What follows belongs to an exercise in optimizing a design on an open flow for small area, a short achievable clock period and few clock cycles; a production flow would make more cautious choices. In this exercise RTL edits were held to simulation tests only and were not proved equivalent to the original. Not every run is shown, and edits may drop behaviour that the tests do not exercise.

### Clock tree branches, run 1

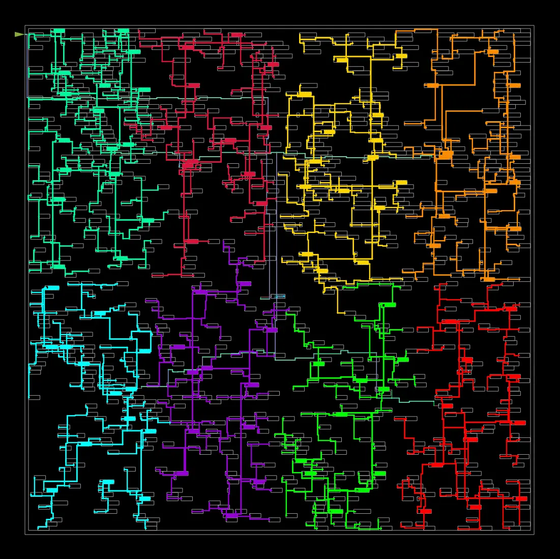
### Drive-strength map, run 1

(1.5 px per µm)
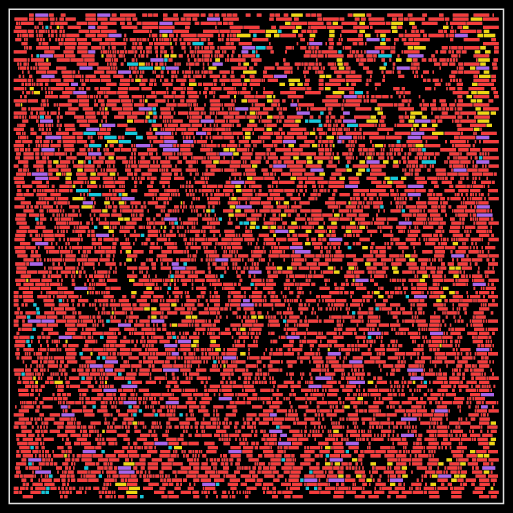
### Layout detail, run 1

Window x 67 to 97, y 67 to 97 µm. Cells in gray, sequential cells in the stronger gray; small squares are vias.
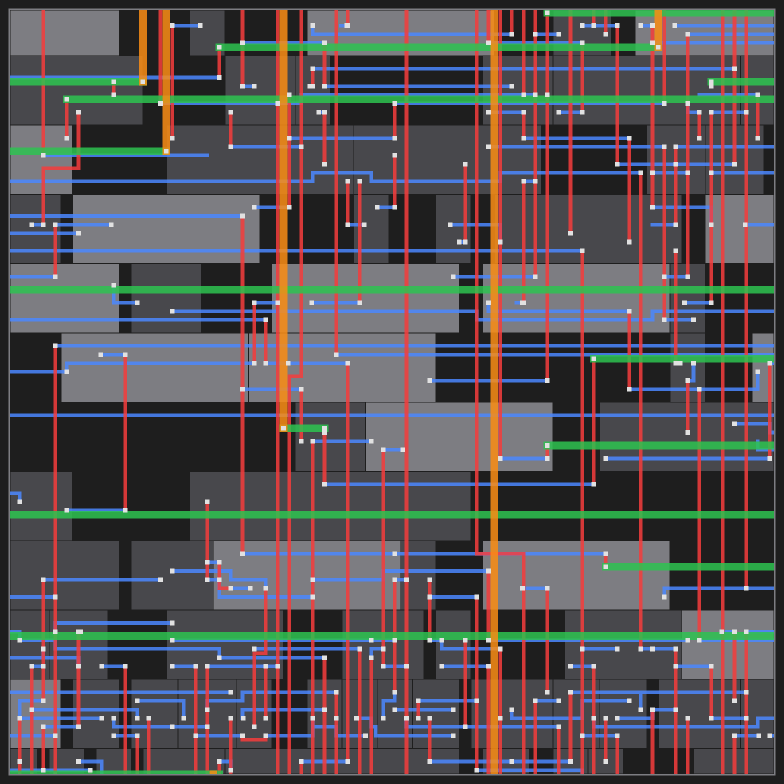
### Logic cells by family, run 1

(1.5 px per µm)
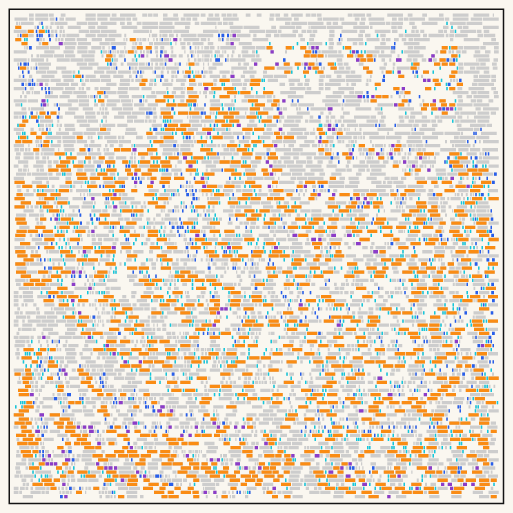
### run.sh
#!/bin/bash
# synth_recipe.tcl (not shown) runs the flow's synth.tcl, then flattens the netlist and writes it again
# the make line also repeats each setting of config.mk as NAME=value (left out here)
make -C /OpenROAD-flow-scripts/flow DESIGN_CONFIG=/design/flow/config.mk WORK_HOME=/design/flow/orfs CLKGATE_MAP_FILE= SYNTH_SCRIPT=/design/flow/synth_recipe.tcl finish
### config.mk
export PLATFORM = sky130hd
export DESIGN_NAME = CONV
export DESIGN_NICKNAME = CONV
export VERILOG_FILES = /design/flow/design.v
export SDC_FILE = /design/flow/constraint.sdc
export NUM_CORES = 4
export LEC_CHECK = 0
export CAP_MARGIN = 20
export CORE_MARGIN = 2
export CORE_UTILIZATION = 60
export SETUP_SLACK_MARGIN = 4.5
export SLEW_MARGIN = 20
### constraint.sdc
create_clock -name core_clock -period 9.0 [get_ports {clk}]
set_input_delay 1.8000 -clock core_clock [delete_from_list [all_inputs] [get_ports {clk}]]
set_output_delay 1.8000 -clock core_clock [all_outputs]
set_load 0.01 [all_outputs]
### design.v
`timescale 1ns/10ps
module CONV(
  input             clk,
  input             reset,
  output reg        busy,
  input             ready,
  output reg [11:0] iaddr,
  input      [19:0] idata,
  output reg        cwr,
  output reg [11:0] caddr_wr,
  output reg [19:0] cdata_wr,
  output            crd,
  output reg [11:0] caddr_rd,
  input      [19:0] cdata_rd,
  output reg [2:0]  csel
);
  assign crd = 1'b1;
  localparam S_IDLE = 2'd0, S_OPS = 2'd1, S_FLUSH = 2'd2, S_DONE = 2'd3;
  reg [1:0] st;
  reg [6:0] R;             
  reg [5:0] c;
  reg [1:0] ph;
  reg [6:0] n;             
  reg       op1, fl1;
  reg [6:0] R1; reg [5:0] c1; reg [1:0] ph1; reg [6:0] n1;
  reg       opm, flm;
  reg [6:0] Rm; reg [5:0] cm; reg [1:0] phm; reg [6:0] nm;
  reg       op2, fl2;
  reg [6:0] R2; reg [5:0] c2; reg [1:0] ph2; reg [6:0] n2;
  reg v1;   
  wire signed [19:0] Xin = v1 ? idata : 20'sd0;
  reg [19:0] m0, m1;       
  reg [19:0] b0, b1;       
  reg pcap0, pcap1, pev0, pev1, ccap0, ccap1, last;
  reg first2, col0, WRok;
  reg [1:0] slot2;
  reg [6:0] WR;            
  reg [5:0] WC;
  wire [6:0] WRm = (cm >= 6'd2) ? Rm : Rm - 7'd1;
  always @(posedge clk) begin
    first2 <= (phm == ((Rm == 7'd0) ? 2'd1 : 2'd0));
    col0   <= (cm == 6'd0);
    slot2  <= phm - ((Rm == 7'd0) ? 2'd1 : 2'd0);
    WR     <= WRm;
    WC     <= cm - 6'd2;   
    WRok   <= ~WRm[6] && (WRm <= 7'd63);
  end
  reg op3, fl3, WRok3;
  reg [1:0] slot3;
  reg [6:0] WR3, n3;
  reg [5:0] WC3;
  always @(posedge clk) begin
    slot3 <= slot2; WR3 <= WR; WC3 <= WC; WRok3 <= WRok; n3 <= n2;
  end
  wire WRodd = WR3[0];
  wire [6:0] rr1 = R1 + {5'd0, ph1} - 7'd1;
  wire [6:0] rr0 = R + {5'd0, ph} - 7'd1;
  reg signed [19:0] Xr;
  reg signed [19:0] F1r;
  wire signed [37:0] F1 = F1r;
  wire signed [21:0] G3x = Xr;
  wire [21:0] G3 = (G3x <<< 0) + (G3x <<< 1);  
  reg signed [21:0] F3r;
  wire signed [37:0] F3 = F3r;
  wire signed [22:0] G5x = Xr;
  wire [22:0] G5 = (G5x <<< 0) + (G5x <<< 2);  
  reg signed [22:0] F5r;
  wire signed [37:0] F5 = F5r;
  wire signed [23:0] G13x = Xr;
  wire [23:0] cs1a = (G13x <<< 0);
  wire [23:0] cs1b = (G13x <<< 2);
  wire [23:0] cs1c = (G13x <<< 3);
  wire [23:0] cs1s = cs1a ^ cs1b ^ cs1c;
  wire [23:0] cs1m = (cs1a & cs1b) | (cs1a & cs1c) | (cs1b & cs1c);
  wire [23:0] cs1k = {cs1m[22:0], 1'b0};
  wire [23:0] G13 = cs1s + cs1k;  
  reg signed [23:0] F13r;
  wire signed [37:0] F13 = F13r;
  wire signed [27:0] G169x = Xr;
  wire [27:0] cs2a = (G169x <<< 0);
  wire [27:0] cs2b = (G169x <<< 3);
  wire [27:0] cs2c = (G169x <<< 5);
  wire [27:0] cs2s = cs2a ^ cs2b ^ cs2c;
  wire [27:0] cs2m = (cs2a & cs2b) | (cs2a & cs2c) | (cs2b & cs2c);
  wire [27:0] cs2k = {cs2m[26:0], 1'b0};
  wire [27:0] cs3a = (G169x <<< 7);
  wire [27:0] cs3b = cs2s;
  wire [27:0] cs3c = cs2k;
  wire [27:0] cs3s = cs3a ^ cs3b ^ cs3c;
  wire [27:0] cs3m = (cs3a & cs3b) | (cs3a & cs3c) | (cs3b & cs3c);
  wire [27:0] cs3k = {cs3m[26:0], 1'b0};
  wire [27:0] G169 = cs3s + cs3k;  
  reg signed [27:0] F169r;
  wire signed [37:0] F169 = F169r;
  wire signed [30:0] G1169x = Xr;
  wire [30:0] cs4a = (G1169x <<< 0);
  wire [30:0] cs4b = (G1169x <<< 4);
  wire [30:0] cs4c = (G1169x <<< 7);
  wire [30:0] cs4s = cs4a ^ cs4b ^ cs4c;
  wire [30:0] cs4m = (cs4a & cs4b) | (cs4a & cs4c) | (cs4b & cs4c);
  wire [30:0] cs4k = {cs4m[29:0], 1'b0};
  wire [30:0] cs5a = (G1169x <<< 10);
  wire [30:0] cs5b = cs4s;
  wire [30:0] cs5c = cs4k;
  wire [30:0] cs5s = cs5a ^ cs5b ^ cs5c;
  wire [30:0] cs5m = (cs5a & cs5b) | (cs5a & cs5c) | (cs5b & cs5c);
  wire [30:0] cs5k = {cs5m[29:0], 1'b0};
  wire [30:0] G1169 = cs5s + cs5k;  
  reg signed [30:0] F1169r;
  wire signed [37:0] F1169 = F1169r;
  always @(posedge clk) begin
    Xr <= Xin;
    F1r <= Xr;
    F3r <= G3;
    F5r <= G5;
    F13r <= G13;
    F169r <= G169;
    F1169r <= G1169;
  end
  reg [2:0] SEL0, SEL1, SEL2;
  always @(posedge clk) begin
    SEL0 <= {phm == 2'd2, phm == 2'd1, phm == 2'd0};
    SEL1 <= (cm == 6'd0 && phm == 2'd2) ? 3'b000 : {phm == 2'd2, phm == 2'd1, phm == 2'd0};
    SEL2 <= (cm == 6'd0) ? 3'b000 : {phm == 2'd2, phm == 2'd1, phm == 2'd0};
  end
  wire [37:0] T00_0 = ({38{SEL0[0]}} & (F169 <<< 8)) | ({38{SEL0[1]}} & (F1 <<< 12)) | ({38{SEL0[2]}} & ~(F169 <<< 7));
  wire N00_0 = SEL0[2];
  wire [37:0] T00_1 = ({38{SEL0[0]}} & ~(F1 <<< 1)) | ({38{SEL0[2]}} & ~(F1 <<< 10));
  wire N00_1 = SEL0[0] | SEL0[2];
  wire [37:0] T00_2 = ({38{SEL0[0]}} & ~(F3 <<< 5)) | ({38{SEL0[1]}} & (F1 <<< 2)) | ({38{SEL0[2]}} & ~(F169 <<< 0));
  wire N00_2 = SEL0[0] | SEL0[2];
  wire [37:0] T01_0 = ({38{SEL1[0]}} & (F169 <<< 0)) | ({38{SEL1[1]}} & ~(F3 <<< 13)) | ({38{SEL1[2]}} & ~(F3 <<< 13));
  wire N01_0 = SEL1[1] | SEL1[2];
  wire [37:0] T01_1 = ({38{SEL1[0]}} & (F3 <<< 2)) | ({38{SEL1[1]}} & ~(F169 <<< 5)) | ({38{SEL1[2]}} & (F5 <<< 11));
  wire N01_1 = SEL1[1];
  wire [37:0] T01_2 = ({38{SEL1[0]}} & (F1169 <<< 5)) | ({38{SEL1[1]}} & (F1169 <<< 0)) | ({38{SEL1[2]}} & (F13 <<< 2));
  wire N01_2 = 1'b0;
  wire [37:0] T02_0 = ({38{SEL2[0]}} & (F13 <<< 11)) | ({38{SEL2[1]}} & (F1 <<< 6)) | ({38{SEL2[2]}} & ~(F1 <<< 4));
  wire N02_0 = SEL2[2];
  wire [37:0] T02_1 = ({38{SEL2[0]}} & ~(F5 <<< 0)) | ({38{SEL2[1]}} & ~(F1169 <<< 5)) | ({38{SEL2[2]}} & ~(F169 <<< 7));
  wire N02_1 = SEL2[0] | SEL2[1] | SEL2[2];
  wire [37:0] T02_2 = ({38{SEL2[0]}} & (F169 <<< 3)) | ({38{SEL2[1]}} & (F13 <<< 2)) | ({38{SEL2[2]}} & (F169 <<< 0));
  wire N02_2 = 1'b0;
  wire [37:0] T10_0 = ({38{SEL0[0]}} & ~(F3 <<< 0)) | ({38{SEL0[1]}} & ~(F3 <<< 0)) | ({38{SEL0[2]}} & ~(F1169 <<< 0));
  wire N10_0 = SEL0[0] | SEL0[1] | SEL0[2];
  wire [37:0] T10_1 = ({38{SEL0[0]}} & ~(F1169 <<< 3)) | ({38{SEL0[1]}} & (F5 <<< 12)) | ({38{SEL0[2]}} & (F1 <<< 14));
  wire N10_1 = SEL0[0];
  wire [37:0] T10_2 = ({38{SEL0[0]}} & ~(F1 <<< 5)) | ({38{SEL0[1]}} & (F1 <<< 8)) | ({38{SEL0[2]}} & (F13 <<< 3));
  wire N10_2 = SEL0[0];
  wire [37:0] T11_0 = ({38{SEL1[0]}} & ~(F5 <<< 0)) | ({38{SEL1[2]}} & ~(F3 <<< 8));
  wire N11_0 = SEL1[0] | SEL1[2];
  wire [37:0] T11_1 = ({38{SEL1[0]}} & ~(F169 <<< 0)) | ({38{SEL1[1]}} & (F169 <<< 5)) | ({38{SEL1[2]}} & (F169 <<< 0));
  wire N11_1 = SEL1[0];
  wire [37:0] T11_2 = ({38{SEL1[0]}} & (F169 <<< 6)) | ({38{SEL1[1]}} & (F13 <<< 9)) | ({38{SEL1[2]}} & ~(F169 <<< 6));
  wire N11_2 = SEL1[2];
  wire [37:0] T12_0 = ({38{SEL2[0]}} & ~(F13 <<< 10)) | ({38{SEL2[1]}} & (F5 <<< 0)) | ({38{SEL2[2]}} & (F13 <<< 10));
  wire N12_0 = SEL2[0];
  wire [37:0] T12_1 = ({38{SEL2[0]}} & ~(F5 <<< 7)) | ({38{SEL2[1]}} & (F1 <<< 13)) | ({38{SEL2[2]}} & (F169 <<< 6));
  wire N12_1 = SEL2[0];
  wire [37:0] T12_2 = ({38{SEL2[0]}} & (F5 <<< 2)) | ({38{SEL2[1]}} & (F5 <<< 3)) | ({38{SEL2[2]}} & (F5 <<< 3));
  wire N12_2 = 1'b0;
  wire signed [37:0] BIAS0 = 38'sh00_1310_0000;
  wire signed [37:0] BIAS1 = {{2{1'b1}}, 36'hF_7295_0000};
  reg [37:0] AS0, AK0, BS0, BK0, CS0, CK0, AS1, AK1, BS1, BK1, CS1, CK1;
  wire [37:0] cs6a = (first2 ? BIAS0 : CS0);
  wire [37:0] cs6b = (first2 ? 38'd0 : CK0);
  wire [37:0] cs6c = T00_0;
  wire [37:0] cs6s = cs6a ^ cs6b ^ cs6c;
  wire [37:0] cs6m = (cs6a & cs6b) | (cs6a & cs6c) | (cs6b & cs6c);
  wire [37:0] cs6k = {cs6m[36:0], N00_0};
  wire [37:0] cs7a = T00_1;
  wire [37:0] cs7b = T00_2;
  wire [37:0] cs7c = cs6s;
  wire [37:0] cs7s = cs7a ^ cs7b ^ cs7c;
  wire [37:0] cs7m = (cs7a & cs7b) | (cs7a & cs7c) | (cs7b & cs7c);
  wire [37:0] cs7k = {cs7m[36:0], N00_1};
  wire [37:0] cs8a = cs6k;
  wire [37:0] cs8b = cs7s;
  wire [37:0] cs8c = cs7k;
  wire [37:0] cs8s = cs8a ^ cs8b ^ cs8c;
  wire [37:0] cs8m = (cs8a & cs8b) | (cs8a & cs8c) | (cs8b & cs8c);
  wire [37:0] cs8k = {cs8m[36:0], N00_2};
  wire [37:0] NS00 = cs8s;
  wire [37:0] NK00 = cs8k;
  wire [37:0] cs9a = (first2 ? (col0 ? BIAS0 : CS0) : BS0);
  wire [37:0] cs9b = (first2 ? (col0 ? 38'd0 : CK0) : BK0);
  wire [37:0] cs9c = T01_0;
  wire [37:0] cs9s = cs9a ^ cs9b ^ cs9c;
  wire [37:0] cs9m = (cs9a & cs9b) | (cs9a & cs9c) | (cs9b & cs9c);
  wire [37:0] cs9k = {cs9m[36:0], N01_0};
  wire [37:0] cs10a = T01_1;
  wire [37:0] cs10b = T01_2;
  wire [37:0] cs10c = cs9s;
  wire [37:0] cs10s = cs10a ^ cs10b ^ cs10c;
  wire [37:0] cs10m = (cs10a & cs10b) | (cs10a & cs10c) | (cs10b & cs10c);
  wire [37:0] cs10k = {cs10m[36:0], N01_1};
  wire [37:0] cs11a = cs9k;
  wire [37:0] cs11b = cs10s;
  wire [37:0] cs11c = cs10k;
  wire [37:0] cs11s = cs11a ^ cs11b ^ cs11c;
  wire [37:0] cs11m = (cs11a & cs11b) | (cs11a & cs11c) | (cs11b & cs11c);
  wire [37:0] cs11k = {cs11m[36:0], N01_2};
  wire [37:0] NS01 = cs11s;
  wire [37:0] NK01 = cs11k;
  wire [37:0] cs12a = (first2 ? BS0 : AS0);
  wire [37:0] cs12b = (first2 ? BK0 : AK0);
  wire [37:0] cs12c = T02_0;
  wire [37:0] cs12s = cs12a ^ cs12b ^ cs12c;
  wire [37:0] cs12m = (cs12a & cs12b) | (cs12a & cs12c) | (cs12b & cs12c);
  wire [37:0] cs12k = {cs12m[36:0], N02_0};
  wire [37:0] cs13a = T02_1;
  wire [37:0] cs13b = T02_2;
  wire [37:0] cs13c = cs12s;
  wire [37:0] cs13s = cs13a ^ cs13b ^ cs13c;
  wire [37:0] cs13m = (cs13a & cs13b) | (cs13a & cs13c) | (cs13b & cs13c);
  wire [37:0] cs13k = {cs13m[36:0], N02_1};
  wire [37:0] cs14a = cs12k;
  wire [37:0] cs14b = cs13s;
  wire [37:0] cs14c = cs13k;
  wire [37:0] cs14s = cs14a ^ cs14b ^ cs14c;
  wire [37:0] cs14m = (cs14a & cs14b) | (cs14a & cs14c) | (cs14b & cs14c);
  wire [37:0] cs14k = {cs14m[36:0], N02_2};
  wire [37:0] NS02 = cs14s;
  wire [37:0] NK02 = cs14k;
  wire [37:0] cs15a = (first2 ? BIAS1 : CS1);
  wire [37:0] cs15b = (first2 ? 38'd0 : CK1);
  wire [37:0] cs15c = T10_0;
  wire [37:0] cs15s = cs15a ^ cs15b ^ cs15c;
  wire [37:0] cs15m = (cs15a & cs15b) | (cs15a & cs15c) | (cs15b & cs15c);
  wire [37:0] cs15k = {cs15m[36:0], N10_0};
  wire [37:0] cs16a = T10_1;
  wire [37:0] cs16b = T10_2;
  wire [37:0] cs16c = cs15s;
  wire [37:0] cs16s = cs16a ^ cs16b ^ cs16c;
  wire [37:0] cs16m = (cs16a & cs16b) | (cs16a & cs16c) | (cs16b & cs16c);
  wire [37:0] cs16k = {cs16m[36:0], N10_1};
  wire [37:0] cs17a = cs15k;
  wire [37:0] cs17b = cs16s;
  wire [37:0] cs17c = cs16k;
  wire [37:0] cs17s = cs17a ^ cs17b ^ cs17c;
  wire [37:0] cs17m = (cs17a & cs17b) | (cs17a & cs17c) | (cs17b & cs17c);
  wire [37:0] cs17k = {cs17m[36:0], N10_2};
  wire [37:0] NS10 = cs17s;
  wire [37:0] NK10 = cs17k;
  wire [37:0] cs18a = (first2 ? (col0 ? BIAS1 : CS1) : BS1);
  wire [37:0] cs18b = (first2 ? (col0 ? 38'd0 : CK1) : BK1);
  wire [37:0] cs18c = T11_0;
  wire [37:0] cs18s = cs18a ^ cs18b ^ cs18c;
  wire [37:0] cs18m = (cs18a & cs18b) | (cs18a & cs18c) | (cs18b & cs18c);
  wire [37:0] cs18k = {cs18m[36:0], N11_0};
  wire [37:0] cs19a = T11_1;
  wire [37:0] cs19b = T11_2;
  wire [37:0] cs19c = cs18s;
  wire [37:0] cs19s = cs19a ^ cs19b ^ cs19c;
  wire [37:0] cs19m = (cs19a & cs19b) | (cs19a & cs19c) | (cs19b & cs19c);
  wire [37:0] cs19k = {cs19m[36:0], N11_1};
  wire [37:0] cs20a = cs18k;
  wire [37:0] cs20b = cs19s;
  wire [37:0] cs20c = cs19k;
  wire [37:0] cs20s = cs20a ^ cs20b ^ cs20c;
  wire [37:0] cs20m = (cs20a & cs20b) | (cs20a & cs20c) | (cs20b & cs20c);
  wire [37:0] cs20k = {cs20m[36:0], N11_2};
  wire [37:0] NS11 = cs20s;
  wire [37:0] NK11 = cs20k;
  wire [37:0] cs21a = (first2 ? BS1 : AS1);
  wire [37:0] cs21b = (first2 ? BK1 : AK1);
  wire [37:0] cs21c = T12_0;
  wire [37:0] cs21s = cs21a ^ cs21b ^ cs21c;
  wire [37:0] cs21m = (cs21a & cs21b) | (cs21a & cs21c) | (cs21b & cs21c);
  wire [37:0] cs21k = {cs21m[36:0], N12_0};
  wire [37:0] cs22a = T12_1;
  wire [37:0] cs22b = T12_2;
  wire [37:0] cs22c = cs21s;
  wire [37:0] cs22s = cs22a ^ cs22b ^ cs22c;
  wire [37:0] cs22m = (cs22a & cs22b) | (cs22a & cs22c) | (cs22b & cs22c);
  wire [37:0] cs22k = {cs22m[36:0], N12_1};
  wire [37:0] cs23a = cs21k;
  wire [37:0] cs23b = cs22s;
  wire [37:0] cs23c = cs22k;
  wire [37:0] cs23s = cs23a ^ cs23b ^ cs23c;
  wire [37:0] cs23m = (cs23a & cs23b) | (cs23a & cs23c) | (cs23b & cs23c);
  wire [37:0] cs23k = {cs23m[36:0], N12_2};
  wire [37:0] NS12 = cs23s;
  wire [37:0] NK12 = cs23k;
  always @(posedge clk) begin
    AS0 <= NS02;
    AK0 <= NK02;
    BS0 <= NS01;
    BK0 <= NK01;
    CS0 <= NS00;
    CK0 <= NK00;
    AS1 <= NS12;
    AK1 <= NK12;
    BS1 <= NS11;
    BK1 <= NK11;
    CS1 <= NS10;
    CK1 <= NK10;
  end
  reg [20:0] E0, E1;              
  wire [37:0] bk24a = AS0;
  wire [37:0] bk24b = AK0;
  wire [37:0] bk24p = bk24a ^ bk24b;
  wire [37:0] bk24g0 = bk24a & bk24b;
  wire bk24G0 = bk24g0[0] | (bk24p[0] & 1'b0);
  wire bk24G_1 = bk24g0[1] | (bk24p[1] & bk24G0);
  wire bk24P_1 = bk24p[1] & bk24p[0];
  wire bk24G_2 = bk24g0[3] | (bk24p[3] & bk24g0[2]);
  wire bk24P_2 = bk24p[3] & bk24p[2];
  wire bk24G_3 = bk24g0[5] | (bk24p[5] & bk24g0[4]);
  wire bk24P_3 = bk24p[5] & bk24p[4];
  wire bk24G_4 = bk24g0[7] | (bk24p[7] & bk24g0[6]);
  wire bk24P_4 = bk24p[7] & bk24p[6];
  wire bk24G_5 = bk24g0[9] | (bk24p[9] & bk24g0[8]);
  wire bk24P_5 = bk24p[9] & bk24p[8];
  wire bk24G_6 = bk24g0[11] | (bk24p[11] & bk24g0[10]);
  wire bk24P_6 = bk24p[11] & bk24p[10];
  wire bk24G_7 = bk24g0[13] | (bk24p[13] & bk24g0[12]);
  wire bk24P_7 = bk24p[13] & bk24p[12];
  wire bk24G_8 = bk24g0[15] | (bk24p[15] & bk24g0[14]);
  wire bk24P_8 = bk24p[15] & bk24p[14];
  wire bk24G_9 = bk24g0[17] | (bk24p[17] & bk24g0[16]);
  wire bk24P_9 = bk24p[17] & bk24p[16];
  wire bk24G_10 = bk24g0[19] | (bk24p[19] & bk24g0[18]);
  wire bk24P_10 = bk24p[19] & bk24p[18];
  wire bk24G_11 = bk24g0[21] | (bk24p[21] & bk24g0[20]);
  wire bk24P_11 = bk24p[21] & bk24p[20];
  wire bk24G_12 = bk24g0[23] | (bk24p[23] & bk24g0[22]);
  wire bk24P_12 = bk24p[23] & bk24p[22];
  wire bk24G_13 = bk24g0[25] | (bk24p[25] & bk24g0[24]);
  wire bk24P_13 = bk24p[25] & bk24p[24];
  wire bk24G_14 = bk24g0[27] | (bk24p[27] & bk24g0[26]);
  wire bk24P_14 = bk24p[27] & bk24p[26];
  wire bk24G_15 = bk24g0[29] | (bk24p[29] & bk24g0[28]);
  wire bk24P_15 = bk24p[29] & bk24p[28];
  wire bk24G_16 = bk24g0[31] | (bk24p[31] & bk24g0[30]);
  wire bk24P_16 = bk24p[31] & bk24p[30];
  wire bk24G_17 = bk24g0[33] | (bk24p[33] & bk24g0[32]);
  wire bk24P_17 = bk24p[33] & bk24p[32];
  wire bk24G_18 = bk24g0[35] | (bk24p[35] & bk24g0[34]);
  wire bk24P_18 = bk24p[35] & bk24p[34];
  wire bk24G_19 = bk24g0[37] | (bk24p[37] & bk24g0[36]);
  wire bk24P_19 = bk24p[37] & bk24p[36];
  wire bk24G_20 = bk24G_2 | (bk24P_2 & bk24G_1);
  wire bk24P_20 = bk24P_2 & bk24P_1;
  wire bk24G_21 = bk24G_4 | (bk24P_4 & bk24G_3);
  wire bk24P_21 = bk24P_4 & bk24P_3;
  wire bk24G_22 = bk24G_6 | (bk24P_6 & bk24G_5);
  wire bk24P_22 = bk24P_6 & bk24P_5;
  wire bk24G_23 = bk24G_8 | (bk24P_8 & bk24G_7);
  wire bk24P_23 = bk24P_8 & bk24P_7;
  wire bk24G_24 = bk24G_10 | (bk24P_10 & bk24G_9);
  wire bk24P_24 = bk24P_10 & bk24P_9;
  wire bk24G_25 = bk24G_12 | (bk24P_12 & bk24G_11);
  wire bk24P_25 = bk24P_12 & bk24P_11;
  wire bk24G_26 = bk24G_14 | (bk24P_14 & bk24G_13);
  wire bk24P_26 = bk24P_14 & bk24P_13;
  wire bk24G_27 = bk24G_16 | (bk24P_16 & bk24G_15);
  wire bk24P_27 = bk24P_16 & bk24P_15;
  wire bk24G_28 = bk24G_18 | (bk24P_18 & bk24G_17);
  wire bk24P_28 = bk24P_18 & bk24P_17;
  wire bk24G_29 = bk24G_21 | (bk24P_21 & bk24G_20);
  wire bk24P_29 = bk24P_21 & bk24P_20;
  wire bk24G_30 = bk24G_23 | (bk24P_23 & bk24G_22);
  wire bk24P_30 = bk24P_23 & bk24P_22;
  wire bk24G_31 = bk24G_25 | (bk24P_25 & bk24G_24);
  wire bk24P_31 = bk24P_25 & bk24P_24;
  wire bk24G_32 = bk24G_27 | (bk24P_27 & bk24G_26);
  wire bk24P_32 = bk24P_27 & bk24P_26;
  wire bk24G_33 = bk24G_30 | (bk24P_30 & bk24G_29);
  wire bk24P_33 = bk24P_30 & bk24P_29;
  wire bk24G_34 = bk24G_32 | (bk24P_32 & bk24G_31);
  wire bk24P_34 = bk24P_32 & bk24P_31;
  wire bk24G_35 = bk24G_34 | (bk24P_34 & bk24G_33);
  wire bk24P_35 = bk24P_34 & bk24P_33;
  wire bk24G_36 = bk24G_31 | (bk24P_31 & bk24G_33);
  wire bk24P_36 = bk24P_31 & bk24P_33;
  wire bk24G_37 = bk24G_22 | (bk24P_22 & bk24G_29);
  wire bk24P_37 = bk24P_22 & bk24P_29;
  wire bk24G_38 = bk24G_24 | (bk24P_24 & bk24G_33);
  wire bk24P_38 = bk24P_24 & bk24P_33;
  wire bk24G_39 = bk24G_26 | (bk24P_26 & bk24G_36);
  wire bk24P_39 = bk24P_26 & bk24P_36;
  wire bk24G_40 = bk24G_28 | (bk24P_28 & bk24G_35);
  wire bk24P_40 = bk24P_28 & bk24P_35;
  wire bk24G_41 = bk24G_3 | (bk24P_3 & bk24G_20);
  wire bk24P_41 = bk24P_3 & bk24P_20;
  wire bk24G_42 = bk24G_5 | (bk24P_5 & bk24G_29);
  wire bk24P_42 = bk24P_5 & bk24P_29;
  wire bk24G_43 = bk24G_7 | (bk24P_7 & bk24G_37);
  wire bk24P_43 = bk24P_7 & bk24P_37;
  wire bk24G_44 = bk24G_9 | (bk24P_9 & bk24G_33);
  wire bk24P_44 = bk24P_9 & bk24P_33;
  wire bk24G_45 = bk24G_11 | (bk24P_11 & bk24G_38);
  wire bk24P_45 = bk24P_11 & bk24P_38;
  wire bk24G_46 = bk24G_13 | (bk24P_13 & bk24G_36);
  wire bk24P_46 = bk24P_13 & bk24P_36;
  wire bk24G_47 = bk24G_15 | (bk24P_15 & bk24G_39);
  wire bk24P_47 = bk24P_15 & bk24P_39;
  wire bk24G_48 = bk24G_17 | (bk24P_17 & bk24G_35);
  wire bk24P_48 = bk24P_17 & bk24P_35;
  wire bk24G_49 = bk24G_19 | (bk24P_19 & bk24G_40);
  wire bk24P_49 = bk24P_19 & bk24P_40;
  wire bk24G_50 = bk24g0[2] | (bk24p[2] & bk24G_1);
  wire bk24P_50 = bk24p[2] & bk24P_1;
  wire bk24G_51 = bk24g0[4] | (bk24p[4] & bk24G_20);
  wire bk24P_51 = bk24p[4] & bk24P_20;
  wire bk24G_52 = bk24g0[6] | (bk24p[6] & bk24G_41);
  wire bk24P_52 = bk24p[6] & bk24P_41;
  wire bk24G_53 = bk24g0[8] | (bk24p[8] & bk24G_29);
  wire bk24P_53 = bk24p[8] & bk24P_29;
  wire bk24G_54 = bk24g0[10] | (bk24p[10] & bk24G_42);
  wire bk24P_54 = bk24p[10] & bk24P_42;
  wire bk24G_55 = bk24g0[12] | (bk24p[12] & bk24G_37);
  wire bk24P_55 = bk24p[12] & bk24P_37;
  wire bk24G_56 = bk24g0[14] | (bk24p[14] & bk24G_43);
  wire bk24P_56 = bk24p[14] & bk24P_43;
  wire bk24G_57 = bk24g0[16] | (bk24p[16] & bk24G_33);
  wire bk24P_57 = bk24p[16] & bk24P_33;
  wire bk24G_58 = bk24g0[18] | (bk24p[18] & bk24G_44);
  wire bk24P_58 = bk24p[18] & bk24P_44;
  wire bk24G_59 = bk24g0[20] | (bk24p[20] & bk24G_38);
  wire bk24P_59 = bk24p[20] & bk24P_38;
  wire bk24G_60 = bk24g0[22] | (bk24p[22] & bk24G_45);
  wire bk24P_60 = bk24p[22] & bk24P_45;
  wire bk24G_61 = bk24g0[24] | (bk24p[24] & bk24G_36);
  wire bk24P_61 = bk24p[24] & bk24P_36;
  wire bk24G_62 = bk24g0[26] | (bk24p[26] & bk24G_46);
  wire bk24P_62 = bk24p[26] & bk24P_46;
  wire bk24G_63 = bk24g0[28] | (bk24p[28] & bk24G_39);
  wire bk24P_63 = bk24p[28] & bk24P_39;
  wire bk24G_64 = bk24g0[30] | (bk24p[30] & bk24G_47);
  wire bk24P_64 = bk24p[30] & bk24P_47;
  wire bk24G_65 = bk24g0[32] | (bk24p[32] & bk24G_35);
  wire bk24P_65 = bk24p[32] & bk24P_35;
  wire bk24G_66 = bk24g0[34] | (bk24p[34] & bk24G_48);
  wire bk24P_66 = bk24p[34] & bk24P_48;
  wire bk24G_67 = bk24g0[36] | (bk24p[36] & bk24G_40);
  wire bk24P_67 = bk24p[36] & bk24P_40;
  wire [37:0] bk24c = {bk24G_67, bk24G_40, bk24G_66, bk24G_48, bk24G_65, bk24G_35, bk24G_64, bk24G_47, bk24G_63, bk24G_39, bk24G_62, bk24G_46, bk24G_61, bk24G_36, bk24G_60, bk24G_45, bk24G_59, bk24G_38, bk24G_58, bk24G_44, bk24G_57, bk24G_33, bk24G_56, bk24G_43, bk24G_55, bk24G_37, bk24G_54, bk24G_42, bk24G_53, bk24G_29, bk24G_52, bk24G_41, bk24G_51, bk24G_20, bk24G_50, bk24G_1, bk24G0, 1'b0};
  wire [37:0] bk24s = bk24p ^ bk24c;
  wire [37:0] bk25a = AS1;
  wire [37:0] bk25b = AK1;
  wire [37:0] bk25p = bk25a ^ bk25b;
  wire [37:0] bk25g0 = bk25a & bk25b;
  wire bk25G0 = bk25g0[0] | (bk25p[0] & 1'b0);
  wire bk25G_1 = bk25g0[1] | (bk25p[1] & bk25G0);
  wire bk25P_1 = bk25p[1] & bk25p[0];
  wire bk25G_2 = bk25g0[3] | (bk25p[3] & bk25g0[2]);
  wire bk25P_2 = bk25p[3] & bk25p[2];
  wire bk25G_3 = bk25g0[5] | (bk25p[5] & bk25g0[4]);
  wire bk25P_3 = bk25p[5] & bk25p[4];
  wire bk25G_4 = bk25g0[7] | (bk25p[7] & bk25g0[6]);
  wire bk25P_4 = bk25p[7] & bk25p[6];
  wire bk25G_5 = bk25g0[9] | (bk25p[9] & bk25g0[8]);
  wire bk25P_5 = bk25p[9] & bk25p[8];
  wire bk25G_6 = bk25g0[11] | (bk25p[11] & bk25g0[10]);
  wire bk25P_6 = bk25p[11] & bk25p[10];
  wire bk25G_7 = bk25g0[13] | (bk25p[13] & bk25g0[12]);
  wire bk25P_7 = bk25p[13] & bk25p[12];
  wire bk25G_8 = bk25g0[15] | (bk25p[15] & bk25g0[14]);
  wire bk25P_8 = bk25p[15] & bk25p[14];
  wire bk25G_9 = bk25g0[17] | (bk25p[17] & bk25g0[16]);
  wire bk25P_9 = bk25p[17] & bk25p[16];
  wire bk25G_10 = bk25g0[19] | (bk25p[19] & bk25g0[18]);
  wire bk25P_10 = bk25p[19] & bk25p[18];
  wire bk25G_11 = bk25g0[21] | (bk25p[21] & bk25g0[20]);
  wire bk25P_11 = bk25p[21] & bk25p[20];
  wire bk25G_12 = bk25g0[23] | (bk25p[23] & bk25g0[22]);
  wire bk25P_12 = bk25p[23] & bk25p[22];
  wire bk25G_13 = bk25g0[25] | (bk25p[25] & bk25g0[24]);
  wire bk25P_13 = bk25p[25] & bk25p[24];
  wire bk25G_14 = bk25g0[27] | (bk25p[27] & bk25g0[26]);
  wire bk25P_14 = bk25p[27] & bk25p[26];
  wire bk25G_15 = bk25g0[29] | (bk25p[29] & bk25g0[28]);
  wire bk25P_15 = bk25p[29] & bk25p[28];
  wire bk25G_16 = bk25g0[31] | (bk25p[31] & bk25g0[30]);
  wire bk25P_16 = bk25p[31] & bk25p[30];
  wire bk25G_17 = bk25g0[33] | (bk25p[33] & bk25g0[32]);
  wire bk25P_17 = bk25p[33] & bk25p[32];
  wire bk25G_18 = bk25g0[35] | (bk25p[35] & bk25g0[34]);
  wire bk25P_18 = bk25p[35] & bk25p[34];
  wire bk25G_19 = bk25g0[37] | (bk25p[37] & bk25g0[36]);
  wire bk25P_19 = bk25p[37] & bk25p[36];
  wire bk25G_20 = bk25G_2 | (bk25P_2 & bk25G_1);
  wire bk25P_20 = bk25P_2 & bk25P_1;
  wire bk25G_21 = bk25G_4 | (bk25P_4 & bk25G_3);
  wire bk25P_21 = bk25P_4 & bk25P_3;
  wire bk25G_22 = bk25G_6 | (bk25P_6 & bk25G_5);
  wire bk25P_22 = bk25P_6 & bk25P_5;
  wire bk25G_23 = bk25G_8 | (bk25P_8 & bk25G_7);
  wire bk25P_23 = bk25P_8 & bk25P_7;
  wire bk25G_24 = bk25G_10 | (bk25P_10 & bk25G_9);
  wire bk25P_24 = bk25P_10 & bk25P_9;
  wire bk25G_25 = bk25G_12 | (bk25P_12 & bk25G_11);
  wire bk25P_25 = bk25P_12 & bk25P_11;
  wire bk25G_26 = bk25G_14 | (bk25P_14 & bk25G_13);
  wire bk25P_26 = bk25P_14 & bk25P_13;
  wire bk25G_27 = bk25G_16 | (bk25P_16 & bk25G_15);
  wire bk25P_27 = bk25P_16 & bk25P_15;
  wire bk25G_28 = bk25G_18 | (bk25P_18 & bk25G_17);
  wire bk25P_28 = bk25P_18 & bk25P_17;
  wire bk25G_29 = bk25G_21 | (bk25P_21 & bk25G_20);
  wire bk25P_29 = bk25P_21 & bk25P_20;
  wire bk25G_30 = bk25G_23 | (bk25P_23 & bk25G_22);
  wire bk25P_30 = bk25P_23 & bk25P_22;
  wire bk25G_31 = bk25G_25 | (bk25P_25 & bk25G_24);
  wire bk25P_31 = bk25P_25 & bk25P_24;
  wire bk25G_32 = bk25G_27 | (bk25P_27 & bk25G_26);
  wire bk25P_32 = bk25P_27 & bk25P_26;
  wire bk25G_33 = bk25G_30 | (bk25P_30 & bk25G_29);
  wire bk25P_33 = bk25P_30 & bk25P_29;
  wire bk25G_34 = bk25G_32 | (bk25P_32 & bk25G_31);
  wire bk25P_34 = bk25P_32 & bk25P_31;
  wire bk25G_35 = bk25G_34 | (bk25P_34 & bk25G_33);
  wire bk25P_35 = bk25P_34 & bk25P_33;
  wire bk25G_36 = bk25G_31 | (bk25P_31 & bk25G_33);
  wire bk25P_36 = bk25P_31 & bk25P_33;
  wire bk25G_37 = bk25G_22 | (bk25P_22 & bk25G_29);
  wire bk25P_37 = bk25P_22 & bk25P_29;
  wire bk25G_38 = bk25G_24 | (bk25P_24 & bk25G_33);
  wire bk25P_38 = bk25P_24 & bk25P_33;
  wire bk25G_39 = bk25G_26 | (bk25P_26 & bk25G_36);
  wire bk25P_39 = bk25P_26 & bk25P_36;
  wire bk25G_40 = bk25G_28 | (bk25P_28 & bk25G_35);
  wire bk25P_40 = bk25P_28 & bk25P_35;
  wire bk25G_41 = bk25G_3 | (bk25P_3 & bk25G_20);
  wire bk25P_41 = bk25P_3 & bk25P_20;
  wire bk25G_42 = bk25G_5 | (bk25P_5 & bk25G_29);
  wire bk25P_42 = bk25P_5 & bk25P_29;
  wire bk25G_43 = bk25G_7 | (bk25P_7 & bk25G_37);
  wire bk25P_43 = bk25P_7 & bk25P_37;
  wire bk25G_44 = bk25G_9 | (bk25P_9 & bk25G_33);
  wire bk25P_44 = bk25P_9 & bk25P_33;
  wire bk25G_45 = bk25G_11 | (bk25P_11 & bk25G_38);
  wire bk25P_45 = bk25P_11 & bk25P_38;
  wire bk25G_46 = bk25G_13 | (bk25P_13 & bk25G_36);
  wire bk25P_46 = bk25P_13 & bk25P_36;
  wire bk25G_47 = bk25G_15 | (bk25P_15 & bk25G_39);
  wire bk25P_47 = bk25P_15 & bk25P_39;
  wire bk25G_48 = bk25G_17 | (bk25P_17 & bk25G_35);
  wire bk25P_48 = bk25P_17 & bk25P_35;
  wire bk25G_49 = bk25G_19 | (bk25P_19 & bk25G_40);
  wire bk25P_49 = bk25P_19 & bk25P_40;
  wire bk25G_50 = bk25g0[2] | (bk25p[2] & bk25G_1);
  wire bk25P_50 = bk25p[2] & bk25P_1;
  wire bk25G_51 = bk25g0[4] | (bk25p[4] & bk25G_20);
  wire bk25P_51 = bk25p[4] & bk25P_20;
  wire bk25G_52 = bk25g0[6] | (bk25p[6] & bk25G_41);
  wire bk25P_52 = bk25p[6] & bk25P_41;
  wire bk25G_53 = bk25g0[8] | (bk25p[8] & bk25G_29);
  wire bk25P_53 = bk25p[8] & bk25P_29;
  wire bk25G_54 = bk25g0[10] | (bk25p[10] & bk25G_42);
  wire bk25P_54 = bk25p[10] & bk25P_42;
  wire bk25G_55 = bk25g0[12] | (bk25p[12] & bk25G_37);
  wire bk25P_55 = bk25p[12] & bk25P_37;
  wire bk25G_56 = bk25g0[14] | (bk25p[14] & bk25G_43);
  wire bk25P_56 = bk25p[14] & bk25P_43;
  wire bk25G_57 = bk25g0[16] | (bk25p[16] & bk25G_33);
  wire bk25P_57 = bk25p[16] & bk25P_33;
  wire bk25G_58 = bk25g0[18] | (bk25p[18] & bk25G_44);
  wire bk25P_58 = bk25p[18] & bk25P_44;
  wire bk25G_59 = bk25g0[20] | (bk25p[20] & bk25G_38);
  wire bk25P_59 = bk25p[20] & bk25P_38;
  wire bk25G_60 = bk25g0[22] | (bk25p[22] & bk25G_45);
  wire bk25P_60 = bk25p[22] & bk25P_45;
  wire bk25G_61 = bk25g0[24] | (bk25p[24] & bk25G_36);
  wire bk25P_61 = bk25p[24] & bk25P_36;
  wire bk25G_62 = bk25g0[26] | (bk25p[26] & bk25G_46);
  wire bk25P_62 = bk25p[26] & bk25P_46;
  wire bk25G_63 = bk25g0[28] | (bk25p[28] & bk25G_39);
  wire bk25P_63 = bk25p[28] & bk25P_39;
  wire bk25G_64 = bk25g0[30] | (bk25p[30] & bk25G_47);
  wire bk25P_64 = bk25p[30] & bk25P_47;
  wire bk25G_65 = bk25g0[32] | (bk25p[32] & bk25G_35);
  wire bk25P_65 = bk25p[32] & bk25P_35;
  wire bk25G_66 = bk25g0[34] | (bk25p[34] & bk25G_48);
  wire bk25P_66 = bk25p[34] & bk25P_48;
  wire bk25G_67 = bk25g0[36] | (bk25p[36] & bk25G_40);
  wire bk25P_67 = bk25p[36] & bk25P_40;
  wire [37:0] bk25c = {bk25G_67, bk25G_40, bk25G_66, bk25G_48, bk25G_65, bk25G_35, bk25G_64, bk25G_47, bk25G_63, bk25G_39, bk25G_62, bk25G_46, bk25G_61, bk25G_36, bk25G_60, bk25G_45, bk25G_59, bk25G_38, bk25G_58, bk25G_44, bk25G_57, bk25G_33, bk25G_56, bk25G_43, bk25G_55, bk25G_37, bk25G_54, bk25G_42, bk25G_53, bk25G_29, bk25G_52, bk25G_41, bk25G_51, bk25G_20, bk25G_50, bk25G_1, bk25G0, 1'b0};
  wire [37:0] bk25s = bk25p ^ bk25c;
  always @(posedge clk) begin
    E0 <= {bk24s[37], bk24s[34:15]};
    if (op2 && slot2 == 2'd0) E1 <= {bk25s[37], bk25s[34:15]};
  end
  wire [20:0] EE = (slot3 == 2'd1) ? E1 : E0;
  wire [37:0] EA = {EE[20], 2'b00, EE[19:0], 15'd0};
  function [19:0] rnd;
    input [37:0] a;
    reg [19:0] t;
    begin
      t = {a[37], a[34:16]};
      if (a[15]) t = a[37] ? t - 20'd1 : t + 20'd1;
      rnd = t[19] ? 20'd0 : t;
    end
  endfunction
  wire [19:0] RV = rnd(EA);
  reg        fc_do, ch_do, ch_rd;
  reg        fk;
  reg [4:0]  fj, fp;
  always @* begin
    fc_do = 1'b0; ch_do = 1'b0; ch_rd = 1'b0; fk = 1'b0; fj = 5'd0;
    fp = (WRodd && WC3 != 6'd0) ? WR3[5:1] : WR3[5:1] - 5'd1;
    if (fl3) fp = 5'd31;
    if (op3 && slot3 == 2'd2) begin
      if (WRok3 && WRodd && WC3 != 6'd0) begin
        fc_do = 1'b1; fk = ~WC3[0]; fj = WC3[0] ? WC3[5:1] : WC3[5:1] - 5'd1;
      end else if (WRok3 && !WRodd && WR3 >= 7'd2 && WC3 == 6'd0) begin
        fc_do = 1'b1; fk = 1'b1; fj = 5'd31;
      end else if (WRok3 && !WRodd && WR3 >= 7'd2) begin
        ch_do = 1'b1; fk = ~WC3[0]; fj = WC3[0] ? WC3[5:1] : WC3[5:1] - 5'd1;
        ch_rd = (fj != 5'd31);
      end else if (WRok3 && WRodd && WR3 >= 7'd3 && WC3 == 6'd0) begin
        ch_do = 1'b1; fk = 1'b1; fj = 5'd31;
      end
    end else if (fl3) begin
      if (n3 == 7'd0) begin
        fc_do = 1'b1; fk = 1'b1; fj = 5'd31;
      end else begin
        ch_do = 1'b1; fk = ~n3[0]; fj = n3[0] ? n3[5:1] : n3[5:1] - 5'd1;
        ch_rd = (fj != 5'd31);
      end
    end
  end
  wire [4:0] fj1 = fj + 5'd1;
  wire [19:0] mx = max3(pcap0 ? pev0 : pev1, pcap0 ? m0 : m1, cdata_rd, cdata_wr);
  always @(posedge clk or posedge reset) begin
    if (reset) begin
      st <= S_IDLE; busy <= 1'b0; cwr <= 1'b0;
      R <= 7'd0; c <= 6'd0; ph <= 2'd0; n <= 7'd0;
      op1 <= 1'b0; fl1 <= 1'b0; opm <= 1'b0; flm <= 1'b0; op2 <= 1'b0; fl2 <= 1'b0; op3 <= 1'b0; fl3 <= 1'b0;
      pcap0 <= 1'b0; pcap1 <= 1'b0; ccap0 <= 1'b0; ccap1 <= 1'b0; last <= 1'b0;
    end else begin
      case (st)
        S_IDLE: if (ready) begin
          st <= S_OPS; busy <= 1'b1; R <= 7'd0; c <= 6'd0; ph <= 2'd1;
        end
        S_OPS: begin
          if (ph == 2'd2) begin
            ph <= 2'd0;
            if ((R == 7'd64) ? (c == 6'd1) : (c == 6'd63)) begin
              c <= 6'd0; R <= R + 7'd1;
              if (R == 7'd64) begin st <= S_FLUSH; n <= 7'd0; end
            end else c <= c + 6'd1;
          end else ph <= ph + 2'd1;
        end
        S_FLUSH: begin
          if (n == 7'd64) st <= S_DONE;
          n <= n + 7'd1;
        end
        default: ;
      endcase
      op1 <= (st == S_OPS); fl1 <= (st == S_FLUSH);
      opm <= op1; flm <= fl1; op2 <= opm; fl2 <= flm; op3 <= op2; fl3 <= fl2;
      cwr <= 1'b0;
      pcap0 <= 1'b0; pcap1 <= 1'b0; ccap0 <= 1'b0; ccap1 <= 1'b0;
      if (op3 && WRok3 && slot3 == 2'd0) begin
        cwr <= 1'b1; pcap0 <= WRodd;
      end
      if (op3 && WRok3 && slot3 == 2'd1) begin
        cwr <= 1'b1; pcap1 <= WRodd;
      end
      if (fc_do || ch_do) cwr <= 1'b1;
      if (ch_do && ch_rd) begin ccap0 <= ~fk; ccap1 <= fk; end
      last <= fl3 && (n3 == 7'd64);
      if (last) busy <= 1'b0;
    end
  end
  always @(posedge clk) begin
    {R1, c1, ph1, n1} <= {R, c, ph, n};
    {Rm, cm, phm, nm} <= {R1, c1, ph1, n1};
    {R2, c2, ph2, n2} <= {Rm, cm, phm, nm};
    iaddr <= {rr0[5:0], c};
    v1 <= (st == S_OPS) && !rr0[6] && rr0 <= 7'd63;
    if (op3 && slot3 == 2'd0) begin
      cdata_wr <= RV; csel <= 3'd1; caddr_wr <= {WR3[5:0], WC3};
      caddr_rd <= {WR3[5:0] - 6'd1, WC3};
      pev0 <= ~WC3[0];
    end else if (op3 && slot3 == 2'd1) begin
      cdata_wr <= RV; csel <= 3'd2; caddr_wr <= {WR3[5:0], WC3};
      pev1 <= ~WC3[0];
    end else if (fc_do) begin
      cdata_wr <= fk ? m1 : m0;
      csel <= fj[0] ? 3'd5 : (fk ? 3'd4 : 3'd3);
      caddr_wr <= fj[0] ? {fp, fj, fk} : {2'd0, fp, fj};
      if (fj == 5'd0) begin
        if (fk) b1 <= m1; else b0 <= m0;
      end
    end else if (ch_do) begin
      cdata_wr <= fk ? b1 : b0;
      csel <= fj[0] ? (fk ? 3'd4 : 3'd3) : 3'd5;
      caddr_wr <= fj[0] ? {2'd0, fp, fj} : {fp, fj, fk};
      caddr_rd <= fj1[0] ? {fp, fj1, fk} : {2'd0, fp, fj1};
    end
    if (ccap0) b0 <= cdata_rd;
    if (ccap1) b1 <= cdata_rd;
    if (pcap0) m0 <= mx;
    if (pcap1) m1 <= mx;
  end
  function [19:0] max3;
    input fresh;
    input [19:0] m, r, v;
    reg rv, rm, vm;
    begin
      rv = r > v; rm = fresh || r > m; vm = fresh || v > m;
      max3 = (rv && rm) ? r : (!rv && vm) ? v : m;
    end
  endfunction
  function [19:0] max2;
    input [19:0] a, b;
    max2 = (a > b) ? a : b;
  endfunction
endmodule
==> results.toml, run 1 <==
[placed_design]
port-buffer-count = 103
place_inst = 7407

[outcome]
status = "timing/DRC/antenna clean"

[layout]
multi_input_gates = 3968
seq_area_share_pct = 29.10
fin_util_pct = 66.23
multiInputGateArea_mm2 = 0.03844
drive_above_1_share_pct = 9.006
inverters = 943
fillers = 8441

[synthesis]
synth_top_cell_by_area = "fa_1"
ys_top_cells_by_count = "inv_1 (940), fa_1 (758), dfxtp_1 (738), nand2_1 (374), ha_1 (316)"
synth-simple-area-share_pct = 8.609
synth-compound-area-share_pct = 12.91
synth_cells = 6127
ys_types = 94
netlist_area_mm2 = 0.06316
synth.top_cell.area_share_pct = 24.02
synthArstFlopShare_pct = 4.221
syn-mean-instance-area_um2 = 10.31
synth-warning-count = 1

[setup_path]
ff2ff_setup_slack_ps = 4700
crit_path_start = "cdata_rd[14]"
worstReg2RegEnd = "b0[1]"
r2r-start = "WR3[2]"
cp-end-kind = "flip-flop"
slowest_stage = "clkdlybuf4s50_1"
reg2reg_depth = 13
path_cells = "clkdlybuf4s50_1, ha_1, nand4_1, nor4_2, o21ai_1, o211ai_1, a2bb2oi_4, buf_4, mux2i_1, a221oi_1"

[clocking]
cts_made_buffers = 105
cts_tree = "built"
cts.path.max_buffers = 3
cts_root_buf = "clkbuf_16"
ctsResizeCount = 5

[route]
viasPerCell = 6.131
drc_errors = 0
wl_per_cell_um = 26.20
first_pass_iters = 10
wl_met1_um = 79910

[timing]
maxSlewViolCount = 0
skew_ps = 27.59
relSlewSlack_pct = 23.71
setup_viol = 0
fmax_mhz = 230.8

[run]
maxCapViolations = 0

[grt]
grtUsageMet1_pct = 50.85

[floorplan]
taps = 1391

[min_path]
hold_class = "flip-flop to flip-flop"
min_to = "WR3[4]"
Testbench counts for the RTL of run 1, summed over its fixed seeds: cycles 74,184.
Back to the opening pictures, 'Clock tree branches':
htree depth: 3
seq_cells: 924

Back to the opening pictures, 'Drive-strength map':
[yellow] drive 2 | cells: 300
[purple] drive 6 and up | cells: 147
[red] drive 1 or less | cells: 5658
[cyan] drive 3 to 4 | cells: 113
design area: 0.06942 mm²
final worst setup slack: 4667 ps
bufs w/o clock: 189
Layout area overhead: 9.915%

Back to the opening pictures, 'Layout detail':
[blue] met1
[red] met2
[orange] met4
[green] met3
cells with their middle in the window: 53
most frequent: dfxtp_1 (12), inv_1 (7), fa_1 (5)
sequential cells in the window: 12
netlist names of flops here include: F1r (3), F3r (3), CS0 (2)

Back to the opening pictures, 'Logic cells by family':
[purple] AND-OR and OR-AND gates | cells: 184 | most used: a21o_1 | where: spread over the die
[blue] NAND gates | cells: 532 | most used: nand2_1 | where: spread over the die
[cyan] inverters | cells: 943 | most used: inv_1 | where: spread over the die
[orange] adder and majority cells | cells: 1074 | most used: fa_1 | where: spread over the die

==> run 1: state kept, by name, indices dropped and copies added (netlist names), 20 cells and up <==
signal    count
AS0          38
AS1          38
BK1          38
BS0          38
BS1          38
CK0          38
CK1          38
CS0          38
CS1          38
AK0          37
AK1          37
BK0          37
F1169r       31
F169r        25
F13r         22
E0           21
E1           21
F3r          20
Xr           20
b0           20
b1           20
cdata_wr     20
m0           20
m1           20
==> run 1: layout by cell type (no fill, tap or decap), types with 74 or more instances in the layout <==
master           Yosys  layout
clkdlybuf4s50_1      0     103
nand2_1            374     374
edfxtp_1           147     147
a221oi_1           107     107
o21ai_0            282     282
ha_1               316     316
fa_1               758     758
nor2_1             247     245
mux2_2             209     209
clkbuf_16            0     108
nor2b_1            189     187
mux2i_1            104     102
inv_1              940     936
buf_4                2      80
a222oi_1            74      74
dfxtp_1            738     724
a21oi_1            300     299
xnor2_1            123     123
a21o_1              94      94
==> run 1: critical path, delay by kind of cell <==
kind / cells / cell delay [ps]
buffers and inverters: 2 / 790
multiplexers: 1 / 410
adder cells (fa/ha/maj): 1 / 360
AND/OR/NAND/NOR: 2 / 740
AO/OA/AOI/OAI: 4 / 660
### Clock network drawn from the DEF, run 1

(1.5 px per µm)
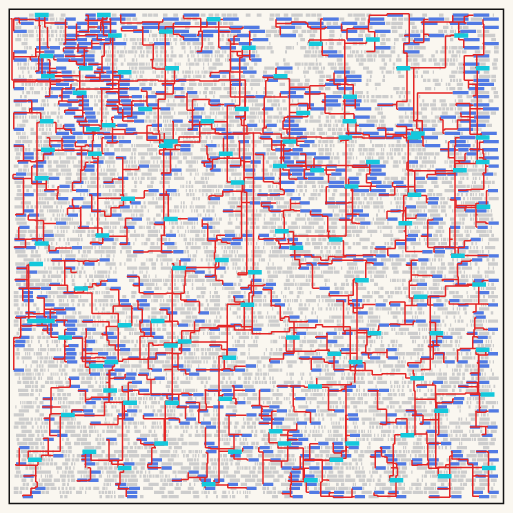

==> inputs of run 2 (changes only) <==
--- a/design.v
+++ b/design.v
@@ -71,7 +71,7 @@
   wire [23:0] cs1b = (G13x <<< 2);
   wire [23:0] cs1c = (G13x <<< 3);
   wire [23:0] cs1s = cs1a ^ cs1b ^ cs1c;
-  wire [23:0] cs1m = (cs1a & cs1b) | (cs1a & cs1c) | (cs1b & cs1c);
+  wire [23:0] cs1m = (cs1a & cs1b) | (cs1c & (cs1a ^ cs1b));
   wire [23:0] cs1k = {cs1m[22:0], 1'b0};
   wire [23:0] G13 = cs1s + cs1k;  
   reg signed [23:0] F13r;
@@ -81,13 +81,13 @@
   wire [27:0] cs2b = (G169x <<< 3);
   wire [27:0] cs2c = (G169x <<< 5);
   wire [27:0] cs2s = cs2a ^ cs2b ^ cs2c;
-  wire [27:0] cs2m = (cs2a & cs2b) | (cs2a & cs2c) | (cs2b & cs2c);
+  wire [27:0] cs2m = (cs2a & cs2b) | (cs2c & (cs2a ^ cs2b));
   wire [27:0] cs2k = {cs2m[26:0], 1'b0};
   wire [27:0] cs3a = (G169x <<< 7);
   wire [27:0] cs3b = cs2s;
   wire [27:0] cs3c = cs2k;
   wire [27:0] cs3s = cs3a ^ cs3b ^ cs3c;
-  wire [27:0] cs3m = (cs3a & cs3b) | (cs3a & cs3c) | (cs3b & cs3c);
+  wire [27:0] cs3m = (cs3a & cs3b) | (cs3c & (cs3a ^ cs3b));
   wire [27:0] cs3k = {cs3m[26:0], 1'b0};
   wire [27:0] G169 = cs3s + cs3k;  
   reg signed [27:0] F169r;
@@ -97,13 +97,13 @@
   wire [30:0] cs4b = (G1169x <<< 4);
   wire [30:0] cs4c = (G1169x <<< 7);
   wire [30:0] cs4s = cs4a ^ cs4b ^ cs4c;
-  wire [30:0] cs4m = (cs4a & cs4b) | (cs4a & cs4c) | (cs4b & cs4c);
+  wire [30:0] cs4m = (cs4a & cs4b) | (cs4c & (cs4a ^ cs4b));
   wire [30:0] cs4k = {cs4m[29:0], 1'b0};
   wire [30:0] cs5a = (G1169x <<< 10);
   wire [30:0] cs5b = cs4s;
   wire [30:0] cs5c = cs4k;
   wire [30:0] cs5s = cs5a ^ cs5b ^ cs5c;
-  wire [30:0] cs5m = (cs5a & cs5b) | (cs5a & cs5c) | (cs5b & cs5c);
+  wire [30:0] cs5m = (cs5a & cs5b) | (cs5c & (cs5a ^ cs5b));
   wire [30:0] cs5k = {cs5m[29:0], 1'b0};
   wire [30:0] G1169 = cs5s + cs5k;  
   reg signed [30:0] F1169r;
@@ -149,9 +149,9 @@
   wire N10_2 = SEL0[0];
   wire [37:0] T11_0 = ({38{SEL1[0]}} & ~(F5 <<< 0)) | ({38{SEL1[2]}} & ~(F3 <<< 8));
   wire N11_0 = SEL1[0] | SEL1[2];
-  wire [37:0] T11_1 = ({38{SEL1[0]}} & ~(F169 <<< 0)) | ({38{SEL1[1]}} & (F169 <<< 5)) | ({38{SEL1[2]}} & (F169 <<< 0));
+  wire [37:0] T11_1 = ({38{SEL1[0]}} & ~(F169 <<< 0)) | ({38{SEL1[1]}} & (F13 <<< 9)) | ({38{SEL1[2]}} & (F169 <<< 0));
   wire N11_1 = SEL1[0];
-  wire [37:0] T11_2 = ({38{SEL1[0]}} & (F169 <<< 6)) | ({38{SEL1[1]}} & (F13 <<< 9)) | ({38{SEL1[2]}} & ~(F169 <<< 6));
+  wire [37:0] T11_2 = ({38{SEL1[0]}} & (F169 <<< 6)) | ({38{SEL1[1]}} & (F169 <<< 5)) | ({38{SEL1[2]}} & ~(F169 <<< 6));
   wire N11_2 = SEL1[2];
   wire [37:0] T12_0 = ({38{SEL2[0]}} & ~(F13 <<< 10)) | ({38{SEL2[1]}} & (F5 <<< 0)) | ({38{SEL2[2]}} & (F13 <<< 10));
   wire N12_0 = SEL2[0];
@@ -166,19 +166,19 @@
   wire [37:0] cs6b = (first2 ? 38'd0 : CK0);
   wire [37:0] cs6c = T00_0;
   wire [37:0] cs6s = cs6a ^ cs6b ^ cs6c;
-  wire [37:0] cs6m = (cs6a & cs6b) | (cs6a & cs6c) | (cs6b & cs6c);
+  wire [37:0] cs6m = (cs6a & cs6b) | (cs6c & (cs6a ^ cs6b));
   wire [37:0] cs6k = {cs6m[36:0], N00_0};
   wire [37:0] cs7a = T00_1;
   wire [37:0] cs7b = T00_2;
   wire [37:0] cs7c = cs6s;
   wire [37:0] cs7s = cs7a ^ cs7b ^ cs7c;
-  wire [37:0] cs7m = (cs7a & cs7b) | (cs7a & cs7c) | (cs7b & cs7c);
+  wire [37:0] cs7m = (cs7a & cs7b) | (cs7c & (cs7a ^ cs7b));
   wire [37:0] cs7k = {cs7m[36:0], N00_1};
   wire [37:0] cs8a = cs6k;
   wire [37:0] cs8b = cs7s;
   wire [37:0] cs8c = cs7k;
   wire [37:0] cs8s = cs8a ^ cs8b ^ cs8c;
-  wire [37:0] cs8m = (cs8a & cs8b) | (cs8a & cs8c) | (cs8b & cs8c);
+  wire [37:0] cs8m = (cs8a & cs8b) | (cs8c & (cs8a ^ cs8b));
   wire [37:0] cs8k = {cs8m[36:0], N00_2};
   wire [37:0] NS00 = cs8s;
   wire [37:0] NK00 = cs8k;
@@ -186,19 +186,19 @@
   wire [37:0] cs9b = (first2 ? (col0 ? 38'd0 : CK0) : BK0);
   wire [37:0] cs9c = T01_0;
   wire [37:0] cs9s = cs9a ^ cs9b ^ cs9c;
-  wire [37:0] cs9m = (cs9a & cs9b) | (cs9a & cs9c) | (cs9b & cs9c);
+  wire [37:0] cs9m = (cs9a & cs9b) | (cs9c & (cs9a ^ cs9b));
   wire [37:0] cs9k = {cs9m[36:0], N01_0};
   wire [37:0] cs10a = T01_1;
   wire [37:0] cs10b = T01_2;
   wire [37:0] cs10c = cs9s;
   wire [37:0] cs10s = cs10a ^ cs10b ^ cs10c;
-  wire [37:0] cs10m = (cs10a & cs10b) | (cs10a & cs10c) | (cs10b & cs10c);
+  wire [37:0] cs10m = (cs10a & cs10b) | (cs10c & (cs10a ^ cs10b));
   wire [37:0] cs10k = {cs10m[36:0], N01_1};
   wire [37:0] cs11a = cs9k;
   wire [37:0] cs11b = cs10s;
   wire [37:0] cs11c = cs10k;
   wire [37:0] cs11s = cs11a ^ cs11b ^ cs11c;
-  wire [37:0] cs11m = (cs11a & cs11b) | (cs11a & cs11c) | (cs11b & cs11c);
+  wire [37:0] cs11m = (cs11a & cs11b) | (cs11c & (cs11a ^ cs11b));
   wire [37:0] cs11k = {cs11m[36:0], N01_2};
   wire [37:0] NS01 = cs11s;
   wire [37:0] NK01 = cs11k;
@@ -206,19 +206,19 @@
   wire [37:0] cs12b = (first2 ? BK0 : AK0);
   wire [37:0] cs12c = T02_0;
   wire [37:0] cs12s = cs12a ^ cs12b ^ cs12c;
-  wire [37:0] cs12m = (cs12a & cs12b) | (cs12a & cs12c) | (cs12b & cs12c);
+  wire [37:0] cs12m = (cs12a & cs12b) | (cs12c & (cs12a ^ cs12b));
   wire [37:0] cs12k = {cs12m[36:0], N02_0};
   wire [37:0] cs13a = T02_1;
   wire [37:0] cs13b = T02_2;
   wire [37:0] cs13c = cs12s;
   wire [37:0] cs13s = cs13a ^ cs13b ^ cs13c;
-  wire [37:0] cs13m = (cs13a & cs13b) | (cs13a & cs13c) | (cs13b & cs13c);
+  wire [37:0] cs13m = (cs13a & cs13b) | (cs13c & (cs13a ^ cs13b));
   wire [37:0] cs13k = {cs13m[36:0], N02_1};
   wire [37:0] cs14a = cs12k;
   wire [37:0] cs14b = cs13s;
   wire [37:0] cs14c = cs13k;
   wire [37:0] cs14s = cs14a ^ cs14b ^ cs14c;
-  wire [37:0] cs14m = (cs14a & cs14b) | (cs14a & cs14c) | (cs14b & cs14c);
+  wire [37:0] cs14m = (cs14a & cs14b) | (cs14c & (cs14a ^ cs14b));
   wire [37:0] cs14k = {cs14m[36:0], N02_2};
   wire [37:0] NS02 = cs14s;
   wire [37:0] NK02 = cs14k;
@@ -226,19 +226,19 @@
   wire [37:0] cs15b = (first2 ? 38'd0 : CK1);
   wire [37:0] cs15c = T10_0;
   wire [37:0] cs15s = cs15a ^ cs15b ^ cs15c;
-  wire [37:0] cs15m = (cs15a & cs15b) | (cs15a & cs15c) | (cs15b & cs15c);
+  wire [37:0] cs15m = (cs15a & cs15b) | (cs15c & (cs15a ^ cs15b));
   wire [37:0] cs15k = {cs15m[36:0], N10_0};
   wire [37:0] cs16a = T10_1;
   wire [37:0] cs16b = T10_2;
   wire [37:0] cs16c = cs15s;
   wire [37:0] cs16s = cs16a ^ cs16b ^ cs16c;
-  wire [37:0] cs16m = (cs16a & cs16b) | (cs16a & cs16c) | (cs16b & cs16c);
+  wire [37:0] cs16m = (cs16a & cs16b) | (cs16c & (cs16a ^ cs16b));
   wire [37:0] cs16k = {cs16m[36:0], N10_1};
   wire [37:0] cs17a = cs15k;
   wire [37:0] cs17b = cs16s;
   wire [37:0] cs17c = cs16k;
   wire [37:0] cs17s = cs17a ^ cs17b ^ cs17c;
-  wire [37:0] cs17m = (cs17a & cs17b) | (cs17a & cs17c) | (cs17b & cs17c);
+  wire [37:0] cs17m = (cs17a & cs17b) | (cs17c & (cs17a ^ cs17b));
   wire [37:0] cs17k = {cs17m[36:0], N10_2};
   wire [37:0] NS10 = cs17s;
   wire [37:0] NK10 = cs17k;
@@ -246,19 +246,19 @@
   wire [37:0] cs18b = (first2 ? (col0 ? 38'd0 : CK1) : BK1);
   wire [37:0] cs18c = T11_0;
   wire [37:0] cs18s = cs18a ^ cs18b ^ cs18c;
-  wire [37:0] cs18m = (cs18a & cs18b) | (cs18a & cs18c) | (cs18b & cs18c);
+  wire [37:0] cs18m = (cs18a & cs18b) | (cs18c & (cs18a ^ cs18b));
   wire [37:0] cs18k = {cs18m[36:0], N11_0};
   wire [37:0] cs19a = T11_1;
   wire [37:0] cs19b = T11_2;
   wire [37:0] cs19c = cs18s;
   wire [37:0] cs19s = cs19a ^ cs19b ^ cs19c;
-  wire [37:0] cs19m = (cs19a & cs19b) | (cs19a & cs19c) | (cs19b & cs19c);
+  wire [37:0] cs19m = (cs19a & cs19b) | (cs19c & (cs19a ^ cs19b));
   wire [37:0] cs19k = {cs19m[36:0], N11_1};
   wire [37:0] cs20a = cs18k;
   wire [37:0] cs20b = cs19s;
   wire [37:0] cs20c = cs19k;
   wire [37:0] cs20s = cs20a ^ cs20b ^ cs20c;
-  wire [37:0] cs20m = (cs20a & cs20b) | (cs20a & cs20c) | (cs20b & cs20c);
+  wire [37:0] cs20m = (cs20a & cs20b) | (cs20c & (cs20a ^ cs20b));
   wire [37:0] cs20k = {cs20m[36:0], N11_2};
   wire [37:0] NS11 = cs20s;
   wire [37:0] NK11 = cs20k;
@@ -266,19 +266,19 @@
   wire [37:0] cs21b = (first2 ? BK1 : AK1);
   wire [37:0] cs21c = T12_0;
   wire [37:0] cs21s = cs21a ^ cs21b ^ cs21c;
-  wire [37:0] cs21m = (cs21a & cs21b) | (cs21a & cs21c) | (cs21b & cs21c);
+  wire [37:0] cs21m = (cs21a & cs21b) | (cs21c & (cs21a ^ cs21b));
   wire [37:0] cs21k = {cs21m[36:0], N12_0};
   wire [37:0] cs22a = T12_1;
   wire [37:0] cs22b = T12_2;
   wire [37:0] cs22c = cs21s;
   wire [37:0] cs22s = cs22a ^ cs22b ^ cs22c;
-  wire [37:0] cs22m = (cs22a & cs22b) | (cs22a & cs22c) | (cs22b & cs22c);
+  wire [37:0] cs22m = (cs22a & cs22b) | (cs22c & (cs22a ^ cs22b));
   wire [37:0] cs22k = {cs22m[36:0], N12_1};
   wire [37:0] cs23a = cs21k;
   wire [37:0] cs23b = cs22s;
   wire [37:0] cs23c = cs22k;
   wire [37:0] cs23s = cs23a ^ cs23b ^ cs23c;
-  wire [37:0] cs23m = (cs23a & cs23b) | (cs23a & cs23c) | (cs23b & cs23c);
+  wire [37:0] cs23m = (cs23a & cs23b) | (cs23c & (cs23a ^ cs23b));
   wire [37:0] cs23k = {cs23m[36:0], N12_2};
   wire [37:0] NS12 = cs23s;
   wire [37:0] NK12 = cs23k;
@@ -595,34 +595,41 @@
     end
   endfunction
   wire [19:0] RV = rnd(EA);
-  reg        fc_do, ch_do, ch_rd;
-  reg        fk;
-  reg [4:0]  fj, fp;
+  reg        fc_c, ch_c, chr_c, fk_c;
+  reg [4:0]  fj_c, fp_c;
+  wire WRodd2 = WR[0];
   always @* begin
-    fc_do = 1'b0; ch_do = 1'b0; ch_rd = 1'b0; fk = 1'b0; fj = 5'd0;
-    fp = (WRodd && WC3 != 6'd0) ? WR3[5:1] : WR3[5:1] - 5'd1;
-    if (fl3) fp = 5'd31;
-    if (op3 && slot3 == 2'd2) begin
-      if (WRok3 && WRodd && WC3 != 6'd0) begin
-        fc_do = 1'b1; fk = ~WC3[0]; fj = WC3[0] ? WC3[5:1] : WC3[5:1] - 5'd1;
-      end else if (WRok3 && !WRodd && WR3 >= 7'd2 && WC3 == 6'd0) begin
-        fc_do = 1'b1; fk = 1'b1; fj = 5'd31;
-      end else if (WRok3 && !WRodd && WR3 >= 7'd2) begin
-        ch_do = 1'b1; fk = ~WC3[0]; fj = WC3[0] ? WC3[5:1] : WC3[5:1] - 5'd1;
-        ch_rd = (fj != 5'd31);
-      end else if (WRok3 && WRodd && WR3 >= 7'd3 && WC3 == 6'd0) begin
-        ch_do = 1'b1; fk = 1'b1; fj = 5'd31;
+    fc_c = 1'b0; ch_c = 1'b0; chr_c = 1'b0; fk_c = 1'b0; fj_c = 5'd0;
+    fp_c = (WRodd2 && WC != 6'd0) ? WR[5:1] : WR[5:1] - 5'd1;
+    if (fl2) fp_c = 5'd31;
+    if (op2 && slot2 == 2'd2) begin
+      if (WRok && WRodd2 && WC != 6'd0) begin
+        fc_c = 1'b1; fk_c = ~WC[0]; fj_c = WC[0] ? WC[5:1] : WC[5:1] - 5'd1;
+      end else if (WRok && !WRodd2 && WR >= 7'd2 && WC == 6'd0) begin
+        fc_c = 1'b1; fk_c = 1'b1; fj_c = 5'd31;
+      end else if (WRok && !WRodd2 && WR >= 7'd2) begin
+        ch_c = 1'b1; fk_c = ~WC[0]; fj_c = WC[0] ? WC[5:1] : WC[5:1] - 5'd1;
+        chr_c = (fj_c != 5'd31);
+      end else if (WRok && WRodd2 && WR >= 7'd3 && WC == 6'd0) begin
+        ch_c = 1'b1; fk_c = 1'b1; fj_c = 5'd31;
       end
-    end else if (fl3) begin
-      if (n3 == 7'd0) begin
-        fc_do = 1'b1; fk = 1'b1; fj = 5'd31;
+    end else if (fl2) begin
+      if (n2 == 7'd0) begin
+        fc_c = 1'b1; fk_c = 1'b1; fj_c = 5'd31;
       end else begin
-        ch_do = 1'b1; fk = ~n3[0]; fj = n3[0] ? n3[5:1] : n3[5:1] - 5'd1;
-        ch_rd = (fj != 5'd31);
+        ch_c = 1'b1; fk_c = ~n2[0]; fj_c = n2[0] ? n2[5:1] : n2[5:1] - 5'd1;
+        chr_c = (fj_c != 5'd31);
       end
     end
   end
-  wire [4:0] fj1 = fj + 5'd1;
+  reg        fc_do, ch_do, ch_rd, fk, w0, w1, s0, s1;
+  reg [4:0]  fj, fp, fj1;
+  always @(posedge clk) begin
+    fc_do <= fc_c; ch_do <= ch_c; ch_rd <= chr_c; fk <= fk_c;
+    fj <= fj_c; fp <= fp_c; fj1 <= fj_c + 5'd1;
+    s0 <= op2 && slot2 == 2'd0; s1 <= op2 && slot2 == 2'd1;
+    w0 <= op2 && WRok && slot2 == 2'd0; w1 <= op2 && WRok && slot2 == 2'd1;
+  end
   wire [19:0] mx = max3(pcap0 ? pev0 : pev1, pcap0 ? m0 : m1, cdata_rd, cdata_wr);
   always @(posedge clk or posedge reset) begin
     if (reset) begin
@@ -654,10 +661,10 @@
       opm <= op1; flm <= fl1; op2 <= opm; fl2 <= flm; op3 <= op2; fl3 <= fl2;
       cwr <= 1'b0;
       pcap0 <= 1'b0; pcap1 <= 1'b0; ccap0 <= 1'b0; ccap1 <= 1'b0;
-      if (op3 && WRok3 && slot3 == 2'd0) begin
+      if (w0) begin
         cwr <= 1'b1; pcap0 <= WRodd;
       end
-      if (op3 && WRok3 && slot3 == 2'd1) begin
+      if (w1) begin
         cwr <= 1'b1; pcap1 <= WRodd;
       end
       if (fc_do || ch_do) cwr <= 1'b1;
@@ -672,11 +679,11 @@
     {R2, c2, ph2, n2} <= {Rm, cm, phm, nm};
     iaddr <= {rr0[5:0], c};
     v1 <= (st == S_OPS) && !rr0[6] && rr0 <= 7'd63;
-    if (op3 && slot3 == 2'd0) begin
+    if (s0) begin
       cdata_wr <= RV; csel <= 3'd1; caddr_wr <= {WR3[5:0], WC3};
       caddr_rd <= {WR3[5:0] - 6'd1, WC3};
       pev0 <= ~WC3[0];
-    end else if (op3 && slot3 == 2'd1) begin
+    end else if (s1) begin
       cdata_wr <= RV; csel <= 3'd2; caddr_wr <= {WR3[5:0], WC3};
       pev1 <= ~WC3[0];
     end else if (fc_do) begin
--- a/config.mk
+++ b/config.mk
@@ -7,6 +7,6 @@
 export LEC_CHECK = 0
 export CAP_MARGIN = 20
 export CORE_MARGIN = 2
-export CORE_UTILIZATION = 60
-export SETUP_SLACK_MARGIN = 4.5
+export CORE_UTILIZATION = 40
+export SETUP_SLACK_MARGIN = 5.0
 export SLEW_MARGIN = 20
### Clock network drawn from the DEF, run 2

(1.5 px per µm)
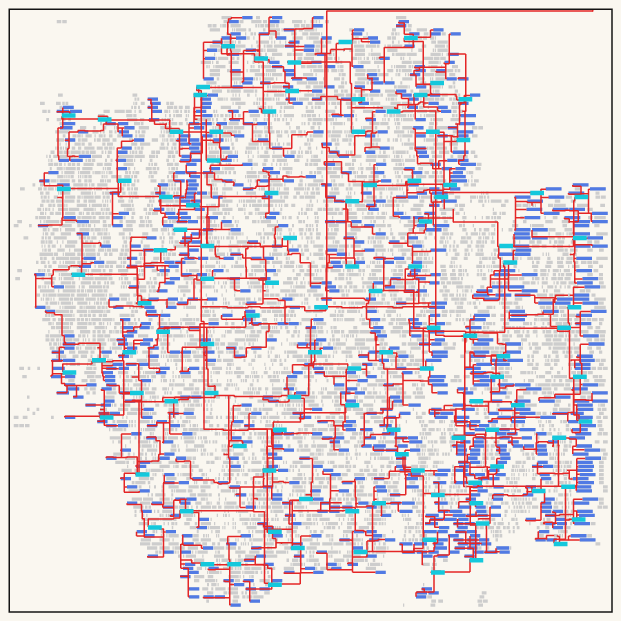
[blue] flip-flops | count: 943
[red] clock wires | length: 14000 µm
[cyan] cells driving clock nets | count: 109
routed clock nets: 110

### Clock tree branches, run 2

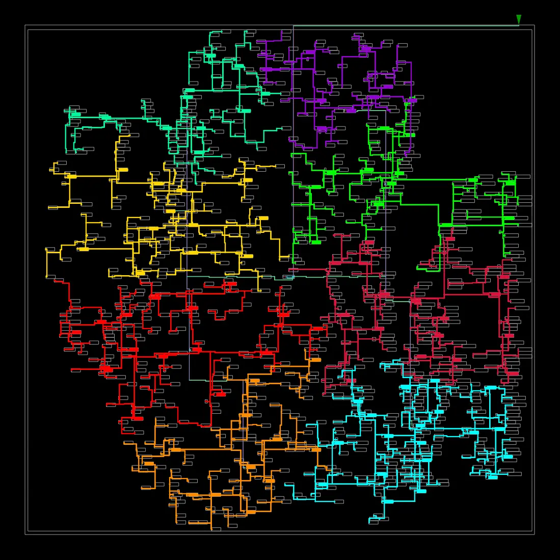
seq_cells: 943
Num CTS Buffers: 109
clk root buf: clkbuf_16

==> run 2 against run 1 <==
Effect of this change:
- still clean on timing, DRC and antenna
- worst setup slack gained 240 ps
- die area grew 49%
- synthesized cell count fell by 0.47%
- clock skew up 90 ps
- global-route usage decreased by 13 points
- hold slack improved by 7.1 ps
- maximum frequency rose by 5.9%
- cell area grew 3.2%
- count of clock-buffer cells in the layout rose by 8
- largest cell class unchanged
==> results.toml, run 2 <==
[placed_design]
place_inst = 8035
post-place-ws_ps = 3086
dp_hpwl_um = 145100
port-buffer-count = 103

[grt]
grt_max_degree = 228
track_usage_pct = 24.66

[route]
wl_per_cell_um = 23.95
drc_errors = 0
dr.first_iter.drc_count = 5033
viasPerCell = 5.586
first_pass_iters = 13
route.vias.total = 46700

[setup_path]
path_cells = "buf_8, ha_4, nand3_4, or3_4, or4_4, or2_4, nor2b_4, a22oi_2, buf_6, nand3_4, buf_12, mux2i_2, mux2_4"
crit_path_max_incr_delay_ps = 510
cp-end-kind = "flip-flop"
crit_path_start = "cdata_rd[18]"
path_common_cell = "nand3_4"
cp.required_ps = 9490
slowest_stage = "or4_4"
cp.depth = 13
r2r-start = "SEL0[0]"
critPathBufInv = 3
worst_ep_arrival_time_ps = 4580
reg2reg_depth = 6
cpLargestDelayFamily = "simple AND/OR/NAND/NOR gates"
worstReg2RegEnd = "CS0[28]"
ff2ff_setup_slack_ps = 5020

[min_path]
hold_class = "flip-flop to flip-flop"
hold_start = "nm[1]"
min_to = "n2[1]"

[layout]
design_area_mm2 = 0.07167
stdcell_count = 8361
fin_util_pct = 45.83
drive_above_1_share_pct = 10.95
syn_to_final_growth_pct = 13.78
mostFrequentLayoutCells = "inv_1 (843), fa_1 (755), dfxtp_1 (727)"
fillers = 14570
final_common_cell = "inv_1"

[synthesis]
synthFlopType = "dfxtp_1"
ys_types = 93
synth-warning-count = 1
synth-simple-area-share_pct = 8.941
synth_seq_cells = 943
syn-mean-instance-area_um2 = 10.33
synth.top_cell.area_share_pct = 24.09
synthArstFlopShare_pct = 4.030
ys_top_cells_by_count = "inv_1 (864), dfxtp_1 (758), fa_1 (758), nand2_1 (497), o21ai_0 (392)"
synth_cells = 6098
synth_top_cell_by_area = "dfxtp_1"
synth_seq_area_share_pct = 32.61
netlist_area_mm2 = 0.06299
synth-compound-area-share_pct = 12.87
synth_edf_count = 147

[run]
maxCapViolations = 0

[timing]
hold_viol_final = 0
tightest_slew_ps = 1250
rsz0062_at_grt = "true"
setup_viol = 0
maxSlewViolCount = 0
setup_slack_ps = 4910
skew_ps = 117.1
setup_tns_ps = 0
relSlewSlack_pct = 16.66
fmax_mhz = 244.5

[clocking]
ctsResizeCount = 151
holdBufCountCts = 0
cts_tree = "built"
cts.path.max_buffers = 3
htree_num_levels = 3
cts_sinks = 943

[floorplan]
placementRows = 145
core_mm2 = 0.1564

[outcome]
status = "timing/DRC/antenna clean"
Testbench counts for the RTL of run 2, summed over its fixed seeds: cycles 74,184.
### Layout detail, run 2

Window x 85 to 115, y 85 to 115 µm. Cells in gray, sequential cells in the stronger gray; small squares are vias.
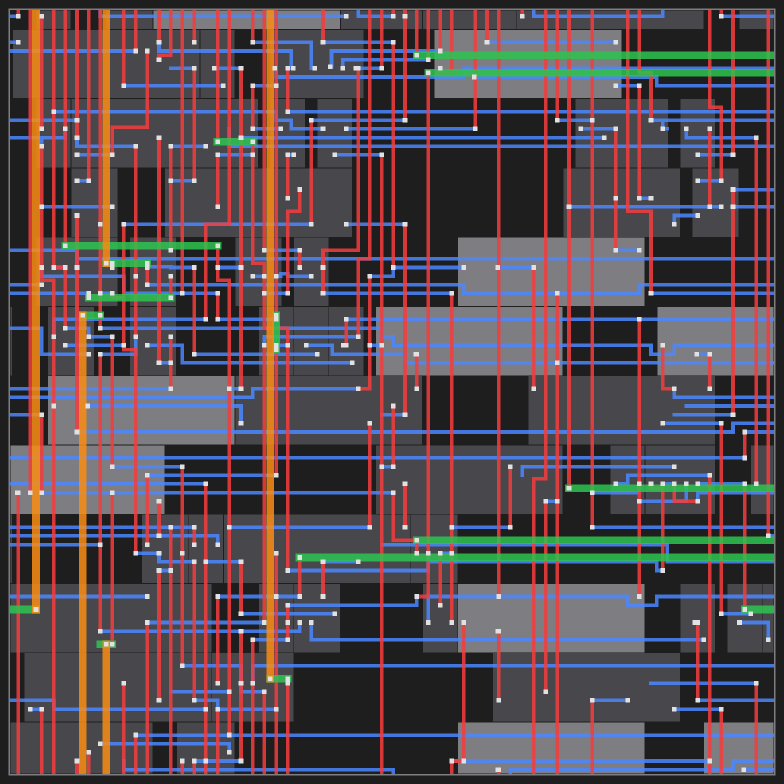
[green] met3
[blue] met1
[red] met2
[orange] met4
sequential cells in the window: 8
most frequent: fa_1 (10), dfxtp_1 (8), nand2_1 (8)
cells with their middle in the window: 50
netlist names of flops here include: AS0 (2), BK0 (2), BS0 (2)

run 2: area by class of cell:
type                            count  area, µm²  share of cell area (%)
Multi-Input combinational cell   4013      38860                   54.22
Timing Repair Buffer              270       2481                   3.462
Inverter                          870       3337                   4.656
Tap cell                         2058       2575                   3.593
Antenna cell                        2      5.005                0.006983
Clock buffer                      146       3057                   4.265
Sequential cell                   943      20650                   28.81
Clock inverter                     59      705.7                  0.9847
run 2: through the flow:
stage	hold slack (ps)
after floorplan	309.6
after global placement	311.0
after detailed placement	312.1
after CTS	326.7
after global routing	327.4
final	324.1
run 2: metal layers:
layer  wire length [µm]  vias up  GRT usage (%)
met5                 22        -              0
met4              10090        4          10.86
met3              20500      536          6.042
met2              88420     2382          38.26
met1              81220    23120          32.69
li1                   -    20660              -
==> inputs of run 3 (changes only) <==
--- a/design.v
+++ b/design.v
@@ -22,11 +22,11 @@
   reg [1:0] ph;
   reg [6:0] n;             
   reg       op1, fl1;
-  reg [6:0] R1; reg [5:0] c1; reg [1:0] ph1; reg [6:0] n1;
+  reg [6:0] R1; reg [5:0] c1; reg [1:0] ph1;
   reg       opm, flm;
-  reg [6:0] Rm; reg [5:0] cm; reg [1:0] phm; reg [6:0] nm;
+  reg [6:0] Rm; reg [5:0] cm; reg [1:0] phm;
   reg       op2, fl2;
-  reg [6:0] R2; reg [5:0] c2; reg [1:0] ph2; reg [6:0] n2;
+  reg [6:0] n2;            
   reg v1;   
   wire signed [19:0] Xin = v1 ? idata : 20'sd0;
   reg [19:0] m0, m1;       
@@ -123,11 +123,11 @@
     SEL1 <= (cm == 6'd0 && phm == 2'd2) ? 3'b000 : {phm == 2'd2, phm == 2'd1, phm == 2'd0};
     SEL2 <= (cm == 6'd0) ? 3'b000 : {phm == 2'd2, phm == 2'd1, phm == 2'd0};
   end
-  wire [37:0] T00_0 = ({38{SEL0[0]}} & (F169 <<< 8)) | ({38{SEL0[1]}} & (F1 <<< 12)) | ({38{SEL0[2]}} & ~(F169 <<< 7));
+  wire [37:0] T00_0 = ({38{SEL0[0]}} & (F169 <<< 8)) | ({38{SEL0[1]}} & (F1 <<< 2)) | ({38{SEL0[2]}} & ~(F169 <<< 7));
   wire N00_0 = SEL0[2];
   wire [37:0] T00_1 = ({38{SEL0[0]}} & ~(F1 <<< 1)) | ({38{SEL0[2]}} & ~(F1 <<< 10));
   wire N00_1 = SEL0[0] | SEL0[2];
-  wire [37:0] T00_2 = ({38{SEL0[0]}} & ~(F3 <<< 5)) | ({38{SEL0[1]}} & (F1 <<< 2)) | ({38{SEL0[2]}} & ~(F169 <<< 0));
+  wire [37:0] T00_2 = ({38{SEL0[0]}} & ~(F3 <<< 5)) | ({38{SEL0[1]}} & (F1 <<< 12)) | ({38{SEL0[2]}} & ~(F169 <<< 0));
   wire N00_2 = SEL0[0] | SEL0[2];
   wire [37:0] T01_0 = ({38{SEL1[0]}} & (F169 <<< 0)) | ({38{SEL1[1]}} & ~(F3 <<< 13)) | ({38{SEL1[2]}} & ~(F3 <<< 13));
   wire N01_0 = SEL1[1] | SEL1[2];
@@ -674,30 +674,27 @@
     end
   end
   always @(posedge clk) begin
-    {R1, c1, ph1, n1} <= {R, c, ph, n};
-    {Rm, cm, phm, nm} <= {R1, c1, ph1, n1};
-    {R2, c2, ph2, n2} <= {Rm, cm, phm, nm};
+    {R1, c1, ph1} <= {R, c, ph};
+    {Rm, cm, phm} <= {R1, c1, ph1};
+    n2 <= fl2 ? n2 + 7'd1 : 7'd0;
     iaddr <= {rr0[5:0], c};
     v1 <= (st == S_OPS) && !rr0[6] && rr0 <= 7'd63;
-    if (s0) begin
-      cdata_wr <= RV; csel <= 3'd1; caddr_wr <= {WR3[5:0], WC3};
-      caddr_rd <= {WR3[5:0] - 6'd1, WC3};
-      pev0 <= ~WC3[0];
-    end else if (s1) begin
-      cdata_wr <= RV; csel <= 3'd2; caddr_wr <= {WR3[5:0], WC3};
-      pev1 <= ~WC3[0];
+    caddr_rd <= (s0 | s1) ? {WR3[5:0] - 6'd1, WC3} : (fj1[0] ? {fp, fj1, fk} : {2'd0, fp, fj1});
+    if (s0 | s1) begin
+      cdata_wr <= RV; csel <= s0 ? 3'd1 : 3'd2; caddr_wr <= {WR3[5:0], WC3};
     end else if (fc_do) begin
       cdata_wr <= fk ? m1 : m0;
       csel <= fj[0] ? 3'd5 : (fk ? 3'd4 : 3'd3);
       caddr_wr <= fj[0] ? {fp, fj, fk} : {2'd0, fp, fj};
-      if (fj == 5'd0) begin
-        if (fk) b1 <= m1; else b0 <= m0;
-      end
-    end else if (ch_do) begin
+    end else begin
       cdata_wr <= fk ? b1 : b0;
       csel <= fj[0] ? (fk ? 3'd4 : 3'd3) : 3'd5;
       caddr_wr <= fj[0] ? {2'd0, fp, fj} : {fp, fj, fk};
-      caddr_rd <= fj1[0] ? {fp, fj1, fk} : {2'd0, fp, fj1};
+    end
+    if (s0) pev0 <= ~WC3[0];
+    if (s1) pev1 <= ~WC3[0];
+    if (fc_do && fj == 5'd0) begin
+      if (fk) b1 <= m1; else b0 <= m0;
     end
     if (ccap0) b0 <= cdata_rd;
     if (ccap1) b1 <= cdata_rd;
### Clock network drawn from the DEF, run 3

(1.5 px per µm)
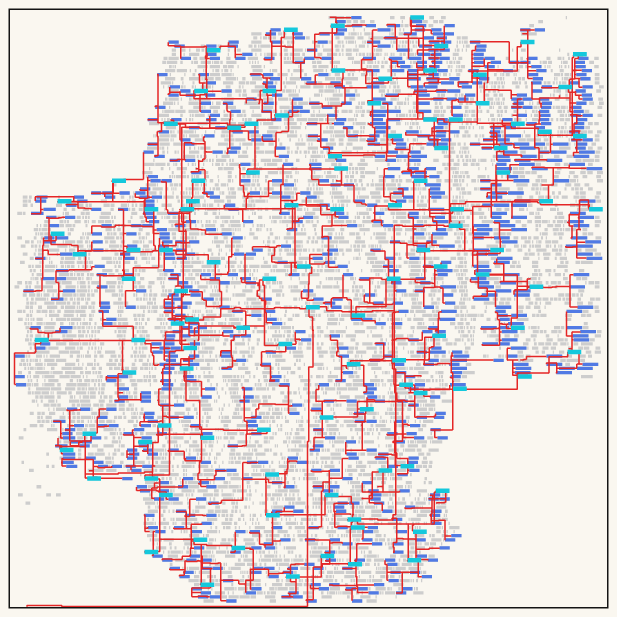
[cyan] cells driving clock nets | count: 109
[red] clock wires | length: 13700 µm
[blue] flip-flops | count: 929
flops lie: spread over the die
Final Skew: 90.34 ps
Clock Latency Late Sink: 800 ps

### Clock tree branches, run 3

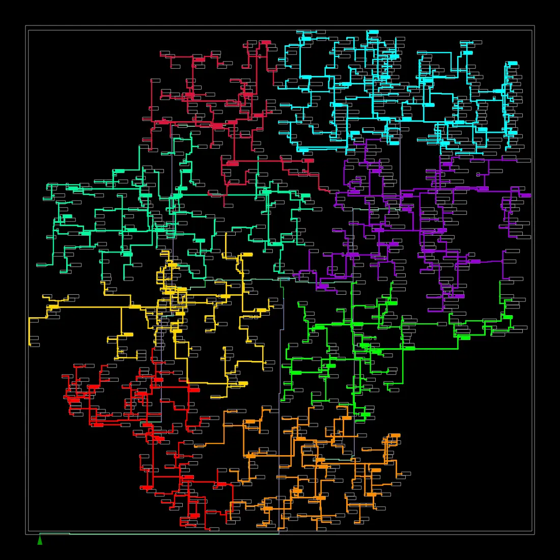
clock sink count: 929
seq_cells: 929

### Layout detail, run 3

Window x 85 to 115, y 85 to 115 µm. Cells in gray, sequential cells in the stronger gray; small squares are vias.
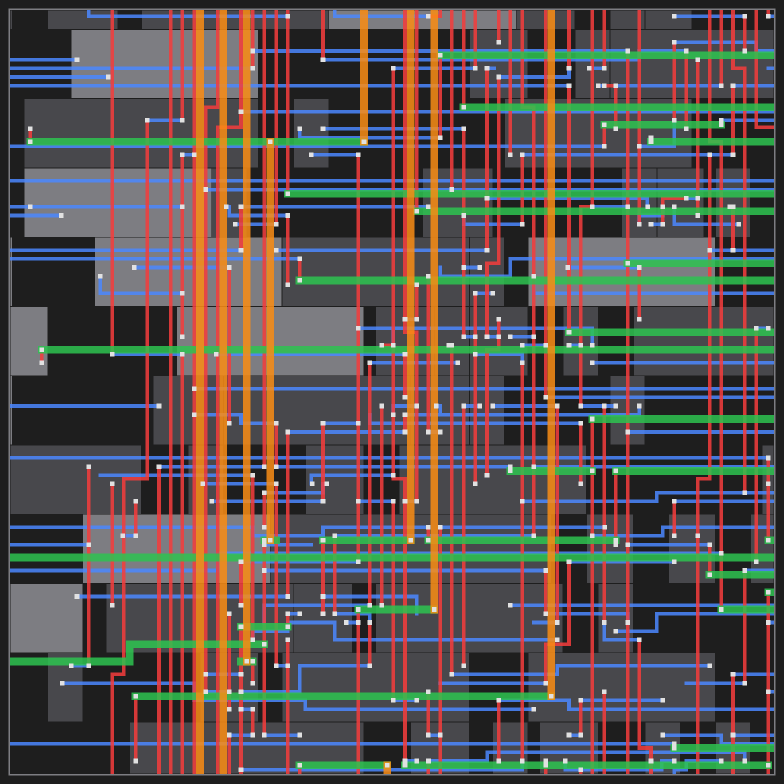
[blue] met1
[green] met3
[red] met2
[orange] met4
cells with their middle in the window: 50
most frequent: fa_1 (11), inv_1 (8), nand2_1 (8)
netlist names of flops here include: CS0 (2)
sequential cells in the window: 6

==> run 3 against run 2 <==
Effect of this change:
- still clean
- sequential share of layout area down 0.40 points
- routed wire length fell by 0.18%
- critical path depth decreased by 2
- non-clock buffer count is 22 lower
- utilization shrank 0.36 points
- hold slack improved by 2.0 ps
- flip-flop and latch count fell by 14
- first-iteration DRC count shrank 5.1%
==> results.toml, run 3 <==
[synthesis]
synthFlopType = "dfxtp_1"
synth_mux_area_share_pct = 5.630
ys_top_cells_by_count = "inv_1 (872), dfxtp_1 (788), fa_1 (758), nand2_1 (466), o21ai_0 (362)"
synth.top_cell.area_share_pct = 25.39
syn_nets = 7206
synth-compound-area-share_pct = 12.82
synth_seq_area_share_pct = 31.90
syn-mean-instance-area_um2 = 10.20
synthArstFlopShare_pct = 4.090
netlist_area_mm2 = 0.06212
ys_types = 83
synth_top_cell_by_area = "dfxtp_1"
synth_cells = 6089
synth_seq_cells = 929
synth-warning-count = 1
synth-simple-area-share_pct = 9.156
synth_edf_count = 103

[clocking]
cts_tree = "built"
cts_root_buf = "clkbuf_16"
holdBufCountCts = 0
cts_made_buffers = 109
htree_num_levels = 3
cts.path.max_buffers = 3

[grt]
gr-usage-met3_pct = 8.174
track_usage_pct = 25.18
grtUsageMet1_pct = 33.54
grt_max_degree = 145
gr-usage-met2_pct = 37.58
grt-busiest-layer = "met2"
grt_pass1_vias = 47990

[layout]
drive_above_1_share_pct = 9.463
fillers = 14590
final_common_cell = "inv_1"
syn_to_final_growth_pct = 12.88
fin_util_pct = 45.47
design_area_mm2 = 0.07012
stdcell_count = 8305
mostFrequentLayoutCells = "inv_1 (853), dfxtp_1 (758), fa_1 (758)"

[timing]
hold_ws_ps = 326.1
fmax_mhz = 254.8
maxSlewViolCount = 0
rsz0062_at_grt = "true"
tightest_slew_ps = 1116
hold_viol_final = 0
setup_tns_ps = 0
setup_slack_ps = 5075
setup_viol = 0
relSlewSlack_pct = 25.59

[route]
routed.top_layer = "met5"
first_pass_iters = 11
wl_per_cell_um = 24.07
met3_length_um = 23030
wl_met1_um = 82440
dr_wl_met2_um = 85420
drc_errors = 0
viasPerCell = 5.590
route.vias.total = 46430
dr.first_iter.drc_count = 4775

[setup_path]
ff2ff_setup_slack_ps = 5080
critPathCapture = "m1[19]"
slowest_stage = "clkdlybuf4s50_1"
r2r-start = "AK0[7]"
reg2reg_depth = 12
worstReg2RegEnd = "E0[12]"
cpLargestDelayFamily = "compound AO/OA/AOI/OAI gates"
crit_path_max_incr_delay_ps = 630
crit_path_start = "cdata_rd[14]"
cp-end-kind = "flip-flop"
path_cells = "clkdlybuf4s50_1, ha_1, a21o_1, a21oi_2, nor2_1, a211oi_2, a22oi_2, a211oi_4, buf_2, mux2i_1, mux2_2"
critPathBufInv = 2
cp.depth = 11
worst_ep_arrival_time_ps = 4460
cp.required_ps = 9530

[placed_design]
port-buffer-count = 103
post-place-ws_ps = 3569
place_inst = 8020
dp_hpwl_um = 145600
gp_congestion = 0.9864

[run]
maxCapViolations = 0

[floorplan]
core_mm2 = 0.1542
placementRows = 144

[min_path]
hold_class = "flip-flop to flip-flop"

[outcome]
status = "timing/DRC/antenna clean"
Testbench counts for the RTL of run 3, summed over its fixed seeds: cycles 74,184.
run 3: timing repair:
item | CTS | global route
resized for setup | 68 | 53
gates cloned | 4 | 1
hold endpoints to repair | 0 | 0
buffers inserted | 38 | 34
pin swaps | 4 | 13
setup endpoints to repair | 184 | 87
run 3: worst min path at each step:
stage | from | slack, ps | cells after the start | end
floorplan | R1[0] | 310 | 0 | Rm[0]
global placement | R1[1] | 310 | 0 | Rm[1]
detailed placement | R1[1] | 310 | 0 | Rm[1]
CTS | R1[1] | 330 | 0 | Rm[1]
global route | R1[0] | 330 | 0 | Rm[0]
finish | R1[1] | 330 | 0 | Rm[1]
run 3: area by class of cell:
class | count | area [µm²] | share of cell area [%]
diodes | 5 | 12.51 | 0.01784
clock buffers | 152 | 3144 | 4.484
clock inverters | 51 | 696.9 | 0.9939
inverters | 876 | 3348 | 4.775
multi-input cells | 4000 | 38200 | 54.48
flip-flops and latches | 929 | 19920 | 28.41
well taps | 2044 | 2557 | 3.647
repair buffers | 248 | 2245 | 3.201
==> inputs of run 4 (changes only) <==
--- a/design.v
+++ b/design.v
@@ -123,11 +123,11 @@
     SEL1 <= (cm == 6'd0 && phm == 2'd2) ? 3'b000 : {phm == 2'd2, phm == 2'd1, phm == 2'd0};
     SEL2 <= (cm == 6'd0) ? 3'b000 : {phm == 2'd2, phm == 2'd1, phm == 2'd0};
   end
-  wire [37:0] T00_0 = ({38{SEL0[0]}} & (F169 <<< 8)) | ({38{SEL0[1]}} & (F1 <<< 2)) | ({38{SEL0[2]}} & ~(F169 <<< 7));
+  wire [37:0] T00_0 = ({38{SEL0[0]}} & (F169 <<< 8)) | ({38{SEL0[1]}} & (F1 <<< 12)) | ({38{SEL0[2]}} & ~(F169 <<< 7));
   wire N00_0 = SEL0[2];
-  wire [37:0] T00_1 = ({38{SEL0[0]}} & ~(F1 <<< 1)) | ({38{SEL0[2]}} & ~(F1 <<< 10));
+  wire [37:0] T00_1 = ({38{SEL0[0]}} & ~(F1 <<< 1)) | ({38{SEL0[1]}} & (F1 <<< 2)) | ({38{SEL0[2]}} & ~(F1 <<< 10));
   wire N00_1 = SEL0[0] | SEL0[2];
-  wire [37:0] T00_2 = ({38{SEL0[0]}} & ~(F3 <<< 5)) | ({38{SEL0[1]}} & (F1 <<< 12)) | ({38{SEL0[2]}} & ~(F169 <<< 0));
+  wire [37:0] T00_2 = ({38{SEL0[0]}} & ~(F3 <<< 5)) | ({38{SEL0[2]}} & ~(F169 <<< 0));
   wire N00_2 = SEL0[0] | SEL0[2];
   wire [37:0] T01_0 = ({38{SEL1[0]}} & (F169 <<< 0)) | ({38{SEL1[1]}} & ~(F3 <<< 13)) | ({38{SEL1[2]}} & ~(F3 <<< 13));
   wire N01_0 = SEL1[1] | SEL1[2];
@@ -149,9 +149,9 @@
   wire N10_2 = SEL0[0];
   wire [37:0] T11_0 = ({38{SEL1[0]}} & ~(F5 <<< 0)) | ({38{SEL1[2]}} & ~(F3 <<< 8));
   wire N11_0 = SEL1[0] | SEL1[2];
-  wire [37:0] T11_1 = ({38{SEL1[0]}} & ~(F169 <<< 0)) | ({38{SEL1[1]}} & (F13 <<< 9)) | ({38{SEL1[2]}} & (F169 <<< 0));
+  wire [37:0] T11_1 = ({38{SEL1[0]}} & ~(F169 <<< 0)) | ({38{SEL1[1]}} & (F169 <<< 5)) | ({38{SEL1[2]}} & (F169 <<< 0));
   wire N11_1 = SEL1[0];
-  wire [37:0] T11_2 = ({38{SEL1[0]}} & (F169 <<< 6)) | ({38{SEL1[1]}} & (F169 <<< 5)) | ({38{SEL1[2]}} & ~(F169 <<< 6));
+  wire [37:0] T11_2 = ({38{SEL1[0]}} & (F169 <<< 6)) | ({38{SEL1[1]}} & (F13 <<< 9)) | ({38{SEL1[2]}} & ~(F169 <<< 6));
   wire N11_2 = SEL1[2];
   wire [37:0] T12_0 = ({38{SEL2[0]}} & ~(F13 <<< 10)) | ({38{SEL2[1]}} & (F5 <<< 0)) | ({38{SEL2[2]}} & (F13 <<< 10));
   wire N12_0 = SEL2[0];
@@ -644,7 +644,7 @@
         end
         S_OPS: begin
           if (ph == 2'd2) begin
-            ph <= 2'd0;
+            ph <= (R == 7'd0 && c != 6'd63) ? 2'd1 : 2'd0;   
             if ((R == 7'd64) ? (c == 6'd1) : (c == 6'd63)) begin
               c <= 6'd0; R <= R + 7'd1;
               if (R == 7'd64) begin st <= S_FLUSH; n <= 7'd0; end
### Layout detail, run 4

Window x 84 to 114, y 84 to 114 µm. Cells in gray, sequential cells in the stronger gray; small squares are vias.
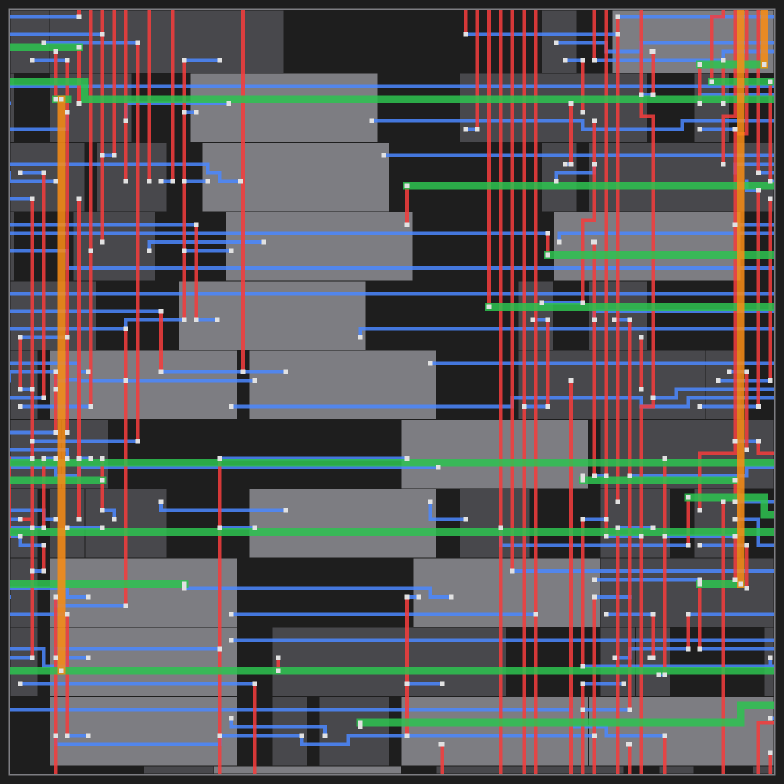
[blue] met1
[red] met2
[orange] met4
[green] met3
cells with their middle in the window: 47
sequential cells in the window: 16
netlist names of flops here include: F3r (4), F1r (3), F5r (3)
most frequent: dfxtp_1 (16), inv_1 (6), fa_1 (5)

### Clock network drawn from the DEF, run 4

(1.5 px per µm)
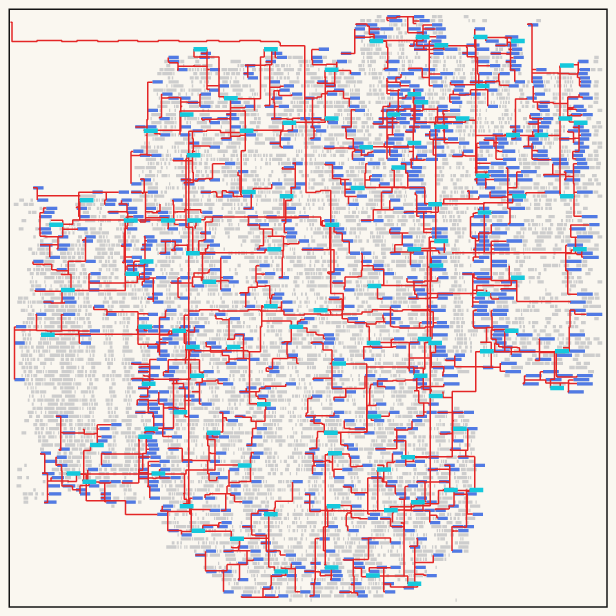
[cyan] cells driving clock nets | count: 105
[red] clock wires | length: 13800 µm
[blue] flip-flops | count: 929
routed clock nets: 106
flops lie: spread over the die
Final Skew: 72.85 ps

==> run 4 against run 3 <==
Effect of this change:
- still clean on timing, DRC and antenna
- non-clock buffer count grew 2
- utilization is 0.18 points lower
- largest cell class unchanged
- sequential share of layout area is 0.18 points higher
- flip-flop and latch count did not move
- synthesized cell count is 1.1% lower
- maximum frequency hardly changed
- worst setup slack is essentially flat
- first-iteration DRC count decreased by 1.0%
- global-route usage decreased by 0.42 points
- routed wire length shrank 2.1%
==> results.toml, run 4 <==
[floorplan]
placementRows = 144
die_h_um = 397.4
core_mm2 = 0.1539

[clocking]
holdBufCountCts = 0
cts_sinks = 929
clkLatencyLatePin_ps = 790
cts_root_buf = "clkbuf_16"
cts.path.max_buffers = 3
cts_tree = "built"
htree_num_levels = 3
ctsResizeCount = 67
cts_setup_buffers = 42

[grt]
grt_max_degree = 132
grtUsageMet1_pct = 33.76
gr-usage-met2_pct = 36.99
track_usage_pct = 24.76
gr-usage-met3_pct = 6.856
gr-total-overflow = 0
grt-busiest-layer = "met2"
grt_pass1_vias = 47880

[setup_path]
crit_path_max_incr_delay_ps = 560
critPathBufInv = 4
cp-end-kind = "flip-flop"
slowest_stage = "dfxtp_4"
worst_setup_path_start_kind = "flip-flop"
worst_ep_arrival_time_ps = 4570
cp.required_ps = 9650
path_cells = "inv_2, buf_4, buf_4, nor2_1, a221oi_1, fa_1, inv_1, fa_1, fa_1"
cpLargestDelayFamily = "adder cells"

[outcome]
status = "timing/DRC/antenna clean"

[synthesis]
synth_seq_cells = 929
synth_top_cell_by_area = "dfxtp_1"
synth_cells = 6021
ys_top_cells_by_count = "inv_1 (877), dfxtp_1 (788), fa_1 (758), nand2_1 (404), o21ai_0 (327)"
synth_edf_count = 103
synthFlopType = "dfxtp_1"
synthArstFlopShare_pct = 4.090
synth-warning-count = 1
netlist_area_mm2 = 0.06192
syn-mean-instance-area_um2 = 10.28
synth.top_cell.area_share_pct = 25.48
synth_seq_area_share_pct = 32.01
ys_types = 94
syn_nets = 7138

[timing]
setup_tns_ps = 0
maxSlewViolCount = 0
setup_viol = 0
fmax_mhz = 254.8
setup_slack_ps = 5075
tightest_slew_ps = 1069
rsz0062_at_grt = "true"
hold_viol_final = 0
fin_crit_ps = 3925
relSlewSlack_pct = 28.21
hold_ws_ps = 326.2

[run]
maxCapViolations = 0

[placed_design]
place_inst = 7955
port-buffer-count = 103
post-place-ws_ps = 3566
dp_hpwl_um = 142000

[layout]
final_common_cell = "inv_1"
mostFrequentLayoutCells = "inv_1 (854), dfxtp_1 (758), fa_1 (757)"
stdcell_count = 8233
syn_to_final_growth_pct = 12.52
fin_util_pct = 45.28
drive_above_1_share_pct = 9.361
design_area_mm2 = 0.06967

[route]
drtAntennaViolNets = 0
dr_wl_met2_um = 83650
wl_met1_um = 81290
first_pass_iters = 12
routed.top_layer = "met5"
met3_length_um = 21780
route.vias.total = 45700
drc_errors = 0
wl_per_cell_um = 23.76
viasPerCell = 5.551

[min_path]
hold_class = "flip-flop to flip-flop"
Testbench counts for the RTL of run 4, summed over its fixed seeds: cycles 73,806.
### Clock tree branches, run 4

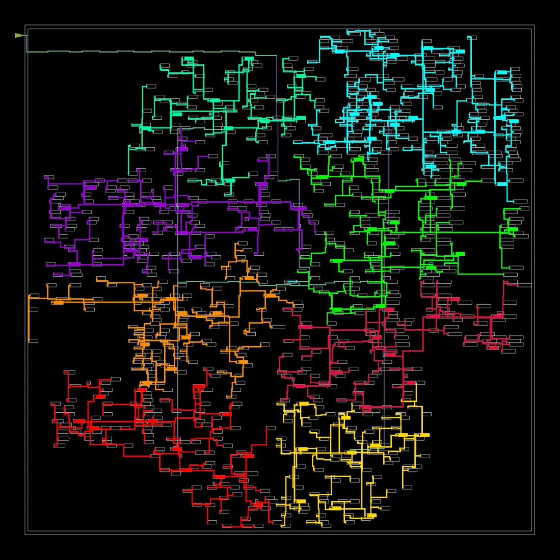
Num CTS Buffers: 105

run 4: changes by cell type after synthesis, sizes merged, moves of 12 or more:
cell    before  now
nand2      466  404
nor2       224  262
nand2b     156  130
a21oi      278  261
a221oi      55   67
run 4: area by class of cell:
cell class / count / area, µm²
diodes: 4 / 10.01
flip-flops and latches: 929 / 19920
clock inverters: 63 / 802.0
inverters: 879 / 3364
clock buffers: 134 / 2908
well taps: 2044 / 2557
fillers: 14590 / 84190
multi-input cells: 3930 / 37860
repair buffers: 250 / 2252
run 4: path summary, 6_finish.rpt:
kind                          from      end  slack [ps]  depth (start not counted)
min reg2reg                  R1[6]    Rm[6]         330                          0
min in group asynchronous    reset     n[4]        1440                          3
max reg2reg                SEL2[0]  AS1[21]        5070                          9
max                        SEL2[0]  AS1[21]        5070                          9
min                          R1[6]    Rm[6]         330                          0
max in group asynchronous    reset    pcap0        7160                          3
run 4: logic make-up after synthesis:
kind of cell             share of synthesized area [%]
buffers and inverters                            7.143
AO/OA/AOI/OAI                                    12.89
XOR/XNOR                                         2.758
AND/OR/NAND/NOR                                  8.657
multiplexers                                     5.648
flip-flops                                       32.01
adder cells (fa/ha/maj)                          30.89
other                                         0.006056
==> inputs of run 5 (changes only) <==
--- a/config.mk
+++ b/config.mk
@@ -8,5 +8,8 @@
 export CAP_MARGIN = 20
 export CORE_MARGIN = 2
 export CORE_UTILIZATION = 40
+export CTS_BUF_LIST = sky130_fd_sc_hd__clkbuf_16
+export CTS_CLUSTER_DIAMETER = 100
+export CTS_CLUSTER_SIZE = 25
 export SETUP_SLACK_MARGIN = 5.0
 export SLEW_MARGIN = 20
### Clock network drawn from the DEF, run 5

(1.5 px per µm)
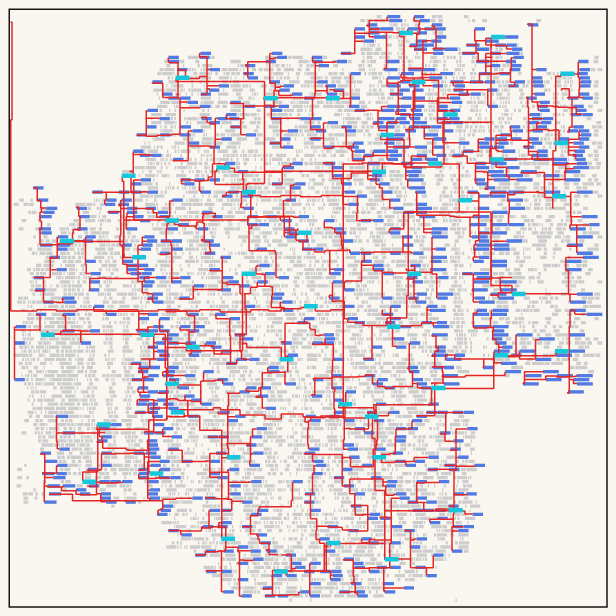
[cyan] cells driving clock nets | count: 48
[blue] flip-flops | count: 929
[red] clock wires | length: 12400 µm
flops lie: spread over the die

### Clock tree branches, run 5

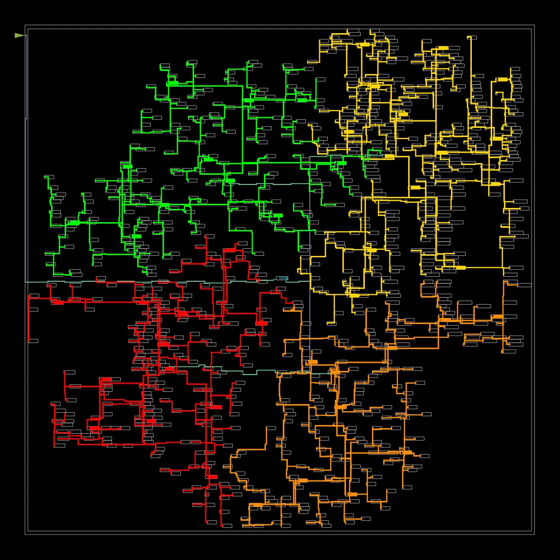
Num CTS Buffers: 48
htree depth: 2

### Layout detail, run 5

Window x 84 to 114, y 84 to 114 µm. Cells in gray, sequential cells in the stronger gray; small squares are vias.
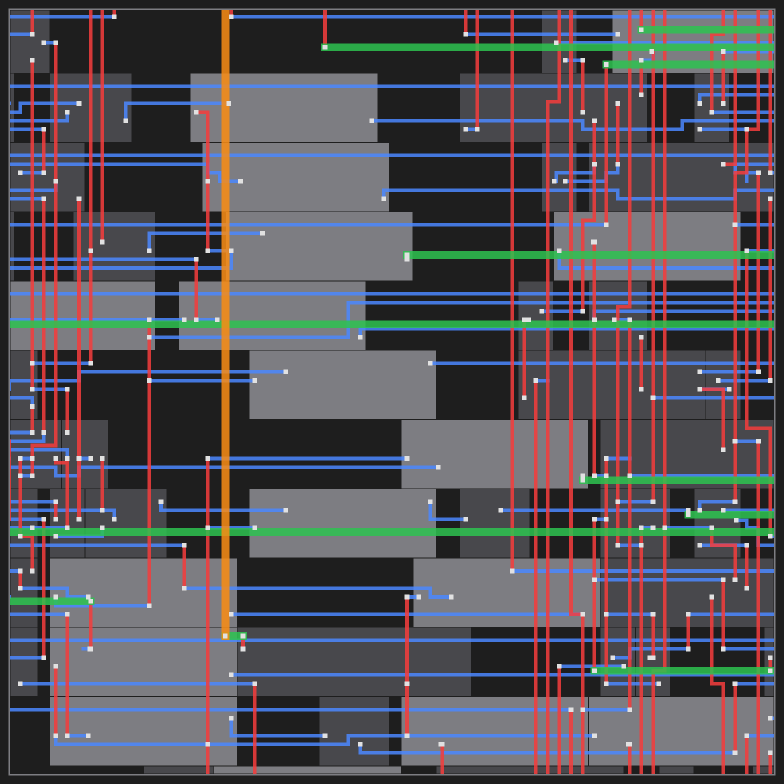
[orange] met4
[green] met3
[red] met2
[blue] met1
cells with their middle in the window: 43
netlist names of flops here include: F3r (4), F1r (3), F5r (3)
most frequent: dfxtp_1 (16), inv_1 (6), fa_1 (5)
sequential cells in the window: 16

==> run 5 against run 4 <==
Effect of this change:
- synthesized area is the same
- maximum frequency shrank 0.71%
- global-route usage shrank 0.30 points
- routed wire length shrank 0.98%
- hold slack gained 1.6 ps
- utilization shrank 1.4 points
- clock skew shrank 26 ps
- via count shrank 0.81%
- highest routed layer is now met4
==> results.toml, run 5 <==
[synthesis]
synth-warning-count = 1
synth_mux_area_share_pct = 5.648
synth_cells = 6021
synth_seq_area_share_pct = 32.01
syn-mean-instance-area_um2 = 10.28
synthFlopType = "dfxtp_1"
synth-simple-area-share_pct = 8.657
synth_seq_cells = 929
synth_edf_count = 103
ys_top_cells_by_count = "inv_1 (877), dfxtp_1 (788), fa_1 (758), nand2_1 (404), o21ai_0 (327)"
synth-compound-area-share_pct = 12.89
synth_top_family_by_area = "adder cells"
synth.top_cell.area_share_pct = 25.48
ys_types = 94
netlist_area_mm2 = 0.06192
synth-xor-area-share_pct = 2.758
syn_nets = 7138
synth_fa_ha_area_share_pct = 30.89
synth_top_cell_by_area = "dfxtp_1"
synthArstFlopShare_pct = 4.090

[floorplan]
die_area_mm2 = 0.1580
start_util_pct = 40.24
dieWidth_um = 397.4
ios = 105
placementRows = 144
core_mm2 = 0.1539
die_h_um = 397.4

[timing]
skew_ps = 47.04
setup_tns_ps = 0
setup_viol = 0
fmax_mhz = 253.0
hold_viol_final = 0
relSlewSlack_pct = 25.15
rsz0062_at_grt = "true"
maxSlewViolCount = 0
hold_ws_ps = 327.7
tightest_slew_ps = 1114
finalCritPeriodShare_pct = 43.92
fin_crit_ps = 3953

[setup_path]
worstReg2RegEnd = "CS0[13]"
reg2reg_depth = 9
cp-end-kind = "flip-flop"
crit_path_start = "SEL0[2]"
critPathCapture = "CS0[13]"
worst_setup_path_start_kind = "flip-flop"
r2r-start = "SEL0[2]"
cp.required_ps = 9600
ff2ff_setup_slack_ps = 5050
worst_ep_arrival_time_ps = 4550
crit_type = "flip-flop to flip-flop"

[layout]
drive_above_1_share_pct = 7.775
mostFrequentLayoutCells = "inv_1 (868), dfxtp_1 (758), fa_1 (757)"
syn_to_final_growth_pct = 9.057
design_area_mm2 = 0.06753
final_common_cell = "inv_1"
fin_util_pct = 43.89

[grt]
grt_max_degree = 132
gr-usage-met2_pct = 36.80
gr-usage-met3_pct = 6.557
gr-total-overflow = 0
grt-busiest-layer = "met2"
grt_pass1_vias = 47320
track_usage_pct = 24.46
antenna_found_initial = 3
grtUsageMet1_pct = 33.70

[clocking]
cts_root_buf = "clkbuf_16"
cts.path.max_buffers = 3
clkLatencyLatePin_ps = 720
cts_tree = "built"
cts_sinks = 929
holdBufCountCts = 0

[route]
routed.top_layer = "met4"
drc_errors = 0
viasPerCell = 5.586
dr.first_iter.drc_count = 4695
wl_per_cell_um = 23.87
met3_length_um = 21400
first_pass_iters = 9
routed_wirelength_um = 193700
route.vias.total = 45330
wl_met1_um = 81000
drtAntennaViolNets = 0
dr_wl_met2_um = 82930

[placed_design]
port-buffer-count = 103
dp_hpwl_um = 142000
placed_area_mm2 = 0.06501

[min_path]
hold_class = "flip-flop to flip-flop"

[run]
maxCapViolations = 0

[outcome]
status = "timing/DRC/antenna clean"
==> run 5: metrics by stage <==
stage / worst slack, ps / instances
floorplan: 4968 / 6021
global placement: 3547 / 7955
detailed placement: 3566 / 7955
CTS: 4921 / 8081
global route: 4860 / 8115
finish: 5047 / 8116
==> run 5: how the worst min path moves through the flow <==
stage               startpoint     end  cells after the start
CTS                     ph1[1]  phm[1]                      0
floorplan                R1[0]   Rm[0]                      0
finish                  ph1[1]  phm[1]                      0
detailed placement      ph1[1]  phm[1]                      0
global placement         R1[3]   Rm[3]                      0
global route             R1[1]   Rm[1]                      0
==> run 5: worst max-delay path, stage by stage, from the launching register on <==
cell	delay [ps]
dfxtp_4	470
inv_2	80
buf_4	390
buf_4	510
nor2_1	100
a221oi_1	590
fa_1	550
fa_1	570
inv_1	60
fa_1	440
==> run 5: area by class of cell <==
class	count	area, µm²
fillers	14780	86340
clock buffers	51	1276
inverters	879	3364
repair buffers	250	2245
diodes	1	2.502
multi-input cells	3930	37870
well taps	2044	2557
clock inverters	32	290.3
flip-flops and latches	929	19920
==> run 5: timing repair <==
item	in CTS	in global routing
endpoints found under the setup margin	242	69
gates cloned	3	0
buffers inserted	40	32
pin swaps	3	5
gates resized for setup	70	41
==> inputs of run 6 (changes only) <==
==> flow/run.sh (new file) <==
#!/bin/bash
set -e
cfg="${FLOW_CONFIG:-config.mk}"
if grep -q '^export SETUP_SLACK_MARGIN' "$cfg"; then
  sed -i 's/^export SETUP_SLACK_MARGIN.*/export SETUP_SLACK_MARGIN = 5.4/' "$cfg"
else
  echo 'export SETUP_SLACK_MARGIN = 5.4' >> "$cfg"
fi
grep -n SETUP_SLACK_MARGIN "$cfg" > run_config.log
bash standard.sh > standard.log 2>&1
==> standard.sh (new file) <==
#!/bin/bash
# synth_recipe.tcl (not shown) runs the flow's synth.tcl, then flattens the netlist and writes it again
# the make line also repeats each setting of config.mk as NAME=value (left out here)
make -C /OpenROAD-flow-scripts/flow DESIGN_CONFIG=/design/flow/config.mk WORK_HOME=/design/flow/orfs CLKGATE_MAP_FILE= SYNTH_SCRIPT=/design/flow/synth_recipe.tcl "${@:-finish}"
--- a/config.mk
+++ b/config.mk
@@ -11,5 +11,5 @@
 export CTS_BUF_LIST = sky130_fd_sc_hd__clkbuf_16
 export CTS_CLUSTER_DIAMETER = 100
 export CTS_CLUSTER_SIZE = 25
-export SETUP_SLACK_MARGIN = 5.0
 export SLEW_MARGIN = 20
+export SETUP_SLACK_MARGIN = 5.4
removed: run.sh
### Clock network drawn from the DEF, run 6

(1.5 px per µm)
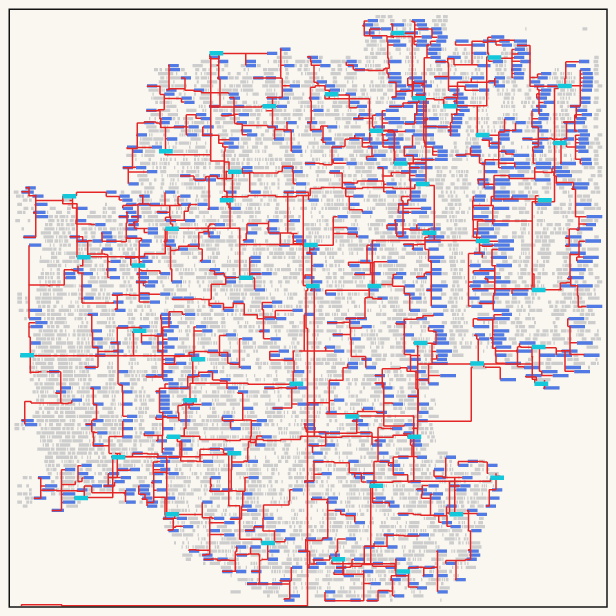
[blue] flip-flops | count: 929
[red] clock wires | length: 12200 µm
[cyan] cells driving clock nets | count: 50
flops lie: spread over the die
routed clock nets: 51

### Layout detail, run 6

Window x 84 to 114, y 84 to 114 µm. Cells in gray, sequential cells in the stronger gray; small squares are vias.
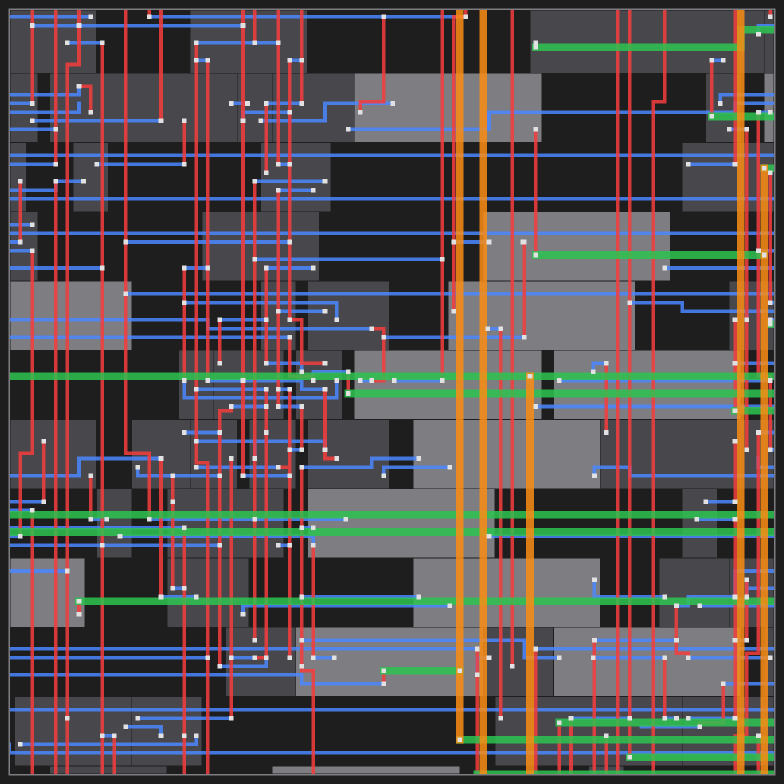
[red] met2
[orange] met4
[blue] met1
[green] met3
sequential cells in the window: 11
netlist names of flops here include: F5r (4), CK0 (2), F1r (2)
cells with their middle in the window: 43
most frequent: dfxtp_1 (11), inv_1 (5), ha_1 (5)

### Clock tree branches, run 6

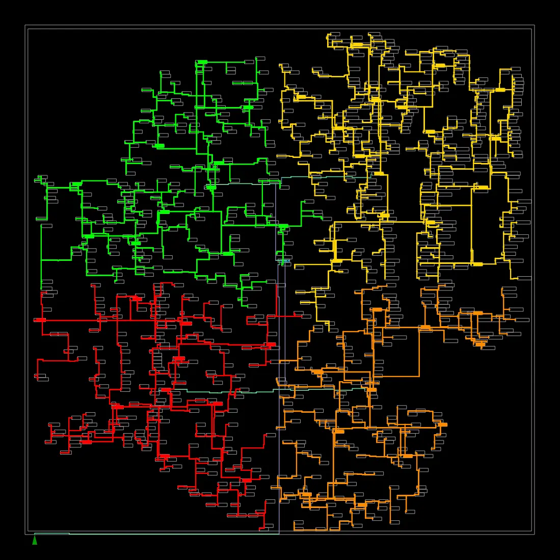
Num CTS Buffers: 50

==> run 6 against run 5 <==
Effect of this change:
- register-to-register slack better by 250 ps
- synthesized area stayed put
- via count is 1.1% higher
- non-clock buffer count is 42 higher
- cell area is 2.4% higher
- critical endpoint is now m1[3]
- still clean on timing, DRC and antenna
- routed wire length is 2.8% higher
- global-route usage is 0.58 points higher
- clock skew is 11 ps higher
- critical path depth is 3 higher
- flip-flop and latch count stayed put
==> results.toml, run 6 <==
[layout]
drive_above_1_share_pct = 10.66
syn_to_final_growth_pct = 11.66
final-nonclk-buf-share_pct = 4.155
design.seq.count = 929
nNonClkBuffers = 292
clock_tree_area_fraction_pct = 2.411
final_common_cell = "inv_1"
multi_input_area_share_pct = 55.99
fillers = 14520
mostFrequentLayoutCells = "inv_1 (861), fa_1 (756), dfxtp_1 (744)"
inverters = 879
multiInputGateArea_mm2 = 0.03871
largestClassByArea = "multi-input gates"
multi_input_gates = 3931

[timing]
tightest_slew_ps = 1064
finalCritPeriodShare_pct = 41.67
fin_crit_ps = 3750
hold_viol_final = 0
rsz0062_at_grt = "true"
relSlewSlack_pct = 29.08
skew_ps = 57.54

[setup_path]
cpLargestDelayFamily = "compound AO/OA/AOI/OAI gates"
slowest_stage = "o41ai_2"
cp.required_ps = 9460
crit_type = "primary input to flip-flop"
crit_path_max_incr_delay_ps = 370
critPathCapture = "m1[3]"
reg2reg_depth = 18
critPathBufInv = 2
crit_path_start = "cdata_rd[5]"
ff2ff_setup_slack_ps = 5300

[placed_design]
dp_hpwl_um = 142000
port-buffer-count = 103

[synthesis]
synth-warning-count = 1
synth_seq_cells = 929
syn-mean-instance-area_um2 = 10.28
synth_seq_area_share_pct = 32.01
syn_nets = 7138
synth_cells = 6021
synth_edf_count = 103
synth_top_cell_by_area = "dfxtp_1"
synthFlopType = "dfxtp_1"

[route]
drtAntennaViolNets = 0
viasPerCell = 5.611
routed_wirelength_um = 199100

[min_path]
min_to = "phm[0]"
hold_class = "flip-flop to flip-flop"
hold_start = "ph1[0]"
hold_depth = 0

[floorplan]
placementRows = 144
ios = 105
die_h_um = 397.4
taps = 2044
dieWidth_um = 397.4
start_util_pct = 40.24
die_area_mm2 = 0.1580
core_mm2 = 0.1539

[clocking]
cts_sinks = 929
cts_setup_buffers = 81
clkLatencyLatePin_ps = 740
ctsResizeCount = 206

[grt]
grt_max_degree = 105
grt_pass1_vias = 47560
antenna_found_initial = 4
gr-total-overflow = 0

[outcome]
status = "timing/DRC/antenna clean"

[run]
maxCapViolations = 0
[run 6: cell counts after synthesis]
Identical to the previous run, type by type.
[run 6: through the flow]
| step | hold slack, ps | instance area [µm²] | cells | worst slack, ps |
|---|---|---|---|---|
| after floorplan | 309.6 | 62060 | 6021 | 5043 |
| after global placement | 313.6 | 65100 | 7950 | 3571 |
| after detailed placement | 312.1 | 65100 | 7950 | 3560 |
| after CTS | 332.2 | 68340 | 8129 | 5216 |
| after global routing | 338.6 | 69120 | 8163 | 5175 |
| final | 333.3 | 69140 | 8168 | 5250 |
[run 6: cell families (layout without fill, tap and decap cells)]
group	count (synthesis)	count (layout)	synth area share, %
AOI/OAI and AO/OA	1219	1221	12.89
buffers and inverters	1163	1259	7.143
and+or+nand+nor	1129	1129	8.657
adders and majority gates	1074	1074	30.89
DFF	929	929	32.01
muxes	311	311	5.648
xor gates and xnor gates	195	195	2.758
other	1	6	0.006056
[run 6: metal layers]
metal	wire (µm)	share of wire [%]	GRT usage, %
met1	81830	41	33.76
met2	86050	43	37.93
met3	22040	11	6.995
met4	9196	4.6	10.04
met5	32	0.016	0
==> inputs of run 7 (changes only) <==
--- a/config.mk
+++ b/config.mk
@@ -11,5 +11,6 @@
 export CTS_BUF_LIST = sky130_fd_sc_hd__clkbuf_16
 export CTS_CLUSTER_DIAMETER = 100
 export CTS_CLUSTER_SIZE = 25
+export PLACE_DENSITY = 0.75
 export SLEW_MARGIN = 20
 export SETUP_SLACK_MARGIN = 5.4
### Clock network drawn from the DEF, run 7

(1.5 px per µm)
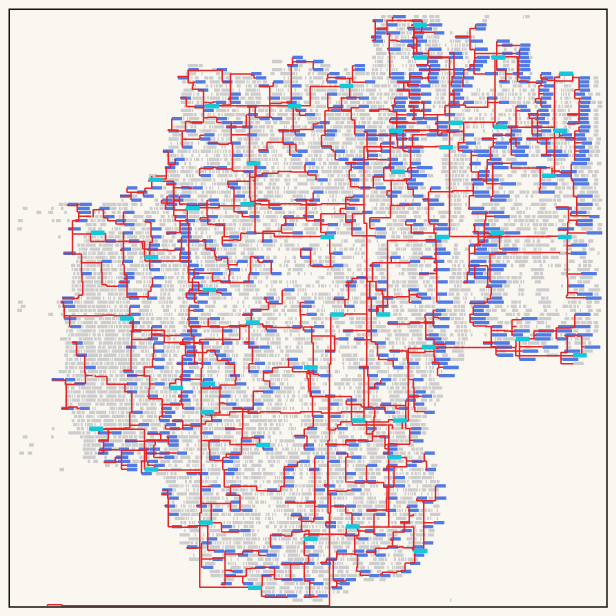
[red] clock wires | length: 11600 µm
[cyan] cells driving clock nets | count: 47
[blue] flip-flops | count: 929
flops lie: spread over the die
Final Skew: 45.95 ps
Clock Latency Late Sink: 720 ps

### Clock tree branches, run 7

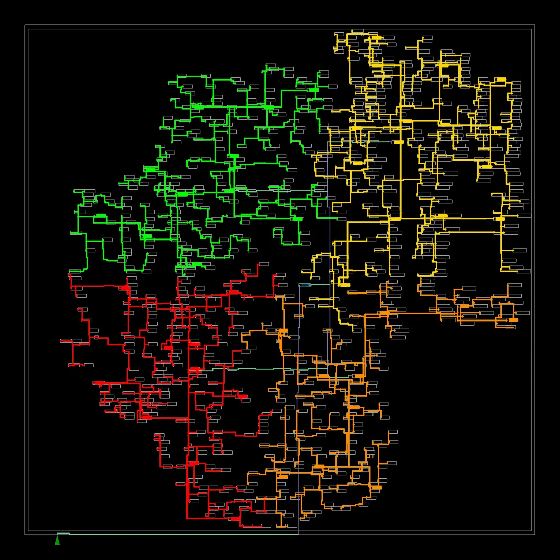
Num CTS Buffers: 47

### Layout detail, run 7

Window x 84 to 114, y 84 to 114 µm. Cells in gray, sequential cells in the stronger gray; small squares are vias.
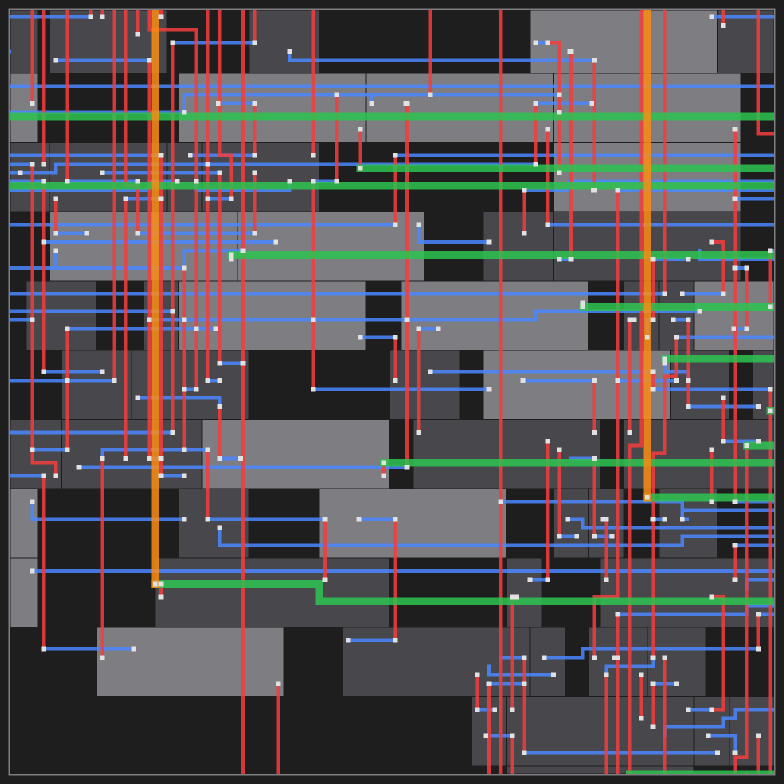
[blue] met1
[green] met3
[orange] met4
[red] met2
sequential cells in the window: 13
cells with their middle in the window: 45
netlist names of flops here include: F1169r (7), CK0 (3)
most frequent: dfxtp_1 (13), inv_1 (9)

==> run 7 against run 6 <==
Effect of this change:
- critical path type is now flip-flop to flip-flop
- synthesized area unchanged
- clock skew is 12 ps lower
- hold slack improved by 0.80 ps
- still clean
- flip-flop and latch count unchanged
==> results.toml, run 7 <==
[layout]
drive_above_1_share_pct = 10.74
design_area_mm2 = 0.06913
mostFrequentLayoutCells = "inv_1 (861), fa_1 (756), dfxtp_1 (749)"
fillers = 14150
final_common_cell = "inv_1"
stdcell_count = 8177
syn_to_final_growth_pct = 11.64

[timing]
fin_crit_ps = 3883
finalCritPeriodShare_pct = 43.14
hold_ws_ps = 334.1
hold_viol_final = 0
tightest_slew_ps = 1060
setup_slack_ps = 5117
relSlewSlack_pct = 28.81
rsz0062_at_grt = "true"
setup_tns_ps = 0

[outcome]
status = "timing/DRC/antenna clean"

[clocking]
holdBufCountCts = 0
cts_sinks = 929

[grt]
gr-usage-met2_pct = 36.90
grtUsageMet1_pct = 30.90
grt-busiest-layer = "met2"
grt_pass1_vias = 47740
grt_max_degree = 112
antenna_found_initial = 11

[route]
viasPerCell = 5.690
routed_wirelength_um = 194300
drtAntennaViolNets = 0
dr_wl_met2_um = 84830
routed.top_layer = "met5"
wl_met1_um = 75200

[floorplan]
die_h_um = 397.4
start_util_pct = 40.24
dieWidth_um = 397.4
placementRows = 144
ios = 105
core_mm2 = 0.1539
die_area_mm2 = 0.1580

[placed_design]
dp_hpwl_um = 137200
gp_congestion = 0.9986
placed_area_mm2 = 0.06512
place_inst = 7954
port-buffer-count = 103
post-place-ws_ps = 3640

[setup_path]
crit_path_start = "Xr[5]"
cpLargestDelayFamily = "compound AO/OA/AOI/OAI gates"
cp-end-kind = "flip-flop"
ff2ff_setup_slack_ps = 5120
crit_type = "flip-flop to flip-flop"
slowest_stage = "fa_1"
critPathCapture = "F169r[26]"
critPathBufInv = 3
crit_path_max_incr_delay_ps = 580
cp.required_ps = 9610

[synthesis]
synth_seq_cells = 929
synth_seq_area_share_pct = 32.01
synth.area.top_cells = "dfxtp_1 (25%), fa_1 (25%), ha_1 (6.4%), inv_1 (5.3%), edfxtp_1 (5.0%)"
synth_cells = 6021
synthFlopType = "dfxtp_1"
synth-warning-count = 1
syn-mean-instance-area_um2 = 10.28
ys_top_cells_by_count = "inv_1 (877), dfxtp_1 (788), fa_1 (758), nand2_1 (404), o21ai_0 (327)"
synth_edf_count = 103

[min_path]
min_to = "Rm[4]"
hold_class = "flip-flop to flip-flop"
hold_start = "R1[4]"

[run]
maxCapViolations = 0
[run 7: cell counts after synthesis]
Identical to the previous run, type by type.
[run 7: cell families after synthesis]
group | share of synthesized area, %
AO/OA/AOI/OAI | 12.89
buffers and inverters | 7.143
AND/OR/NAND/NOR | 8.657
adder cells (fa/ha/maj) | 30.89
flip-flops | 32.01
multiplexers | 5.648
XOR/XNOR | 2.758
other | 0.006056
[run 7: final cells by class]
class                           instances  area, µm²  share of cell area [%]
Tap cell                             2044       2557                   3.700
Multi-Input combinational cell       3933      38770                   56.08
Antenna cell                            4      10.01                 0.01448
Inverter                              879       3366                   4.869
Clock buffer                           47       1176                   1.701
Clock inverter                         32      332.8                  0.4815
Sequential cell                       929      19940                   28.84
Timing Repair Buffer                  309       2979                   4.310
[run 7: timing repair]
action | CTS | global route
buffers inserted | 85 | 44
resized for setup | 214 | 120
endpoints found under the hold margin | 0 | 0
endpoints found under the setup margin | 481 | 173
pin swaps | 42 | 47
gates cloned | 6 | 5
==> inputs of run 8 (changes only) <==
--- a/config.mk
+++ b/config.mk
@@ -7,10 +7,9 @@
 export LEC_CHECK = 0
 export CAP_MARGIN = 20
 export CORE_MARGIN = 2
-export CORE_UTILIZATION = 40
+export CORE_UTILIZATION = 55
 export CTS_BUF_LIST = sky130_fd_sc_hd__clkbuf_16
 export CTS_CLUSTER_DIAMETER = 100
 export CTS_CLUSTER_SIZE = 25
-export PLACE_DENSITY = 0.75
 export SLEW_MARGIN = 20
 export SETUP_SLACK_MARGIN = 5.4
### Clock network drawn from the DEF, run 8

(1.5 px per µm)
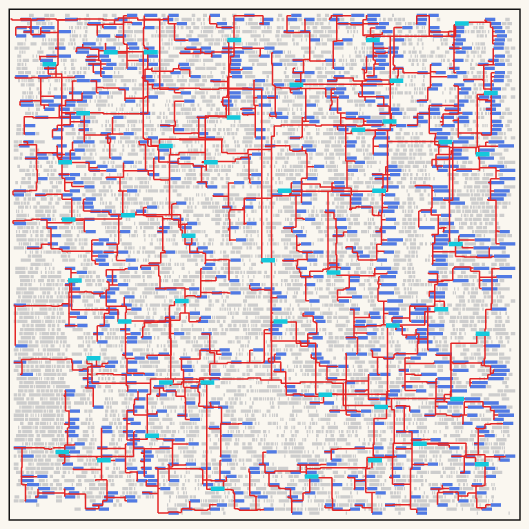
[red] clock wires | length: 11900 µm
[blue] flip-flops | count: 929
[cyan] cells driving clock nets | count: 47
routed clock nets: 48

### Clock tree branches, run 8

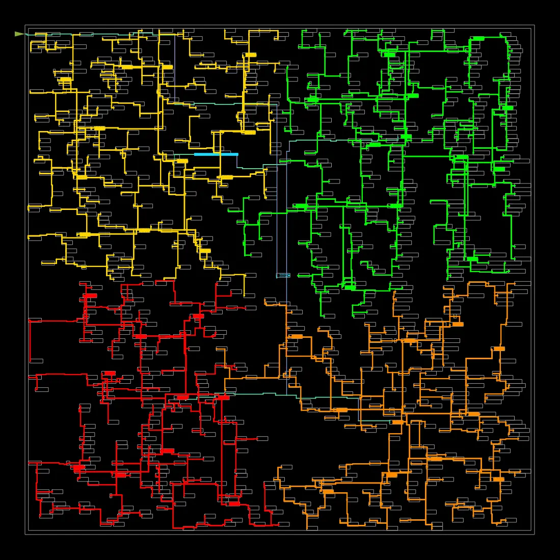

### Logic cells by family, run 8

(1.5 px per µm)
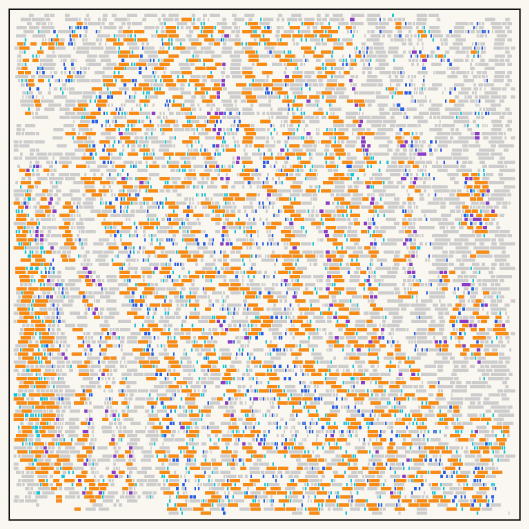
[blue] NAND gates | cells: 624 | most used: nand2_1 | where: spread over the die
[cyan] inverters | cells: 879 | most used: inv_1 | where: spread over the die
[purple] AND-OR and OR-AND gates | cells: 178 | most used: a21o_1 | where: spread over the die
[orange] adder and majority cells | cells: 1074 | most used: fa_1 | where: spread over the die

### Layout detail, run 8

Window x 70 to 100, y 70 to 100 µm. Cells in gray, sequential cells in the stronger gray; small squares are vias.
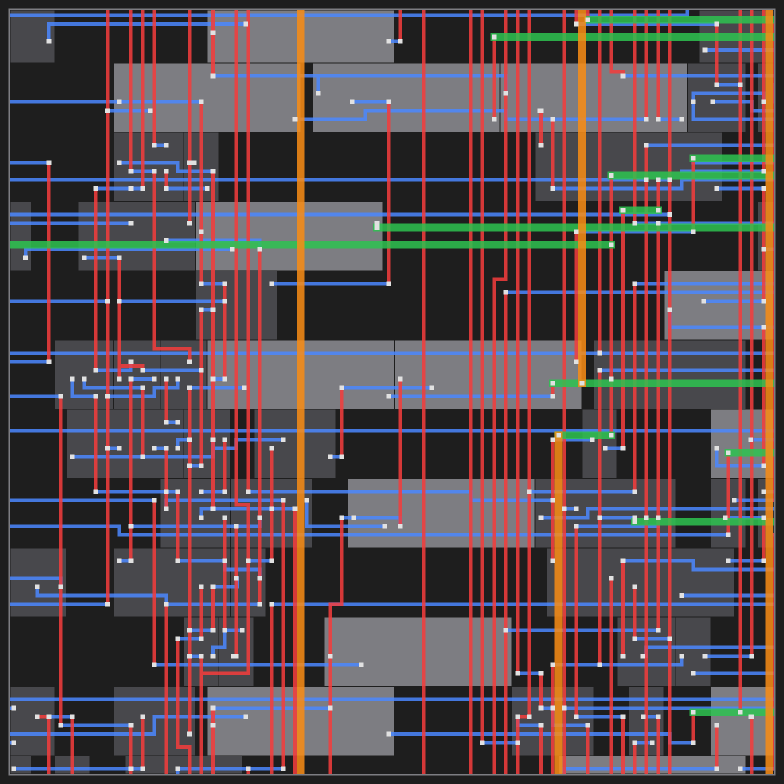
[orange] met4
[blue] met1
[green] met3
[red] met2
sequential cells in the window: 11
netlist names of flops here include: F3r (5), F5r (3)
most frequent: dfxtp_1 (11), inv_1 (5), xnor2_1 (5)
cells with their middle in the window: 41

==> run 8 against run 7 <==
Effect of this change:
- register-to-register slack gained 100 ps
- first-iteration DRC count is 12% lower
- hold slack improved by 4.7 ps
- routed wire length grew 2.7%
- final cell count decreased by 6.7%
- sequential share of layout area up 0.30 points
- flip-flop and latch count unchanged
- via count shrank 2.5%
- non-clock buffer count decreased by 8
- count of clock-buffer cells in the layout is 2 higher
- synthesized area stayed put
==> results.toml, run 8 <==
[timing]
setup_tns_ps = 0
hold_ws_ps = 338.8
tightest_slew_ps = 1144
setup_slack_ps = 5219
skew_ps = 35.34
finalCritPeriodShare_pct = 42.01
relSlewSlack_pct = 23.70
rsz0062_at_grt = "true"
hold_viol_final = 0

[synthesis]
synth_seq_cells = 929
synth-warning-count = 1
synth.area.top_cells = "dfxtp_1 (25%), fa_1 (25%), ha_1 (6.4%), inv_1 (5.3%), edfxtp_1 (5.0%)"
synth_edf_count = 103
synth_cells = 6021
synth_seq_area_share_pct = 32.01
ys_top_cells_by_count = "inv_1 (877), dfxtp_1 (788), fa_1 (758), nand2_1 (404), o21ai_0 (327)"

[clocking]
holdBufCountCts = 0
cts_made_buffers = 47
cts_setup_buffers = 81
ctsResizeCount = 228
cts_sinks = 929

[grt]
gr-usage-met2_pct = 52.14
grt-busiest-layer = "met2"
grtUsageMet1_pct = 47.06
grt_max_degree = 88
antenna_found_initial = 7
grt_pass1_vias = 46580

[placed_design]
place_inst = 7406
port-buffer-count = 103
gp_congestion = 0.9513
post-place-ws_ps = 3573
placed_area_mm2 = 0.06441

[route]
viasPerCell = 5.948
dr_wl_met2_um = 86810
routed_wirelength_um = 199600
routed.top_layer = "met5"
first_pass_iters = 9

[min_path]
hold_start = "R1[5]"
min_to = "Rm[5]"

[layout]
syn_to_final_growth_pct = 10.37
drive_above_1_share_pct = 10.47
final_common_cell = "inv_1"
design_area_mm2 = 0.06834
mostFrequentLayoutCells = "inv_1 (862), dfxtp_1 (759), fa_1 (751)"
fillers = 9531
stdcell_count = 7627

[floorplan]
die_h_um = 339.5
ios = 105
start_util_pct = 55.27
placementRows = 123
die_area_mm2 = 0.1153

[setup_path]
cpLargestDelayFamily = "compound AO/OA/AOI/OAI gates"
critPathBufInv = 4
ff2ff_setup_slack_ps = 5220
cp-end-kind = "flip-flop"
crit_path_max_incr_delay_ps = 550

[outcome]
status = "timing/DRC/antenna clean"
==> run 8: cell counts after synthesis <==
Identical to the previous run, type by type.
==> run 8: worst max-delay path by stage <==
| stage | start | to | slack (ps) | cells past startpoint |
|---|---|---|---|---|
| after detailed placement | cdata_rd[13] | m0[9] | 3570 | 12 |
| after floorplan | cdata_rd[1] | m0[10] | 5040 | 11 |
| final | Xr[5] | F169r[27] | 5220 | 17 |
| after global routing | Xr[5] | F169r[27] | 5130 | 17 |
| after global placement | cdata_rd[13] | m0[10] | 3600 | 12 |
| after CTS | Xr[5] | F169r[27] | 5260 | 17 |
==> run 8: cell type report <==
cell class	instances	area, µm²	area share [%]
well taps	1500	1877	2.746
repair buffers	301	2910	4.258
diodes	3	7.507	0.01098
clock inverters	35	284.0	0.4156
inverters	879	3374	4.938
flip-flops and latches	929	19920	29.15
clock buffers	49	1226	1.794
multi-input cells	3931	38740	56.69
==> run 8: logic make-up after synthesis <==
kind of cell	Yosys count	share of synthesized area, %
other cells	1	0.006056
xor+xnor	195	2.758
flops	929	32.01
simple gates	1129	8.657
fa+ha+maj	1074	30.89
buf+inv	1163	7.143
mux	311	5.648
compound gates	1219	12.89
==> inputs of run 9 (changes only) <==
==> config.mk (replaced) <==
export PLATFORM = sky130hd
export DESIGN_NAME = CONV
export DESIGN_NICKNAME = CONV
export VERILOG_FILES = /design/flow/design.v
export SDC_FILE = /design/flow/constraint.sdc
export NUM_CORES = 4
export LEC_CHECK = 0
export CAP_MARGIN = 20
export CORE_MARGIN = 2
export CORE_UTILIZATION = 40
export SLEW_MARGIN = 20
export SETUP_SLACK_MARGIN = 5.4
### Clock network drawn from the DEF, run 9

(1.5 px per µm)
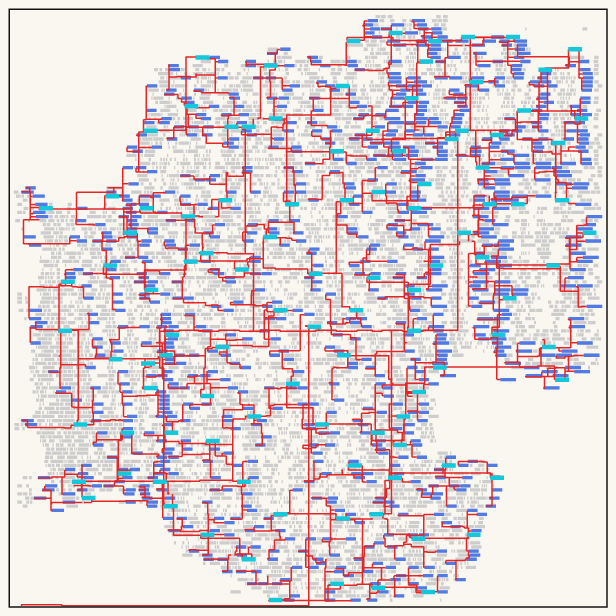
[cyan] cells driving clock nets | count: 107
[blue] flip-flops | count: 929
[red] clock wires | length: 13800 µm
routed clock nets: 108
flops lie: spread over the die
Final Skew: 92.56 ps
Clock Latency Late Sink: 810 ps

### Layout detail, run 9

Window x 84 to 114, y 84 to 114 µm. Cells in gray, sequential cells in the stronger gray; small squares are vias.
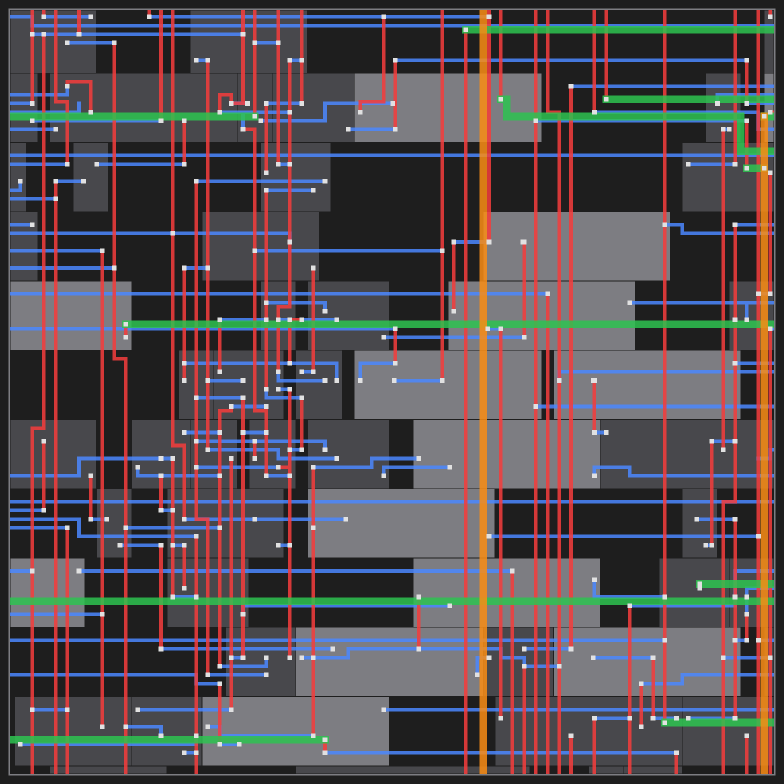
[blue] met1
[red] met2
[green] met3
[orange] met4
netlist names of flops here include: F5r (4), F1r (3), CK0 (2)
cells with their middle in the window: 43
sequential cells in the window: 12
most frequent: dfxtp_1 (12), inv_1 (5), ha_1 (5)

==> run 9 against run 8 <==
Effect of this change:
- still clean
- global-route usage shrank 8.9 points
- utilization shrank 15 points
- flip-flop and latch count is the same
- register-to-register slack gained 150 ps
- via count grew 2.6%
- critical endpoint is now m0[7]
- highest routed layer unchanged
==> results.toml, run 9 <==
[synthesis]
synth.top_cell.area_share_pct = 25.48
synth_seq_cells = 929
syn-mean-instance-area_um2 = 10.28
synth_edf_count = 103
synth_top_cell_by_area = "dfxtp_1"
synth-warning-count = 1
synth_seq_area_share_pct = 32.01
synth_cells = 6021
ys_top_cells_by_count = "inv_1 (877), dfxtp_1 (788), fa_1 (758), nand2_1 (404), o21ai_0 (327)"
ys_types = 94
synthArstFlopShare_pct = 4.090
synth.area.top_cells = "dfxtp_1 (25%), fa_1 (25%), ha_1 (6.4%), inv_1 (5.3%), edfxtp_1 (5.0%)"
netlist_area_mm2 = 0.06192

[grt]
gr-total-overflow = 0
grtUsageMet1_pct = 33.91
grt_pass1_vias = 48350
antenna_found_initial = 3
gr-usage-met3_pct = 7.475
grt-busiest-layer = "met2"
gr-usage-met2_pct = 38.31
grt_max_degree = 105

[clocking]
clkSlewWorstSetupHoldPaths_ps = 60
cts_root_buf = "clkbuf_16"
ctsResizeCount = 218
cts_setup_buffers = 85
cts.path.max_buffers = 3
cts_sinks = 929
holdBufCountCts = 0

[layout]
syn_to_final_growth_pct = 15.45
stdcell_count = 8296
fillers = 14300
drive_above_1_share_pct = 12.50
final_common_cell = "inv_1"
fin_nets = 7268
multiInputGateArea_mm2 = 0.03869
design_area_mm2 = 0.07148
mostFrequentLayoutCells = "inv_1 (847), fa_1 (753), dfxtp_1 (743)"
ff_latch_area_mm2 = 0.01995

[timing]
hold_viol_final = 0
finalCritPeriodShare_pct = 41.06
setup_slack_ps = 5305
relSlewSlack_pct = 26.39
fmax_mhz = 270.6
tightest_slew_ps = 1104
rsz0062_at_grt = "true"
setup_tns_ps = 0
hold_ws_ps = 324.4
fin_crit_ps = 3695

[setup_path]
cpLargestDelayFamily = "compound AO/OA/AOI/OAI gates"
crit_path_max_incr_delay_ps = 410
critPathBufInv = 3
cp-end-kind = "flip-flop"

[floorplan]
die_area_mm2 = 0.1580
placementRows = 144
die_h_um = 397.4
ios = 105
start_util_pct = 40.24

[placed_design]
port-buffer-count = 103
gp_congestion = 0.9423
post-place-ws_ps = 3560
placed_area_mm2 = 0.06510
place_inst = 7950

[route]
viasPerCell = 5.612
dr_wl_met2_um = 86540
first_pass_iters = 11
routed.top_layer = "met5"
routed_wirelength_um = 201200
drtAntennaViolNets = 0

[min_path]
hold_class = "flip-flop to flip-flop"

[outcome]
status = "timing/DRC/antenna clean"
### Clock tree branches, run 9

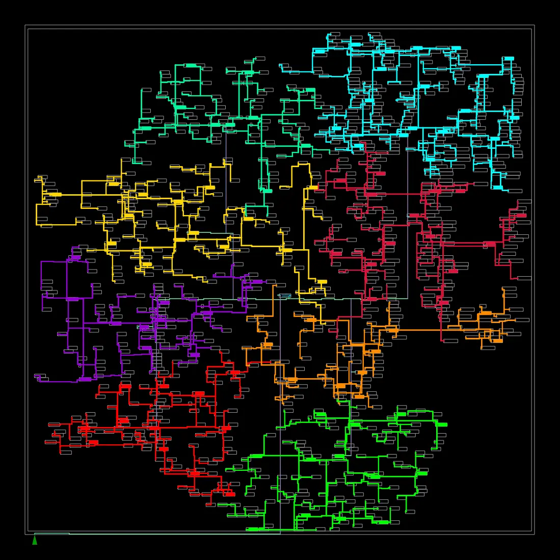
htree depth: 3
Num CTS Buffers: 107

==> run 9: cell type report <==
type / instances / area share (%)
multi-input combinational: 3931 / 54.13
antenna: 6 / 0.02100
tap: 2044 / 3.578
timing repair buffer: 303 / 4.105
clock inverter: 68 / 1.323
inverter: 879 / 4.721
sequential: 929 / 27.91
clock buffer: 136 / 4.215
==> run 9: path summary, 6_finish.rpt <==
kind | from | to | slack, ps | cells past startpoint
max reg2reg | Xr[5] | F169r[27] | 5370 | 17
min in group asynchronous | reset | fl3 | 1540 | 2
max | cdata_rd[1] | m0[7] | 5310 | 13
min reg2reg | R1[3] | Rm[3] | 320 | 0
min | R1[3] | Rm[3] | 320 | 0
max in group asynchronous | reset | ccap0 | 6860 | 2
==> run 9: cell families after synthesis <==
| group | Yosys count | share of synthesized area, % |
|---|---|---|
| AOI/OAI and AO/OA | 1219 | 12.89 |
| adders and majority gates | 1074 | 30.89 |
| xor gates and xnor gates | 195 | 2.758 |
| other | 1 | 0.006056 |
| muxes | 311 | 5.648 |
| and+or+nand+nor | 1129 | 8.657 |
| buffers and inverters | 1163 | 7.143 |
| DFF | 929 | 32.01 |
## Run 10: large edit since run 9, in outline
design.v: 717 -> 1681 lines; modules unchanged: 0
  CONV: edited, 716 -> 1680 lines
==> run.sh (new file) <==
#!/bin/bash
# synth_recipe.tcl (not shown) runs the flow's synth.tcl, then flattens the netlist and writes it again
# the make line also repeats each setting of config.mk as NAME=value (left out here)
make -C /OpenROAD-flow-scripts/flow DESIGN_CONFIG=/design/flow/config.mk WORK_HOME=/design/flow/orfs CLKGATE_MAP_FILE= SYNTH_SCRIPT=/design/flow/synth_recipe.tcl finish
--- a/config.mk
+++ b/config.mk
@@ -9,4 +9,4 @@
 export CORE_MARGIN = 2
 export CORE_UTILIZATION = 40
+export SETUP_SLACK_MARGIN = 4.0
 export SLEW_MARGIN = 20
-export SETUP_SLACK_MARGIN = 5.4
removed: flow/run.sh
removed: standard.sh
### Clock network drawn from the DEF, run 10

(1.5 px per µm)
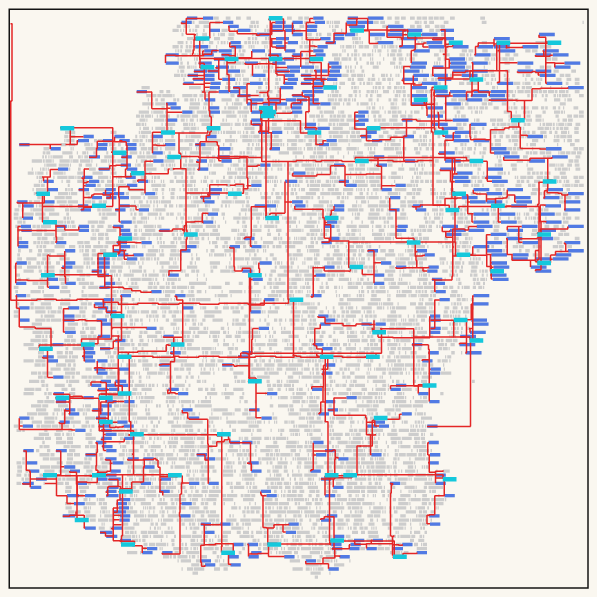
[red] clock wires | length: 11000 µm
[blue] flip-flops | count: 651
[cyan] cells driving clock nets | count: 84
flops lie: spread over the die
routed clock nets: 85

### Clock tree branches, run 10

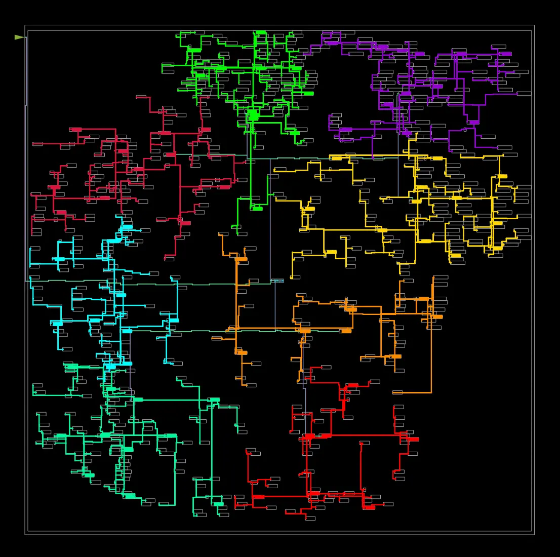
clock sink count: 651
seq_cells: 651
Num CTS Buffers: 84

### Layout detail, run 10

Window x 81 to 111, y 81 to 111 µm. Cells in gray, sequential cells in the stronger gray; small squares are vias.
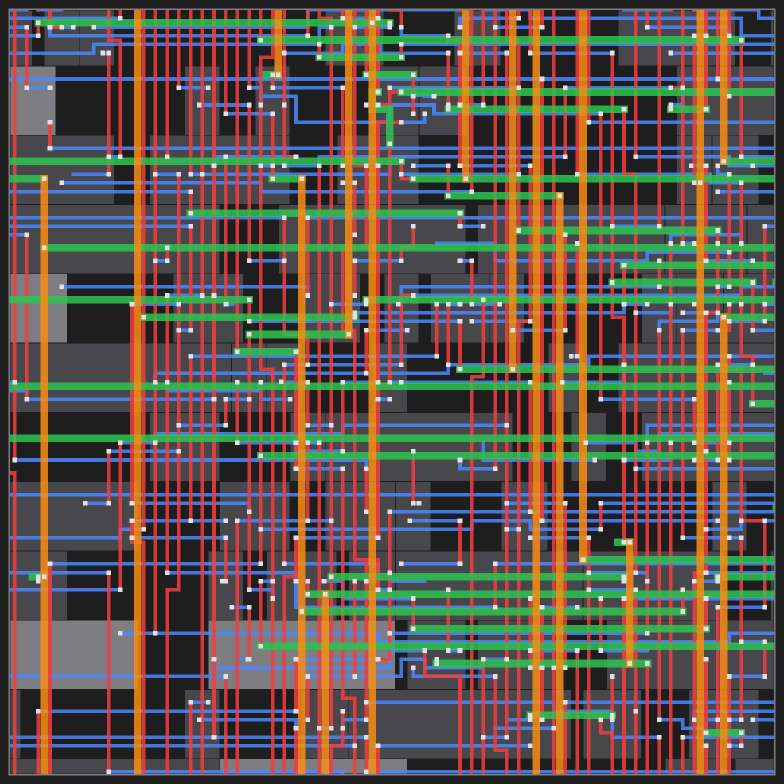
[green] met3
[orange] met4
[blue] met1
[red] met2
sequential cells in the window: 2
netlist names of flops here include: C0 (1), F169r (1)
most frequent: inv_1 (11), fa_1 (10), nor2_1 (6)
cells with their middle in the window: 63

==> run 10 against run 9 <==
Effect of this change:
- clock skew shrank 52 ps
- critical path depth up 8
- non-clock buffer count increased by 53
- register-to-register slack got worse by 1800 ps
- final cell count shrank 1.5%
- flip-flop and latch count is 278 lower
- synthesized area shrank 6.3%
- sequential share of layout area shrank 6.1 points
- critical endpoint is now C0[37]
==> results.toml, run 10 <==
[outcome]
status = "timing/DRC/antenna clean"

[layout]
fin_util_pct = 47.14
design_area_mm2 = 0.06780
mostFrequentLayoutCells = "inv_1 (1023), fa_1 (665), ha_1 (441)"
final_common_cell = "inv_1"
fillers = 13470
drive_above_1_share_pct = 13.72
syn_to_final_growth_pct = 16.83
fin_nets = 7391
stdcell_count = 8175

[placed_design]
post-place-ws_ps = 2337
gp_congestion = 0.9673
place_inst = 7846
port-buffer-count = 103
placed_area_mm2 = 0.06148

[route]
route.vias.total = 46780
viasPerCell = 5.723
drtAntennaViolNets = 0
drc_errors = 0
wl_per_cell_um = 25.02
routed_wirelength_um = 204600
first_pass_iters = 10

[timing]
hold_ws_ps = 319.3
fmax_mhz = 185.7
relSlewSlack_pct = 26.02
finalCritPeriodShare_pct = 59.83
rsz0062_at_grt = "true"
setup_slack_ps = 3615
fin_crit_ps = 5385
tightest_slew_ps = 1110
skew_ps = 40.40
setup_tns_ps = 0
hold_viol_final = 0

[clocking]
cts_setup_buffers = 79
cts.path.max_buffers = 3
clkLatencyLatePin_ps = 720
htree_num_levels = 3
clkSlewWorstSetupHoldPaths_ps = 60
holdBufCountCts = 0
ctsResizeCount = 219
cts_root_buf = "clkbuf_16"

[setup_path]
worstReg2RegEnd = "C0[37]"
crit_path_max_incr_delay_ps = 610
crit_path_start = "SEL0[2]"
critPathBufInv = 2
crit_type = "flip-flop to flip-flop"
cp.depth = 21
cpLargestDelayFamily = "adder cells"
cp-end-kind = "flip-flop"
r2r-start = "SEL0[2]"
critPathCapture = "C0[37]"
slowest_stage = "fa_1"
reg2reg_depth = 21
ff2ff_setup_slack_ps = 3620
cp.required_ps = 9630

[floorplan]
start_util_pct = 40.35
die_h_um = 384.9
die_area_mm2 = 0.1481
ios = 105
placementRows = 139

[grt]
grt_max_degree = 68
gr-total-overflow = 0
grt_pass1_vias = 46960
antenna_found_initial = 6
track_usage_pct = 27.04

[min_path]
hold_depth = 0
min_to = "phm[0]"
hold_class = "flip-flop to flip-flop"
hold_start = "ph1[0]"

[synthesis]
synth-compound-area-share_pct = 15.51
synth.top_cell.area_share_pct = 23.59
synth_edf_count = 145
netlist_area_mm2 = 0.05803
yosysMostFrequentCell = "inv_1"
synthArstFlopShare_pct = 5.684
synth_fa_ha_area_share_pct = 33.66
ys_top_cells_by_count = "inv_1 (1044), fa_1 (684), dfxtp_1 (469), ha_1 (466), nand2_1 (426)"
synth_mux_area_share_pct = 4.090
synth-warning-count = 1
ys_types = 90
synth-xor-area-share_pct = 3.952
synth_seq_area_share_pct = 25.28
synth-simple-area-share_pct = 8.911
synth_top_cell_by_area = "fa_1"
synth_cells = 6024
syn-mean-instance-area_um2 = 9.634
synth_top_family_by_area = "adder cells"
synth_seq_cells = 651
synth.area.top_cells = "fa_1 (24%), dfxtp_1 (16%), ha_1 (10%), edfxtp_1 (7.5%), inv_1 (6.8%)"

[run]
maxCapViolations = 0
Testbench counts for the RTL of run 10, summed over its fixed seeds: cycles 74,178.
==> run 10: cell count changes in the layout (fill, tap and decap cells not counted), sizes merged, moves of 37 or more <==
cell / delta
edfxtp: +42
dfxtp: -319
fa: -74
a21o: +69
xor2: +52
nand2b: -54
ha: +150
a21oi: +37
o211ai: +46
nor2: -66
inv: +177
o21ai: -77
mux2i: -102
==> run 10: logic make-up after synthesis <==
group | after synthesis
flops | 651
buf+inv | 1317
mux | 218
simple gates | 1085
fa+ha+maj | 1151
compound gates | 1340
other cells | 1
xor+xnor | 261
==> run 10: area by class of cell <==
class | count | area, µm² | area share, %
multi-input cells | 4057 | 39690 | 58.54
flip-flops and latches | 651 | 14780 | 21.80
repair buffers | 356 | 4073 | 6.007
inverters | 1048 | 4024 | 5.935
well taps | 1903 | 2381 | 3.512
clock buffers | 115 | 2371 | 3.497
clock inverters | 43 | 473.0 | 0.6975
diodes | 2 | 5.005 | 0.007381
==> run 10: metal layers <==
metal / routed length, µm / up-vias / track usage, %
li1: - / 20660 / -
met1: 84420 / 23160 / 36.35
met2: 87780 / 2373 / 41.05
met3: 21220 / 593 / 7.140
met4: 11130 / 2 / 11.44
met5: 12 / - / 0
==> inputs of run 11 (changes only) <==
--- a/config.mk
+++ b/config.mk
@@ -8,5 +8,5 @@
 export CAP_MARGIN = 20
 export CORE_MARGIN = 2
 export CORE_UTILIZATION = 40
-export SETUP_SLACK_MARGIN = 4.0
+export SETUP_SLACK_MARGIN = 5.0
 export SLEW_MARGIN = 20
### Clock network drawn from the DEF, run 11

(1.5 px per µm)
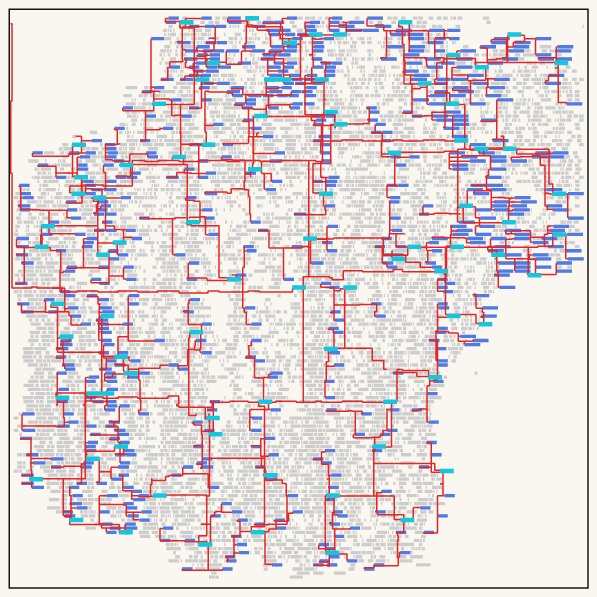
[red] clock wires | length: 10900 µm
[cyan] cells driving clock nets | count: 84
[blue] flip-flops | count: 651
routed clock nets: 85
flops lie: spread over the die

### Clock tree branches, run 11

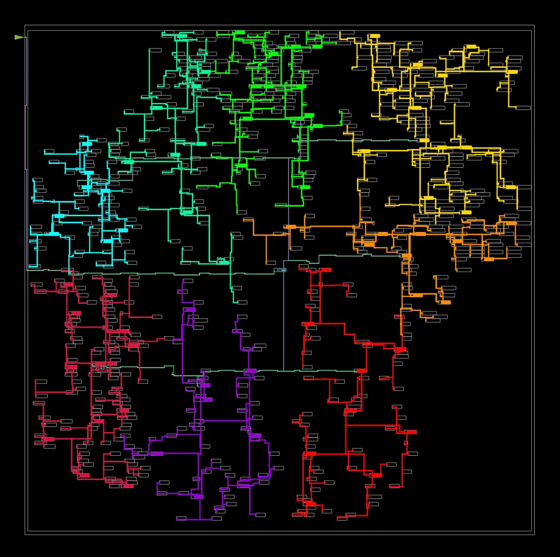

### Layout detail, run 11

Window x 81 to 111, y 81 to 111 µm. Cells in gray, sequential cells in the stronger gray; small squares are vias.
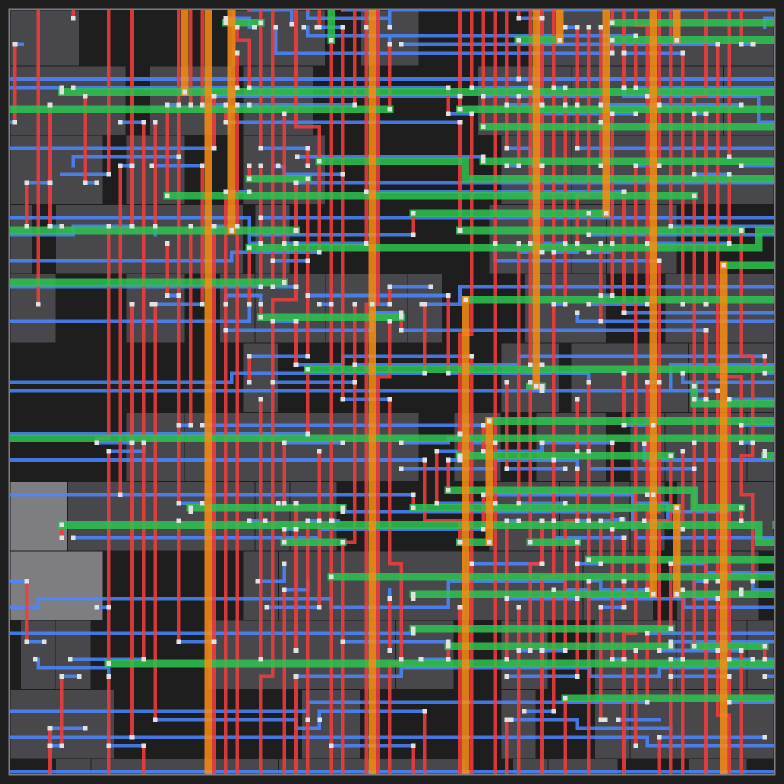
[red] met2
[orange] met4
[green] met3
[blue] met1
sequential cells in the window: 0
most frequent: inv_1 (9), fa_1 (6), buf_4 (6)
cells with their middle in the window: 60

==> run 11 against run 10 <==
Effect of this change:
- maximum frequency increased by 3.0%
- critical path depth increased by 3
- register-to-register slack improved by 160 ps
- synthesized cell count unchanged
- sequential share of layout area decreased by 1.2 points
- utilization increased by 2.9 points
- critical endpoint is now B0[22]
- largest cell class unchanged
==> results.toml, run 11 <==
[outcome]
status = "timing/DRC/antenna clean"

[run]
maxCapViolations = 0

[layout]
design_area_mm2 = 0.07204
fin_util_pct = 50.09
stdcell_count = 8393
syn_to_final_growth_pct = 24.13
final_common_cell = "inv_1"
fillers = 12840
drive_above_1_share_pct = 21.28
fin_nets = 7610

[setup_path]
crit_path_max_incr_delay_ps = 500
cp.required_ps = 9670
ff2ff_setup_slack_ps = 3770
slowest_stage = "fa_1"
reg2reg_depth = 24
r2r-start = "first2"
critPathBufInv = 7
cp.depth = 24
cpLargestDelayFamily = "adder cells"
crit_path_start = "first2"

[clocking]
cts_root_buf = "clkbuf_16"
clkLatencyLatePin_ps = 740
cts.path.max_buffers = 3
clkSlewWorstSetupHoldPaths_ps = 70
htree_num_levels = 3
cts_made_buffers = 84
cts_sinks = 651

[grt]
gr-usage-met3_pct = 7.925
track_usage_pct = 27.96
grt-busiest-layer = "met2"
grt_pass1_vias = 48690
antenna_found_initial = 6
grtUsageMet1_pct = 37.20
gr-usage-met2_pct = 42.27
grt_max_degree = 47

[synthesis]
synth_cells = 6024
ys_top_cells_by_count = "inv_1 (1044), fa_1 (684), dfxtp_1 (469), ha_1 (466), nand2_1 (426)"
synth.area.top_cells = "fa_1 (24%), dfxtp_1 (16%), ha_1 (10%), edfxtp_1 (7.5%), inv_1 (6.8%)"
yosysMostFrequentCell = "inv_1"
syn-mean-instance-area_um2 = 9.634
netlist_area_mm2 = 0.05803
synth_seq_area_share_pct = 25.28
synth_seq_cells = 651
synth_top_family_by_area = "adder cells"
synth.top_cell.area_share_pct = 23.59
synth-warning-count = 1
ys_types = 90
synthArstFlopShare_pct = 5.684
synth_edf_count = 145
synth_mux_area_share_pct = 4.090
synth_top_cell_by_area = "fa_1"
synth-simple-area-share_pct = 8.911
synth-xor-area-share_pct = 3.952
synth_fa_ha_area_share_pct = 33.66

[route]
first_pass_iters = 10
route.vias.total = 48120
routed.top_layer = "met5"
met3_length_um = 23090
wl_met1_um = 85910
drc_errors = 0

[floorplan]
die_h_um = 384.9
ios = 105
die_area_mm2 = 0.1481
start_util_pct = 40.35
placementRows = 139

[timing]
finalCritPeriodShare_pct = 58.08
rsz0062_at_grt = "true"
hold_ws_ps = 320.8
fmax_mhz = 191.3
skew_ps = 75.26
setup_tns_ps = 0
hold_viol_final = 0
setup_slack_ps = 3773
fin_crit_ps = 5227

[min_path]
hold_depth = 0
hold_class = "flip-flop to flip-flop"

[placed_design]
gp_congestion = 0.9762
place_inst = 7843
placed_area_mm2 = 0.06207
==> run 11: cell types whose count changed in the layout (fill, tap and decap cells not counted), moves of 34 or more <==
cell	previous run	this run
buf_4	167	282
fa_1	665	582
fa_2	19	102
buf_6	13	88
ha_1	441	404
a21oi_1	267	232
ha_4	21	55
==> run 11: final cells by class <==
type                       count  area [µm²]  area share, %
antenna                        4       10.01        0.01389
clock buffer                 107        2364          3.281
sequential                   651       14850          20.61
timing repair buffer         566        6259          8.688
tap                         1903        2381          3.305
multi-input combinational   4062       41350          57.40
inverter                    1048        4058          5.633
timing repair inverter         4       37.54        0.05211
clock inverter                48       726.9          1.009
==> run 11: repair_timing <==
item	in CTS	in global routing
resized for setup	496	297
cloned	30	8
endpoints found under the setup margin	302	292
hold endpoints to repair	0	0
setup buffers	243	110
pin swaps	167	205

-- afterwards: timing with drivers on the ports --
How much do the figures lean on ideal ports? The routed layouts below were timed once more, with nothing changed but the port constraints.
Step 1: set_driving_cell puts a clkbuf_16 on clk and a buf_2 on each other input, an assumption about the parent block.
Step 2, shift: input delay + t, output delay - t, t = (earliest + latest rising clock arrival at the registers) / 2. This alone moves slack from input paths to output paths.
a / b / c = ideal / step 1 / step 2; a / b = the first two.
run	t, ns	setup WS [ns]	worst register clock-pin slew, ns	worst data-port slew with drivers (ns)
run 1	0.801	4.667 / 4.696 / 3.921	0.07 / 0.07	0.09
run 2	0.825	4.910 / 4.935 / 4.110	0.07 / 0.07	0.08
run 3	0.837	5.075 / 5.079 / 4.285	0.07 / 0.07	0.06
run 4	0.840	5.075 / 5.075 / 4.312	0.07 / 0.07	0.05
run 5	0.776	5.047 / 5.047 / 4.355	0.12 / 0.12	0.05
run 6	0.789	5.250 / 5.297 / 4.508	0.12 / 0.12	0.05
run 7	0.778	5.117 / 5.117 / 4.652	0.12 / 0.12	0.07
run 8	0.774	5.219 / 5.219 / 4.559	0.11 / 0.11	0.05
run 9	0.837	5.305 / 5.341 / 4.504	0.07 / 0.07	0.05
run 10	0.780	3.615 / 3.615 / 3.615	0.07 / 0.07	0.04
run 11	0.780	3.773 / 3.773 / 3.773	0.07 / 0.07	0.04
After both steps setup and hold are still met in every run listed. For run 9, which loses most, drivers alone change the setup slack by +0.036 ns; drivers and shift together by -0.801 ns.
